Context: an optimization exercise on an open-source flow, tuned for a short achievable clock period and few clock cycles. The choices shown serve that exercise and are no tape-out recipe. RTL that was checked went through simulation tests only; none was proved equivalent to the original. Not every run is shown, and edits may drop behaviour that the tests do not exercise. Only the layout flow was run in runs 6 and 7; the RTL was not checked for function there.

==> flow/design.v <==
module JAM (
input CLK,
input RST,
output reg [2:0] W,
output reg [2:0] J,
input [6:0] Cost,
output [3:0] MatchCount,
output [9:0] MinCost,
output reg Valid );
reg [2:0] pos;
reg [7:0] rw, rw2;
reg [63:0] ef, ef2;
reg last;
wire [2:0] nW = (pos == 3'd7) ? W + 3'd1 : W;
wire [2:0] nP = pos + 3'd1;
integer q, w;
always @(posedge CLK) begin
  if (RST) begin
    W <= 3'd0; J <= 3'd0; pos <= 3'd0; last <= 1'b0; Valid <= 1'b0;
    rw <= 8'd1; rw2 <= 8'd0; ef2 <= 64'd0;
    for (w = 0; w < 8; w = w + 1) for (q = 0; q < 8; q = q + 1) ef[8*w+q] <= (w == 0);
  end else begin
    pos <= nP; W <= nW;
    if (pos != 3'd7) J <= J + 3'd1;
    last <= (W == 3'd7) && (pos == 3'd7);
    Valid <= last;
    rw <= 8'd1 << nW;
    for (w = 0; w < 8; w = w + 1) for (q = 0; q < 8; q = q + 1) ef[8*w+q] <= (nW == w) && (nP <= q);
    rw2 <= rw; ef2 <= ef;
  end
end
reg [9:0] vm_01; reg [3:0] vc_01;
reg [9:0] vm_02; reg [3:0] vc_02;
reg [9:0] vm_03; reg [3:0] vc_03;
reg [9:0] vm_04; reg [3:0] vc_04;
reg [9:0] vm_05; reg [3:0] vc_05;
reg [9:0] vm_06; reg [3:0] vc_06;
reg [9:0] vm_07; reg [3:0] vc_07;
reg [9:0] vm_08; reg [3:0] vc_08;
reg [9:0] vm_09; reg [3:0] vc_09;
reg [9:0] vm_0a; reg [3:0] vc_0a;
reg [9:0] vm_0b; reg [3:0] vc_0b;
reg [9:0] vm_0c; reg [3:0] vc_0c;
reg [9:0] vm_0d; reg [3:0] vc_0d;
reg [9:0] vm_0e; reg [3:0] vc_0e;
reg [8:0] vm_0f; reg [3:0] vc_0f;
reg [9:0] vm_10; reg [3:0] vc_10;
reg [9:0] vm_11; reg [3:0] vc_11;
reg [9:0] vm_12; reg [3:0] vc_12;
reg [9:0] vm_13; reg [3:0] vc_13;
reg [9:0] vm_14; reg [3:0] vc_14;
reg [9:0] vm_15; reg [3:0] vc_15;
reg [9:0] vm_16; reg [3:0] vc_16;
reg [8:0] vm_17; reg [3:0] vc_17;
reg [9:0] vm_18; reg [3:0] vc_18;
reg [9:0] vm_19; reg [3:0] vc_19;
reg [9:0] vm_1a; reg [3:0] vc_1a;
reg [8:0] vm_1b; reg [3:0] vc_1b;
reg [9:0] vm_1c; reg [3:0] vc_1c;
reg [8:0] vm_1d; reg [3:0] vc_1d;
reg [8:0] vm_1e; reg [3:0] vc_1e;
reg [9:0] vm_20; reg [3:0] vc_20;
reg [9:0] vm_21; reg [3:0] vc_21;
reg [9:0] vm_22; reg [3:0] vc_22;
reg [9:0] vm_23; reg [3:0] vc_23;
reg [9:0] vm_24; reg [3:0] vc_24;
reg [9:0] vm_25; reg [3:0] vc_25;
reg [9:0] vm_26; reg [3:0] vc_26;
reg [8:0] vm_27; reg [3:0] vc_27;
reg [9:0] vm_28; reg [3:0] vc_28;
reg [9:0] vm_29; reg [3:0] vc_29;
reg [9:0] vm_2a; reg [3:0] vc_2a;
reg [8:0] vm_2b; reg [3:0] vc_2b;
reg [9:0] vm_2c; reg [3:0] vc_2c;
reg [8:0] vm_2d; reg [3:0] vc_2d;
reg [8:0] vm_2e; reg [3:0] vc_2e;
reg [9:0] vm_30; reg [3:0] vc_30;
reg [9:0] vm_31; reg [3:0] vc_31;
reg [9:0] vm_32; reg [3:0] vc_32;
reg [8:0] vm_33; reg [3:0] vc_33;
reg [9:0] vm_34; reg [3:0] vc_34;
reg [8:0] vm_35; reg [3:0] vc_35;
reg [8:0] vm_36; reg [3:0] vc_36;
reg [9:0] vm_38; reg [3:0] vc_38;
reg [8:0] vm_39; reg [3:0] vc_39;
reg [8:0] vm_3a; reg [3:0] vc_3a;
reg [8:0] vm_3c; reg [3:0] vc_3c;
reg [9:0] vm_40; reg [3:0] vc_40;
reg [9:0] vm_41; reg [3:0] vc_41;
reg [9:0] vm_42; reg [3:0] vc_42;
reg [9:0] vm_43; reg [3:0] vc_43;
reg [9:0] vm_44; reg [3:0] vc_44;
reg [9:0] vm_45; reg [3:0] vc_45;
reg [9:0] vm_46; reg [3:0] vc_46;
reg [8:0] vm_47; reg [3:0] vc_47;
reg [9:0] vm_48; reg [3:0] vc_48;
reg [9:0] vm_49; reg [3:0] vc_49;
reg [9:0] vm_4a; reg [3:0] vc_4a;
reg [8:0] vm_4b; reg [3:0] vc_4b;
reg [9:0] vm_4c; reg [3:0] vc_4c;
reg [8:0] vm_4d; reg [3:0] vc_4d;
reg [8:0] vm_4e; reg [3:0] vc_4e;
reg [9:0] vm_50; reg [3:0] vc_50;
reg [9:0] vm_51; reg [3:0] vc_51;
reg [9:0] vm_52; reg [3:0] vc_52;
reg [8:0] vm_53; reg [3:0] vc_53;
reg [9:0] vm_54; reg [3:0] vc_54;
reg [8:0] vm_55; reg [3:0] vc_55;
reg [8:0] vm_56; reg [3:0] vc_56;
reg [9:0] vm_58; reg [3:0] vc_58;
reg [8:0] vm_59; reg [3:0] vc_59;
reg [8:0] vm_5a; reg [3:0] vc_5a;
reg [8:0] vm_5c; reg [3:0] vc_5c;
reg [9:0] vm_60; reg [3:0] vc_60;
reg [9:0] vm_61; reg [3:0] vc_61;
reg [9:0] vm_62; reg [3:0] vc_62;
reg [8:0] vm_63; reg [3:0] vc_63;
reg [9:0] vm_64; reg [3:0] vc_64;
reg [8:0] vm_65; reg [3:0] vc_65;
reg [8:0] vm_66; reg [3:0] vc_66;
reg [9:0] vm_68; reg [3:0] vc_68;
reg [8:0] vm_69; reg [3:0] vc_69;
reg [8:0] vm_6a; reg [3:0] vc_6a;
reg [8:0] vm_6c; reg [3:0] vc_6c;
reg [9:0] vm_70; reg [3:0] vc_70;
reg [8:0] vm_71; reg [3:0] vc_71;
reg [8:0] vm_72; reg [3:0] vc_72;
reg [8:0] vm_74; reg [3:0] vc_74;
reg [8:0] vm_78; reg [3:0] vc_78;
reg [9:0] vm_80; reg [3:0] vc_80;
reg [9:0] vm_81; reg [3:0] vc_81;
reg [9:0] vm_82; reg [3:0] vc_82;
reg [9:0] vm_83; reg [3:0] vc_83;
reg [9:0] vm_84; reg [3:0] vc_84;
reg [9:0] vm_85; reg [3:0] vc_85;
reg [9:0] vm_86; reg [3:0] vc_86;
reg [8:0] vm_87; reg [3:0] vc_87;
reg [9:0] vm_88; reg [3:0] vc_88;
reg [9:0] vm_89; reg [3:0] vc_89;
reg [9:0] vm_8a; reg [3:0] vc_8a;
reg [8:0] vm_8b; reg [3:0] vc_8b;
reg [9:0] vm_8c; reg [3:0] vc_8c;
reg [8:0] vm_8d; reg [3:0] vc_8d;
reg [8:0] vm_8e; reg [3:0] vc_8e;
reg [9:0] vm_90; reg [3:0] vc_90;
reg [9:0] vm_91; reg [3:0] vc_91;
reg [9:0] vm_92; reg [3:0] vc_92;
reg [8:0] vm_93; reg [3:0] vc_93;
reg [9:0] vm_94; reg [3:0] vc_94;
reg [8:0] vm_95; reg [3:0] vc_95;
reg [8:0] vm_96; reg [3:0] vc_96;
reg [9:0] vm_98; reg [3:0] vc_98;
reg [8:0] vm_99; reg [3:0] vc_99;
reg [8:0] vm_9a; reg [3:0] vc_9a;
reg [8:0] vm_9c; reg [3:0] vc_9c;
reg [9:0] vm_a0; reg [3:0] vc_a0;
reg [9:0] vm_a1; reg [3:0] vc_a1;
reg [9:0] vm_a2; reg [3:0] vc_a2;
reg [8:0] vm_a3; reg [3:0] vc_a3;
reg [9:0] vm_a4; reg [3:0] vc_a4;
reg [8:0] vm_a5; reg [3:0] vc_a5;
reg [8:0] vm_a6; reg [3:0] vc_a6;
reg [9:0] vm_a8; reg [3:0] vc_a8;
reg [8:0] vm_a9; reg [3:0] vc_a9;
reg [8:0] vm_aa; reg [3:0] vc_aa;
reg [8:0] vm_ac; reg [3:0] vc_ac;
reg [9:0] vm_b0; reg [3:0] vc_b0;
reg [8:0] vm_b1; reg [3:0] vc_b1;
reg [8:0] vm_b2; reg [3:0] vc_b2;
reg [8:0] vm_b4; reg [3:0] vc_b4;
reg [8:0] vm_b8; reg [3:0] vc_b8;
reg [9:0] vm_c0; reg [3:0] vc_c0;
reg [9:0] vm_c1; reg [3:0] vc_c1;
reg [9:0] vm_c2; reg [3:0] vc_c2;
reg [8:0] vm_c3; reg [3:0] vc_c3;
reg [9:0] vm_c4; reg [3:0] vc_c4;
reg [8:0] vm_c5; reg [3:0] vc_c5;
reg [8:0] vm_c6; reg [3:0] vc_c6;
reg [9:0] vm_c8; reg [3:0] vc_c8;
reg [8:0] vm_c9; reg [3:0] vc_c9;
reg [8:0] vm_ca; reg [3:0] vc_ca;
reg [8:0] vm_cc; reg [3:0] vc_cc;
reg [9:0] vm_d0; reg [3:0] vc_d0;
reg [8:0] vm_d1; reg [3:0] vc_d1;
reg [8:0] vm_d2; reg [3:0] vc_d2;
reg [8:0] vm_d4; reg [3:0] vc_d4;
reg [8:0] vm_d8; reg [3:0] vc_d8;
reg [9:0] vm_e0; reg [3:0] vc_e0;
reg [8:0] vm_e1; reg [3:0] vc_e1;
reg [8:0] vm_e2; reg [3:0] vc_e2;
reg [8:0] vm_e4; reg [3:0] vc_e4;
reg [8:0] vm_e8; reg [3:0] vc_e8;
reg [8:0] vm_f0; reg [3:0] vc_f0;
reg [9:0] vm_ff; reg [3:0] vc_ff;
reg [9:0] cd_80; reg [3:0] cc_80;
always @(posedge CLK) cd_80 <= (rw[0] ? 7'd0 : vm_05) + Cost;
always @(posedge CLK) cc_80 <= rw[0] ? 4'd1 : vc_05;
wire lt_80 = cd_80 < vm_80;
wire eq_80 = cd_80 == vm_80;
wire tk_80 = (ef2[7] | ef2[48]) | ((rw2[0] | rw2[6]) & lt_80);
wire ac_80 = (rw2[0] | rw2[6]) & ~(ef2[7] | ef2[48]) & eq_80;
wire [3:0] pc_80 = cc_80;
always @(posedge CLK) begin
  vm_40 <= tk_80 ? cd_80 : vm_80;
  vc_40 <= tk_80 ? pc_80 : ac_80 ? vc_80 + pc_80 : vc_80;
end
reg [9:0] cd_01; reg [3:0] cc_01;
always @(posedge CLK) cd_01 <= vm_06 + Cost;
always @(posedge CLK) cc_01 <= vc_06;
wire lt_01 = cd_01 < vm_01;
wire eq_01 = cd_01 == vm_01;
wire tk_01 = ef2[49] | (rw2[6] & lt_01);
wire ac_01 = rw2[6] & ~ef2[49] & eq_01;
wire [3:0] pc_01 = cc_01;
always @(posedge CLK) begin
  vm_80 <= tk_01 ? cd_01 : vm_01;
  vc_80 <= tk_01 ? pc_01 : ac_01 ? vc_01 + pc_01 : vc_01;
end
reg [9:0] cd_81; reg [3:0] cc_81;
always @(posedge CLK) cd_81 <= vm_0b + Cost;
always @(posedge CLK) cc_81 <= vc_0b;
wire lt_81 = cd_81 < vm_81;
wire eq_81 = cd_81 == vm_81;
wire tk_81 = ef2[40] | (rw2[5] & lt_81);
wire ac_81 = rw2[5] & ~ef2[40] & eq_81;
wire [3:0] pc_81 = cc_81;
always @(posedge CLK) begin
  vm_c0 <= tk_81 ? cd_81 : vm_81;
  vc_c0 <= tk_81 ? pc_81 : ac_81 ? vc_81 + pc_81 : vc_81;
end
always @(posedge CLK) begin vm_01 <= vm_02; vc_01 <= vc_02; end
reg [9:0] cd_82; reg [3:0] cc_82;
always @(posedge CLK) cd_82 <= vm_0d + Cost;
always @(posedge CLK) cc_82 <= vc_0d;
wire lt_82 = cd_82 < vm_82;
wire eq_82 = cd_82 == vm_82;
wire tk_82 = ef2[41] | (rw2[5] & lt_82);
wire ac_82 = rw2[5] & ~ef2[41] & eq_82;
wire [3:0] pc_82 = cc_82;
always @(posedge CLK) begin
  vm_41 <= tk_82 ? cd_82 : vm_82;
  vc_41 <= tk_82 ? pc_82 : ac_82 ? vc_82 + pc_82 : vc_82;
end
reg [9:0] cd_03; reg [3:0] cc_03;
always @(posedge CLK) cd_03 <= vm_0e + Cost;
always @(posedge CLK) cc_03 <= vc_0e;
wire lt_03 = cd_03 < vm_03;
wire eq_03 = cd_03 == vm_03;
wire tk_03 = ef2[42] | (rw2[5] & lt_03);
wire ac_03 = rw2[5] & ~ef2[42] & eq_03;
wire [3:0] pc_03 = cc_03;
always @(posedge CLK) begin
  vm_81 <= tk_03 ? cd_03 : vm_03;
  vc_81 <= tk_03 ? pc_03 : ac_03 ? vc_03 + pc_03 : vc_03;
end
reg [9:0] cd_83; reg [3:0] cc_83;
always @(posedge CLK) cd_83 <= vm_e8 + Cost;
always @(posedge CLK) cc_83 <= vc_e8;
wire lt_83 = cd_83 < vm_83;
wire eq_83 = cd_83 == vm_83;
wire tk_83 = ef2[32] | (rw2[4] & lt_83);
wire ac_83 = rw2[4] & ~ef2[32] & eq_83;
wire [3:0] pc_83 = cc_83;
always @(posedge CLK) begin
  vm_c1 <= tk_83 ? cd_83 : vm_83;
  vc_c1 <= tk_83 ? pc_83 : ac_83 ? vc_83 + pc_83 : vc_83;
end
reg [9:0] cd_04; reg [3:0] cc_04;
always @(posedge CLK) cd_04 <= vm_0c + Cost;
always @(posedge CLK) cc_04 <= vc_0c;
wire lt_04 = cd_04 < vm_04;
wire eq_04 = cd_04 == vm_04;
wire tk_04 = ef2[48] | (rw2[6] & lt_04);
wire ac_04 = rw2[6] & ~ef2[48] & eq_04;
wire [3:0] pc_04 = cc_04;
always @(posedge CLK) begin
  vm_02 <= tk_04 ? cd_04 : vm_04;
  vc_02 <= tk_04 ? pc_04 : ac_04 ? vc_04 + pc_04 : vc_04;
end
always @(posedge CLK) begin vm_42 <= vm_84; vc_42 <= vc_84; end
always @(posedge CLK) begin vm_82 <= vm_05; vc_82 <= vc_05; end
reg [9:0] cd_85; reg [3:0] cc_85;
always @(posedge CLK) cd_85 <= vm_e4 + Cost;
always @(posedge CLK) cc_85 <= vc_e4;
wire lt_85 = cd_85 < vm_85;
wire eq_85 = cd_85 == vm_85;
wire tk_85 = ef2[33] | (rw2[4] & lt_85);
wire ac_85 = rw2[4] & ~ef2[33] & eq_85;
wire [3:0] pc_85 = cc_85;
always @(posedge CLK) begin
  vm_c2 <= tk_85 ? cd_85 : vm_85;
  vc_c2 <= tk_85 ? pc_85 : ac_85 ? vc_85 + pc_85 : vc_85;
end
always @(posedge CLK) begin vm_03 <= vm_06; vc_03 <= vc_06; end
reg [9:0] cd_86; reg [3:0] cc_86;
always @(posedge CLK) cd_86 <= vm_e2 + Cost;
always @(posedge CLK) cc_86 <= vc_e2;
wire lt_86 = cd_86 < vm_86;
wire eq_86 = cd_86 == vm_86;
wire tk_86 = ef2[34] | (rw2[4] & lt_86);
wire ac_86 = rw2[4] & ~ef2[34] & eq_86;
wire [3:0] pc_86 = cc_86;
always @(posedge CLK) begin
  vm_43 <= tk_86 ? cd_86 : vm_86;
  vc_43 <= tk_86 ? pc_86 : ac_86 ? vc_86 + pc_86 : vc_86;
end
reg [9:0] cd_07; reg [3:0] cc_07;
always @(posedge CLK) cd_07 <= vm_e1 + Cost;
always @(posedge CLK) cc_07 <= vc_e1;
wire lt_07 = cd_07 < vm_07;
wire eq_07 = cd_07 == vm_07;
wire tk_07 = ef2[35] | (rw2[4] & lt_07);
wire ac_07 = rw2[4] & ~ef2[35] & eq_07;
wire [3:0] pc_07 = cc_07;
always @(posedge CLK) begin
  vm_83 <= tk_07 ? cd_07 : vm_07;
  vc_83 <= tk_07 ? pc_07 : ac_07 ? vc_07 + pc_07 : vc_07;
end
always @(posedge CLK) begin vm_c3 <= vm_87; vc_c3 <= vc_87; end
reg [9:0] cd_08; reg [3:0] cc_08;
always @(posedge CLK) cd_08 <= vm_14 + Cost;
always @(posedge CLK) cc_08 <= vc_14;
wire lt_08 = cd_08 < vm_08;
wire eq_08 = cd_08 == vm_08;
wire tk_08 = ef2[48] | (rw2[6] & lt_08);
wire ac_08 = rw2[6] & ~ef2[48] & eq_08;
wire [3:0] pc_08 = cc_08;
always @(posedge CLK) begin
  vm_04 <= tk_08 ? cd_08 : vm_08;
  vc_04 <= tk_08 ? pc_08 : ac_08 ? vc_08 + pc_08 : vc_08;
end
reg [9:0] cd_88; reg [3:0] cc_88;
always @(posedge CLK) cd_88 <= vm_19 + Cost;
always @(posedge CLK) cc_88 <= vc_19;
wire lt_88 = cd_88 < vm_88;
wire eq_88 = cd_88 == vm_88;
wire tk_88 = ef2[40] | (rw2[5] & lt_88);
wire ac_88 = rw2[5] & ~ef2[40] & eq_88;
wire [3:0] pc_88 = cc_88;
always @(posedge CLK) begin
  vm_44 <= tk_88 ? cd_88 : vm_88;
  vc_44 <= tk_88 ? pc_88 : ac_88 ? vc_88 + pc_88 : vc_88;
end
reg [9:0] cd_09; reg [3:0] cc_09;
always @(posedge CLK) cd_09 <= vm_1a + Cost;
always @(posedge CLK) cc_09 <= vc_1a;
wire lt_09 = cd_09 < vm_09;
wire eq_09 = cd_09 == vm_09;
wire tk_09 = ef2[40] | (rw2[5] & lt_09);
wire ac_09 = rw2[5] & ~ef2[40] & eq_09;
wire [3:0] pc_09 = cc_09;
always @(posedge CLK) begin
  vm_84 <= tk_09 ? cd_09 : vm_09;
  vc_84 <= tk_09 ? pc_09 : ac_09 ? vc_09 + pc_09 : vc_09;
end
always @(posedge CLK) begin vm_c4 <= vm_89; vc_c4 <= vc_89; end
reg [9:0] cd_0a; reg [3:0] cc_0a;
always @(posedge CLK) cd_0a <= vm_1c + Cost;
always @(posedge CLK) cc_0a <= vc_1c;
wire lt_0a = cd_0a < vm_0a;
wire eq_0a = cd_0a == vm_0a;
wire tk_0a = ef2[41] | (rw2[5] & lt_0a);
wire ac_0a = rw2[5] & ~ef2[41] & eq_0a;
wire [3:0] pc_0a = cc_0a;
always @(posedge CLK) begin
  vm_05 <= tk_0a ? cd_0a : vm_0a;
  vc_05 <= tk_0a ? pc_0a : ac_0a ? vc_0a + pc_0a : vc_0a;
end
always @(posedge CLK) begin vm_45 <= vm_8a; vc_45 <= vc_8a; end
always @(posedge CLK) begin vm_85 <= vm_0b; vc_85 <= vc_0b; end
always @(posedge CLK) begin vm_c5 <= vm_8b; vc_c5 <= vc_8b; end
always @(posedge CLK) begin vm_06 <= vm_0c; vc_06 <= vc_0c; end
always @(posedge CLK) begin vm_46 <= vm_8c; vc_46 <= vc_8c; end
always @(posedge CLK) begin vm_86 <= vm_0d; vc_86 <= vc_0d; end
always @(posedge CLK) begin vm_c6 <= vm_8d; vc_c6 <= vc_8d; end
always @(posedge CLK) begin vm_07 <= vm_0e; vc_07 <= vc_0e; end
always @(posedge CLK) begin vm_47 <= vm_8e; vc_47 <= vc_8e; end
always @(posedge CLK) begin vm_87 <= vm_0f; vc_87 <= vc_0f; end
reg [9:0] cd_10; reg [3:0] cc_10;
always @(posedge CLK) cd_10 <= vm_24 + Cost;
always @(posedge CLK) cc_10 <= vc_24;
wire lt_10 = cd_10 < vm_10;
wire eq_10 = cd_10 == vm_10;
wire tk_10 = ef2[48] | (rw2[6] & lt_10);
wire ac_10 = rw2[6] & ~ef2[48] & eq_10;
wire [3:0] pc_10 = cc_10;
always @(posedge CLK) begin
  vm_08 <= tk_10 ? cd_10 : vm_10;
  vc_08 <= tk_10 ? pc_10 : ac_10 ? vc_10 + pc_10 : vc_10;
end
reg [9:0] cd_90; reg [3:0] cc_90;
always @(posedge CLK) cd_90 <= vm_29 + Cost;
always @(posedge CLK) cc_90 <= vc_29;
wire lt_90 = cd_90 < vm_90;
wire eq_90 = cd_90 == vm_90;
wire tk_90 = ef2[40] | (rw2[5] & lt_90);
wire ac_90 = rw2[5] & ~ef2[40] & eq_90;
wire [3:0] pc_90 = cc_90;
always @(posedge CLK) begin
  vm_48 <= tk_90 ? cd_90 : vm_90;
  vc_48 <= tk_90 ? pc_90 : ac_90 ? vc_90 + pc_90 : vc_90;
end
reg [9:0] cd_11; reg [3:0] cc_11;
always @(posedge CLK) cd_11 <= vm_2a + Cost;
always @(posedge CLK) cc_11 <= vc_2a;
wire lt_11 = cd_11 < vm_11;
wire eq_11 = cd_11 == vm_11;
wire tk_11 = ef2[40] | (rw2[5] & lt_11);
wire ac_11 = rw2[5] & ~ef2[40] & eq_11;
wire [3:0] pc_11 = cc_11;
always @(posedge CLK) begin
  vm_88 <= tk_11 ? cd_11 : vm_11;
  vc_88 <= tk_11 ? pc_11 : ac_11 ? vc_11 + pc_11 : vc_11;
end
reg [9:0] cd_91; reg [3:0] cc_91;
always @(posedge CLK) cd_91 <= vm_cc + Cost;
always @(posedge CLK) cc_91 <= vc_cc;
wire lt_91 = cd_91 < vm_91;
wire eq_91 = cd_91 == vm_91;
wire tk_91 = ef2[32] | (rw2[4] & lt_91);
wire ac_91 = rw2[4] & ~ef2[32] & eq_91;
wire [3:0] pc_91 = cc_91;
always @(posedge CLK) begin
  vm_c8 <= tk_91 ? cd_91 : vm_91;
  vc_c8 <= tk_91 ? pc_91 : ac_91 ? vc_91 + pc_91 : vc_91;
end
reg [9:0] cd_12; reg [3:0] cc_12;
always @(posedge CLK) cd_12 <= vm_2c + Cost;
always @(posedge CLK) cc_12 <= vc_2c;
wire lt_12 = cd_12 < vm_12;
wire eq_12 = cd_12 == vm_12;
wire tk_12 = ef2[41] | (rw2[5] & lt_12);
wire ac_12 = rw2[5] & ~ef2[41] & eq_12;
wire [3:0] pc_12 = cc_12;
always @(posedge CLK) begin
  vm_09 <= tk_12 ? cd_12 : vm_12;
  vc_09 <= tk_12 ? pc_12 : ac_12 ? vc_12 + pc_12 : vc_12;
end
reg [9:0] cd_92; reg [3:0] cc_92;
always @(posedge CLK) cd_92 <= vm_ca + Cost;
always @(posedge CLK) cc_92 <= vc_ca;
wire lt_92 = cd_92 < vm_92;
wire eq_92 = cd_92 == vm_92;
wire tk_92 = ef2[32] | (rw2[4] & lt_92);
wire ac_92 = rw2[4] & ~ef2[32] & eq_92;
wire [3:0] pc_92 = cc_92;
always @(posedge CLK) begin
  vm_49 <= tk_92 ? cd_92 : vm_92;
  vc_49 <= tk_92 ? pc_92 : ac_92 ? vc_92 + pc_92 : vc_92;
end
reg [9:0] cd_13; reg [3:0] cc_13;
always @(posedge CLK) cd_13 <= vm_c9 + Cost;
always @(posedge CLK) cc_13 <= vc_c9;
wire lt_13 = cd_13 < vm_13;
wire eq_13 = cd_13 == vm_13;
wire tk_13 = ef2[32] | (rw2[4] & lt_13);
wire ac_13 = rw2[4] & ~ef2[32] & eq_13;
wire [3:0] pc_13 = cc_13;
always @(posedge CLK) begin
  vm_89 <= tk_13 ? cd_13 : vm_13;
  vc_89 <= tk_13 ? pc_13 : ac_13 ? vc_13 + pc_13 : vc_13;
end
reg [8:0] cd_93; reg [3:0] cc_93;
always @(posedge CLK) cd_93 <= vm_07 + Cost;
always @(posedge CLK) cc_93 <= vc_07;
wire lt_93 = cd_93 < vm_93;
wire eq_93 = cd_93 == vm_93;
wire tk_93 = ef2[26] | (rw2[3] & lt_93);
wire ac_93 = rw2[3] & ~ef2[26] & eq_93;
wire [3:0] pc_93 = cc_93;
always @(posedge CLK) begin
  vm_c9 <= tk_93 ? cd_93 : vm_93;
  vc_c9 <= tk_93 ? pc_93 : ac_93 ? vc_93 + pc_93 : vc_93;
end
always @(posedge CLK) begin vm_0a <= vm_14; vc_0a <= vc_14; end
reg [9:0] cd_94; reg [3:0] cc_94;
always @(posedge CLK) cd_94 <= vm_c6 + Cost;
always @(posedge CLK) cc_94 <= vc_c6;
wire lt_94 = cd_94 < vm_94;
wire eq_94 = cd_94 == vm_94;
wire tk_94 = ef2[33] | (rw2[4] & lt_94);
wire ac_94 = rw2[4] & ~ef2[33] & eq_94;
wire [3:0] pc_94 = cc_94;
always @(posedge CLK) begin
  vm_4a <= tk_94 ? cd_94 : vm_94;
  vc_4a <= tk_94 ? pc_94 : ac_94 ? vc_94 + pc_94 : vc_94;
end
reg [9:0] cd_15; reg [3:0] cc_15;
always @(posedge CLK) cd_15 <= vm_c5 + Cost;
always @(posedge CLK) cc_15 <= vc_c5;
wire lt_15 = cd_15 < vm_15;
wire eq_15 = cd_15 == vm_15;
wire tk_15 = ef2[33] | (rw2[4] & lt_15);
wire ac_15 = rw2[4] & ~ef2[33] & eq_15;
wire [3:0] pc_15 = cc_15;
always @(posedge CLK) begin
  vm_8a <= tk_15 ? cd_15 : vm_15;
  vc_8a <= tk_15 ? pc_15 : ac_15 ? vc_15 + pc_15 : vc_15;
end
reg [8:0] cd_95; reg [3:0] cc_95;
always @(posedge CLK) cd_95 <= vm_0b + Cost;
always @(posedge CLK) cc_95 <= vc_0b;
wire lt_95 = cd_95 < vm_95;
wire eq_95 = cd_95 == vm_95;
wire tk_95 = ef2[25] | (rw2[3] & lt_95);
wire ac_95 = rw2[3] & ~ef2[25] & eq_95;
wire [3:0] pc_95 = cc_95;
always @(posedge CLK) begin
  vm_ca <= tk_95 ? cd_95 : vm_95;
  vc_ca <= tk_95 ? pc_95 : ac_95 ? vc_95 + pc_95 : vc_95;
end
reg [9:0] cd_16; reg [3:0] cc_16;
always @(posedge CLK) cd_16 <= vm_c3 + Cost;
always @(posedge CLK) cc_16 <= vc_c3;
wire lt_16 = cd_16 < vm_16;
wire eq_16 = cd_16 == vm_16;
wire tk_16 = ef2[34] | (rw2[4] & lt_16);
wire ac_16 = rw2[4] & ~ef2[34] & eq_16;
wire [3:0] pc_16 = cc_16;
always @(posedge CLK) begin
  vm_0b <= tk_16 ? cd_16 : vm_16;
  vc_0b <= tk_16 ? pc_16 : ac_16 ? vc_16 + pc_16 : vc_16;
end
reg [8:0] cd_96; reg [3:0] cc_96;
always @(posedge CLK) cd_96 <= vm_0d + Cost;
always @(posedge CLK) cc_96 <= vc_0d;
wire lt_96 = cd_96 < vm_96;
wire eq_96 = cd_96 == vm_96;
wire tk_96 = ef2[25] | (rw2[3] & lt_96);
wire ac_96 = rw2[3] & ~ef2[25] & eq_96;
wire [3:0] pc_96 = cc_96;
always @(posedge CLK) begin
  vm_4b <= tk_96 ? cd_96 : vm_96;
  vc_4b <= tk_96 ? pc_96 : ac_96 ? vc_96 + pc_96 : vc_96;
end
reg [8:0] cd_17; reg [3:0] cc_17;
always @(posedge CLK) cd_17 <= vm_0e + Cost;
always @(posedge CLK) cc_17 <= vc_0e;
wire lt_17 = cd_17 < vm_17;
wire eq_17 = cd_17 == vm_17;
wire tk_17 = ef2[25] | (rw2[3] & lt_17);
wire ac_17 = rw2[3] & ~ef2[25] & eq_17;
wire [3:0] pc_17 = cc_17;
always @(posedge CLK) begin
  vm_8b <= tk_17 ? cd_17 : vm_17;
  vc_8b <= tk_17 ? pc_17 : ac_17 ? vc_17 + pc_17 : vc_17;
end
reg [9:0] cd_18; reg [3:0] cc_18;
always @(posedge CLK) cd_18 <= vm_38 + Cost;
always @(posedge CLK) cc_18 <= vc_38;
wire lt_18 = cd_18 < vm_18;
wire eq_18 = cd_18 == vm_18;
wire tk_18 = ef2[40] | (rw2[5] & lt_18);
wire ac_18 = rw2[5] & ~ef2[40] & eq_18;
wire [3:0] pc_18 = cc_18;
always @(posedge CLK) begin
  vm_0c <= tk_18 ? cd_18 : vm_18;
  vc_0c <= tk_18 ? pc_18 : ac_18 ? vc_18 + pc_18 : vc_18;
end
always @(posedge CLK) begin vm_4c <= vm_98; vc_4c <= vc_98; end
always @(posedge CLK) begin vm_8c <= vm_19; vc_8c <= vc_19; end
reg [8:0] cd_99; reg [3:0] cc_99;
always @(posedge CLK) cd_99 <= vm_13 + Cost;
always @(posedge CLK) cc_99 <= vc_13;
wire lt_99 = cd_99 < vm_99;
wire eq_99 = cd_99 == vm_99;
wire tk_99 = ef2[24] | (rw2[3] & lt_99);
wire ac_99 = rw2[3] & ~ef2[24] & eq_99;
wire [3:0] pc_99 = cc_99;
always @(posedge CLK) begin
  vm_cc <= tk_99 ? cd_99 : vm_99;
  vc_cc <= tk_99 ? pc_99 : ac_99 ? vc_99 + pc_99 : vc_99;
end
always @(posedge CLK) begin vm_0d <= vm_1a; vc_0d <= vc_1a; end
reg [8:0] cd_9a; reg [3:0] cc_9a;
always @(posedge CLK) cd_9a <= vm_15 + Cost;
always @(posedge CLK) cc_9a <= vc_15;
wire lt_9a = cd_9a < vm_9a;
wire eq_9a = cd_9a == vm_9a;
wire tk_9a = ef2[24] | (rw2[3] & lt_9a);
wire ac_9a = rw2[3] & ~ef2[24] & eq_9a;
wire [3:0] pc_9a = cc_9a;
always @(posedge CLK) begin
  vm_4d <= tk_9a ? cd_9a : vm_9a;
  vc_4d <= tk_9a ? pc_9a : ac_9a ? vc_9a + pc_9a : vc_9a;
end
reg [8:0] cd_1b; reg [3:0] cc_1b;
always @(posedge CLK) cd_1b <= vm_16 + Cost;
always @(posedge CLK) cc_1b <= vc_16;
wire lt_1b = cd_1b < vm_1b;
wire eq_1b = cd_1b == vm_1b;
wire tk_1b = ef2[24] | (rw2[3] & lt_1b);
wire ac_1b = rw2[3] & ~ef2[24] & eq_1b;
wire [3:0] pc_1b = cc_1b;
always @(posedge CLK) begin
  vm_8d <= tk_1b ? cd_1b : vm_1b;
  vc_8d <= tk_1b ? pc_1b : ac_1b ? vc_1b + pc_1b : vc_1b;
end
always @(posedge CLK) begin vm_0e <= vm_1c; vc_0e <= vc_1c; end
reg [8:0] cd_9c; reg [3:0] cc_9c;
always @(posedge CLK) cd_9c <= vm_19 + Cost;
always @(posedge CLK) cc_9c <= vc_19;
wire lt_9c = cd_9c < vm_9c;
wire eq_9c = cd_9c == vm_9c;
wire tk_9c = ef2[24] | (rw2[3] & lt_9c);
wire ac_9c = rw2[3] & ~ef2[24] & eq_9c;
wire [3:0] pc_9c = cc_9c;
always @(posedge CLK) begin
  vm_4e <= tk_9c ? cd_9c : vm_9c;
  vc_4e <= tk_9c ? pc_9c : ac_9c ? vc_9c + pc_9c : vc_9c;
end
reg [8:0] cd_1d; reg [3:0] cc_1d;
always @(posedge CLK) cd_1d <= vm_1a + Cost;
always @(posedge CLK) cc_1d <= vc_1a;
wire lt_1d = cd_1d < vm_1d;
wire eq_1d = cd_1d == vm_1d;
wire tk_1d = ef2[24] | (rw2[3] & lt_1d);
wire ac_1d = rw2[3] & ~ef2[24] & eq_1d;
wire [3:0] pc_1d = cc_1d;
always @(posedge CLK) begin
  vm_8e <= tk_1d ? cd_1d : vm_1d;
  vc_8e <= tk_1d ? pc_1d : ac_1d ? vc_1d + pc_1d : vc_1d;
end
reg [8:0] cd_1e; reg [3:0] cc_1e;
always @(posedge CLK) cd_1e <= vm_1c + Cost;
always @(posedge CLK) cc_1e <= vc_1c;
wire lt_1e = cd_1e < vm_1e;
wire eq_1e = cd_1e == vm_1e;
wire tk_1e = ef2[24] | (rw2[3] & lt_1e);
wire ac_1e = rw2[3] & ~ef2[24] & eq_1e;
wire [3:0] pc_1e = cc_1e;
always @(posedge CLK) begin
  vm_0f <= tk_1e ? cd_1e : vm_1e;
  vc_0f <= tk_1e ? pc_1e : ac_1e ? vc_1e + pc_1e : vc_1e;
end
reg [9:0] cd_20; reg [3:0] cc_20;
always @(posedge CLK) cd_20 <= vm_44 + Cost;
always @(posedge CLK) cc_20 <= vc_44;
wire lt_20 = cd_20 < vm_20;
wire eq_20 = cd_20 == vm_20;
wire tk_20 = ef2[48] | (rw2[6] & lt_20);
wire ac_20 = rw2[6] & ~ef2[48] & eq_20;
wire [3:0] pc_20 = cc_20;
always @(posedge CLK) begin
  vm_10 <= tk_20 ? cd_20 : vm_20;
  vc_10 <= tk_20 ? pc_20 : ac_20 ? vc_20 + pc_20 : vc_20;
end
reg [9:0] cd_a0; reg [3:0] cc_a0;
always @(posedge CLK) cd_a0 <= vm_49 + Cost;
always @(posedge CLK) cc_a0 <= vc_49;
wire lt_a0 = cd_a0 < vm_a0;
wire eq_a0 = cd_a0 == vm_a0;
wire tk_a0 = ef2[40] | (rw2[5] & lt_a0);
wire ac_a0 = rw2[5] & ~ef2[40] & eq_a0;
wire [3:0] pc_a0 = cc_a0;
always @(posedge CLK) begin
  vm_50 <= tk_a0 ? cd_a0 : vm_a0;
  vc_50 <= tk_a0 ? pc_a0 : ac_a0 ? vc_a0 + pc_a0 : vc_a0;
end
reg [9:0] cd_21; reg [3:0] cc_21;
always @(posedge CLK) cd_21 <= vm_4a + Cost;
always @(posedge CLK) cc_21 <= vc_4a;
wire lt_21 = cd_21 < vm_21;
wire eq_21 = cd_21 == vm_21;
wire tk_21 = ef2[40] | (rw2[5] & lt_21);
wire ac_21 = rw2[5] & ~ef2[40] & eq_21;
wire [3:0] pc_21 = cc_21;
always @(posedge CLK) begin
  vm_90 <= tk_21 ? cd_21 : vm_21;
  vc_90 <= tk_21 ? pc_21 : ac_21 ? vc_21 + pc_21 : vc_21;
end
reg [9:0] cd_a1; reg [3:0] cc_a1;
always @(posedge CLK) cd_a1 <= (rw[2] ? vm_03 : vm_ac) + Cost;
always @(posedge CLK) cc_a1 <= rw[2] ? vc_03 : vc_ac;
wire lt_a1 = cd_a1 < vm_a1;
wire eq_a1 = cd_a1 == vm_a1;
wire tk_a1 = (ef2[20] | ef2[32]) | ((rw2[2] | rw2[4]) & lt_a1);
wire ac_a1 = (rw2[2] | rw2[4]) & ~(ef2[20] | ef2[32]) & eq_a1;
wire [3:0] pc_a1 = cc_a1;
always @(posedge CLK) begin
  vm_d0 <= tk_a1 ? cd_a1 : vm_a1;
  vc_d0 <= tk_a1 ? pc_a1 : ac_a1 ? vc_a1 + pc_a1 : vc_a1;
end
reg [9:0] cd_22; reg [3:0] cc_22;
always @(posedge CLK) cd_22 <= vm_4c + Cost;
always @(posedge CLK) cc_22 <= vc_4c;
wire lt_22 = cd_22 < vm_22;
wire eq_22 = cd_22 == vm_22;
wire tk_22 = ef2[41] | (rw2[5] & lt_22);
wire ac_22 = rw2[5] & ~ef2[41] & eq_22;
wire [3:0] pc_22 = cc_22;
always @(posedge CLK) begin
  vm_11 <= tk_22 ? cd_22 : vm_22;
  vc_11 <= tk_22 ? pc_22 : ac_22 ? vc_22 + pc_22 : vc_22;
end
reg [9:0] cd_a2; reg [3:0] cc_a2;
always @(posedge CLK) cd_a2 <= (rw[2] ? vm_05 : vm_aa) + Cost;
always @(posedge CLK) cc_a2 <= rw[2] ? vc_05 : vc_aa;
wire lt_a2 = cd_a2 < vm_a2;
wire eq_a2 = cd_a2 == vm_a2;
wire tk_a2 = (ef2[19] | ef2[32]) | ((rw2[2] | rw2[4]) & lt_a2);
wire ac_a2 = (rw2[2] | rw2[4]) & ~(ef2[19] | ef2[32]) & eq_a2;
wire [3:0] pc_a2 = cc_a2;
always @(posedge CLK) begin
  vm_51 <= tk_a2 ? cd_a2 : vm_a2;
  vc_51 <= tk_a2 ? pc_a2 : ac_a2 ? vc_a2 + pc_a2 : vc_a2;
end
reg [9:0] cd_23; reg [3:0] cc_23;
always @(posedge CLK) cd_23 <= (rw[2] ? vm_06 : vm_a9) + Cost;
always @(posedge CLK) cc_23 <= rw[2] ? vc_06 : vc_a9;
wire lt_23 = cd_23 < vm_23;
wire eq_23 = cd_23 == vm_23;
wire tk_23 = (ef2[19] | ef2[32]) | ((rw2[2] | rw2[4]) & lt_23);
wire ac_23 = (rw2[2] | rw2[4]) & ~(ef2[19] | ef2[32]) & eq_23;
wire [3:0] pc_23 = cc_23;
always @(posedge CLK) begin
  vm_91 <= tk_23 ? cd_23 : vm_23;
  vc_91 <= tk_23 ? pc_23 : ac_23 ? vc_23 + pc_23 : vc_23;
end
always @(posedge CLK) begin vm_d1 <= vm_a3; vc_d1 <= vc_a3; end
always @(posedge CLK) begin vm_12 <= vm_24; vc_12 <= vc_24; end
reg [9:0] cd_a4; reg [3:0] cc_a4;
always @(posedge CLK) cd_a4 <= (rw[2] ? vm_09 : vm_a6) + Cost;
always @(posedge CLK) cc_a4 <= rw[2] ? vc_09 : vc_a6;
wire lt_a4 = cd_a4 < vm_a4;
wire eq_a4 = cd_a4 == vm_a4;
wire tk_a4 = (ef2[18] | ef2[33]) | ((rw2[2] | rw2[4]) & lt_a4);
wire ac_a4 = (rw2[2] | rw2[4]) & ~(ef2[18] | ef2[33]) & eq_a4;
wire [3:0] pc_a4 = cc_a4;
always @(posedge CLK) begin
  vm_52 <= tk_a4 ? cd_a4 : vm_a4;
  vc_52 <= tk_a4 ? pc_a4 : ac_a4 ? vc_a4 + pc_a4 : vc_a4;
end
reg [9:0] cd_25; reg [3:0] cc_25;
always @(posedge CLK) cd_25 <= (rw[2] ? vm_0a : vm_a5) + Cost;
always @(posedge CLK) cc_25 <= rw[2] ? vc_0a : vc_a5;
wire lt_25 = cd_25 < vm_25;
wire eq_25 = cd_25 == vm_25;
wire tk_25 = (ef2[18] | ef2[33]) | ((rw2[2] | rw2[4]) & lt_25);
wire ac_25 = (rw2[2] | rw2[4]) & ~(ef2[18] | ef2[33]) & eq_25;
wire [3:0] pc_25 = cc_25;
always @(posedge CLK) begin
  vm_92 <= tk_25 ? cd_25 : vm_25;
  vc_92 <= tk_25 ? pc_25 : ac_25 ? vc_25 + pc_25 : vc_25;
end
always @(posedge CLK) begin vm_d2 <= vm_a5; vc_d2 <= vc_a5; end
reg [9:0] cd_26; reg [3:0] cc_26;
always @(posedge CLK) cd_26 <= (rw[2] ? vm_0c : vm_a3) + Cost;
always @(posedge CLK) cc_26 <= rw[2] ? vc_0c : vc_a3;
wire lt_26 = cd_26 < vm_26;
wire eq_26 = cd_26 == vm_26;
wire tk_26 = (ef2[18] | ef2[34]) | ((rw2[2] | rw2[4]) & lt_26);
wire ac_26 = (rw2[2] | rw2[4]) & ~(ef2[18] | ef2[34]) & eq_26;
wire [3:0] pc_26 = cc_26;
always @(posedge CLK) begin
  vm_13 <= tk_26 ? cd_26 : vm_26;
  vc_13 <= tk_26 ? pc_26 : ac_26 ? vc_26 + pc_26 : vc_26;
end
always @(posedge CLK) begin vm_53 <= vm_a6; vc_53 <= vc_a6; end
always @(posedge CLK) begin vm_93 <= vm_27; vc_93 <= vc_27; end
reg [9:0] cd_28; reg [3:0] cc_28;
always @(posedge CLK) cd_28 <= vm_58 + Cost;
always @(posedge CLK) cc_28 <= vc_58;
wire lt_28 = cd_28 < vm_28;
wire eq_28 = cd_28 == vm_28;
wire tk_28 = ef2[40] | (rw2[5] & lt_28);
wire ac_28 = rw2[5] & ~ef2[40] & eq_28;
wire [3:0] pc_28 = cc_28;
always @(posedge CLK) begin
  vm_14 <= tk_28 ? cd_28 : vm_28;
  vc_14 <= tk_28 ? pc_28 : ac_28 ? vc_28 + pc_28 : vc_28;
end
reg [8:0] cd_a8; reg [3:0] cc_a8;
always @(posedge CLK) cd_a8 <= vm_11 + Cost;
always @(posedge CLK) cc_a8 <= vc_11;
wire lt_a8 = cd_a8 < vm_a8;
wire eq_a8 = cd_a8 == vm_a8;
wire tk_a8 = ef2[17] | (rw2[2] & lt_a8);
wire ac_a8 = rw2[2] & ~ef2[17] & eq_a8;
wire [3:0] pc_a8 = cc_a8;
always @(posedge CLK) begin
  vm_54 <= tk_a8 ? cd_a8 : vm_a8;
  vc_54 <= tk_a8 ? pc_a8 : ac_a8 ? vc_a8 + pc_a8 : vc_a8;
end
reg [8:0] cd_29; reg [3:0] cc_29;
always @(posedge CLK) cd_29 <= vm_12 + Cost;
always @(posedge CLK) cc_29 <= vc_12;
wire lt_29 = cd_29 < vm_29;
wire eq_29 = cd_29 == vm_29;
wire tk_29 = ef2[17] | (rw2[2] & lt_29);
wire ac_29 = rw2[2] & ~ef2[17] & eq_29;
wire [3:0] pc_29 = cc_29;
always @(posedge CLK) begin
  vm_94 <= tk_29 ? cd_29 : vm_29;
  vc_94 <= tk_29 ? pc_29 : ac_29 ? vc_29 + pc_29 : vc_29;
end
always @(posedge CLK) begin vm_d4 <= vm_a9; vc_d4 <= vc_a9; end
reg [8:0] cd_2a; reg [3:0] cc_2a;
always @(posedge CLK) cd_2a <= vm_14 + Cost;
always @(posedge CLK) cc_2a <= vc_14;
wire lt_2a = cd_2a < vm_2a;
wire eq_2a = cd_2a == vm_2a;
wire tk_2a = ef2[17] | (rw2[2] & lt_2a);
wire ac_2a = rw2[2] & ~ef2[17] & eq_2a;
wire [3:0] pc_2a = cc_2a;
always @(posedge CLK) begin
  vm_15 <= tk_2a ? cd_2a : vm_2a;
  vc_15 <= tk_2a ? pc_2a : ac_2a ? vc_2a + pc_2a : vc_2a;
end
always @(posedge CLK) begin vm_55 <= vm_aa; vc_55 <= vc_aa; end
always @(posedge CLK) begin vm_95 <= vm_2b; vc_95 <= vc_2b; end
reg [8:0] cd_2c; reg [3:0] cc_2c;
always @(posedge CLK) cd_2c <= vm_18 + Cost;
always @(posedge CLK) cc_2c <= vc_18;
wire lt_2c = cd_2c < vm_2c;
wire eq_2c = cd_2c == vm_2c;
wire tk_2c = ef2[17] | (rw2[2] & lt_2c);
wire ac_2c = rw2[2] & ~ef2[17] & eq_2c;
wire [3:0] pc_2c = cc_2c;
always @(posedge CLK) begin
  vm_16 <= tk_2c ? cd_2c : vm_2c;
  vc_16 <= tk_2c ? pc_2c : ac_2c ? vc_2c + pc_2c : vc_2c;
end
always @(posedge CLK) begin vm_56 <= vm_ac; vc_56 <= vc_ac; end
always @(posedge CLK) begin vm_96 <= vm_2d; vc_96 <= vc_2d; end
always @(posedge CLK) begin vm_17 <= vm_2e; vc_17 <= vc_2e; end
reg [9:0] cd_30; reg [3:0] cc_30;
always @(posedge CLK) cd_30 <= vm_68 + Cost;
always @(posedge CLK) cc_30 <= vc_68;
wire lt_30 = cd_30 < vm_30;
wire eq_30 = cd_30 == vm_30;
wire tk_30 = ef2[40] | (rw2[5] & lt_30);
wire ac_30 = rw2[5] & ~ef2[40] & eq_30;
wire [3:0] pc_30 = cc_30;
always @(posedge CLK) begin
  vm_18 <= tk_30 ? cd_30 : vm_30;
  vc_18 <= tk_30 ? pc_30 : ac_30 ? vc_30 + pc_30 : vc_30;
end
reg [9:0] cd_b0; reg [3:0] cc_b0;
always @(posedge CLK) cd_b0 <= (rw[2] ? vm_21 : vm_8e) + Cost;
always @(posedge CLK) cc_b0 <= rw[2] ? vc_21 : vc_8e;
wire lt_b0 = cd_b0 < vm_b0;
wire eq_b0 = cd_b0 == vm_b0;
wire tk_b0 = (ef2[16] | ef2[32]) | ((rw2[2] | rw2[4]) & lt_b0);
wire ac_b0 = (rw2[2] | rw2[4]) & ~(ef2[16] | ef2[32]) & eq_b0;
wire [3:0] pc_b0 = cc_b0;
always @(posedge CLK) begin
  vm_58 <= tk_b0 ? cd_b0 : vm_b0;
  vc_58 <= tk_b0 ? pc_b0 : ac_b0 ? vc_b0 + pc_b0 : vc_b0;
end
reg [9:0] cd_31; reg [3:0] cc_31;
always @(posedge CLK) cd_31 <= (rw[2] ? vm_22 : vm_8d) + Cost;
always @(posedge CLK) cc_31 <= rw[2] ? vc_22 : vc_8d;
wire lt_31 = cd_31 < vm_31;
wire eq_31 = cd_31 == vm_31;
wire tk_31 = (ef2[16] | ef2[32]) | ((rw2[2] | rw2[4]) & lt_31);
wire ac_31 = (rw2[2] | rw2[4]) & ~(ef2[16] | ef2[32]) & eq_31;
wire [3:0] pc_31 = cc_31;
always @(posedge CLK) begin
  vm_98 <= tk_31 ? cd_31 : vm_31;
  vc_98 <= tk_31 ? pc_31 : ac_31 ? vc_31 + pc_31 : vc_31;
end
reg [8:0] cd_b1; reg [3:0] cc_b1;
always @(posedge CLK) cd_b1 <= vm_43 + Cost;
always @(posedge CLK) cc_b1 <= vc_43;
wire lt_b1 = cd_b1 < vm_b1;
wire eq_b1 = cd_b1 == vm_b1;
wire tk_b1 = ef2[27] | (rw2[3] & lt_b1);
wire ac_b1 = rw2[3] & ~ef2[27] & eq_b1;
wire [3:0] pc_b1 = cc_b1;
always @(posedge CLK) begin
  vm_d8 <= tk_b1 ? cd_b1 : vm_b1;
  vc_d8 <= tk_b1 ? pc_b1 : ac_b1 ? vc_b1 + pc_b1 : vc_b1;
end
reg [9:0] cd_32; reg [3:0] cc_32;
always @(posedge CLK) cd_32 <= (rw[2] ? vm_24 : vm_8b) + Cost;
always @(posedge CLK) cc_32 <= rw[2] ? vc_24 : vc_8b;
wire lt_32 = cd_32 < vm_32;
wire eq_32 = cd_32 == vm_32;
wire tk_32 = (ef2[16] | ef2[32]) | ((rw2[2] | rw2[4]) & lt_32);
wire ac_32 = (rw2[2] | rw2[4]) & ~(ef2[16] | ef2[32]) & eq_32;
wire [3:0] pc_32 = cc_32;
always @(posedge CLK) begin
  vm_19 <= tk_32 ? cd_32 : vm_32;
  vc_19 <= tk_32 ? pc_32 : ac_32 ? vc_32 + pc_32 : vc_32;
end
reg [8:0] cd_b2; reg [3:0] cc_b2;
always @(posedge CLK) cd_b2 <= vm_45 + Cost;
always @(posedge CLK) cc_b2 <= vc_45;
wire lt_b2 = cd_b2 < vm_b2;
wire eq_b2 = cd_b2 == vm_b2;
wire tk_b2 = ef2[26] | (rw2[3] & lt_b2);
wire ac_b2 = rw2[3] & ~ef2[26] & eq_b2;
wire [3:0] pc_b2 = cc_b2;
always @(posedge CLK) begin
  vm_59 <= tk_b2 ? cd_b2 : vm_b2;
  vc_59 <= tk_b2 ? pc_b2 : ac_b2 ? vc_b2 + pc_b2 : vc_b2;
end
reg [8:0] cd_33; reg [3:0] cc_33;
always @(posedge CLK) cd_33 <= vm_46 + Cost;
always @(posedge CLK) cc_33 <= vc_46;
wire lt_33 = cd_33 < vm_33;
wire eq_33 = cd_33 == vm_33;
wire tk_33 = ef2[26] | (rw2[3] & lt_33);
wire ac_33 = rw2[3] & ~ef2[26] & eq_33;
wire [3:0] pc_33 = cc_33;
always @(posedge CLK) begin
  vm_99 <= tk_33 ? cd_33 : vm_33;
  vc_99 <= tk_33 ? pc_33 : ac_33 ? vc_33 + pc_33 : vc_33;
end
reg [9:0] cd_34; reg [3:0] cc_34;
always @(posedge CLK) cd_34 <= (rw[2] ? vm_28 : vm_87) + Cost;
always @(posedge CLK) cc_34 <= rw[2] ? vc_28 : vc_87;
wire lt_34 = cd_34 < vm_34;
wire eq_34 = cd_34 == vm_34;
wire tk_34 = (ef2[16] | ef2[33]) | ((rw2[2] | rw2[4]) & lt_34);
wire ac_34 = (rw2[2] | rw2[4]) & ~(ef2[16] | ef2[33]) & eq_34;
wire [3:0] pc_34 = cc_34;
always @(posedge CLK) begin
  vm_1a <= tk_34 ? cd_34 : vm_34;
  vc_1a <= tk_34 ? pc_34 : ac_34 ? vc_34 + pc_34 : vc_34;
end
reg [8:0] cd_b4; reg [3:0] cc_b4;
always @(posedge CLK) cd_b4 <= vm_49 + Cost;
always @(posedge CLK) cc_b4 <= vc_49;
wire lt_b4 = cd_b4 < vm_b4;
wire eq_b4 = cd_b4 == vm_b4;
wire tk_b4 = ef2[25] | (rw2[3] & lt_b4);
wire ac_b4 = rw2[3] & ~ef2[25] & eq_b4;
wire [3:0] pc_b4 = cc_b4;
always @(posedge CLK) begin
  vm_5a <= tk_b4 ? cd_b4 : vm_b4;
  vc_5a <= tk_b4 ? pc_b4 : ac_b4 ? vc_b4 + pc_b4 : vc_b4;
end
reg [8:0] cd_35; reg [3:0] cc_35;
always @(posedge CLK) cd_35 <= vm_4a + Cost;
always @(posedge CLK) cc_35 <= vc_4a;
wire lt_35 = cd_35 < vm_35;
wire eq_35 = cd_35 == vm_35;
wire tk_35 = ef2[25] | (rw2[3] & lt_35);
wire ac_35 = rw2[3] & ~ef2[25] & eq_35;
wire [3:0] pc_35 = cc_35;
always @(posedge CLK) begin
  vm_9a <= tk_35 ? cd_35 : vm_35;
  vc_9a <= tk_35 ? pc_35 : ac_35 ? vc_35 + pc_35 : vc_35;
end
reg [8:0] cd_36; reg [3:0] cc_36;
always @(posedge CLK) cd_36 <= vm_4c + Cost;
always @(posedge CLK) cc_36 <= vc_4c;
wire lt_36 = cd_36 < vm_36;
wire eq_36 = cd_36 == vm_36;
wire tk_36 = ef2[25] | (rw2[3] & lt_36);
wire ac_36 = rw2[3] & ~ef2[25] & eq_36;
wire [3:0] pc_36 = cc_36;
always @(posedge CLK) begin
  vm_1b <= tk_36 ? cd_36 : vm_36;
  vc_1b <= tk_36 ? pc_36 : ac_36 ? vc_36 + pc_36 : vc_36;
end
reg [8:0] cd_38; reg [3:0] cc_38;
always @(posedge CLK) cd_38 <= vm_30 + Cost;
always @(posedge CLK) cc_38 <= vc_30;
wire lt_38 = cd_38 < vm_38;
wire eq_38 = cd_38 == vm_38;
wire tk_38 = ef2[16] | (rw2[2] & lt_38);
wire ac_38 = rw2[2] & ~ef2[16] & eq_38;
wire [3:0] pc_38 = cc_38;
always @(posedge CLK) begin
  vm_1c <= tk_38 ? cd_38 : vm_38;
  vc_1c <= tk_38 ? pc_38 : ac_38 ? vc_38 + pc_38 : vc_38;
end
reg [8:0] cd_b8; reg [3:0] cc_b8;
always @(posedge CLK) cd_b8 <= vm_51 + Cost;
always @(posedge CLK) cc_b8 <= vc_51;
wire lt_b8 = cd_b8 < vm_b8;
wire eq_b8 = cd_b8 == vm_b8;
wire tk_b8 = ef2[24] | (rw2[3] & lt_b8);
wire ac_b8 = rw2[3] & ~ef2[24] & eq_b8;
wire [3:0] pc_b8 = cc_b8;
always @(posedge CLK) begin
  vm_5c <= tk_b8 ? cd_b8 : vm_b8;
  vc_5c <= tk_b8 ? pc_b8 : ac_b8 ? vc_b8 + pc_b8 : vc_b8;
end
reg [8:0] cd_39; reg [3:0] cc_39;
always @(posedge CLK) cd_39 <= vm_52 + Cost;
always @(posedge CLK) cc_39 <= vc_52;
wire lt_39 = cd_39 < vm_39;
wire eq_39 = cd_39 == vm_39;
wire tk_39 = ef2[24] | (rw2[3] & lt_39);
wire ac_39 = rw2[3] & ~ef2[24] & eq_39;
wire [3:0] pc_39 = cc_39;
always @(posedge CLK) begin
  vm_9c <= tk_39 ? cd_39 : vm_39;
  vc_9c <= tk_39 ? pc_39 : ac_39 ? vc_39 + pc_39 : vc_39;
end
reg [8:0] cd_3a; reg [3:0] cc_3a;
always @(posedge CLK) cd_3a <= vm_54 + Cost;
always @(posedge CLK) cc_3a <= vc_54;
wire lt_3a = cd_3a < vm_3a;
wire eq_3a = cd_3a == vm_3a;
wire tk_3a = ef2[24] | (rw2[3] & lt_3a);
wire ac_3a = rw2[3] & ~ef2[24] & eq_3a;
wire [3:0] pc_3a = cc_3a;
always @(posedge CLK) begin
  vm_1d <= tk_3a ? cd_3a : vm_3a;
  vc_1d <= tk_3a ? pc_3a : ac_3a ? vc_3a + pc_3a : vc_3a;
end
reg [8:0] cd_3c; reg [3:0] cc_3c;
always @(posedge CLK) cd_3c <= vm_58 + Cost;
always @(posedge CLK) cc_3c <= vc_58;
wire lt_3c = cd_3c < vm_3c;
wire eq_3c = cd_3c == vm_3c;
wire tk_3c = ef2[24] | (rw2[3] & lt_3c);
wire ac_3c = rw2[3] & ~ef2[24] & eq_3c;
wire [3:0] pc_3c = cc_3c;
always @(posedge CLK) begin
  vm_1e <= tk_3c ? cd_3c : vm_3c;
  vc_1e <= tk_3c ? pc_3c : ac_3c ? vc_3c + pc_3c : vc_3c;
end
reg [9:0] cd_40; reg [3:0] cc_40;
always @(posedge CLK) cd_40 <= vm_84 + Cost;
always @(posedge CLK) cc_40 <= vc_84;
wire lt_40 = cd_40 < vm_40;
wire eq_40 = cd_40 == vm_40;
wire tk_40 = ef2[48] | (rw2[6] & lt_40);
wire ac_40 = rw2[6] & ~ef2[48] & eq_40;
wire [3:0] pc_40 = cc_40;
always @(posedge CLK) begin
  vm_20 <= tk_40 ? cd_40 : vm_40;
  vc_20 <= tk_40 ? pc_40 : ac_40 ? vc_40 + pc_40 : vc_40;
end
reg [9:0] cd_c0; reg [3:0] cc_c0;
always @(posedge CLK) cd_c0 <= (rw[1] ? vm_01 : vm_89) + Cost;
always @(posedge CLK) cc_c0 <= rw[1] ? vc_01 : vc_89;
wire lt_c0 = cd_c0 < vm_c0;
wire eq_c0 = cd_c0 == vm_c0;
wire tk_c0 = (ef2[14] | ef2[40]) | ((rw2[1] | rw2[5]) & lt_c0);
wire ac_c0 = (rw2[1] | rw2[5]) & ~(ef2[14] | ef2[40]) & eq_c0;
wire [3:0] pc_c0 = cc_c0;
always @(posedge CLK) begin
  vm_60 <= tk_c0 ? cd_c0 : vm_c0;
  vc_60 <= tk_c0 ? pc_c0 : ac_c0 ? vc_c0 + pc_c0 : vc_c0;
end
reg [9:0] cd_41; reg [3:0] cc_41;
always @(posedge CLK) cd_41 <= (rw[1] ? vm_02 : vm_8a) + Cost;
always @(posedge CLK) cc_41 <= rw[1] ? vc_02 : vc_8a;
wire lt_41 = cd_41 < vm_41;
wire eq_41 = cd_41 == vm_41;
wire tk_41 = (ef2[13] | ef2[40]) | ((rw2[1] | rw2[5]) & lt_41);
wire ac_41 = (rw2[1] | rw2[5]) & ~(ef2[13] | ef2[40]) & eq_41;
wire [3:0] pc_41 = cc_41;
always @(posedge CLK) begin
  vm_a0 <= tk_41 ? cd_41 : vm_41;
  vc_a0 <= tk_41 ? pc_41 : ac_41 ? vc_41 + pc_41 : vc_41;
end
reg [9:0] cd_c1; reg [3:0] cc_c1;
always @(posedge CLK) cd_c1 <= vm_6c + Cost;
always @(posedge CLK) cc_c1 <= vc_6c;
wire lt_c1 = cd_c1 < vm_c1;
wire eq_c1 = cd_c1 == vm_c1;
wire tk_c1 = ef2[32] | (rw2[4] & lt_c1);
wire ac_c1 = rw2[4] & ~ef2[32] & eq_c1;
wire [3:0] pc_c1 = cc_c1;
always @(posedge CLK) begin
  vm_e0 <= tk_c1 ? cd_c1 : vm_c1;
  vc_e0 <= tk_c1 ? pc_c1 : ac_c1 ? vc_c1 + pc_c1 : vc_c1;
end
reg [9:0] cd_42; reg [3:0] cc_42;
always @(posedge CLK) cd_42 <= (rw[1] ? vm_04 : vm_8c) + Cost;
always @(posedge CLK) cc_42 <= rw[1] ? vc_04 : vc_8c;
wire lt_42 = cd_42 < vm_42;
wire eq_42 = cd_42 == vm_42;
wire tk_42 = (ef2[12] | ef2[41]) | ((rw2[1] | rw2[5]) & lt_42);
wire ac_42 = (rw2[1] | rw2[5]) & ~(ef2[12] | ef2[41]) & eq_42;
wire [3:0] pc_42 = cc_42;
always @(posedge CLK) begin
  vm_21 <= tk_42 ? cd_42 : vm_42;
  vc_21 <= tk_42 ? pc_42 : ac_42 ? vc_42 + pc_42 : vc_42;
end
reg [9:0] cd_c2; reg [3:0] cc_c2;
always @(posedge CLK) cd_c2 <= vm_6a + Cost;
always @(posedge CLK) cc_c2 <= vc_6a;
wire lt_c2 = cd_c2 < vm_c2;
wire eq_c2 = cd_c2 == vm_c2;
wire tk_c2 = ef2[32] | (rw2[4] & lt_c2);
wire ac_c2 = rw2[4] & ~ef2[32] & eq_c2;
wire [3:0] pc_c2 = cc_c2;
always @(posedge CLK) begin
  vm_61 <= tk_c2 ? cd_c2 : vm_c2;
  vc_61 <= tk_c2 ? pc_c2 : ac_c2 ? vc_c2 + pc_c2 : vc_c2;
end
reg [9:0] cd_43; reg [3:0] cc_43;
always @(posedge CLK) cd_43 <= vm_69 + Cost;
always @(posedge CLK) cc_43 <= vc_69;
wire lt_43 = cd_43 < vm_43;
wire eq_43 = cd_43 == vm_43;
wire tk_43 = ef2[32] | (rw2[4] & lt_43);
wire ac_43 = rw2[4] & ~ef2[32] & eq_43;
wire [3:0] pc_43 = cc_43;
always @(posedge CLK) begin
  vm_a1 <= tk_43 ? cd_43 : vm_43;
  vc_a1 <= tk_43 ? pc_43 : ac_43 ? vc_43 + pc_43 : vc_43;
end
always @(posedge CLK) begin vm_e1 <= vm_c3; vc_e1 <= vc_c3; end
reg [7:0] cd_44; reg [3:0] cc_44;
always @(posedge CLK) cd_44 <= vm_08 + Cost;
always @(posedge CLK) cc_44 <= vc_08;
wire lt_44 = cd_44 < vm_44;
wire eq_44 = cd_44 == vm_44;
wire tk_44 = ef2[11] | (rw2[1] & lt_44);
wire ac_44 = rw2[1] & ~ef2[11] & eq_44;
wire [3:0] pc_44 = cc_44;
always @(posedge CLK) begin
  vm_22 <= tk_44 ? cd_44 : vm_44;
  vc_22 <= tk_44 ? pc_44 : ac_44 ? vc_44 + pc_44 : vc_44;
end
reg [9:0] cd_c4; reg [3:0] cc_c4;
always @(posedge CLK) cd_c4 <= vm_66 + Cost;
always @(posedge CLK) cc_c4 <= vc_66;
wire lt_c4 = cd_c4 < vm_c4;
wire eq_c4 = cd_c4 == vm_c4;
wire tk_c4 = ef2[33] | (rw2[4] & lt_c4);
wire ac_c4 = rw2[4] & ~ef2[33] & eq_c4;
wire [3:0] pc_c4 = cc_c4;
always @(posedge CLK) begin
  vm_62 <= tk_c4 ? cd_c4 : vm_c4;
  vc_62 <= tk_c4 ? pc_c4 : ac_c4 ? vc_c4 + pc_c4 : vc_c4;
end
reg [9:0] cd_45; reg [3:0] cc_45;
always @(posedge CLK) cd_45 <= vm_65 + Cost;
always @(posedge CLK) cc_45 <= vc_65;
wire lt_45 = cd_45 < vm_45;
wire eq_45 = cd_45 == vm_45;
wire tk_45 = ef2[33] | (rw2[4] & lt_45);
wire ac_45 = rw2[4] & ~ef2[33] & eq_45;
wire [3:0] pc_45 = cc_45;
always @(posedge CLK) begin
  vm_a2 <= tk_45 ? cd_45 : vm_45;
  vc_a2 <= tk_45 ? pc_45 : ac_45 ? vc_45 + pc_45 : vc_45;
end
always @(posedge CLK) begin vm_e2 <= vm_c5; vc_e2 <= vc_c5; end
reg [9:0] cd_46; reg [3:0] cc_46;
always @(posedge CLK) cd_46 <= vm_63 + Cost;
always @(posedge CLK) cc_46 <= vc_63;
wire lt_46 = cd_46 < vm_46;
wire eq_46 = cd_46 == vm_46;
wire tk_46 = ef2[34] | (rw2[4] & lt_46);
wire ac_46 = rw2[4] & ~ef2[34] & eq_46;
wire [3:0] pc_46 = cc_46;
always @(posedge CLK) begin
  vm_23 <= tk_46 ? cd_46 : vm_46;
  vc_23 <= tk_46 ? pc_46 : ac_46 ? vc_46 + pc_46 : vc_46;
end
always @(posedge CLK) begin vm_63 <= vm_c6; vc_63 <= vc_c6; end
always @(posedge CLK) begin vm_a3 <= vm_47; vc_a3 <= vc_47; end
reg [9:0] cd_48; reg [3:0] cc_48;
always @(posedge CLK) cd_48 <= (rw[1] ? vm_10 : vm_98) + Cost;
always @(posedge CLK) cc_48 <= rw[1] ? vc_10 : vc_98;
wire lt_48 = cd_48 < vm_48;
wire eq_48 = cd_48 == vm_48;
wire tk_48 = (ef2[10] | ef2[40]) | ((rw2[1] | rw2[5]) & lt_48);
wire ac_48 = (rw2[1] | rw2[5]) & ~(ef2[10] | ef2[40]) & eq_48;
wire [3:0] pc_48 = cc_48;
always @(posedge CLK) begin
  vm_24 <= tk_48 ? cd_48 : vm_48;
  vc_24 <= tk_48 ? pc_48 : ac_48 ? vc_48 + pc_48 : vc_48;
end
always @(posedge CLK) begin vm_64 <= vm_c8; vc_64 <= vc_c8; end
always @(posedge CLK) begin vm_a4 <= vm_49; vc_a4 <= vc_49; end
always @(posedge CLK) begin vm_e4 <= vm_c9; vc_e4 <= vc_c9; end
always @(posedge CLK) begin vm_25 <= vm_4a; vc_25 <= vc_4a; end
always @(posedge CLK) begin vm_65 <= vm_ca; vc_65 <= vc_ca; end
always @(posedge CLK) begin vm_a5 <= vm_4b; vc_a5 <= vc_4b; end
always @(posedge CLK) begin vm_26 <= vm_4c; vc_26 <= vc_4c; end
always @(posedge CLK) begin vm_66 <= vm_cc; vc_66 <= vc_cc; end
always @(posedge CLK) begin vm_a6 <= vm_4d; vc_a6 <= vc_4d; end
always @(posedge CLK) begin vm_27 <= vm_4e; vc_27 <= vc_4e; end
reg [9:0] cd_50; reg [3:0] cc_50;
always @(posedge CLK) cd_50 <= (rw[1] ? vm_20 : vm_a8) + Cost;
always @(posedge CLK) cc_50 <= rw[1] ? vc_20 : vc_a8;
wire lt_50 = cd_50 < vm_50;
wire eq_50 = cd_50 == vm_50;
wire tk_50 = (ef2[9] | ef2[40]) | ((rw2[1] | rw2[5]) & lt_50);
wire ac_50 = (rw2[1] | rw2[5]) & ~(ef2[9] | ef2[40]) & eq_50;
wire [3:0] pc_50 = cc_50;
always @(posedge CLK) begin
  vm_28 <= tk_50 ? cd_50 : vm_50;
  vc_28 <= tk_50 ? pc_50 : ac_50 ? vc_50 + pc_50 : vc_50;
end
reg [9:0] cd_d0; reg [3:0] cc_d0;
always @(posedge CLK) cd_d0 <= vm_4e + Cost;
always @(posedge CLK) cc_d0 <= vc_4e;
wire lt_d0 = cd_d0 < vm_d0;
wire eq_d0 = cd_d0 == vm_d0;
wire tk_d0 = ef2[32] | (rw2[4] & lt_d0);
wire ac_d0 = rw2[4] & ~ef2[32] & eq_d0;
wire [3:0] pc_d0 = cc_d0;
always @(posedge CLK) begin
  vm_68 <= tk_d0 ? cd_d0 : vm_d0;
  vc_68 <= tk_d0 ? pc_d0 : ac_d0 ? vc_d0 + pc_d0 : vc_d0;
end
reg [9:0] cd_51; reg [3:0] cc_51;
always @(posedge CLK) cd_51 <= vm_4d + Cost;
always @(posedge CLK) cc_51 <= vc_4d;
wire lt_51 = cd_51 < vm_51;
wire eq_51 = cd_51 == vm_51;
wire tk_51 = ef2[32] | (rw2[4] & lt_51);
wire ac_51 = rw2[4] & ~ef2[32] & eq_51;
wire [3:0] pc_51 = cc_51;
always @(posedge CLK) begin
  vm_a8 <= tk_51 ? cd_51 : vm_51;
  vc_a8 <= tk_51 ? pc_51 : ac_51 ? vc_51 + pc_51 : vc_51;
end
reg [8:0] cd_d1; reg [3:0] cc_d1;
always @(posedge CLK) cd_d1 <= vm_83 + Cost;
always @(posedge CLK) cc_d1 <= vc_83;
wire lt_d1 = cd_d1 < vm_d1;
wire eq_d1 = cd_d1 == vm_d1;
wire tk_d1 = ef2[27] | (rw2[3] & lt_d1);
wire ac_d1 = rw2[3] & ~ef2[27] & eq_d1;
wire [3:0] pc_d1 = cc_d1;
always @(posedge CLK) begin
  vm_e8 <= tk_d1 ? cd_d1 : vm_d1;
  vc_e8 <= tk_d1 ? pc_d1 : ac_d1 ? vc_d1 + pc_d1 : vc_d1;
end
reg [9:0] cd_52; reg [3:0] cc_52;
always @(posedge CLK) cd_52 <= vm_4b + Cost;
always @(posedge CLK) cc_52 <= vc_4b;
wire lt_52 = cd_52 < vm_52;
wire eq_52 = cd_52 == vm_52;
wire tk_52 = ef2[32] | (rw2[4] & lt_52);
wire ac_52 = rw2[4] & ~ef2[32] & eq_52;
wire [3:0] pc_52 = cc_52;
always @(posedge CLK) begin
  vm_29 <= tk_52 ? cd_52 : vm_52;
  vc_29 <= tk_52 ? pc_52 : ac_52 ? vc_52 + pc_52 : vc_52;
end
reg [8:0] cd_d2; reg [3:0] cc_d2;
always @(posedge CLK) cd_d2 <= vm_85 + Cost;
always @(posedge CLK) cc_d2 <= vc_85;
wire lt_d2 = cd_d2 < vm_d2;
wire eq_d2 = cd_d2 == vm_d2;
wire tk_d2 = ef2[26] | (rw2[3] & lt_d2);
wire ac_d2 = rw2[3] & ~ef2[26] & eq_d2;
wire [3:0] pc_d2 = cc_d2;
always @(posedge CLK) begin
  vm_69 <= tk_d2 ? cd_d2 : vm_d2;
  vc_69 <= tk_d2 ? pc_d2 : ac_d2 ? vc_d2 + pc_d2 : vc_d2;
end
reg [8:0] cd_53; reg [3:0] cc_53;
always @(posedge CLK) cd_53 <= vm_86 + Cost;
always @(posedge CLK) cc_53 <= vc_86;
wire lt_53 = cd_53 < vm_53;
wire eq_53 = cd_53 == vm_53;
wire tk_53 = ef2[26] | (rw2[3] & lt_53);
wire ac_53 = rw2[3] & ~ef2[26] & eq_53;
wire [3:0] pc_53 = cc_53;
always @(posedge CLK) begin
  vm_a9 <= tk_53 ? cd_53 : vm_53;
  vc_a9 <= tk_53 ? pc_53 : ac_53 ? vc_53 + pc_53 : vc_53;
end
reg [9:0] cd_54; reg [3:0] cc_54;
always @(posedge CLK) cd_54 <= vm_47 + Cost;
always @(posedge CLK) cc_54 <= vc_47;
wire lt_54 = cd_54 < vm_54;
wire eq_54 = cd_54 == vm_54;
wire tk_54 = ef2[33] | (rw2[4] & lt_54);
wire ac_54 = rw2[4] & ~ef2[33] & eq_54;
wire [3:0] pc_54 = cc_54;
always @(posedge CLK) begin
  vm_2a <= tk_54 ? cd_54 : vm_54;
  vc_2a <= tk_54 ? pc_54 : ac_54 ? vc_54 + pc_54 : vc_54;
end
reg [8:0] cd_d4; reg [3:0] cc_d4;
always @(posedge CLK) cd_d4 <= vm_89 + Cost;
always @(posedge CLK) cc_d4 <= vc_89;
wire lt_d4 = cd_d4 < vm_d4;
wire eq_d4 = cd_d4 == vm_d4;
wire tk_d4 = ef2[25] | (rw2[3] & lt_d4);
wire ac_d4 = rw2[3] & ~ef2[25] & eq_d4;
wire [3:0] pc_d4 = cc_d4;
always @(posedge CLK) begin
  vm_6a <= tk_d4 ? cd_d4 : vm_d4;
  vc_6a <= tk_d4 ? pc_d4 : ac_d4 ? vc_d4 + pc_d4 : vc_d4;
end
reg [8:0] cd_55; reg [3:0] cc_55;
always @(posedge CLK) cd_55 <= vm_8a + Cost;
always @(posedge CLK) cc_55 <= vc_8a;
wire lt_55 = cd_55 < vm_55;
wire eq_55 = cd_55 == vm_55;
wire tk_55 = ef2[25] | (rw2[3] & lt_55);
wire ac_55 = rw2[3] & ~ef2[25] & eq_55;
wire [3:0] pc_55 = cc_55;
always @(posedge CLK) begin
  vm_aa <= tk_55 ? cd_55 : vm_55;
  vc_aa <= tk_55 ? pc_55 : ac_55 ? vc_55 + pc_55 : vc_55;
end
reg [8:0] cd_56; reg [3:0] cc_56;
always @(posedge CLK) cd_56 <= vm_8c + Cost;
always @(posedge CLK) cc_56 <= vc_8c;
wire lt_56 = cd_56 < vm_56;
wire eq_56 = cd_56 == vm_56;
wire tk_56 = ef2[25] | (rw2[3] & lt_56);
wire ac_56 = rw2[3] & ~ef2[25] & eq_56;
wire [3:0] pc_56 = cc_56;
always @(posedge CLK) begin
  vm_2b <= tk_56 ? cd_56 : vm_56;
  vc_2b <= tk_56 ? pc_56 : ac_56 ? vc_56 + pc_56 : vc_56;
end
always @(posedge CLK) begin vm_2c <= vm_58; vc_2c <= vc_58; end
reg [8:0] cd_d8; reg [3:0] cc_d8;
always @(posedge CLK) cd_d8 <= vm_91 + Cost;
always @(posedge CLK) cc_d8 <= vc_91;
wire lt_d8 = cd_d8 < vm_d8;
wire eq_d8 = cd_d8 == vm_d8;
wire tk_d8 = ef2[24] | (rw2[3] & lt_d8);
wire ac_d8 = rw2[3] & ~ef2[24] & eq_d8;
wire [3:0] pc_d8 = cc_d8;
always @(posedge CLK) begin
  vm_6c <= tk_d8 ? cd_d8 : vm_d8;
  vc_6c <= tk_d8 ? pc_d8 : ac_d8 ? vc_d8 + pc_d8 : vc_d8;
end
reg [8:0] cd_59; reg [3:0] cc_59;
always @(posedge CLK) cd_59 <= vm_92 + Cost;
always @(posedge CLK) cc_59 <= vc_92;
wire lt_59 = cd_59 < vm_59;
wire eq_59 = cd_59 == vm_59;
wire tk_59 = ef2[24] | (rw2[3] & lt_59);
wire ac_59 = rw2[3] & ~ef2[24] & eq_59;
wire [3:0] pc_59 = cc_59;
always @(posedge CLK) begin
  vm_ac <= tk_59 ? cd_59 : vm_59;
  vc_ac <= tk_59 ? pc_59 : ac_59 ? vc_59 + pc_59 : vc_59;
end
reg [8:0] cd_5a; reg [3:0] cc_5a;
always @(posedge CLK) cd_5a <= vm_94 + Cost;
always @(posedge CLK) cc_5a <= vc_94;
wire lt_5a = cd_5a < vm_5a;
wire eq_5a = cd_5a == vm_5a;
wire tk_5a = ef2[24] | (rw2[3] & lt_5a);
wire ac_5a = rw2[3] & ~ef2[24] & eq_5a;
wire [3:0] pc_5a = cc_5a;
always @(posedge CLK) begin
  vm_2d <= tk_5a ? cd_5a : vm_5a;
  vc_2d <= tk_5a ? pc_5a : ac_5a ? vc_5a + pc_5a : vc_5a;
end
reg [8:0] cd_5c; reg [3:0] cc_5c;
always @(posedge CLK) cd_5c <= vm_98 + Cost;
always @(posedge CLK) cc_5c <= vc_98;
wire lt_5c = cd_5c < vm_5c;
wire eq_5c = cd_5c == vm_5c;
wire tk_5c = ef2[24] | (rw2[3] & lt_5c);
wire ac_5c = rw2[3] & ~ef2[24] & eq_5c;
wire [3:0] pc_5c = cc_5c;
always @(posedge CLK) begin
  vm_2e <= tk_5c ? cd_5c : vm_5c;
  vc_2e <= tk_5c ? pc_5c : ac_5c ? vc_5c + pc_5c : vc_5c;
end
reg [9:0] cd_60; reg [3:0] cc_60;
always @(posedge CLK) cd_60 <= (rw[1] ? vm_40 : vm_c8) + Cost;
always @(posedge CLK) cc_60 <= rw[1] ? vc_40 : vc_c8;
wire lt_60 = cd_60 < vm_60;
wire eq_60 = cd_60 == vm_60;
wire tk_60 = (ef2[8] | ef2[40]) | ((rw2[1] | rw2[5]) & lt_60);
wire ac_60 = (rw2[1] | rw2[5]) & ~(ef2[8] | ef2[40]) & eq_60;
wire [3:0] pc_60 = cc_60;
always @(posedge CLK) begin
  vm_30 <= tk_60 ? cd_60 : vm_60;
  vc_30 <= tk_60 ? pc_60 : ac_60 ? vc_60 + pc_60 : vc_60;
end
reg [9:0] cd_e0; reg [3:0] cc_e0;
always @(posedge CLK) cd_e0 <= (rw[2] ? vm_81 : vm_2e) + Cost;
always @(posedge CLK) cc_e0 <= rw[2] ? vc_81 : vc_2e;
wire lt_e0 = cd_e0 < vm_e0;
wire eq_e0 = cd_e0 == vm_e0;
wire tk_e0 = (ef2[21] | ef2[32]) | ((rw2[2] | rw2[4]) & lt_e0);
wire ac_e0 = (rw2[2] | rw2[4]) & ~(ef2[21] | ef2[32]) & eq_e0;
wire [3:0] pc_e0 = cc_e0;
always @(posedge CLK) begin
  vm_70 <= tk_e0 ? cd_e0 : vm_e0;
  vc_70 <= tk_e0 ? pc_e0 : ac_e0 ? vc_e0 + pc_e0 : vc_e0;
end
reg [9:0] cd_61; reg [3:0] cc_61;
always @(posedge CLK) cd_61 <= (rw[2] ? vm_82 : vm_2d) + Cost;
always @(posedge CLK) cc_61 <= rw[2] ? vc_82 : vc_2d;
wire lt_61 = cd_61 < vm_61;
wire eq_61 = cd_61 == vm_61;
wire tk_61 = (ef2[20] | ef2[32]) | ((rw2[2] | rw2[4]) & lt_61);
wire ac_61 = (rw2[2] | rw2[4]) & ~(ef2[20] | ef2[32]) & eq_61;
wire [3:0] pc_61 = cc_61;
always @(posedge CLK) begin
  vm_b0 <= tk_61 ? cd_61 : vm_61;
  vc_b0 <= tk_61 ? pc_61 : ac_61 ? vc_61 + pc_61 : vc_61;
end
always @(posedge CLK) begin vm_f0 <= vm_e1; vc_f0 <= vc_e1; end
reg [9:0] cd_62; reg [3:0] cc_62;
always @(posedge CLK) cd_62 <= (rw[2] ? vm_84 : vm_2b) + Cost;
always @(posedge CLK) cc_62 <= rw[2] ? vc_84 : vc_2b;
wire lt_62 = cd_62 < vm_62;
wire eq_62 = cd_62 == vm_62;
wire tk_62 = (ef2[19] | ef2[32]) | ((rw2[2] | rw2[4]) & lt_62);
wire ac_62 = (rw2[2] | rw2[4]) & ~(ef2[19] | ef2[32]) & eq_62;
wire [3:0] pc_62 = cc_62;
always @(posedge CLK) begin
  vm_31 <= tk_62 ? cd_62 : vm_62;
  vc_31 <= tk_62 ? pc_62 : ac_62 ? vc_62 + pc_62 : vc_62;
end
always @(posedge CLK) begin vm_71 <= vm_e2; vc_71 <= vc_e2; end
always @(posedge CLK) begin vm_b1 <= vm_63; vc_b1 <= vc_63; end
reg [9:0] cd_64; reg [3:0] cc_64;
always @(posedge CLK) cd_64 <= (rw[2] ? vm_88 : vm_27) + Cost;
always @(posedge CLK) cc_64 <= rw[2] ? vc_88 : vc_27;
wire lt_64 = cd_64 < vm_64;
wire eq_64 = cd_64 == vm_64;
wire tk_64 = (ef2[18] | ef2[33]) | ((rw2[2] | rw2[4]) & lt_64);
wire ac_64 = (rw2[2] | rw2[4]) & ~(ef2[18] | ef2[33]) & eq_64;
wire [3:0] pc_64 = cc_64;
always @(posedge CLK) begin
  vm_32 <= tk_64 ? cd_64 : vm_64;
  vc_32 <= tk_64 ? pc_64 : ac_64 ? vc_64 + pc_64 : vc_64;
end
always @(posedge CLK) begin vm_72 <= vm_e4; vc_72 <= vc_e4; end
always @(posedge CLK) begin vm_b2 <= vm_65; vc_b2 <= vc_65; end
always @(posedge CLK) begin vm_33 <= vm_66; vc_33 <= vc_66; end
reg [8:0] cd_68; reg [3:0] cc_68;
always @(posedge CLK) cd_68 <= vm_90 + Cost;
always @(posedge CLK) cc_68 <= vc_90;
wire lt_68 = cd_68 < vm_68;
wire eq_68 = cd_68 == vm_68;
wire tk_68 = ef2[17] | (rw2[2] & lt_68);
wire ac_68 = rw2[2] & ~ef2[17] & eq_68;
wire [3:0] pc_68 = cc_68;
always @(posedge CLK) begin
  vm_34 <= tk_68 ? cd_68 : vm_68;
  vc_34 <= tk_68 ? pc_68 : ac_68 ? vc_68 + pc_68 : vc_68;
end
always @(posedge CLK) begin vm_74 <= vm_e8; vc_74 <= vc_e8; end
always @(posedge CLK) begin vm_b4 <= vm_69; vc_b4 <= vc_69; end
always @(posedge CLK) begin vm_35 <= vm_6a; vc_35 <= vc_6a; end
always @(posedge CLK) begin vm_36 <= vm_6c; vc_36 <= vc_6c; end
reg [9:0] cd_70; reg [3:0] cc_70;
always @(posedge CLK) cd_70 <= (rw[2] ? vm_a0 : vm_0f) + Cost;
always @(posedge CLK) cc_70 <= rw[2] ? vc_a0 : vc_0f;
wire lt_70 = cd_70 < vm_70;
wire eq_70 = cd_70 == vm_70;
wire tk_70 = (ef2[16] | ef2[32]) | ((rw2[2] | rw2[4]) & lt_70);
wire ac_70 = (rw2[2] | rw2[4]) & ~(ef2[16] | ef2[32]) & eq_70;
wire [3:0] pc_70 = cc_70;
always @(posedge CLK) begin
  vm_38 <= tk_70 ? cd_70 : vm_70;
  vc_38 <= tk_70 ? pc_70 : ac_70 ? vc_70 + pc_70 : vc_70;
end
reg [8:0] cd_f0; reg [3:0] cc_f0;
always @(posedge CLK) cd_f0 <= vm_c1 + Cost;
always @(posedge CLK) cc_f0 <= vc_c1;
wire lt_f0 = cd_f0 < vm_f0;
wire eq_f0 = cd_f0 == vm_f0;
wire tk_f0 = ef2[28] | (rw2[3] & lt_f0);
wire ac_f0 = rw2[3] & ~ef2[28] & eq_f0;
wire [3:0] pc_f0 = cc_f0;
always @(posedge CLK) begin
  vm_78 <= tk_f0 ? cd_f0 : vm_f0;
  vc_78 <= tk_f0 ? pc_f0 : ac_f0 ? vc_f0 + pc_f0 : vc_f0;
end
reg [8:0] cd_71; reg [3:0] cc_71;
always @(posedge CLK) cd_71 <= vm_c2 + Cost;
always @(posedge CLK) cc_71 <= vc_c2;
wire lt_71 = cd_71 < vm_71;
wire eq_71 = cd_71 == vm_71;
wire tk_71 = ef2[27] | (rw2[3] & lt_71);
wire ac_71 = rw2[3] & ~ef2[27] & eq_71;
wire [3:0] pc_71 = cc_71;
always @(posedge CLK) begin
  vm_b8 <= tk_71 ? cd_71 : vm_71;
  vc_b8 <= tk_71 ? pc_71 : ac_71 ? vc_71 + pc_71 : vc_71;
end
reg [8:0] cd_72; reg [3:0] cc_72;
always @(posedge CLK) cd_72 <= vm_c4 + Cost;
always @(posedge CLK) cc_72 <= vc_c4;
wire lt_72 = cd_72 < vm_72;
wire eq_72 = cd_72 == vm_72;
wire tk_72 = ef2[26] | (rw2[3] & lt_72);
wire ac_72 = rw2[3] & ~ef2[26] & eq_72;
wire [3:0] pc_72 = cc_72;
always @(posedge CLK) begin
  vm_39 <= tk_72 ? cd_72 : vm_72;
  vc_39 <= tk_72 ? pc_72 : ac_72 ? vc_72 + pc_72 : vc_72;
end
reg [8:0] cd_74; reg [3:0] cc_74;
always @(posedge CLK) cd_74 <= vm_c8 + Cost;
always @(posedge CLK) cc_74 <= vc_c8;
wire lt_74 = cd_74 < vm_74;
wire eq_74 = cd_74 == vm_74;
wire tk_74 = ef2[25] | (rw2[3] & lt_74);
wire ac_74 = rw2[3] & ~ef2[25] & eq_74;
wire [3:0] pc_74 = cc_74;
always @(posedge CLK) begin
  vm_3a <= tk_74 ? cd_74 : vm_74;
  vc_3a <= tk_74 ? pc_74 : ac_74 ? vc_74 + pc_74 : vc_74;
end
reg [8:0] cd_78; reg [3:0] cc_78;
always @(posedge CLK) cd_78 <= vm_d0 + Cost;
always @(posedge CLK) cc_78 <= vc_d0;
wire lt_78 = cd_78 < vm_78;
wire eq_78 = cd_78 == vm_78;
wire tk_78 = ef2[24] | (rw2[3] & lt_78);
wire ac_78 = rw2[3] & ~ef2[24] & eq_78;
wire [3:0] pc_78 = cc_78;
always @(posedge CLK) begin
  vm_3c <= tk_78 ? cd_78 : vm_78;
  vc_3c <= tk_78 ? pc_78 : ac_78 ? vc_78 + pc_78 : vc_78;
end
reg [9:0] cd_ff; reg [3:0] cc_ff;
always @(posedge CLK) cd_ff <= vm_02 + Cost;
always @(posedge CLK) cc_ff <= vc_02;
wire lt_ff = cd_ff < vm_ff;
wire eq_ff = cd_ff == vm_ff;
wire tk_ff = ef2[56] | (rw2[7] & lt_ff);
wire ac_ff = rw2[7] & ~ef2[56] & eq_ff;
wire [3:0] pc_ff = cc_ff;
always @(posedge CLK) begin
  vm_ff <= tk_ff ? cd_ff : vm_ff;
  vc_ff <= tk_ff ? pc_ff : ac_ff ? vc_ff + pc_ff : vc_ff;
end
assign MinCost = vm_ff;
assign MatchCount = vc_ff;
endmodule
==> flow/flow/run.sh <==
#!/bin/bash
# The standard layout, except that the resizer may swap a cell for any cell of the same
# function (not only one with the same footprint). ORFS writes each step's log under orfs/logs/;
# make's own output goes to make.log here.
set -euo pipefail
bash standard.sh MATCH_CELL_FOOTPRINT=0 finish > make.log 2>&1
==> flow/standard.sh <==
#!/bin/bash
# synth_recipe.tcl (not shown) runs the flow's synth.tcl, then flattens the netlist and writes it again
# the make line also repeats each setting of config.mk as NAME=value (left out here)
make -C /OpenROAD-flow-scripts/flow DESIGN_CONFIG=/design/flow/config.mk WORK_HOME=/design/flow/orfs CLKGATE_MAP_FILE= SYNTH_SCRIPT=/design/flow/synth_recipe.tcl "${@:-finish}"
==> flow/config.mk <==
export PLATFORM = sky130hd
export DESIGN_NAME = JAM
export DESIGN_NICKNAME = JAM
export VERILOG_FILES = /design/flow/design.v
export SDC_FILE = /design/flow/constraint.sdc
export NUM_CORES = 4
export LEC_CHECK = 0
export CAP_MARGIN = 35
export CORE_MARGIN = 2
export CORE_UTILIZATION = 40
export SETUP_SLACK_MARGIN = 3.0
export SLEW_MARGIN = 20
export TNS_END_PERCENT = 5
==> flow/constraint.sdc <==
create_clock -name core_clock -period 5.5 [get_ports {CLK}]
set_input_delay 1.1000 -clock core_clock [delete_from_list [all_inputs] [get_ports {CLK}]]
set_output_delay 1.1000 -clock core_clock [all_outputs]
set_load 0.01 [all_outputs]
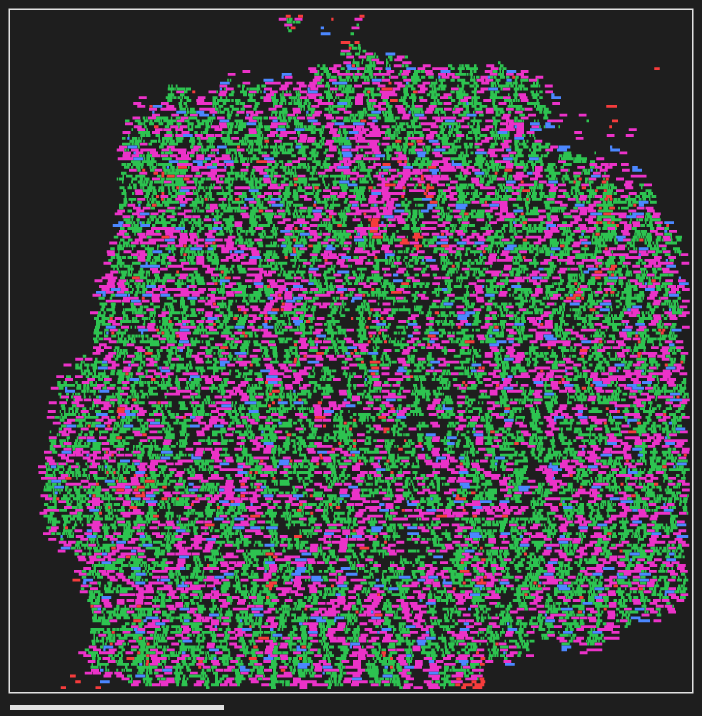
Run 1: placed cells, one colour a class
Scale bar: 200 µm.
blue -> clock drivers and dummy loads  # cells 678
green -> combinational and other logic  # cells 12182
red -> remaining buffers and delay cells  # cells 451
magenta -> sequential cells  # cells 3431

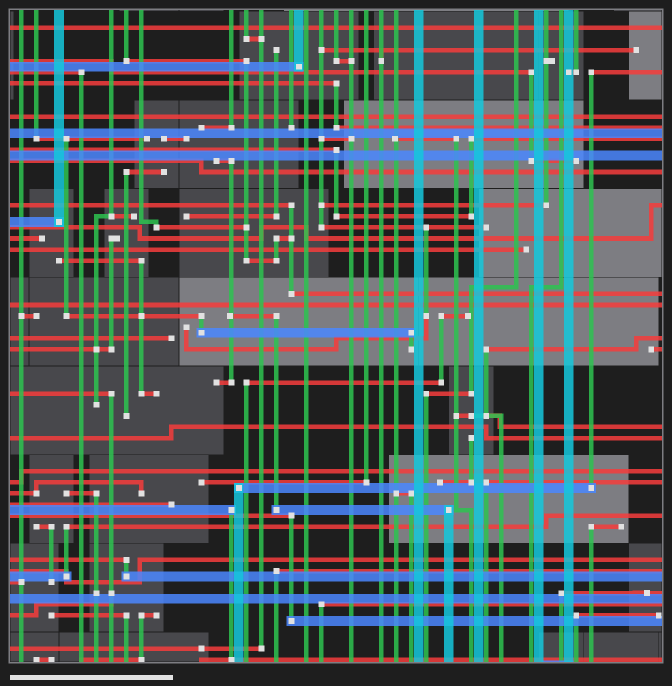
Run 1: close-up of the layout
Scale bar: 5 µm. Region (309, 437) to (329, 457) µm. Cells in grey, sequential cells in the stronger grey; small squares are vias.
green -> metal 2
cyan -> metal 4
blue -> metal 3
red -> metal 1
most frequent = inv_1 (5), dfxtp_1 (5)
cells with their middle in the window = 21
sequential cells in the window = 5
netlist names of flops here include = `vc_30` (2)

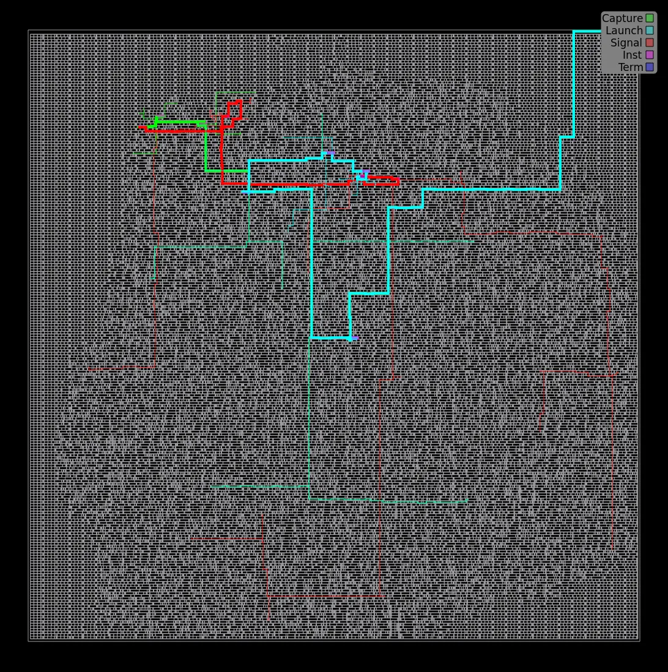
Run 1: critical path on the layout
Post-Layout Cell Count: 22200
Tmin final: 2.83 ns
Setup TNS: 0 ns
Final Util: 0.467
Setup WS post-layout: 2.67 ns

==> run 1: worst paths after layout <==
path | from | to | slack, ns
worst min-delay path | vc_0b[1]$_DFF_P_ | vc_85[1]$_DFF_P_ | 0.31
worst max-delay path | ef2[24]$_SDFF_PP0_ | vm_3c[7]$_DFF_P_ | 2.67
worst min register to register | vc_0b[1]$_DFF_P_ | vc_85[1]$_DFF_P_ | 0.31
worst max register to register | ef2[24]$_SDFF_PP0_ | vm_3c[7]$_DFF_P_ | 2.67
==> run 1: cell type report <==
class / instances / area (µm²) / area share
tap: 5265 / 6590 / 0.0352
antenna: 206 / 515 / 0.00276
multi-input combinational: 10600 / 87400 / 0.468
timing repair buffer: 451 / 4810 / 0.0258
inverter: 1565 / 5880 / 0.0314
sequential: 3431 / 68900 / 0.369
clock inverter: 172 / 2250 / 0.0121
clock buffer: 506 / 10600 / 0.0566
==> run 1: metal layers <==
| layer | share of wire | wire [µm] | global-route usage |
|---|---|---|---|
| met1 | 0.41 | 275000 | 0.414 |
| met2 | 0.40 | 270000 | 0.452 |
| met3 | 0.097 | 65100 | 0.0746 |
| met4 | 0.087 | 58000 | 0.241 |
| met5 | 0.00048 | 319 | 0 |
==> run 1: synth_stat cells, types with 58 or more instances <==
library cell,n
nand3_1,147
fa_1,201
and4_1,91
a21oi_1,909
a21o_1,308
xor2_1,135
o21a_1,84
dfxtp_1,3417
nor2b_1,401
buf_2,58
nor3_1,242
mux2_2,906
a211oi_1,71
ha_1,2009
nand2b_1,134
o21ai_0,994
nand2_1,905
nor2_1,906
nand4_1,257
o211ai_1,102
clkbuf_1,173
xnor2_1,554
mux2i_1,355
inv_1,1565
==> run 1: logic make-up (layout without fill, tap and decap cells) <==
| family | after synthesis | count (layout) | synth area share |
|---|---|---|---|
| other cells | 0 | 206 | 0 |
| flops | 3431 | 3431 | 0.428 |
| xor+xnor | 689 | 689 | 0.0375 |
| buf+inv | 1824 | 2694 | 0.0434 |
| simple gates | 3513 | 3513 | 0.111 |
| mux | 1261 | 1261 | 0.0855 |
| fa+ha+maj | 2210 | 2210 | 0.181 |
| compound gates | 2944 | 2944 | 0.113 |
==> run 1: timing repair <==
action,CTS,global route
resized for setup,319,144
gates cloned,11,1
pin swaps,85,47
buffers inserted,119,49
setup endpoints to repair,1217,1152
==> run 1: metrics by stage <==
step	util	hold WS [ns]	setup slack [ns]
6_report	0.467	0.315	2.67
5_1_grt	0.467	0.324	2.67
4_1_cts	0.463	0.321	2.72
3_5_place_dp	0.424	0.312	1.42
3_3_place_gp	0.421	0.310	1.43
2_1_floorplan	-	0.310	2.56
==> run 1: critical path: cells and delay by family (launching register included) <==
family                 cells  cell delay (ns)
AO/OA/AOI/OAI              2             1.08
buffers and inverters      1             0.74
flip-flops                 1             0.73
==> flow_summary.yaml, run 1 <==
layout:
  post_route_cells_drive_above_1_share: 0.148
  layout_common_cells: "dfxtp_1, ha_1, inv_1, o21ai_0, nand2_1"
  post-route-cell-area_um2: 187000
  top_regs: "ef2 x29, ef x29"
  layout_commonest_cell: "dfxtp_1"
  area_growth_pct: 16.2
  nFillCells: 37000
  nNetsFinal: 18700
cts:
  cts_max_level: 5
  clock_latency_ns: 1.05
  cts_tree: "yes"
  cts.clk_slew.worst_paths_ns: 0.06
  cts_sinks: 3431
  clockBufferDepth: 4
  cts_buffers: 369
  cts_hold_buf: 0
  clock-root-buffer: "clkbuf_16"
timing:
  relSlewSlack: 0.261
  worst_slew_pin_slew_ns: 1.10
  fin_skew_ns: 0.0756
  slew_violations: 0
  timing.final.crit_share: 0.515
  setup_viol: 0
  grt_setup_unrepaired: "yes"
  max_clock_freq_mhz: 353
  hold_viol: 0
worst_setup_path:
  cp.required_ns: 6.24
  cp_slowest_cell: "buf_4"
  cpPeakStageDelay_ns: 0.74
  endpoint_kind: "flop"
  r2r_cells: 3
  startpoint_type: "flop"
  critical_path_class: "reg -> reg"
  crit_fanout: 25
  crit_arrival_ns: 3.57
  crit_chain: "buf_4 > a41o_1 > o21ai_0"
grt:
  grt_use_total: 0.317
  grt_pass1_wl_um: 892000
  grt-ovfl-total: 0
  antenna_found_initial: 171
  grt_pass1_vias: 112000
  grt_max_degree: 69
synthesis:
  async_flop_share: 0
  yosysTopAreaCellShare: 0.425
  synth_ff_type: "dfxtp_1"
  ys_ff_latch: 3431
  synth_edf_count: 14
  ys_top_cells_by_area: "dfxtp_1, ha_1, mux2_2, inv_1, o21ai_0"
  syn-num-nets: 18100
  yosysUniqueCellTypes: 82
  yosysSeqAreaShare: 0.428
  syn_avg_cell_area_um2: 10.1
  yosys.area.top_type: "dfxtp_1"
  synthCells: 15900
  yosysWarnings: 1
  synth_area_um2: 161000
placed_design:
  gp_congestion: 1.04
  dpl.cell_count: 21100
  portBuffers: 29
  place_hpwl_um: 534000
  dpl-instance-area_um2: 169000
status:
  status: "no timing/DRC/antenna violations"
routing:
  postRouteAntennaNets: 0
  wl_per_cell_um: 30.1
  viasPerCell: 5.53
  drc_errors: 0
  vias: 123000
  drtPass1Iterations: 6
  routed_wl_um: 669000
  drtIter0Drc: 13600
floorplan:
  dieArea_um2: 407000
  pin_count: 30
  dieHeight_um: 638
  rows: 232
  die_w_um: 638
  initial_core_util: 0.402
  core-area_um2: 400000
run:
  cap_violations: 0
min_path:
  min_delay_path_depth: 0
  hp-class: "reg -> reg"
Testbench counts for the RTL of run 1, summed over its fixed seeds: cycles 1,560.
==> run 2, diff against run 1 <==
--- a/flow/config.mk
+++ b/flow/config.mk
@@ -8,5 +8,5 @@
 export CAP_MARGIN = 35
 export CORE_MARGIN = 2
-export CORE_UTILIZATION = 40
+export CORE_UTILIZATION = 50
 export SETUP_SLACK_MARGIN = 3.0
 export SLEW_MARGIN = 20
==> flow_summary.yaml, run 2 <==
status:
  status: "no timing/DRC/antenna violations"
floorplan:
  core-area_um2: 321000
  dieArea_um2: 326000
  initial_core_util: 0.502
  rows: 208
synthesis:
  synth_edf_count: 14
  synthCells: 15900
  syn-num-nets: 18100
  synth_ff_type: "dfxtp_1"
  ys_ff_latch: 3431
  synth_area_um2: 161000
  ys_top_cells_by_area: "dfxtp_1, ha_1, mux2_2, inv_1, o21ai_0"
  synthTopCellsByCount: "dfxtp_1, ha_1, inv_1, o21ai_0, a21oi_1"
  yosysTopAreaCellShare: 0.425
  yosysUniqueCellTypes: 82
  yosysWarnings: 1
routing:
  vias: 124000
  wl_per_cell_um: 31.9
  drtIter0Drc: 14500
  viasPerCell: 5.82
  drtPass1Iterations: 7
placed_design:
  dpl.cell_count: 20200
  place_hpwl_um: 530000
  portBuffers: 29
  gp_congestion: 1.05
worst_setup_path:
  critical_path_class: "reg -> reg"
  r2r_start: "cd_08[4]$_DFF_P_"
  cp.required_ns: 6.26
  startpoint_type: "flop"
  critPathLaunch: "cd_08[4]$_DFF_P_"
  crit_arrival_ns: 3.74
  endpoint_kind: "flop"
cts:
  cts_hold_buf: 0
  clockBufferDepth: 4
  clock_latency_ns: 1.01
  cts.clk_slew.worst_paths_ns: 0.06
  cts_max_level: 5
  cts_buffers: 367
  cts_sinks: 3431
  cts_tree: "yes"
  clock-root-buffer: "clkbuf_16"
timing:
  timing.final.crit_share: 0.541
  relSlewSlack: 0.219
  slew_violations: 0
  tns_ns: 0
  max_clock_freq_mhz: 336
  setup_viol: 0
  hold_ws_ns: 0.310
  hold_viol: 0
layout:
  area_growth_pct: 16.1
  nFillCells: 27600
  top_regs: "ef2 x29, ef x29"
  post_route_cells_drive_above_1_share: 0.154
  multiInputGateArea_um2: 87700
  regArea_um2: 68900
  layout_commonest_cell: "dfxtp_1"
min_path:
  hold_path.startpoint: "vc_47[3]$_DFF_P_"
  hp-class: "reg -> reg"
grt:
  grt_use_total: 0.397
  antenna_found_initial: 139
  grt_max_degree: 59
-- run 2: cell counts after synthesis --
No cell type changed its count.
-- run 2: repair_timing --
action,CTS,global route
endpoints found under the hold margin,0,0
buffers inserted,67,161
gates cloned,8,19
endpoints found under the setup margin,1351,1323
resized for setup,186,362
pin swaps,24,127
-- run 2: cells by family after synthesis --
family          after synthesis  share of synthesized area
mux                        1261                     0.0855
fa+ha+maj                  2210                      0.181
xor+xnor                    689                     0.0375
compound gates             2944                      0.113
simple gates               3513                      0.111
buf+inv                    1824                     0.0434
flops                      3431                      0.428
-- run 2: final cells by class --
type | count | area share
sequential | 3431 | 0.369
antenna | 142 | 0.00190
timing repair buffer | 504 | 0.0295
tap | 4305 | 0.0288
inverter | 1565 | 0.0315
multi-input combinational | 10600 | 0.470
clock buffer | 497 | 0.0563
clock inverter | 176 | 0.0135
-- run 2: path summary, 6_finish.rpt --
kind                                             to  cells past startpoint  slack [ns]
worst min-delay path               vc_a3[3]$_DFF_P_                      0        0.31
worst min register to register     vc_a3[3]$_DFF_P_                      0        0.31
worst max-delay path            vm_15[9]$_SDFF_PP0_                      5        2.52
worst max register to register  vm_15[9]$_SDFF_PP0_                      5        2.52
-- run 2: critical path, stage by stage, from the launching register on --
cell      delay [ns]
dfxtp_1         0.80
ha_1            0.24
and4_1          0.22
o211ai_1        0.10
a41o_2          0.45
nor2_1          0.93
-- run 2: stage by stage --
step | setup WS [ns] | cell area (µm²) | util
2_1_floorplan | 2.56 | 161000 | -
3_3_place_gp | 1.48 | 167000 | 0.522
3_5_place_dp | 1.46 | 168000 | 0.524
4_1_cts | 2.73 | 183000 | 0.570
5_1_grt | 2.56 | 187000 | 0.582
6_report | 2.52 | 187000 | 0.583
-- run 2: layer usage --
layer / track usage / routed length, µm
met5: 0 / 142
met4: 0.298 / 61400
met3: 0.0886 / 70000
met2: 0.556 / 270000
met1: 0.531 / 277000
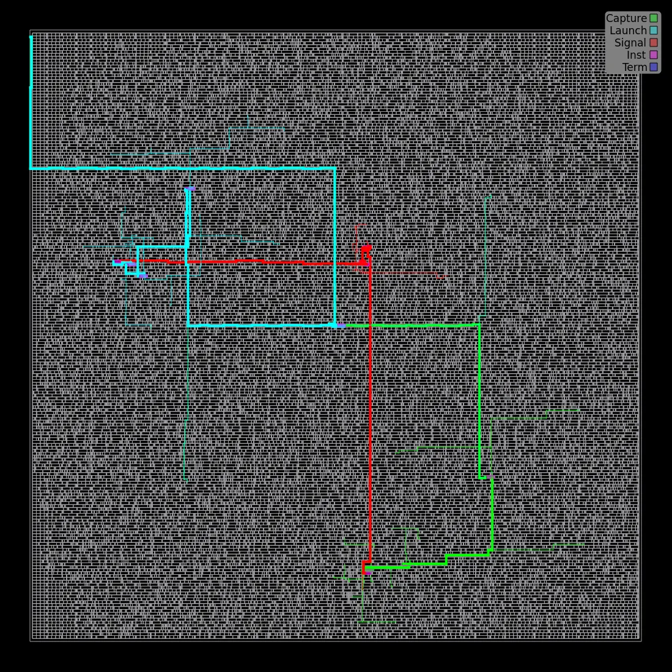
Run 2: critical path on the layout
Post-Layout Cell Count: 21200
Tmin final: 2.98 ns
Setup WS post-layout: 2.52 ns
Final Util: 0.583

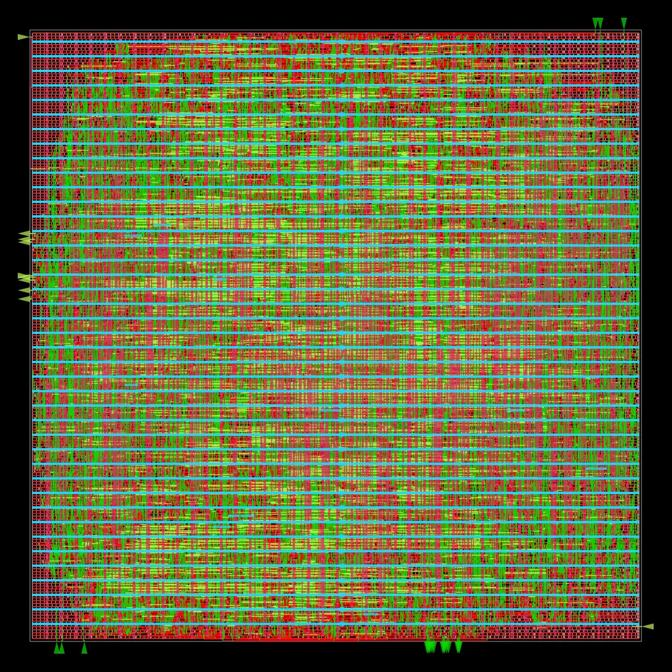
Run 2: top view of the die
final WL: 678000 µm
Die X: 571 µm

Run 2, placed cells, one colour a class:
Scale bar: 200 µm.
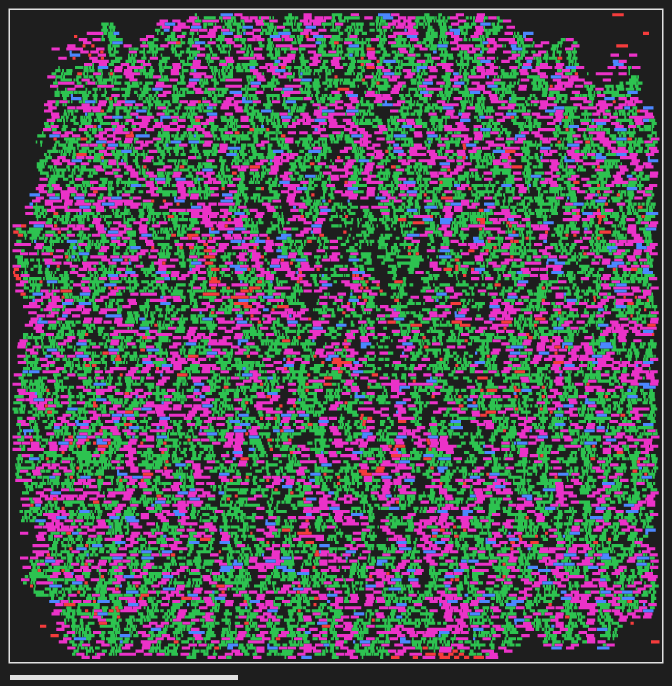

==> run 3, diff against run 2 <==
==> flow/run.sh (new file) <==
#!/bin/bash
# synth_recipe.tcl (not shown) runs the flow's synth.tcl, then flattens the netlist and writes it again
# the make line also repeats each setting of config.mk as NAME=value (left out here)
make -C /OpenROAD-flow-scripts/flow DESIGN_CONFIG=/design/flow/config.mk WORK_HOME=/design/flow/orfs CLKGATE_MAP_FILE= SYNTH_SCRIPT=/design/flow/synth_recipe.tcl finish
--- a/flow/config.mk
+++ b/flow/config.mk
@@ -8,5 +8,5 @@
 export CAP_MARGIN = 35
 export CORE_MARGIN = 2
-export CORE_UTILIZATION = 50
+export CORE_UTILIZATION = 40
 export SETUP_SLACK_MARGIN = 3.0
 export SLEW_MARGIN = 20
removed: flow/flow/run.sh
removed: flow/standard.sh
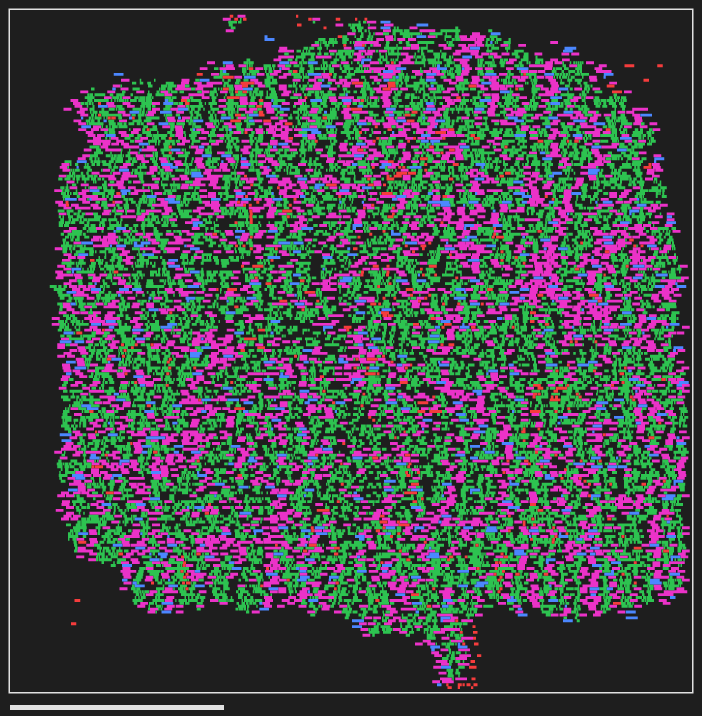
Run 3: placed cells, one colour a class
Scale bar: 200 µm.
blue -> clock drivers and dummy loads  # cells 677
green -> combinational and other logic  # cells 12186
red -> remaining buffers and delay cells  # cells 486
magenta -> sequential cells  # cells 3431

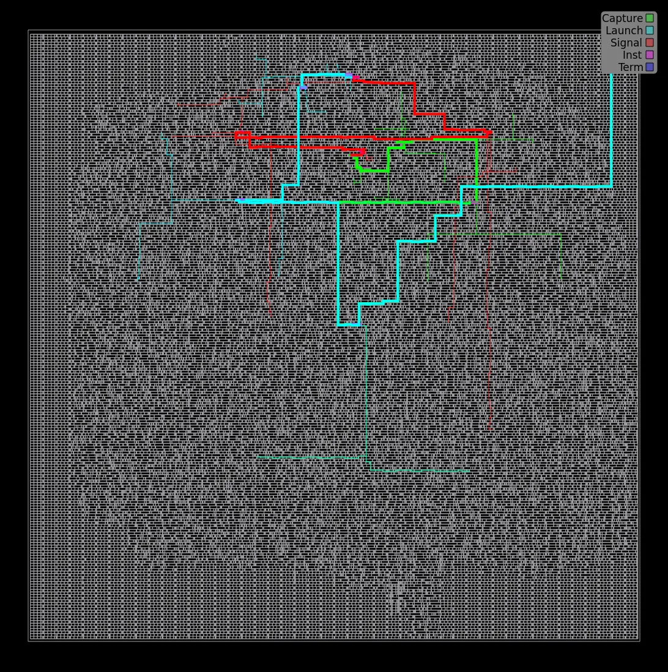
Run 3: critical path on the layout
Tmin final: 2.84 ns
Final Util: 0.469

==> flow_summary.yaml, run 3 <==
floorplan:
  core-area_um2: 400000
  die_w_um: 638
  rows: 232
  pin_count: 30
  initial_core_util: 0.402
  dieArea_um2: 407000
  dieHeight_um: 638
placed_design:
  place_hpwl_um: 532000
  gp_congestion: 1.07
  dpl-instance-area_um2: 169000
  portBuffers: 29
  pre_cts_slack_ns: 1.54
routing:
  wl_met2_um: 268000
  wl_per_cell_um: 30.2
  postRouteAntennaNets: 0
  wl_met3_um: 67700
  drc_errors: 0
  vias: 123000
  wl_met1_um: 269000
  viasPerCell: 5.56
  dr.max_layer_used: "met5"
  drtIter0Drc: 13600
  drtPass1Iterations: 7
  routed_wl_um: 669000
grt:
  grt-ovfl-total: 0
  grt_pass1_vias: 113000
  grt_max_degree: 63
  grt_use_total: 0.317
  grt_pass1_wl_um: 893000
  antenna_found_initial: 106
timing:
  max_clock_freq_mhz: 352
  relSlewSlack: 0.277
  slew_violations: 0
  grt_setup_unrepaired: "yes"
  worst_slew_pin_slew_ns: 1.08
  timing.final.crit_share: 0.516
  fin_skew_ns: 0.0666
  tns_ns: 0
  worst_slack_ns: 2.66
  setup_viol: 0
  hold_viol: 0
synthesis:
  syn_avg_cell_area_um2: 10.1
  syn-num-nets: 18100
  yosysWarnings: 1
  ys_top_cells_by_area: "dfxtp_1, ha_1, mux2_2, inv_1, o21ai_0"
  synth_ff_type: "dfxtp_1"
  async_flop_share: 0
  yosys.area.top_type: "dfxtp_1"
  ys_ff_latch: 3431
  synthTopCellsByCount: "dfxtp_1, ha_1, inv_1, o21ai_0, a21oi_1"
  synth_edf_count: 14
  synthCells: 15900
  yosysSeqAreaShare: 0.428
  yosysMostFrequentCell: "dfxtp_1"
  yosysUniqueCellTypes: 82
  yosysTopAreaCellShare: 0.425
  synth_area_um2: 161000
cts:
  cts_sinks: 3431
  cts_buffers: 370
  clockBufferDepth: 4
  cts_hold_buf: 0
  cts.clk_slew.worst_paths_ns: 0.06
  clock_latency_ns: 1.03
  cts_max_level: 5
  cts_tree: "yes"
  clock-root-buffer: "clkbuf_16"
layout:
  multiInputGateArea_um2: 87300
  area_growth_pct: 16.5
  layout_common_cells: "dfxtp_1, ha_1, inv_1, o21ai_0, nand2_1"
  post-route-cell-area_um2: 188000
  layout_commonest_cell: "dfxtp_1"
  top_regs: "ef2 x29, ef x29"
  nNetsFinal: 18700
  post_route_cells_drive_above_1_share: 0.151
  nFillCells: 36900
  regArea_um2: 68900
worst_setup_path:
  cp.required_ns: 6.40
  crit_arrival_ns: 3.74
  critical_path_class: "reg -> reg"
  endpoint_kind: "flop"
  crit_fanout: 12
  startpoint_type: "flop"
status:
  status: "no timing/DRC/antenna violations"
run:
  cap_violations: 0
min_path:
  hp-class: "reg -> reg"
[run 3: path summary, 6_finish.rpt]
check | startpoint | end | slack (ns) | depth (start not counted)
max | rw2[5]$_SDFF_PP0_ | vc_05[3]$_DFF_P_ | 2.66 | 5
min | vc_c6[3]$_DFF_P_ | cc_94[3]$_DFF_P_ | 0.31 | 0
max reg2reg | rw2[5]$_SDFF_PP0_ | vc_05[3]$_DFF_P_ | 2.66 | 5
min reg2reg | vc_c6[3]$_DFF_P_ | cc_94[3]$_DFF_P_ | 0.31 | 0
[run 3: critical path: stages (launching register included)]
cell and delay, ns:
dfxtp_4 0.67, nor2b_4 0.90, and4_1 0.66, and4_1 0.25, o21ai_0 0.07, o211a_1 0.15
[run 3: kinds of logic (layout without fill, tap and decap cells)]
group | count (synthesis) | after routing | synth area share
and+or+nand+nor | 3513 | 3515 | 0.111
DFF | 3431 | 3431 | 0.428
AOI/OAI and AO/OA | 2944 | 2946 | 0.113
adders and majority gates | 2210 | 2210 | 0.181
buffers and inverters | 1824 | 2728 | 0.0434
muxes | 1261 | 1261 | 0.0855
xor gates and xnor gates | 689 | 689 | 0.0375
other | 0 | 133 | 0
[run 3: timing repair]
| action | CTS | global route |
|---|---|---|
| endpoints found under the setup margin | 1366 | 1169 |
| cloned | 14 | 5 |
| pin swaps | 118 | 34 |
| gates resized for setup | 391 | 115 |
| buffers inserted | 145 | 52 |
[run 3: final cells by class]
type / instances / share of cell area
antenna: 133 / 0.00177
sequential: 3431 / 0.368
clock buffer: 479 / 0.0555
tap: 5265 / 0.0351
inverter: 1565 / 0.0314
multi-input combinational: 10600 / 0.466
clock inverter: 198 / 0.0154
timing repair buffer: 486 / 0.0275
[run 3: per-layer routing]
layer  vias up  global-route usage
met5         -                   0
met4        14               0.255
met3      1422              0.0764
met2      5851               0.450
met1     59300               0.408
li1      56700                   -
[run 3: stage by stage]
step                      instances  hold slack [ns]
final                         22200            0.312
after global routing          22100            0.308
after CTS                     22000            0.303
after detailed placement      21100            0.312
after global placement        21100            0.310
after floorplan               15900            0.310
==> run 4, diff against run 3 <==
--- a/flow/config.mk
+++ b/flow/config.mk
@@ -9,5 +9,5 @@
 export CORE_MARGIN = 2
 export CORE_UTILIZATION = 40
-export SETUP_SLACK_MARGIN = 3.0
+export SETUP_SLACK_MARGIN = 3.3
 export SLEW_MARGIN = 20
 export TNS_END_PERCENT = 5
==> flow_summary.yaml, run 4 <==
status:
  status: "no timing/DRC/antenna violations"
grt:
  grt_pass1_vias: 112000
  grt_pass1_wl_um: 886000
  grt.met1_usage: 0.417
  grt_max_degree: 45
  grt_use_total: 0.314
  grt-ovfl-total: 0
  antenna_found_initial: 154
  use_met3: 0.0623
  busiest_layer: "met2"
  met2_usage: 0.454
worst_setup_path:
  r2r_cells: 9
  critical_path_class: "reg -> reg"
  cp_slowest_cell: "or4b_2"
  critical_path.top_delay_family: "simple AND/OR/NAND/NOR gates"
  cp.required_ns: 6.44
  cp.buffers_inverters: 2
  crit_fanout: 14
  cpPeakStageDelay_ns: 0.65
  path_depth: 9
  endpoint_kind: "flop"
  critPathMostFrequentCell: "buf_16"
  crit_chain: "buf_16 > buf_16 > mux2_2 > ha_1 > o21ai_0 > nor2_1 > o41ai_4 > or4b_2 > nand3_1"
  crit_arrival_ns: 3.81
  startpoint_type: "flop"
layout:
  layout_common_cells: "dfxtp_1, ha_1, inv_1, o21ai_0, nand2_1"
  nNetsFinal: 18700
  nFillCells: 36800
  post_route_cells_drive_above_1_share: 0.156
  top_regs: "ef2 x29, ef x29"
  fin_util: 0.470
  post-route-cell-area_um2: 188000
  layout_commonest_cell: "dfxtp_1"
  area_growth_pct: 16.7
cts:
  clock-root-buffer: "clkbuf_16"
  cts_tree: "yes"
  clockBufferDepth: 4
  cts.clk_slew.worst_paths_ns: 0.07
  cts_buffers: 370
  cts_sinks: 3431
  clock_latency_ns: 1.01
  cts_max_level: 5
timing:
  slew_violations: 0
  relSlewSlack: 0.274
  hold_viol: 0
  max_clock_freq_mhz: 348
  fin_skew_ns: 0.0632
  setup_viol: 0
  tns_ns: 0
  grt_setup_unrepaired: "yes"
  worst_slew_pin_slew_ns: 1.09
  timing.final.crit_share: 0.522
  worst_slack_ns: 2.63
  period_needed_ns: 2.87
floorplan:
  pin_count: 30
  rows: 232
  core-area_um2: 400000
  dieArea_um2: 407000
  dieHeight_um: 638
  initial_core_util: 0.402
  die_w_um: 638
routing:
  postRouteAntennaNets: 0
  drc_errors: 0
  drtPass1Iterations: 9
  vias: 124000
  wl_per_cell_um: 30.4
  routed_wl_um: 675000
  drtIter0Drc: 14900
  viasPerCell: 5.59
placed_design:
  place_hpwl_um: 531000
  pre_cts_slack_ns: 1.49
  dpl-instance-area_um2: 169000
  gp_congestion: 1.06
  portBuffers: 29
synthesis:
  synth_ff_type: "dfxtp_1"
  synth_top_family_by_area: "adder cells"
  ys_top_cells_by_area: "dfxtp_1, ha_1, mux2_2, inv_1, o21ai_0"
  ys_ff_latch: 3431
  yosys.area_share.simple: 0.111
  synthTopCellsByCount: "dfxtp_1, ha_1, inv_1, o21ai_0, a21oi_1"
  yosysSeqAreaShare: 0.428
  yosysTopAreaCellShare: 0.425
  synth_edf_count: 14
  yosysUniqueCellTypes: 82
  synthAdderAreaFrac: 0.181
  yosys.area.top_type: "dfxtp_1"
  async_flop_share: 0
  yosysWarnings: 1
  synthCells: 15900
  synth_area_um2: 161000
  yosysMostFrequentCell: "dfxtp_1"
  synth_compound_area_frac: 0.113
  syn-num-nets: 18100
  syn_avg_cell_area_um2: 10.1
  synth_xor_area_frac: 0.0375
  muxShareOfSynthArea: 0.0855
run:
  cap_violations: 0
min_path:
  hp-class: "reg -> reg"
  min_delay_path_depth: 0
-- run 4: cell counts after synthesis --
Identical to the previous run, type by type.
-- run 4: timing repair --
action | CTS | global route
gates cloned | 10 | 21
hold buffers | 0 | 0
pin swaps | 29 | 71
resized for setup | 323 | 350
endpoints found under the setup margin | 1949 | 1837
setup buffers | 109 | 127
-- run 4: worst paths after layout --
kind	startpoint	to	slack, ns
setup reg to reg	rw[2]$_SDFF_PP0_	cd_62[9]$_DFF_P_	2.63
hold / removal	vc_4a[0]$_DFF_P_	cc_21[0]$_DFF_P_	0.30
hold reg to reg	vc_4a[0]$_DFF_P_	cc_21[0]$_DFF_P_	0.30
setup / recovery	rw[2]$_SDFF_PP0_	cd_62[9]$_DFF_P_	2.63
-- run 4: metrics by stage --
step	instances	hold slack, ns
global placement	21000	0.310
detailed placement	21100	0.312
global route	22100	0.317
finish	22200	0.296
CTS	21900	0.306
floorplan	15900	0.310
-- run 4: layer usage --
metal | vias up | wire length [µm] | share of wire
met5 | - | 124 | 0.00018
met3 | 1422 | 70200 | 0.10
met1 | 59700 | 272000 | 0.40
met4 | 18 | 59700 | 0.088
met2 | 6181 | 272000 | 0.40
li1 | 56700 | - | -
-- run 4: kinds of logic (layout without fill, tap and decap cells) --
family | count (synthesis) | in the layout
buffers and inverters | 1824 | 2761
other | 0 | 106
multiplexers | 1261 | 1261
flip-flops | 3431 | 3431
XOR/XNOR | 689 | 689
AND/OR/NAND/NOR | 3513 | 3514
adder cells (fa/ha/maj) | 2210 | 2210
AO/OA/AOI/OAI | 2944 | 2945
-- run 4: final cells by class --
class / count / area, µm² / share of cell area
clock buffers: 510 / 10600 / 0.0564
well taps: 5265 / 6590 / 0.0351
multi-input cells: 10600 / 87300 / 0.465
diodes: 106 / 265 / 0.00141
flip-flops and latches: 3431 / 69100 / 0.368
repair buffers: 514 / 5650 / 0.0301
clock inverters: 172 / 2430 / 0.0130
inverters: 1565 / 5910 / 0.0314
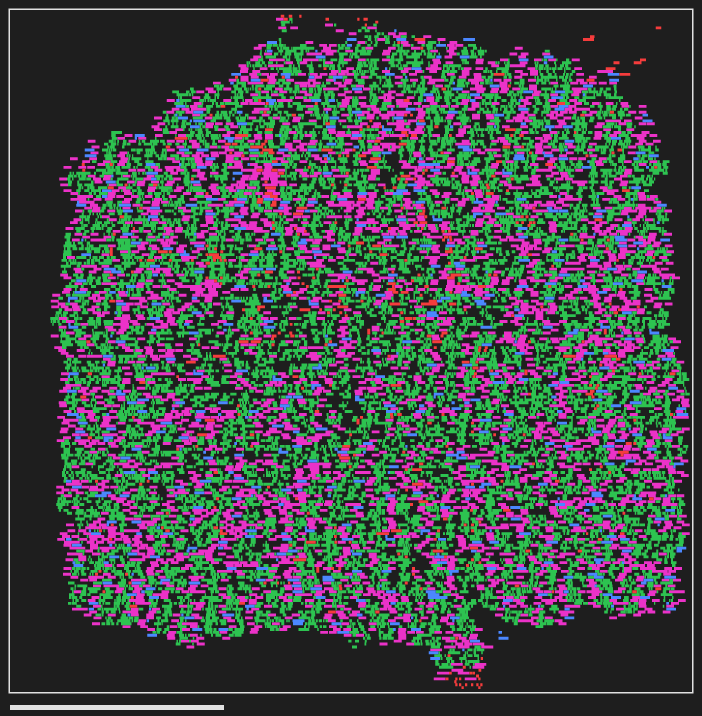
Run 4: placed cells, one colour a class
Scale bar: 200 µm.
magenta -> sequential cells  # cells 3431
green -> combinational and other logic  # cells 12184
blue -> clock drivers and dummy loads  # cells 682
red -> remaining buffers and delay cells  # cells 514

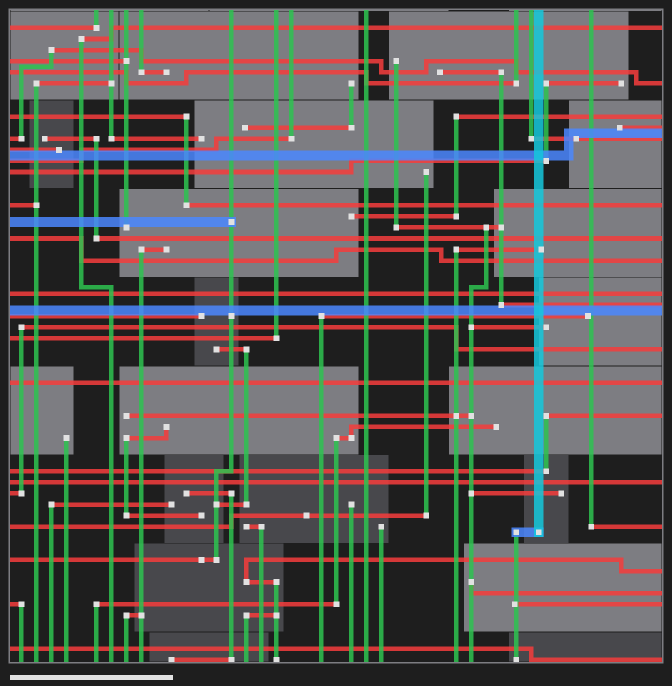
Run 4: close-up of the layout
Scale bar: 5 µm. Region (309, 437) to (329, 457) µm. Cells in grey, sequential cells in the stronger grey; small squares are vias.
green -> metal 2
cyan -> metal 4
red -> metal 1
blue -> metal 3
sequential cells in the window = 9
netlist names of flops here include = `vm_d0` (3)
cells with their middle in the window = 15
most frequent = dfxtp_1 (9), ha_1 (2)

Run 4, critical path on the layout:
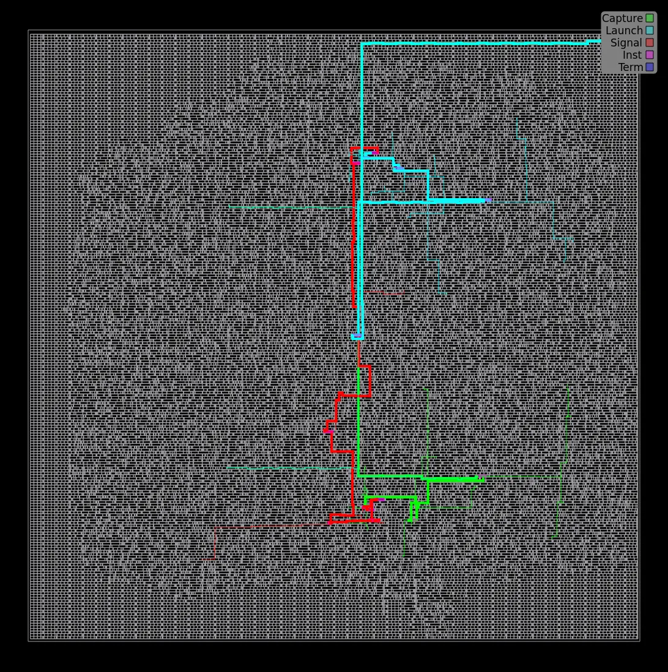

--- run 5: outline of the changes from run 4 ---
flow/design.v: 1526 -> 1752 lines; modules unchanged: 0
  JAM: edited, 1526 -> 1752 lines
--- a/flow/config.mk
+++ b/flow/config.mk
@@ -9,5 +9,5 @@
 export CORE_MARGIN = 2
 export CORE_UTILIZATION = 40
-export SETUP_SLACK_MARGIN = 3.3
+export SETUP_SLACK_MARGIN = 3.0
 export SLEW_MARGIN = 20
 export TNS_END_PERCENT = 5
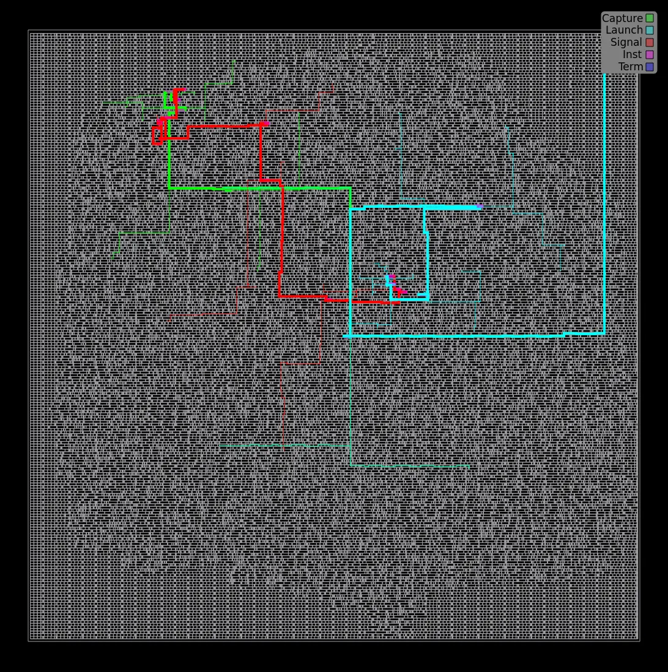
Run 5: critical path on the layout
Post-Layout Cell Count: 22300
Final Util: 0.466
Tmin final: 2.89 ns

==> flow_summary.yaml, run 5 <==
status:
  status: "no timing/DRC/antenna violations"
timing:
  slew_violations: 0
  grt_setup_unrepaired: "yes"
  setup_viol: 0
  max_clock_freq_mhz: 346
  tns_ns: 0
  fin_skew_ns: 0.0718
  worst_slack_ns: 2.61
  worst_slew_pin_slew_ns: 1.03
  hold_ws_ns: 0.318
  hold_viol: 0
  timing.final.crit_share: 0.526
  relSlewSlack: 0.309
routing:
  vias: 124000
  postRouteAntennaNets: 0
  drc_errors: 0
  wl_per_cell_um: 30.8
  viasPerCell: 5.56
  drtPass1Iterations: 6
  routed_wl_um: 686000
  drtIter0Drc: 14400
synthesis:
  ys_ff_latch: 3468
  synthCells: 15900
  yosysTopAreaCellShare: 0.427
  syn-num-nets: 18200
  async_flop_share: 0
  yosysUniqueCellTypes: 83
  syn_avg_cell_area_um2: 10.2
  ys_top_cells_by_area: "dfxtp_1, ha_1, mux2_2, inv_1, o21ai_0"
  synthTopCellsByCount: "dfxtp_1, ha_1, inv_1, o21ai_0, nor2_1"
  yosysSeqAreaShare: 0.430
  yosysMostFrequentCell: "dfxtp_1"
  yosys.area.top_type: "dfxtp_1"
  synth_ff_type: "dfxtp_1"
  synth_area_um2: 162000
  synth_edf_count: 14
  yosysWarnings: 1
cts:
  cts_tree: "yes"
  clockBufferDepth: 4
  clock-root-buffer: "clkbuf_16"
  cts_sinks: 3468
  clock_latency_ns: 1.02
  cts_buffers: 375
  cts.clk_slew.worst_paths_ns: 0.06
  cts_max_level: 5
  cts_hold_buf: 0
floorplan:
  core-area_um2: 403000
  pin_count: 30
  initial_core_util: 0.402
  rows: 233
run:
  cap_violations: 0
worst_setup_path:
  r2r_slack_ns: 2.61
  r2r_cells: 13
  r2r_start: "rw[2]$_SDFF_PP0_"
  cp_slowest_cell: "dfxtp_4"
  crit_arrival_ns: 3.75
  cp.required_ns: 6.36
  critPathLaunch: "rw[2]$_SDFF_PP0_"
  critical_path_class: "reg -> reg"
  crit_fanout: 8
  cpPeakStageDelay_ns: 0.38
  critPathMostFrequentCell: "buf_12"
  endpoint_kind: "flop"
  crit_chain: "buf_12 > buf_12 > buf_12 > buf_16 > buf_12 > buf_4 > mux2_2 > ha_1 > o21ai_0 > nor2_2 > o41ai_4 > o311ai_2 > nand2_1"
  endpoint: "cd_61[9]$_DFF_P_"
  r2r-end: "cd_61[9]$_DFF_P_"
  startpoint_type: "flop"
grt:
  grt-ovfl-total: 0
  antenna_found_initial: 141
  grt_pass1_wl_um: 909000
  grt_use_total: 0.324
  grt_pass1_vias: 113000
  grt_max_degree: 54
placed_design:
  pre_cts_slack_ns: 1.53
  place_hpwl_um: 548000
  gp_congestion: 1.06
  dpl-instance-area_um2: 170000
  portBuffers: 29
layout:
  post_route_cells_drive_above_1_share: 0.143
  largest_register_ffs: 29
  top_register: "ef"
  layout_commonest_cell: "dfxtp_1"
  nNetsFinal: 18700
  area_growth_pct: 15.9
  nFillCells: 37500
  layout_common_cells: "dfxtp_1, ha_1, inv_1, o21ai_0, nor2_1"
min_path:
  hp-class: "reg -> reg"
Testbench counts for the RTL of run 5, summed over its fixed seeds: cycles 1,560.
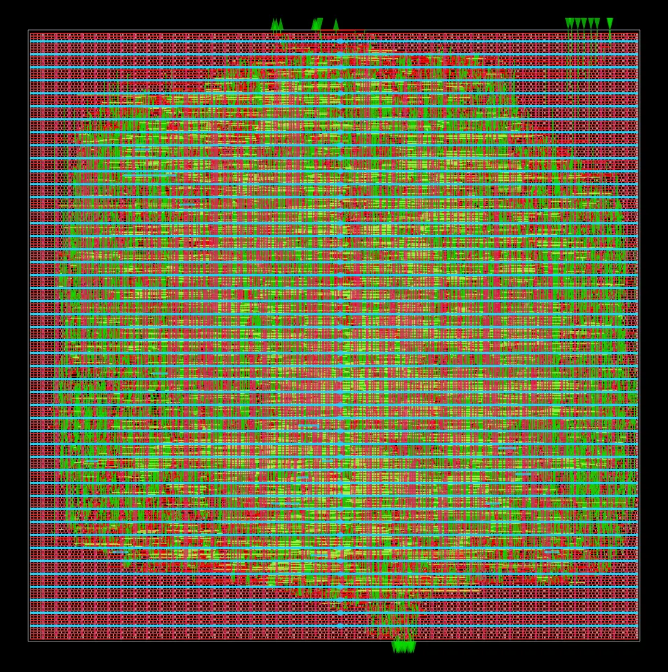
Run 5: top view of the die
Post-Layout Inst Area: 188000 µm²
full die area: 410000 µm²
Die X: 640 µm

-- run 5: cell types whose count changed after synthesis, sizes merged, moves of 19 or more --
cell / delta
mux2i: +19
nand2: -19
nor3b: -19
nor2b: -27
clkbuf: -100
and4: -25
nor3: +34
dfxtp: +37
buf: +90
nor4: -31
nand3: +68
inv: +23
a211oi: -21
-- run 5: worst max-delay path: cells and delay by family (launching register included) --
family,cells,cell delay (ns)
buffers and inverters,6,0.88
multiplexers,1,0.32
AND/OR/NAND/NOR,2,0.29
AO/OA/AOI/OAI,3,0.53
adder cells (fa/ha/maj),1,0.31
flip-flops,1,0.38
-- run 5: worst min path at each step --
stage                          start               end  cells after the start
floorplan           vc_14[0]$_DFF_P_  cc_08[0]$_DFF_P_                      0
global placement    vc_19[1]$_DFF_P_  cc_88[1]$_DFF_P_                      0
detailed placement  vc_c5[1]$_DFF_P_  cc_15[1]$_DFF_P_                      0
CTS                 vc_c6[2]$_DFF_P_  cc_94[2]$_DFF_P_                      0
global route        vc_c6[2]$_DFF_P_  cc_94[2]$_DFF_P_                      0
finish              vc_c6[2]$_DFF_P_  cc_94[2]$_DFF_P_                      0
-- run 5: layout make-up --
class	instances	area, µm²	share of cell area
well taps	5405	6760	0.0361
clock buffers	496	10600	0.0563
clock inverters	183	2460	0.0131
flip-flops and latches	3468	69700	0.371
inverters	1588	5960	0.0318
diodes	112	280	0.00149
repair buffers	431	4810	0.0256
multi-input cells	10600	87000	0.464
-- run 5: cells by family after synthesis --
kind of cell / after synthesis / synth area share
AO/OA/AOI/OAI: 2924 / 0.113
adder cells (fa/ha/maj): 2210 / 0.180
AND/OR/NAND/NOR: 3530 / 0.109
buffers and inverters: 1837 / 0.0445
flip-flops: 3468 / 0.430
multiplexers: 1277 / 0.0859
XOR/XNOR: 688 / 0.0372
-- run 5: metal layers --
metal  GRT usage  vias up  part of all wire
li1            -    56800                 -
met1       0.429    59800              0.41
met2       0.456     6000              0.40
met3      0.0670     1443             0.099
met4       0.253       32             0.093
met5           0        -           0.00037
-- run 5: stage by stage --
stage	cells
2_1_floorplan	15900
3_3_place_gp	21200
3_5_place_dp	21300
4_1_cts	22100
5_1_grt	22200
6_report	22300
-- run 5: what timing repair did --
| item | CTS | global route |
|---|---|---|
| gates cloned | 15 | 8 |
| setup buffers | 101 | 68 |
| pin swaps | 65 | 69 |
| resized for setup | 273 | 188 |
| endpoints found under the setup margin | 1059 | 1215 |
## Run 6: large edit since run 5, in outline
flow/design.v: 1752 -> 1430 lines; modules unchanged: 0
  JAM: edited, 1752 -> 1430 lines
--- a/flow/config.mk
+++ b/flow/config.mk
@@ -6,8 +6,6 @@
 export NUM_CORES = 4
 export LEC_CHECK = 0
-export CAP_MARGIN = 35
+export CAP_MARGIN = 20
 export CORE_MARGIN = 2
 export CORE_UTILIZATION = 40
-export SETUP_SLACK_MARGIN = 3.0
 export SLEW_MARGIN = 20
-export TNS_END_PERCENT = 5
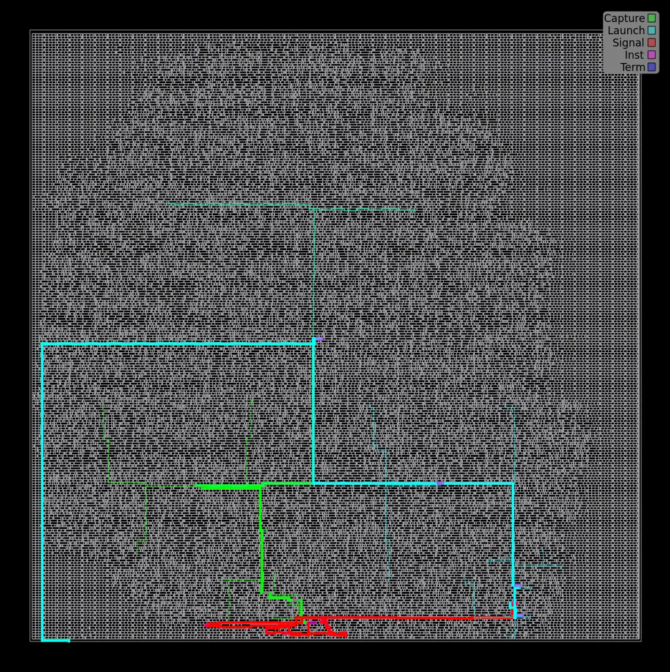
Run 6: critical path on the layout
Final Util: 0.456
Post-Layout Cell Count: 25300
Tmin final: 4.71 ns
Setup WS post-layout: 0.790 ns

==> flow_summary.yaml, run 6 <==
floorplan:
  initial_core_util: 0.402
  rows: 243
  dieArea_um2: 446000
  die_w_um: 668
  dieHeight_um: 668
  core-area_um2: 438000
  pin_count: 30
synthesis:
  synthTopCellsByCount: "dfxtp_1, ha_1, inv_1, nor2_1, a21oi_1"
  yosysMostFrequentCell: "dfxtp_1"
  yosysWarnings: 1
  synthCells: 18500
  synth_ff_type: "dfxtp_1"
  yosysSeqAreaShare: 0.384
  async_flop_share: 0.00208
  yosysUniqueCellTypes: 84
  yosys.area.top_type: "dfxtp_1"
  ys_top_cells_by_area: "dfxtp_1, ha_1, mux2_2, inv_1, a21oi_1"
  synth_area_um2: 176000
  yosysTopAreaCellShare: 0.381
  synth_edf_count: 14
  ys_ff_latch: 3371
  syn-num-nets: 21300
  syn_avg_cell_area_um2: 9.51
routing:
  viasPerCell: 5.47
  vias: 138000
  wl_per_cell_um: 25.2
  drtIter0Drc: 13000
  drtPass1Iterations: 8
  postRouteAntennaNets: 0
  drc_errors: 0
  routed_wl_um: 637000
cts:
  cts_sinks: 3371
  post_cts_resized: 0
  cts_buffers: 366
  clockBufferDepth: 4
  cts_max_level: 5
  cts.clk_slew.worst_paths_ns: 0.06
  cts_tree: "yes"
  cts_hold_buf: 0
  post_cts_buffers: 0
  clock-root-buffer: "clkbuf_16"
  clock_latency_ns: 1.02
grt:
  grt_max_degree: 49
  grt_pass1_wl_um: 892000
  grt-ovfl-total: 0
  antenna_found_initial: 82
  grt.met1_usage: 0.379
  met2_usage: 0.424
  use_met3: 0.0403
  grt_use_total: 0.277
  busiest_layer: "met2"
  grt_pass1_vias: 128000
timing:
  setup_viol: 0
  hold_viol: 0
  fin_skew_ns: 0.0744
  worst_slew_pin_slew_ns: 1.23
  relSlewSlack: 0.181
  hold_ws_ns: 0.352
  grt_setup_unrepaired: "no"
  max_clock_freq_mhz: 212
  slew_violations: 0
  timing.final.crit_share: 0.856
layout:
  post_route_cells_drive_above_1_share: 0.104
  nNetsFinal: 21800
  multiInputGateArea_um2: 100000
  regArea_um2: 67700
  post-route-cell-area_um2: 200000
  nFillCells: 41600
  area_growth_pct: 13.5
  layout_common_cells: "dfxtp_1, ha_1, inv_1, nor2_1, a21oi_1"
  layout_commonest_cell: "dfxtp_1"
worst_setup_path:
  cpPeakStageDelay_ns: 0.75
  crit_fanout: 4
  cp.buffers_inverters: 1
  startpoint_type: "flop"
  cp_slowest_cell: "dfxtp_1"
  crit_arrival_ns: 5.30
  critical_path_class: "reg -> reg"
  cp.required_ns: 6.09
  crit_chain: "ha_1 > inv_1 > fa_1 > nor2b_1 > o21ai_0 > a21boi_0 > o21a_1 > mux2i_1 > o2111ai_1 > ha_1 > nand3_1 > nor3_1 > nand3_1 > a21boi_0"
  endpoint_kind: "flop"
  critical_path.top_delay_family: "compound AO/OA/AOI/OAI gates"
placed_design:
  dpl.cell_count: 24600
  portBuffers: 29
  gp_congestion: 0.980
  pre_cts_slack_ns: 0.0106
  place_hpwl_um: 518000
  dpl-instance-area_um2: 187000
min_path:
  hp-class: "reg -> reg"
status:
  status: "no timing/DRC/antenna violations"
run:
  cap_violations: 0
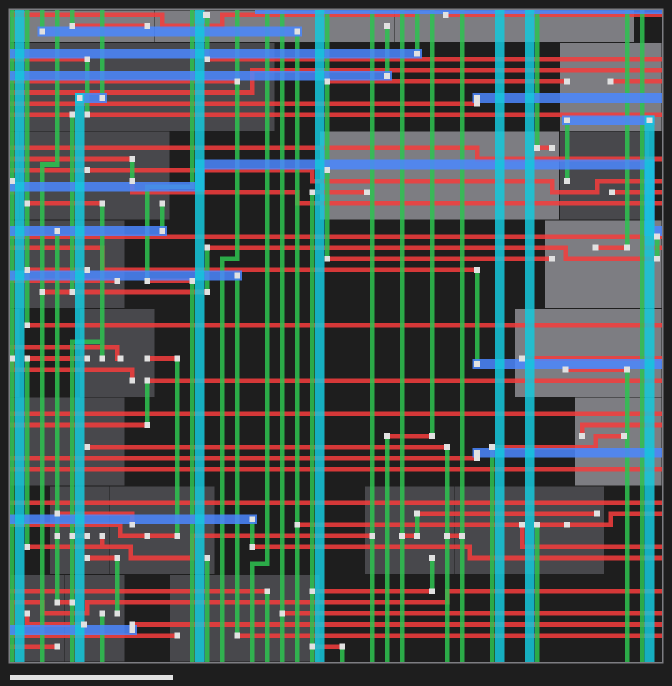
Run 6: close-up of the layout
Scale bar: 5 µm. Region (324, 457) to (344, 477) µm. Cells in grey, sequential cells in the stronger grey; small squares are vias.
blue -> metal 3
red -> metal 1
green -> metal 2
cyan -> metal 4
netlist names of flops here include = `vm_19` (2)
cells with their middle in the window = 14
most frequent = ha_1 (4), a21oi_1 (2), dfxtp_1 (2)
sequential cells in the window = 2

[run 6: changes by cell type in the layout (fill, tap and decap cells not counted), moves of 112 or more]
cell,delta
ha_1,+538
xor2_1,+199
inv_1,+413
nand3_1,+113
buf_4,+179
mux2_2,-126
o21ai_0,+177
a21oi_1,+361
nor2b_1,-154
nor2_1,+396
nand2_1,+364
o21bai_1,+112
mux2i_1,-117
a211oi_1,+312
[run 6: kinds of logic (layout without fill, tap and decap cells)]
group	after synthesis	after routing	share of synthesized area
AND/OR/NAND/NOR	4134	4134	0.109
adder cells (fa/ha/maj)	2744	2744	0.206
AO/OA/AOI/OAI	4144	4144	0.148
multiplexers	991	991	0.0616
XOR/XNOR	844	844	0.0419
other	0	45	0
buffers and inverters	2301	3159	0.0500
flip-flops	3371	3371	0.384
[run 6: path summary, 6_finish.rpt]
check,endpoint,start,slack (ns),depth (start not counted)
hold reg to reg,vm_6b[3]$_DFF_P_,vm_d6[3]$_DFF_P_,0.35,0
setup reg to reg,vc_ff[3]$_DFFE_PP_,vm_fe[0]$_DFF_P_,0.79,14
hold / removal,vm_6b[3]$_DFF_P_,vm_d6[3]$_DFF_P_,0.35,0
setup / recovery,vc_ff[3]$_DFFE_PP_,vm_fe[0]$_DFF_P_,0.79,14
min in group asynchronous,Valid$_DFF_PP0_,RST,0.73,2
max in group asynchronous,W[2]$_DFFE_PP0P_,RST,4.38,2
[run 6: cell type report]
type                            count  area share
Multi-Input combinational cell  12900       0.500
Sequential cell                  3371       0.338
Clock buffer                      462      0.0505
Inverter                         1993      0.0374
Tap cell                         5880      0.0368
Timing Repair Buffer              492      0.0216
Clock inverter                    212      0.0145
Antenna cell                       45    0.000563
[run 6: layer usage]
metal / part of all wire / vias up
li1: - / 66200
met1: 0.44 / 66300
met2: 0.43 / 4799
met3: 0.072 / 1131
met4: 0.057 / 14
met5: 0.00014 / -
[run 6: metrics by stage]
step / util / TNS, ns
finish: 0.456 / 0
detailed placement: 0.426 / 0
global route: 0.456 / 0
CTS: 0.456 / 0
global placement: 0.426 / -0.354
floorplan: - / 0
[run 6: worst register-to-register path, delay by kind of cell (launching register included)]
kind | cells | cell delay (ns)
flip-flops | 1 | 0.75
buffers and inverters | 1 | 0.09
AO/OA/AOI/OAI | 5 | 1.47
AND/OR/NAND/NOR | 4 | 0.59
multiplexers | 1 | 0.20
adder cells (fa/ha/maj) | 3 | 1.22
==> run 7: too many edits to list; what changed since run 6 <==
flow/design.v: 1430 -> 21117 lines; modules unchanged: 0
  JAM: edited, 1430 -> 21117 lines
--- a/flow/config.mk
+++ b/flow/config.mk
@@ -9,3 +9,5 @@
 export CORE_MARGIN = 2
 export CORE_UTILIZATION = 40
+export SETUP_SLACK_MARGIN = 2.5
 export SLEW_MARGIN = 20
+export TNS_END_PERCENT = 5
==> flow_summary.yaml, run 7 <==
synthesis:
  synthCells: 23100
  yosysTopAreaCellShare: 0.307
  ys_top_cells_by_area: "dfxtp_1, ha_1, fa_1, inv_1, xor2_1"
  syn_avg_cell_area_um2: 9.60
  yosysSeqAreaShare: 0.309
  synth_ff_type: "dfxtp_1"
  yosysWarnings: 1
  async_flop_share: 0
  synthTopCellsByCount: "ha_1, dfxtp_1, inv_1, nand2_1, nor2_1"
  yosys.area.top_type: "dfxtp_1"
  yosysMostFrequentCell: "ha_1"
  syn-num-nets: 27700
  synth_edf_count: 14
  synth_area_um2: 221000
  ys_ff_latch: 3407
cts:
  cts_tree: "yes"
  cts_hold_buf: 0
  cts_max_level: 5
  cts.clk_slew.worst_paths_ns: 0.06
  clock_latency_ns: 1.07
  clock-root-buffer: "clkbuf_16"
  cts_sinks: 3407
  clockBufferDepth: 4
  cts_buffers: 376
layout:
  post_route_cells_drive_above_1_share: 0.108
  fin_cells: 31800
  nFillCells: 51800
  largest_register_ffs: 29
  nNetsFinal: 28800
  post-route-cell-area_um2: 257000
  area_growth_pct: 16.3
  fin_util: 0.466
  layout_commonest_cell: "ha_1"
  layout_common_cells: "ha_1, dfxtp_1, inv_1, nand2_1, nor2_1"
timing:
  worst_slew_pin_slew_ns: 1.14
  fin_skew_ns: 0.0950
  timing.final.crit_share: 0.665
  setup_viol: 0
  max_clock_freq_mhz: 273
  hold_ws_ns: 0.344
  grt_setup_unrepaired: "yes"
  tns_ns: 0
  relSlewSlack: 0.235
  slew_violations: 0
  worst_slack_ns: 1.84
run:
  cap_violations: 0
min_path:
  hp-class: "reg -> reg"
  min_delay_path_depth: 0
routing:
  postRouteAntennaNets: 0
  drc_errors: 0
  viasPerCell: 5.41
  drtPass1Iterations: 6
  routed_wl_um: 875000
  vias: 172000
worst_setup_path:
  crit_arrival_ns: 4.60
  cp_slowest_cell: "fa_1"
  endpoint_kind: "flop"
  critical_path.top_delay_family: "buffers and inverters"
  crit_fanout: 6
  r2r_cells: 5
  startpoint_type: "primary input"
  cp.required_ns: 6.44
  r2r_slack_ns: 1.92
  cpPeakStageDelay_ns: 0.59
  critical_path_class: "in -> reg"
  critPathMostFrequentCell: "buf_16"
placed_design:
  portBuffers: 29
  gp_congestion: 0.984
  dpl-instance-area_um2: 236000
  pre_cts_slack_ns: 0.430
  place_hpwl_um: 693000
  dpl.cell_count: 30600
grt:
  grt_use_total: 0.301
  antenna_found_initial: 110
  grt_pass1_wl_um: 1210000
floorplan:
  core-area_um2: 552000
  dieArea_um2: 559000
  die_w_um: 748
  dieHeight_um: 748
  pin_count: 30
  rows: 273
status:
  status: "no timing/DRC/antenna violations"
## run 7: cell types whose count changed after synthesis, sizes merged, moves of 197 or more
cell	change
ha	+998
nand2	+197
o21ai	+318
nor2b	+224
xor2	+530
mux2	-435
fa	+889
inv	+792
a211oi	-262
xnor2	+278
## run 7: cell families (layout without fill, tap and decap cells)
family / Yosys count / after routing / share of synthesized area
adders and majority gates: 4631 / 4631 / 0.301
AOI/OAI and AO/OA: 4567 / 4584 / 0.131
DFF: 3407 / 3407 / 0.309
xor gates and xnor gates: 1652 / 1652 / 0.0654
other: 0 / 61 / 0
and+or+nand+nor: 4952 / 4956 / 0.106
muxes: 728 / 728 / 0.0347
buffers and inverters: 3117 / 4513 / 0.0531
## run 7: final timing paths
kind | from | end
worst max-delay path | Cost[1] | vc_c2[1]$_DFF_P_
worst min-delay path | vm_fe[6]$_DFF_P_ | vm_7f[6]$_DFF_P_
worst max register to register | J[0]$_SDFF_PP0_ | ef[35]$_SDFF_PP0_
worst min register to register | vm_fe[6]$_DFF_P_ | vm_7f[6]$_DFF_P_
## run 7: timing repair
action / 4_1_cts / 5_1_grt
gates cloned: 33 / 25
setup endpoints to repair: 1749 / 1747
pin swaps: 149 / 189
resized for setup: 456 / 407
buffers inserted: 227 / 147
## run 7: final cells by class
class	instances	area, µm²	share of cell area
multi-input combinational	16600	145000	0.563
sequential	3407	68500	0.266
inverter	2785	10600	0.0410
timing repair buffer	1029	10400	0.0404
clock buffer	473	10400	0.0403
tap	7287	9120	0.0354
clock inverter	219	3250	0.0126
antenna	61	153	0.000593
timing repair inverter	7	93.8	0.000364
## run 7: per-layer routing
metal | GRT usage | part of all wire
met5 | 0 | 0.00019
met4 | 0.187 | 0.076
met3 | 0.0451 | 0.069
met2 | 0.467 | 0.43
met1 | 0.395 | 0.42
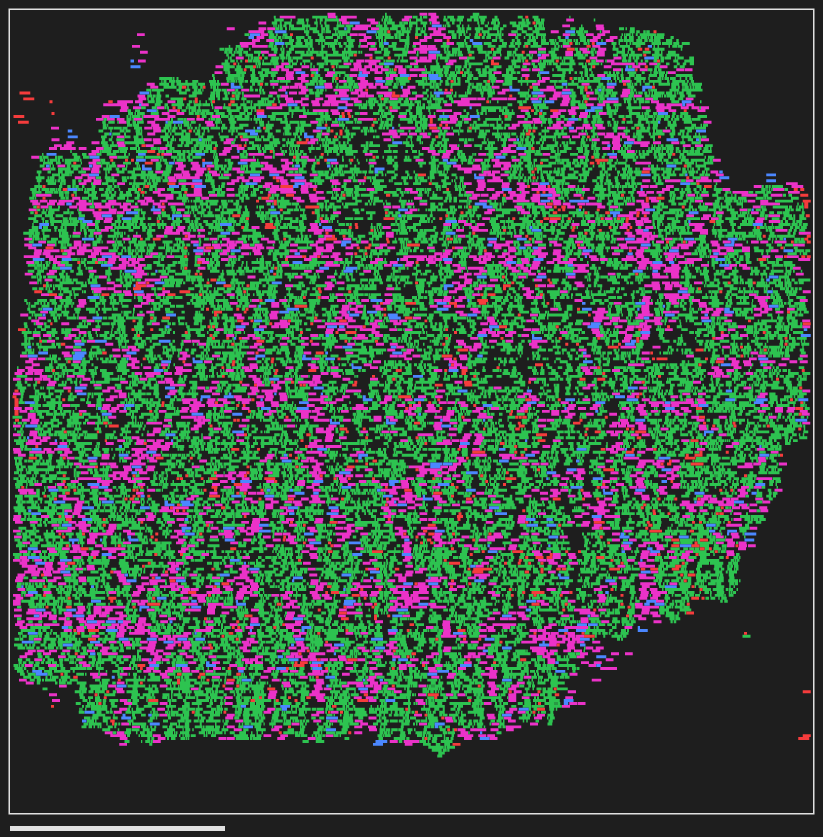
Run 7: placed cells, one colour a class
Scale bar: 200 µm.
magenta -> sequential cells  # cells 3407
blue -> clock drivers and dummy loads  # cells 692
green -> combinational and other logic  # cells 19343
red -> remaining buffers and delay cells  # cells 1029

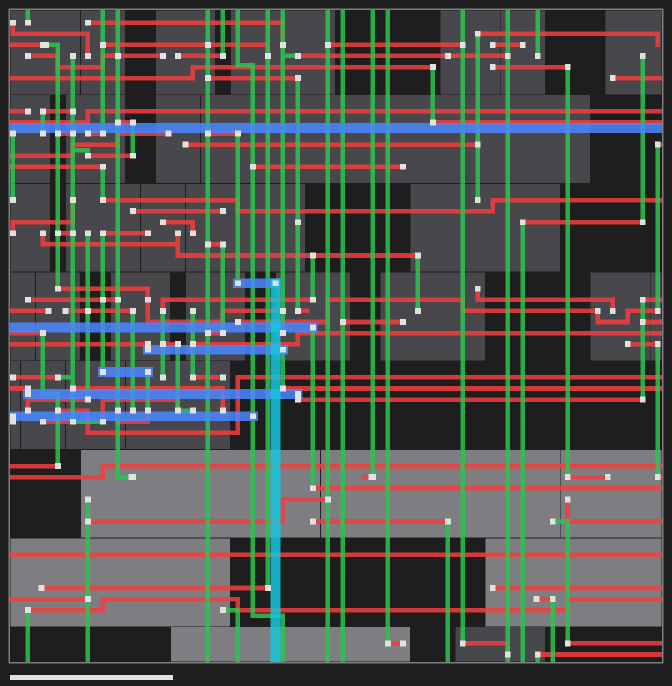
Run 7: close-up of the layout
Scale bar: 5 µm. Region (364, 513) to (384, 533) µm. Cells in grey, sequential cells in the stronger grey; small squares are vias.
blue -> metal 3
cyan -> metal 4
green -> metal 2
red -> metal 1
most frequent = nor2_1 (4), dfxtp_1 (4), o21ai_0 (3)
cells with their middle in the window = 28
sequential cells in the window = 4
netlist names of flops here include = `vm_e5` (3), `vm_a7` (1)

[what the ideal ports hide]
No port has a modelled driver above. Below, the same layouts with a new extraction and two added sets of constraints.
Step 1 (the two cells are an assumption about what drives the block):
set clk [get_ports {CLK}]
set_driving_cell -lib_cell sky130_fd_sc_hd__clkbuf_16 $clk
set_driving_cell -lib_cell sky130_fd_sc_hd__buf_2 [delete_from_list [all_inputs] $clk]
Step 2 times the ports against the registers' clock, not the clock port: input delays grow and output delays shrink by t, the midpoint of the rising clock arrivals with the driver on.
Slacks: no drivers / after step 1 / after step 2; pairs: no drivers / after step 1.
run | t, ns | setup WS [ns] | worst data-port slew with drivers (ns)
run 1 | 1.121 | 2.670 / 2.600 / 1.479 | 0.42
run 2 | 1.090 | 2.522 / 2.522 / 1.554 | 0.51
run 3 | 1.090 | 2.660 / 2.615 / 1.526 | 0.35
run 4 | 1.089 | 2.627 / 2.527 / 1.438 | 0.59
run 5 | 1.111 | 2.607 / 2.561 / 1.523 | 0.46
run 6 | 1.111 | 0.790 / 0.790 / -0.144 | 0.07
run 7 | 1.143 | 1.843 / 1.875 / 0.732 | 0.08
Met with ideal ports but missed after step 2: setup timing in run 6. The setup slack of run 1, which loses most, moves by -0.070 ns with the drivers and by -1.191 ns with both steps.
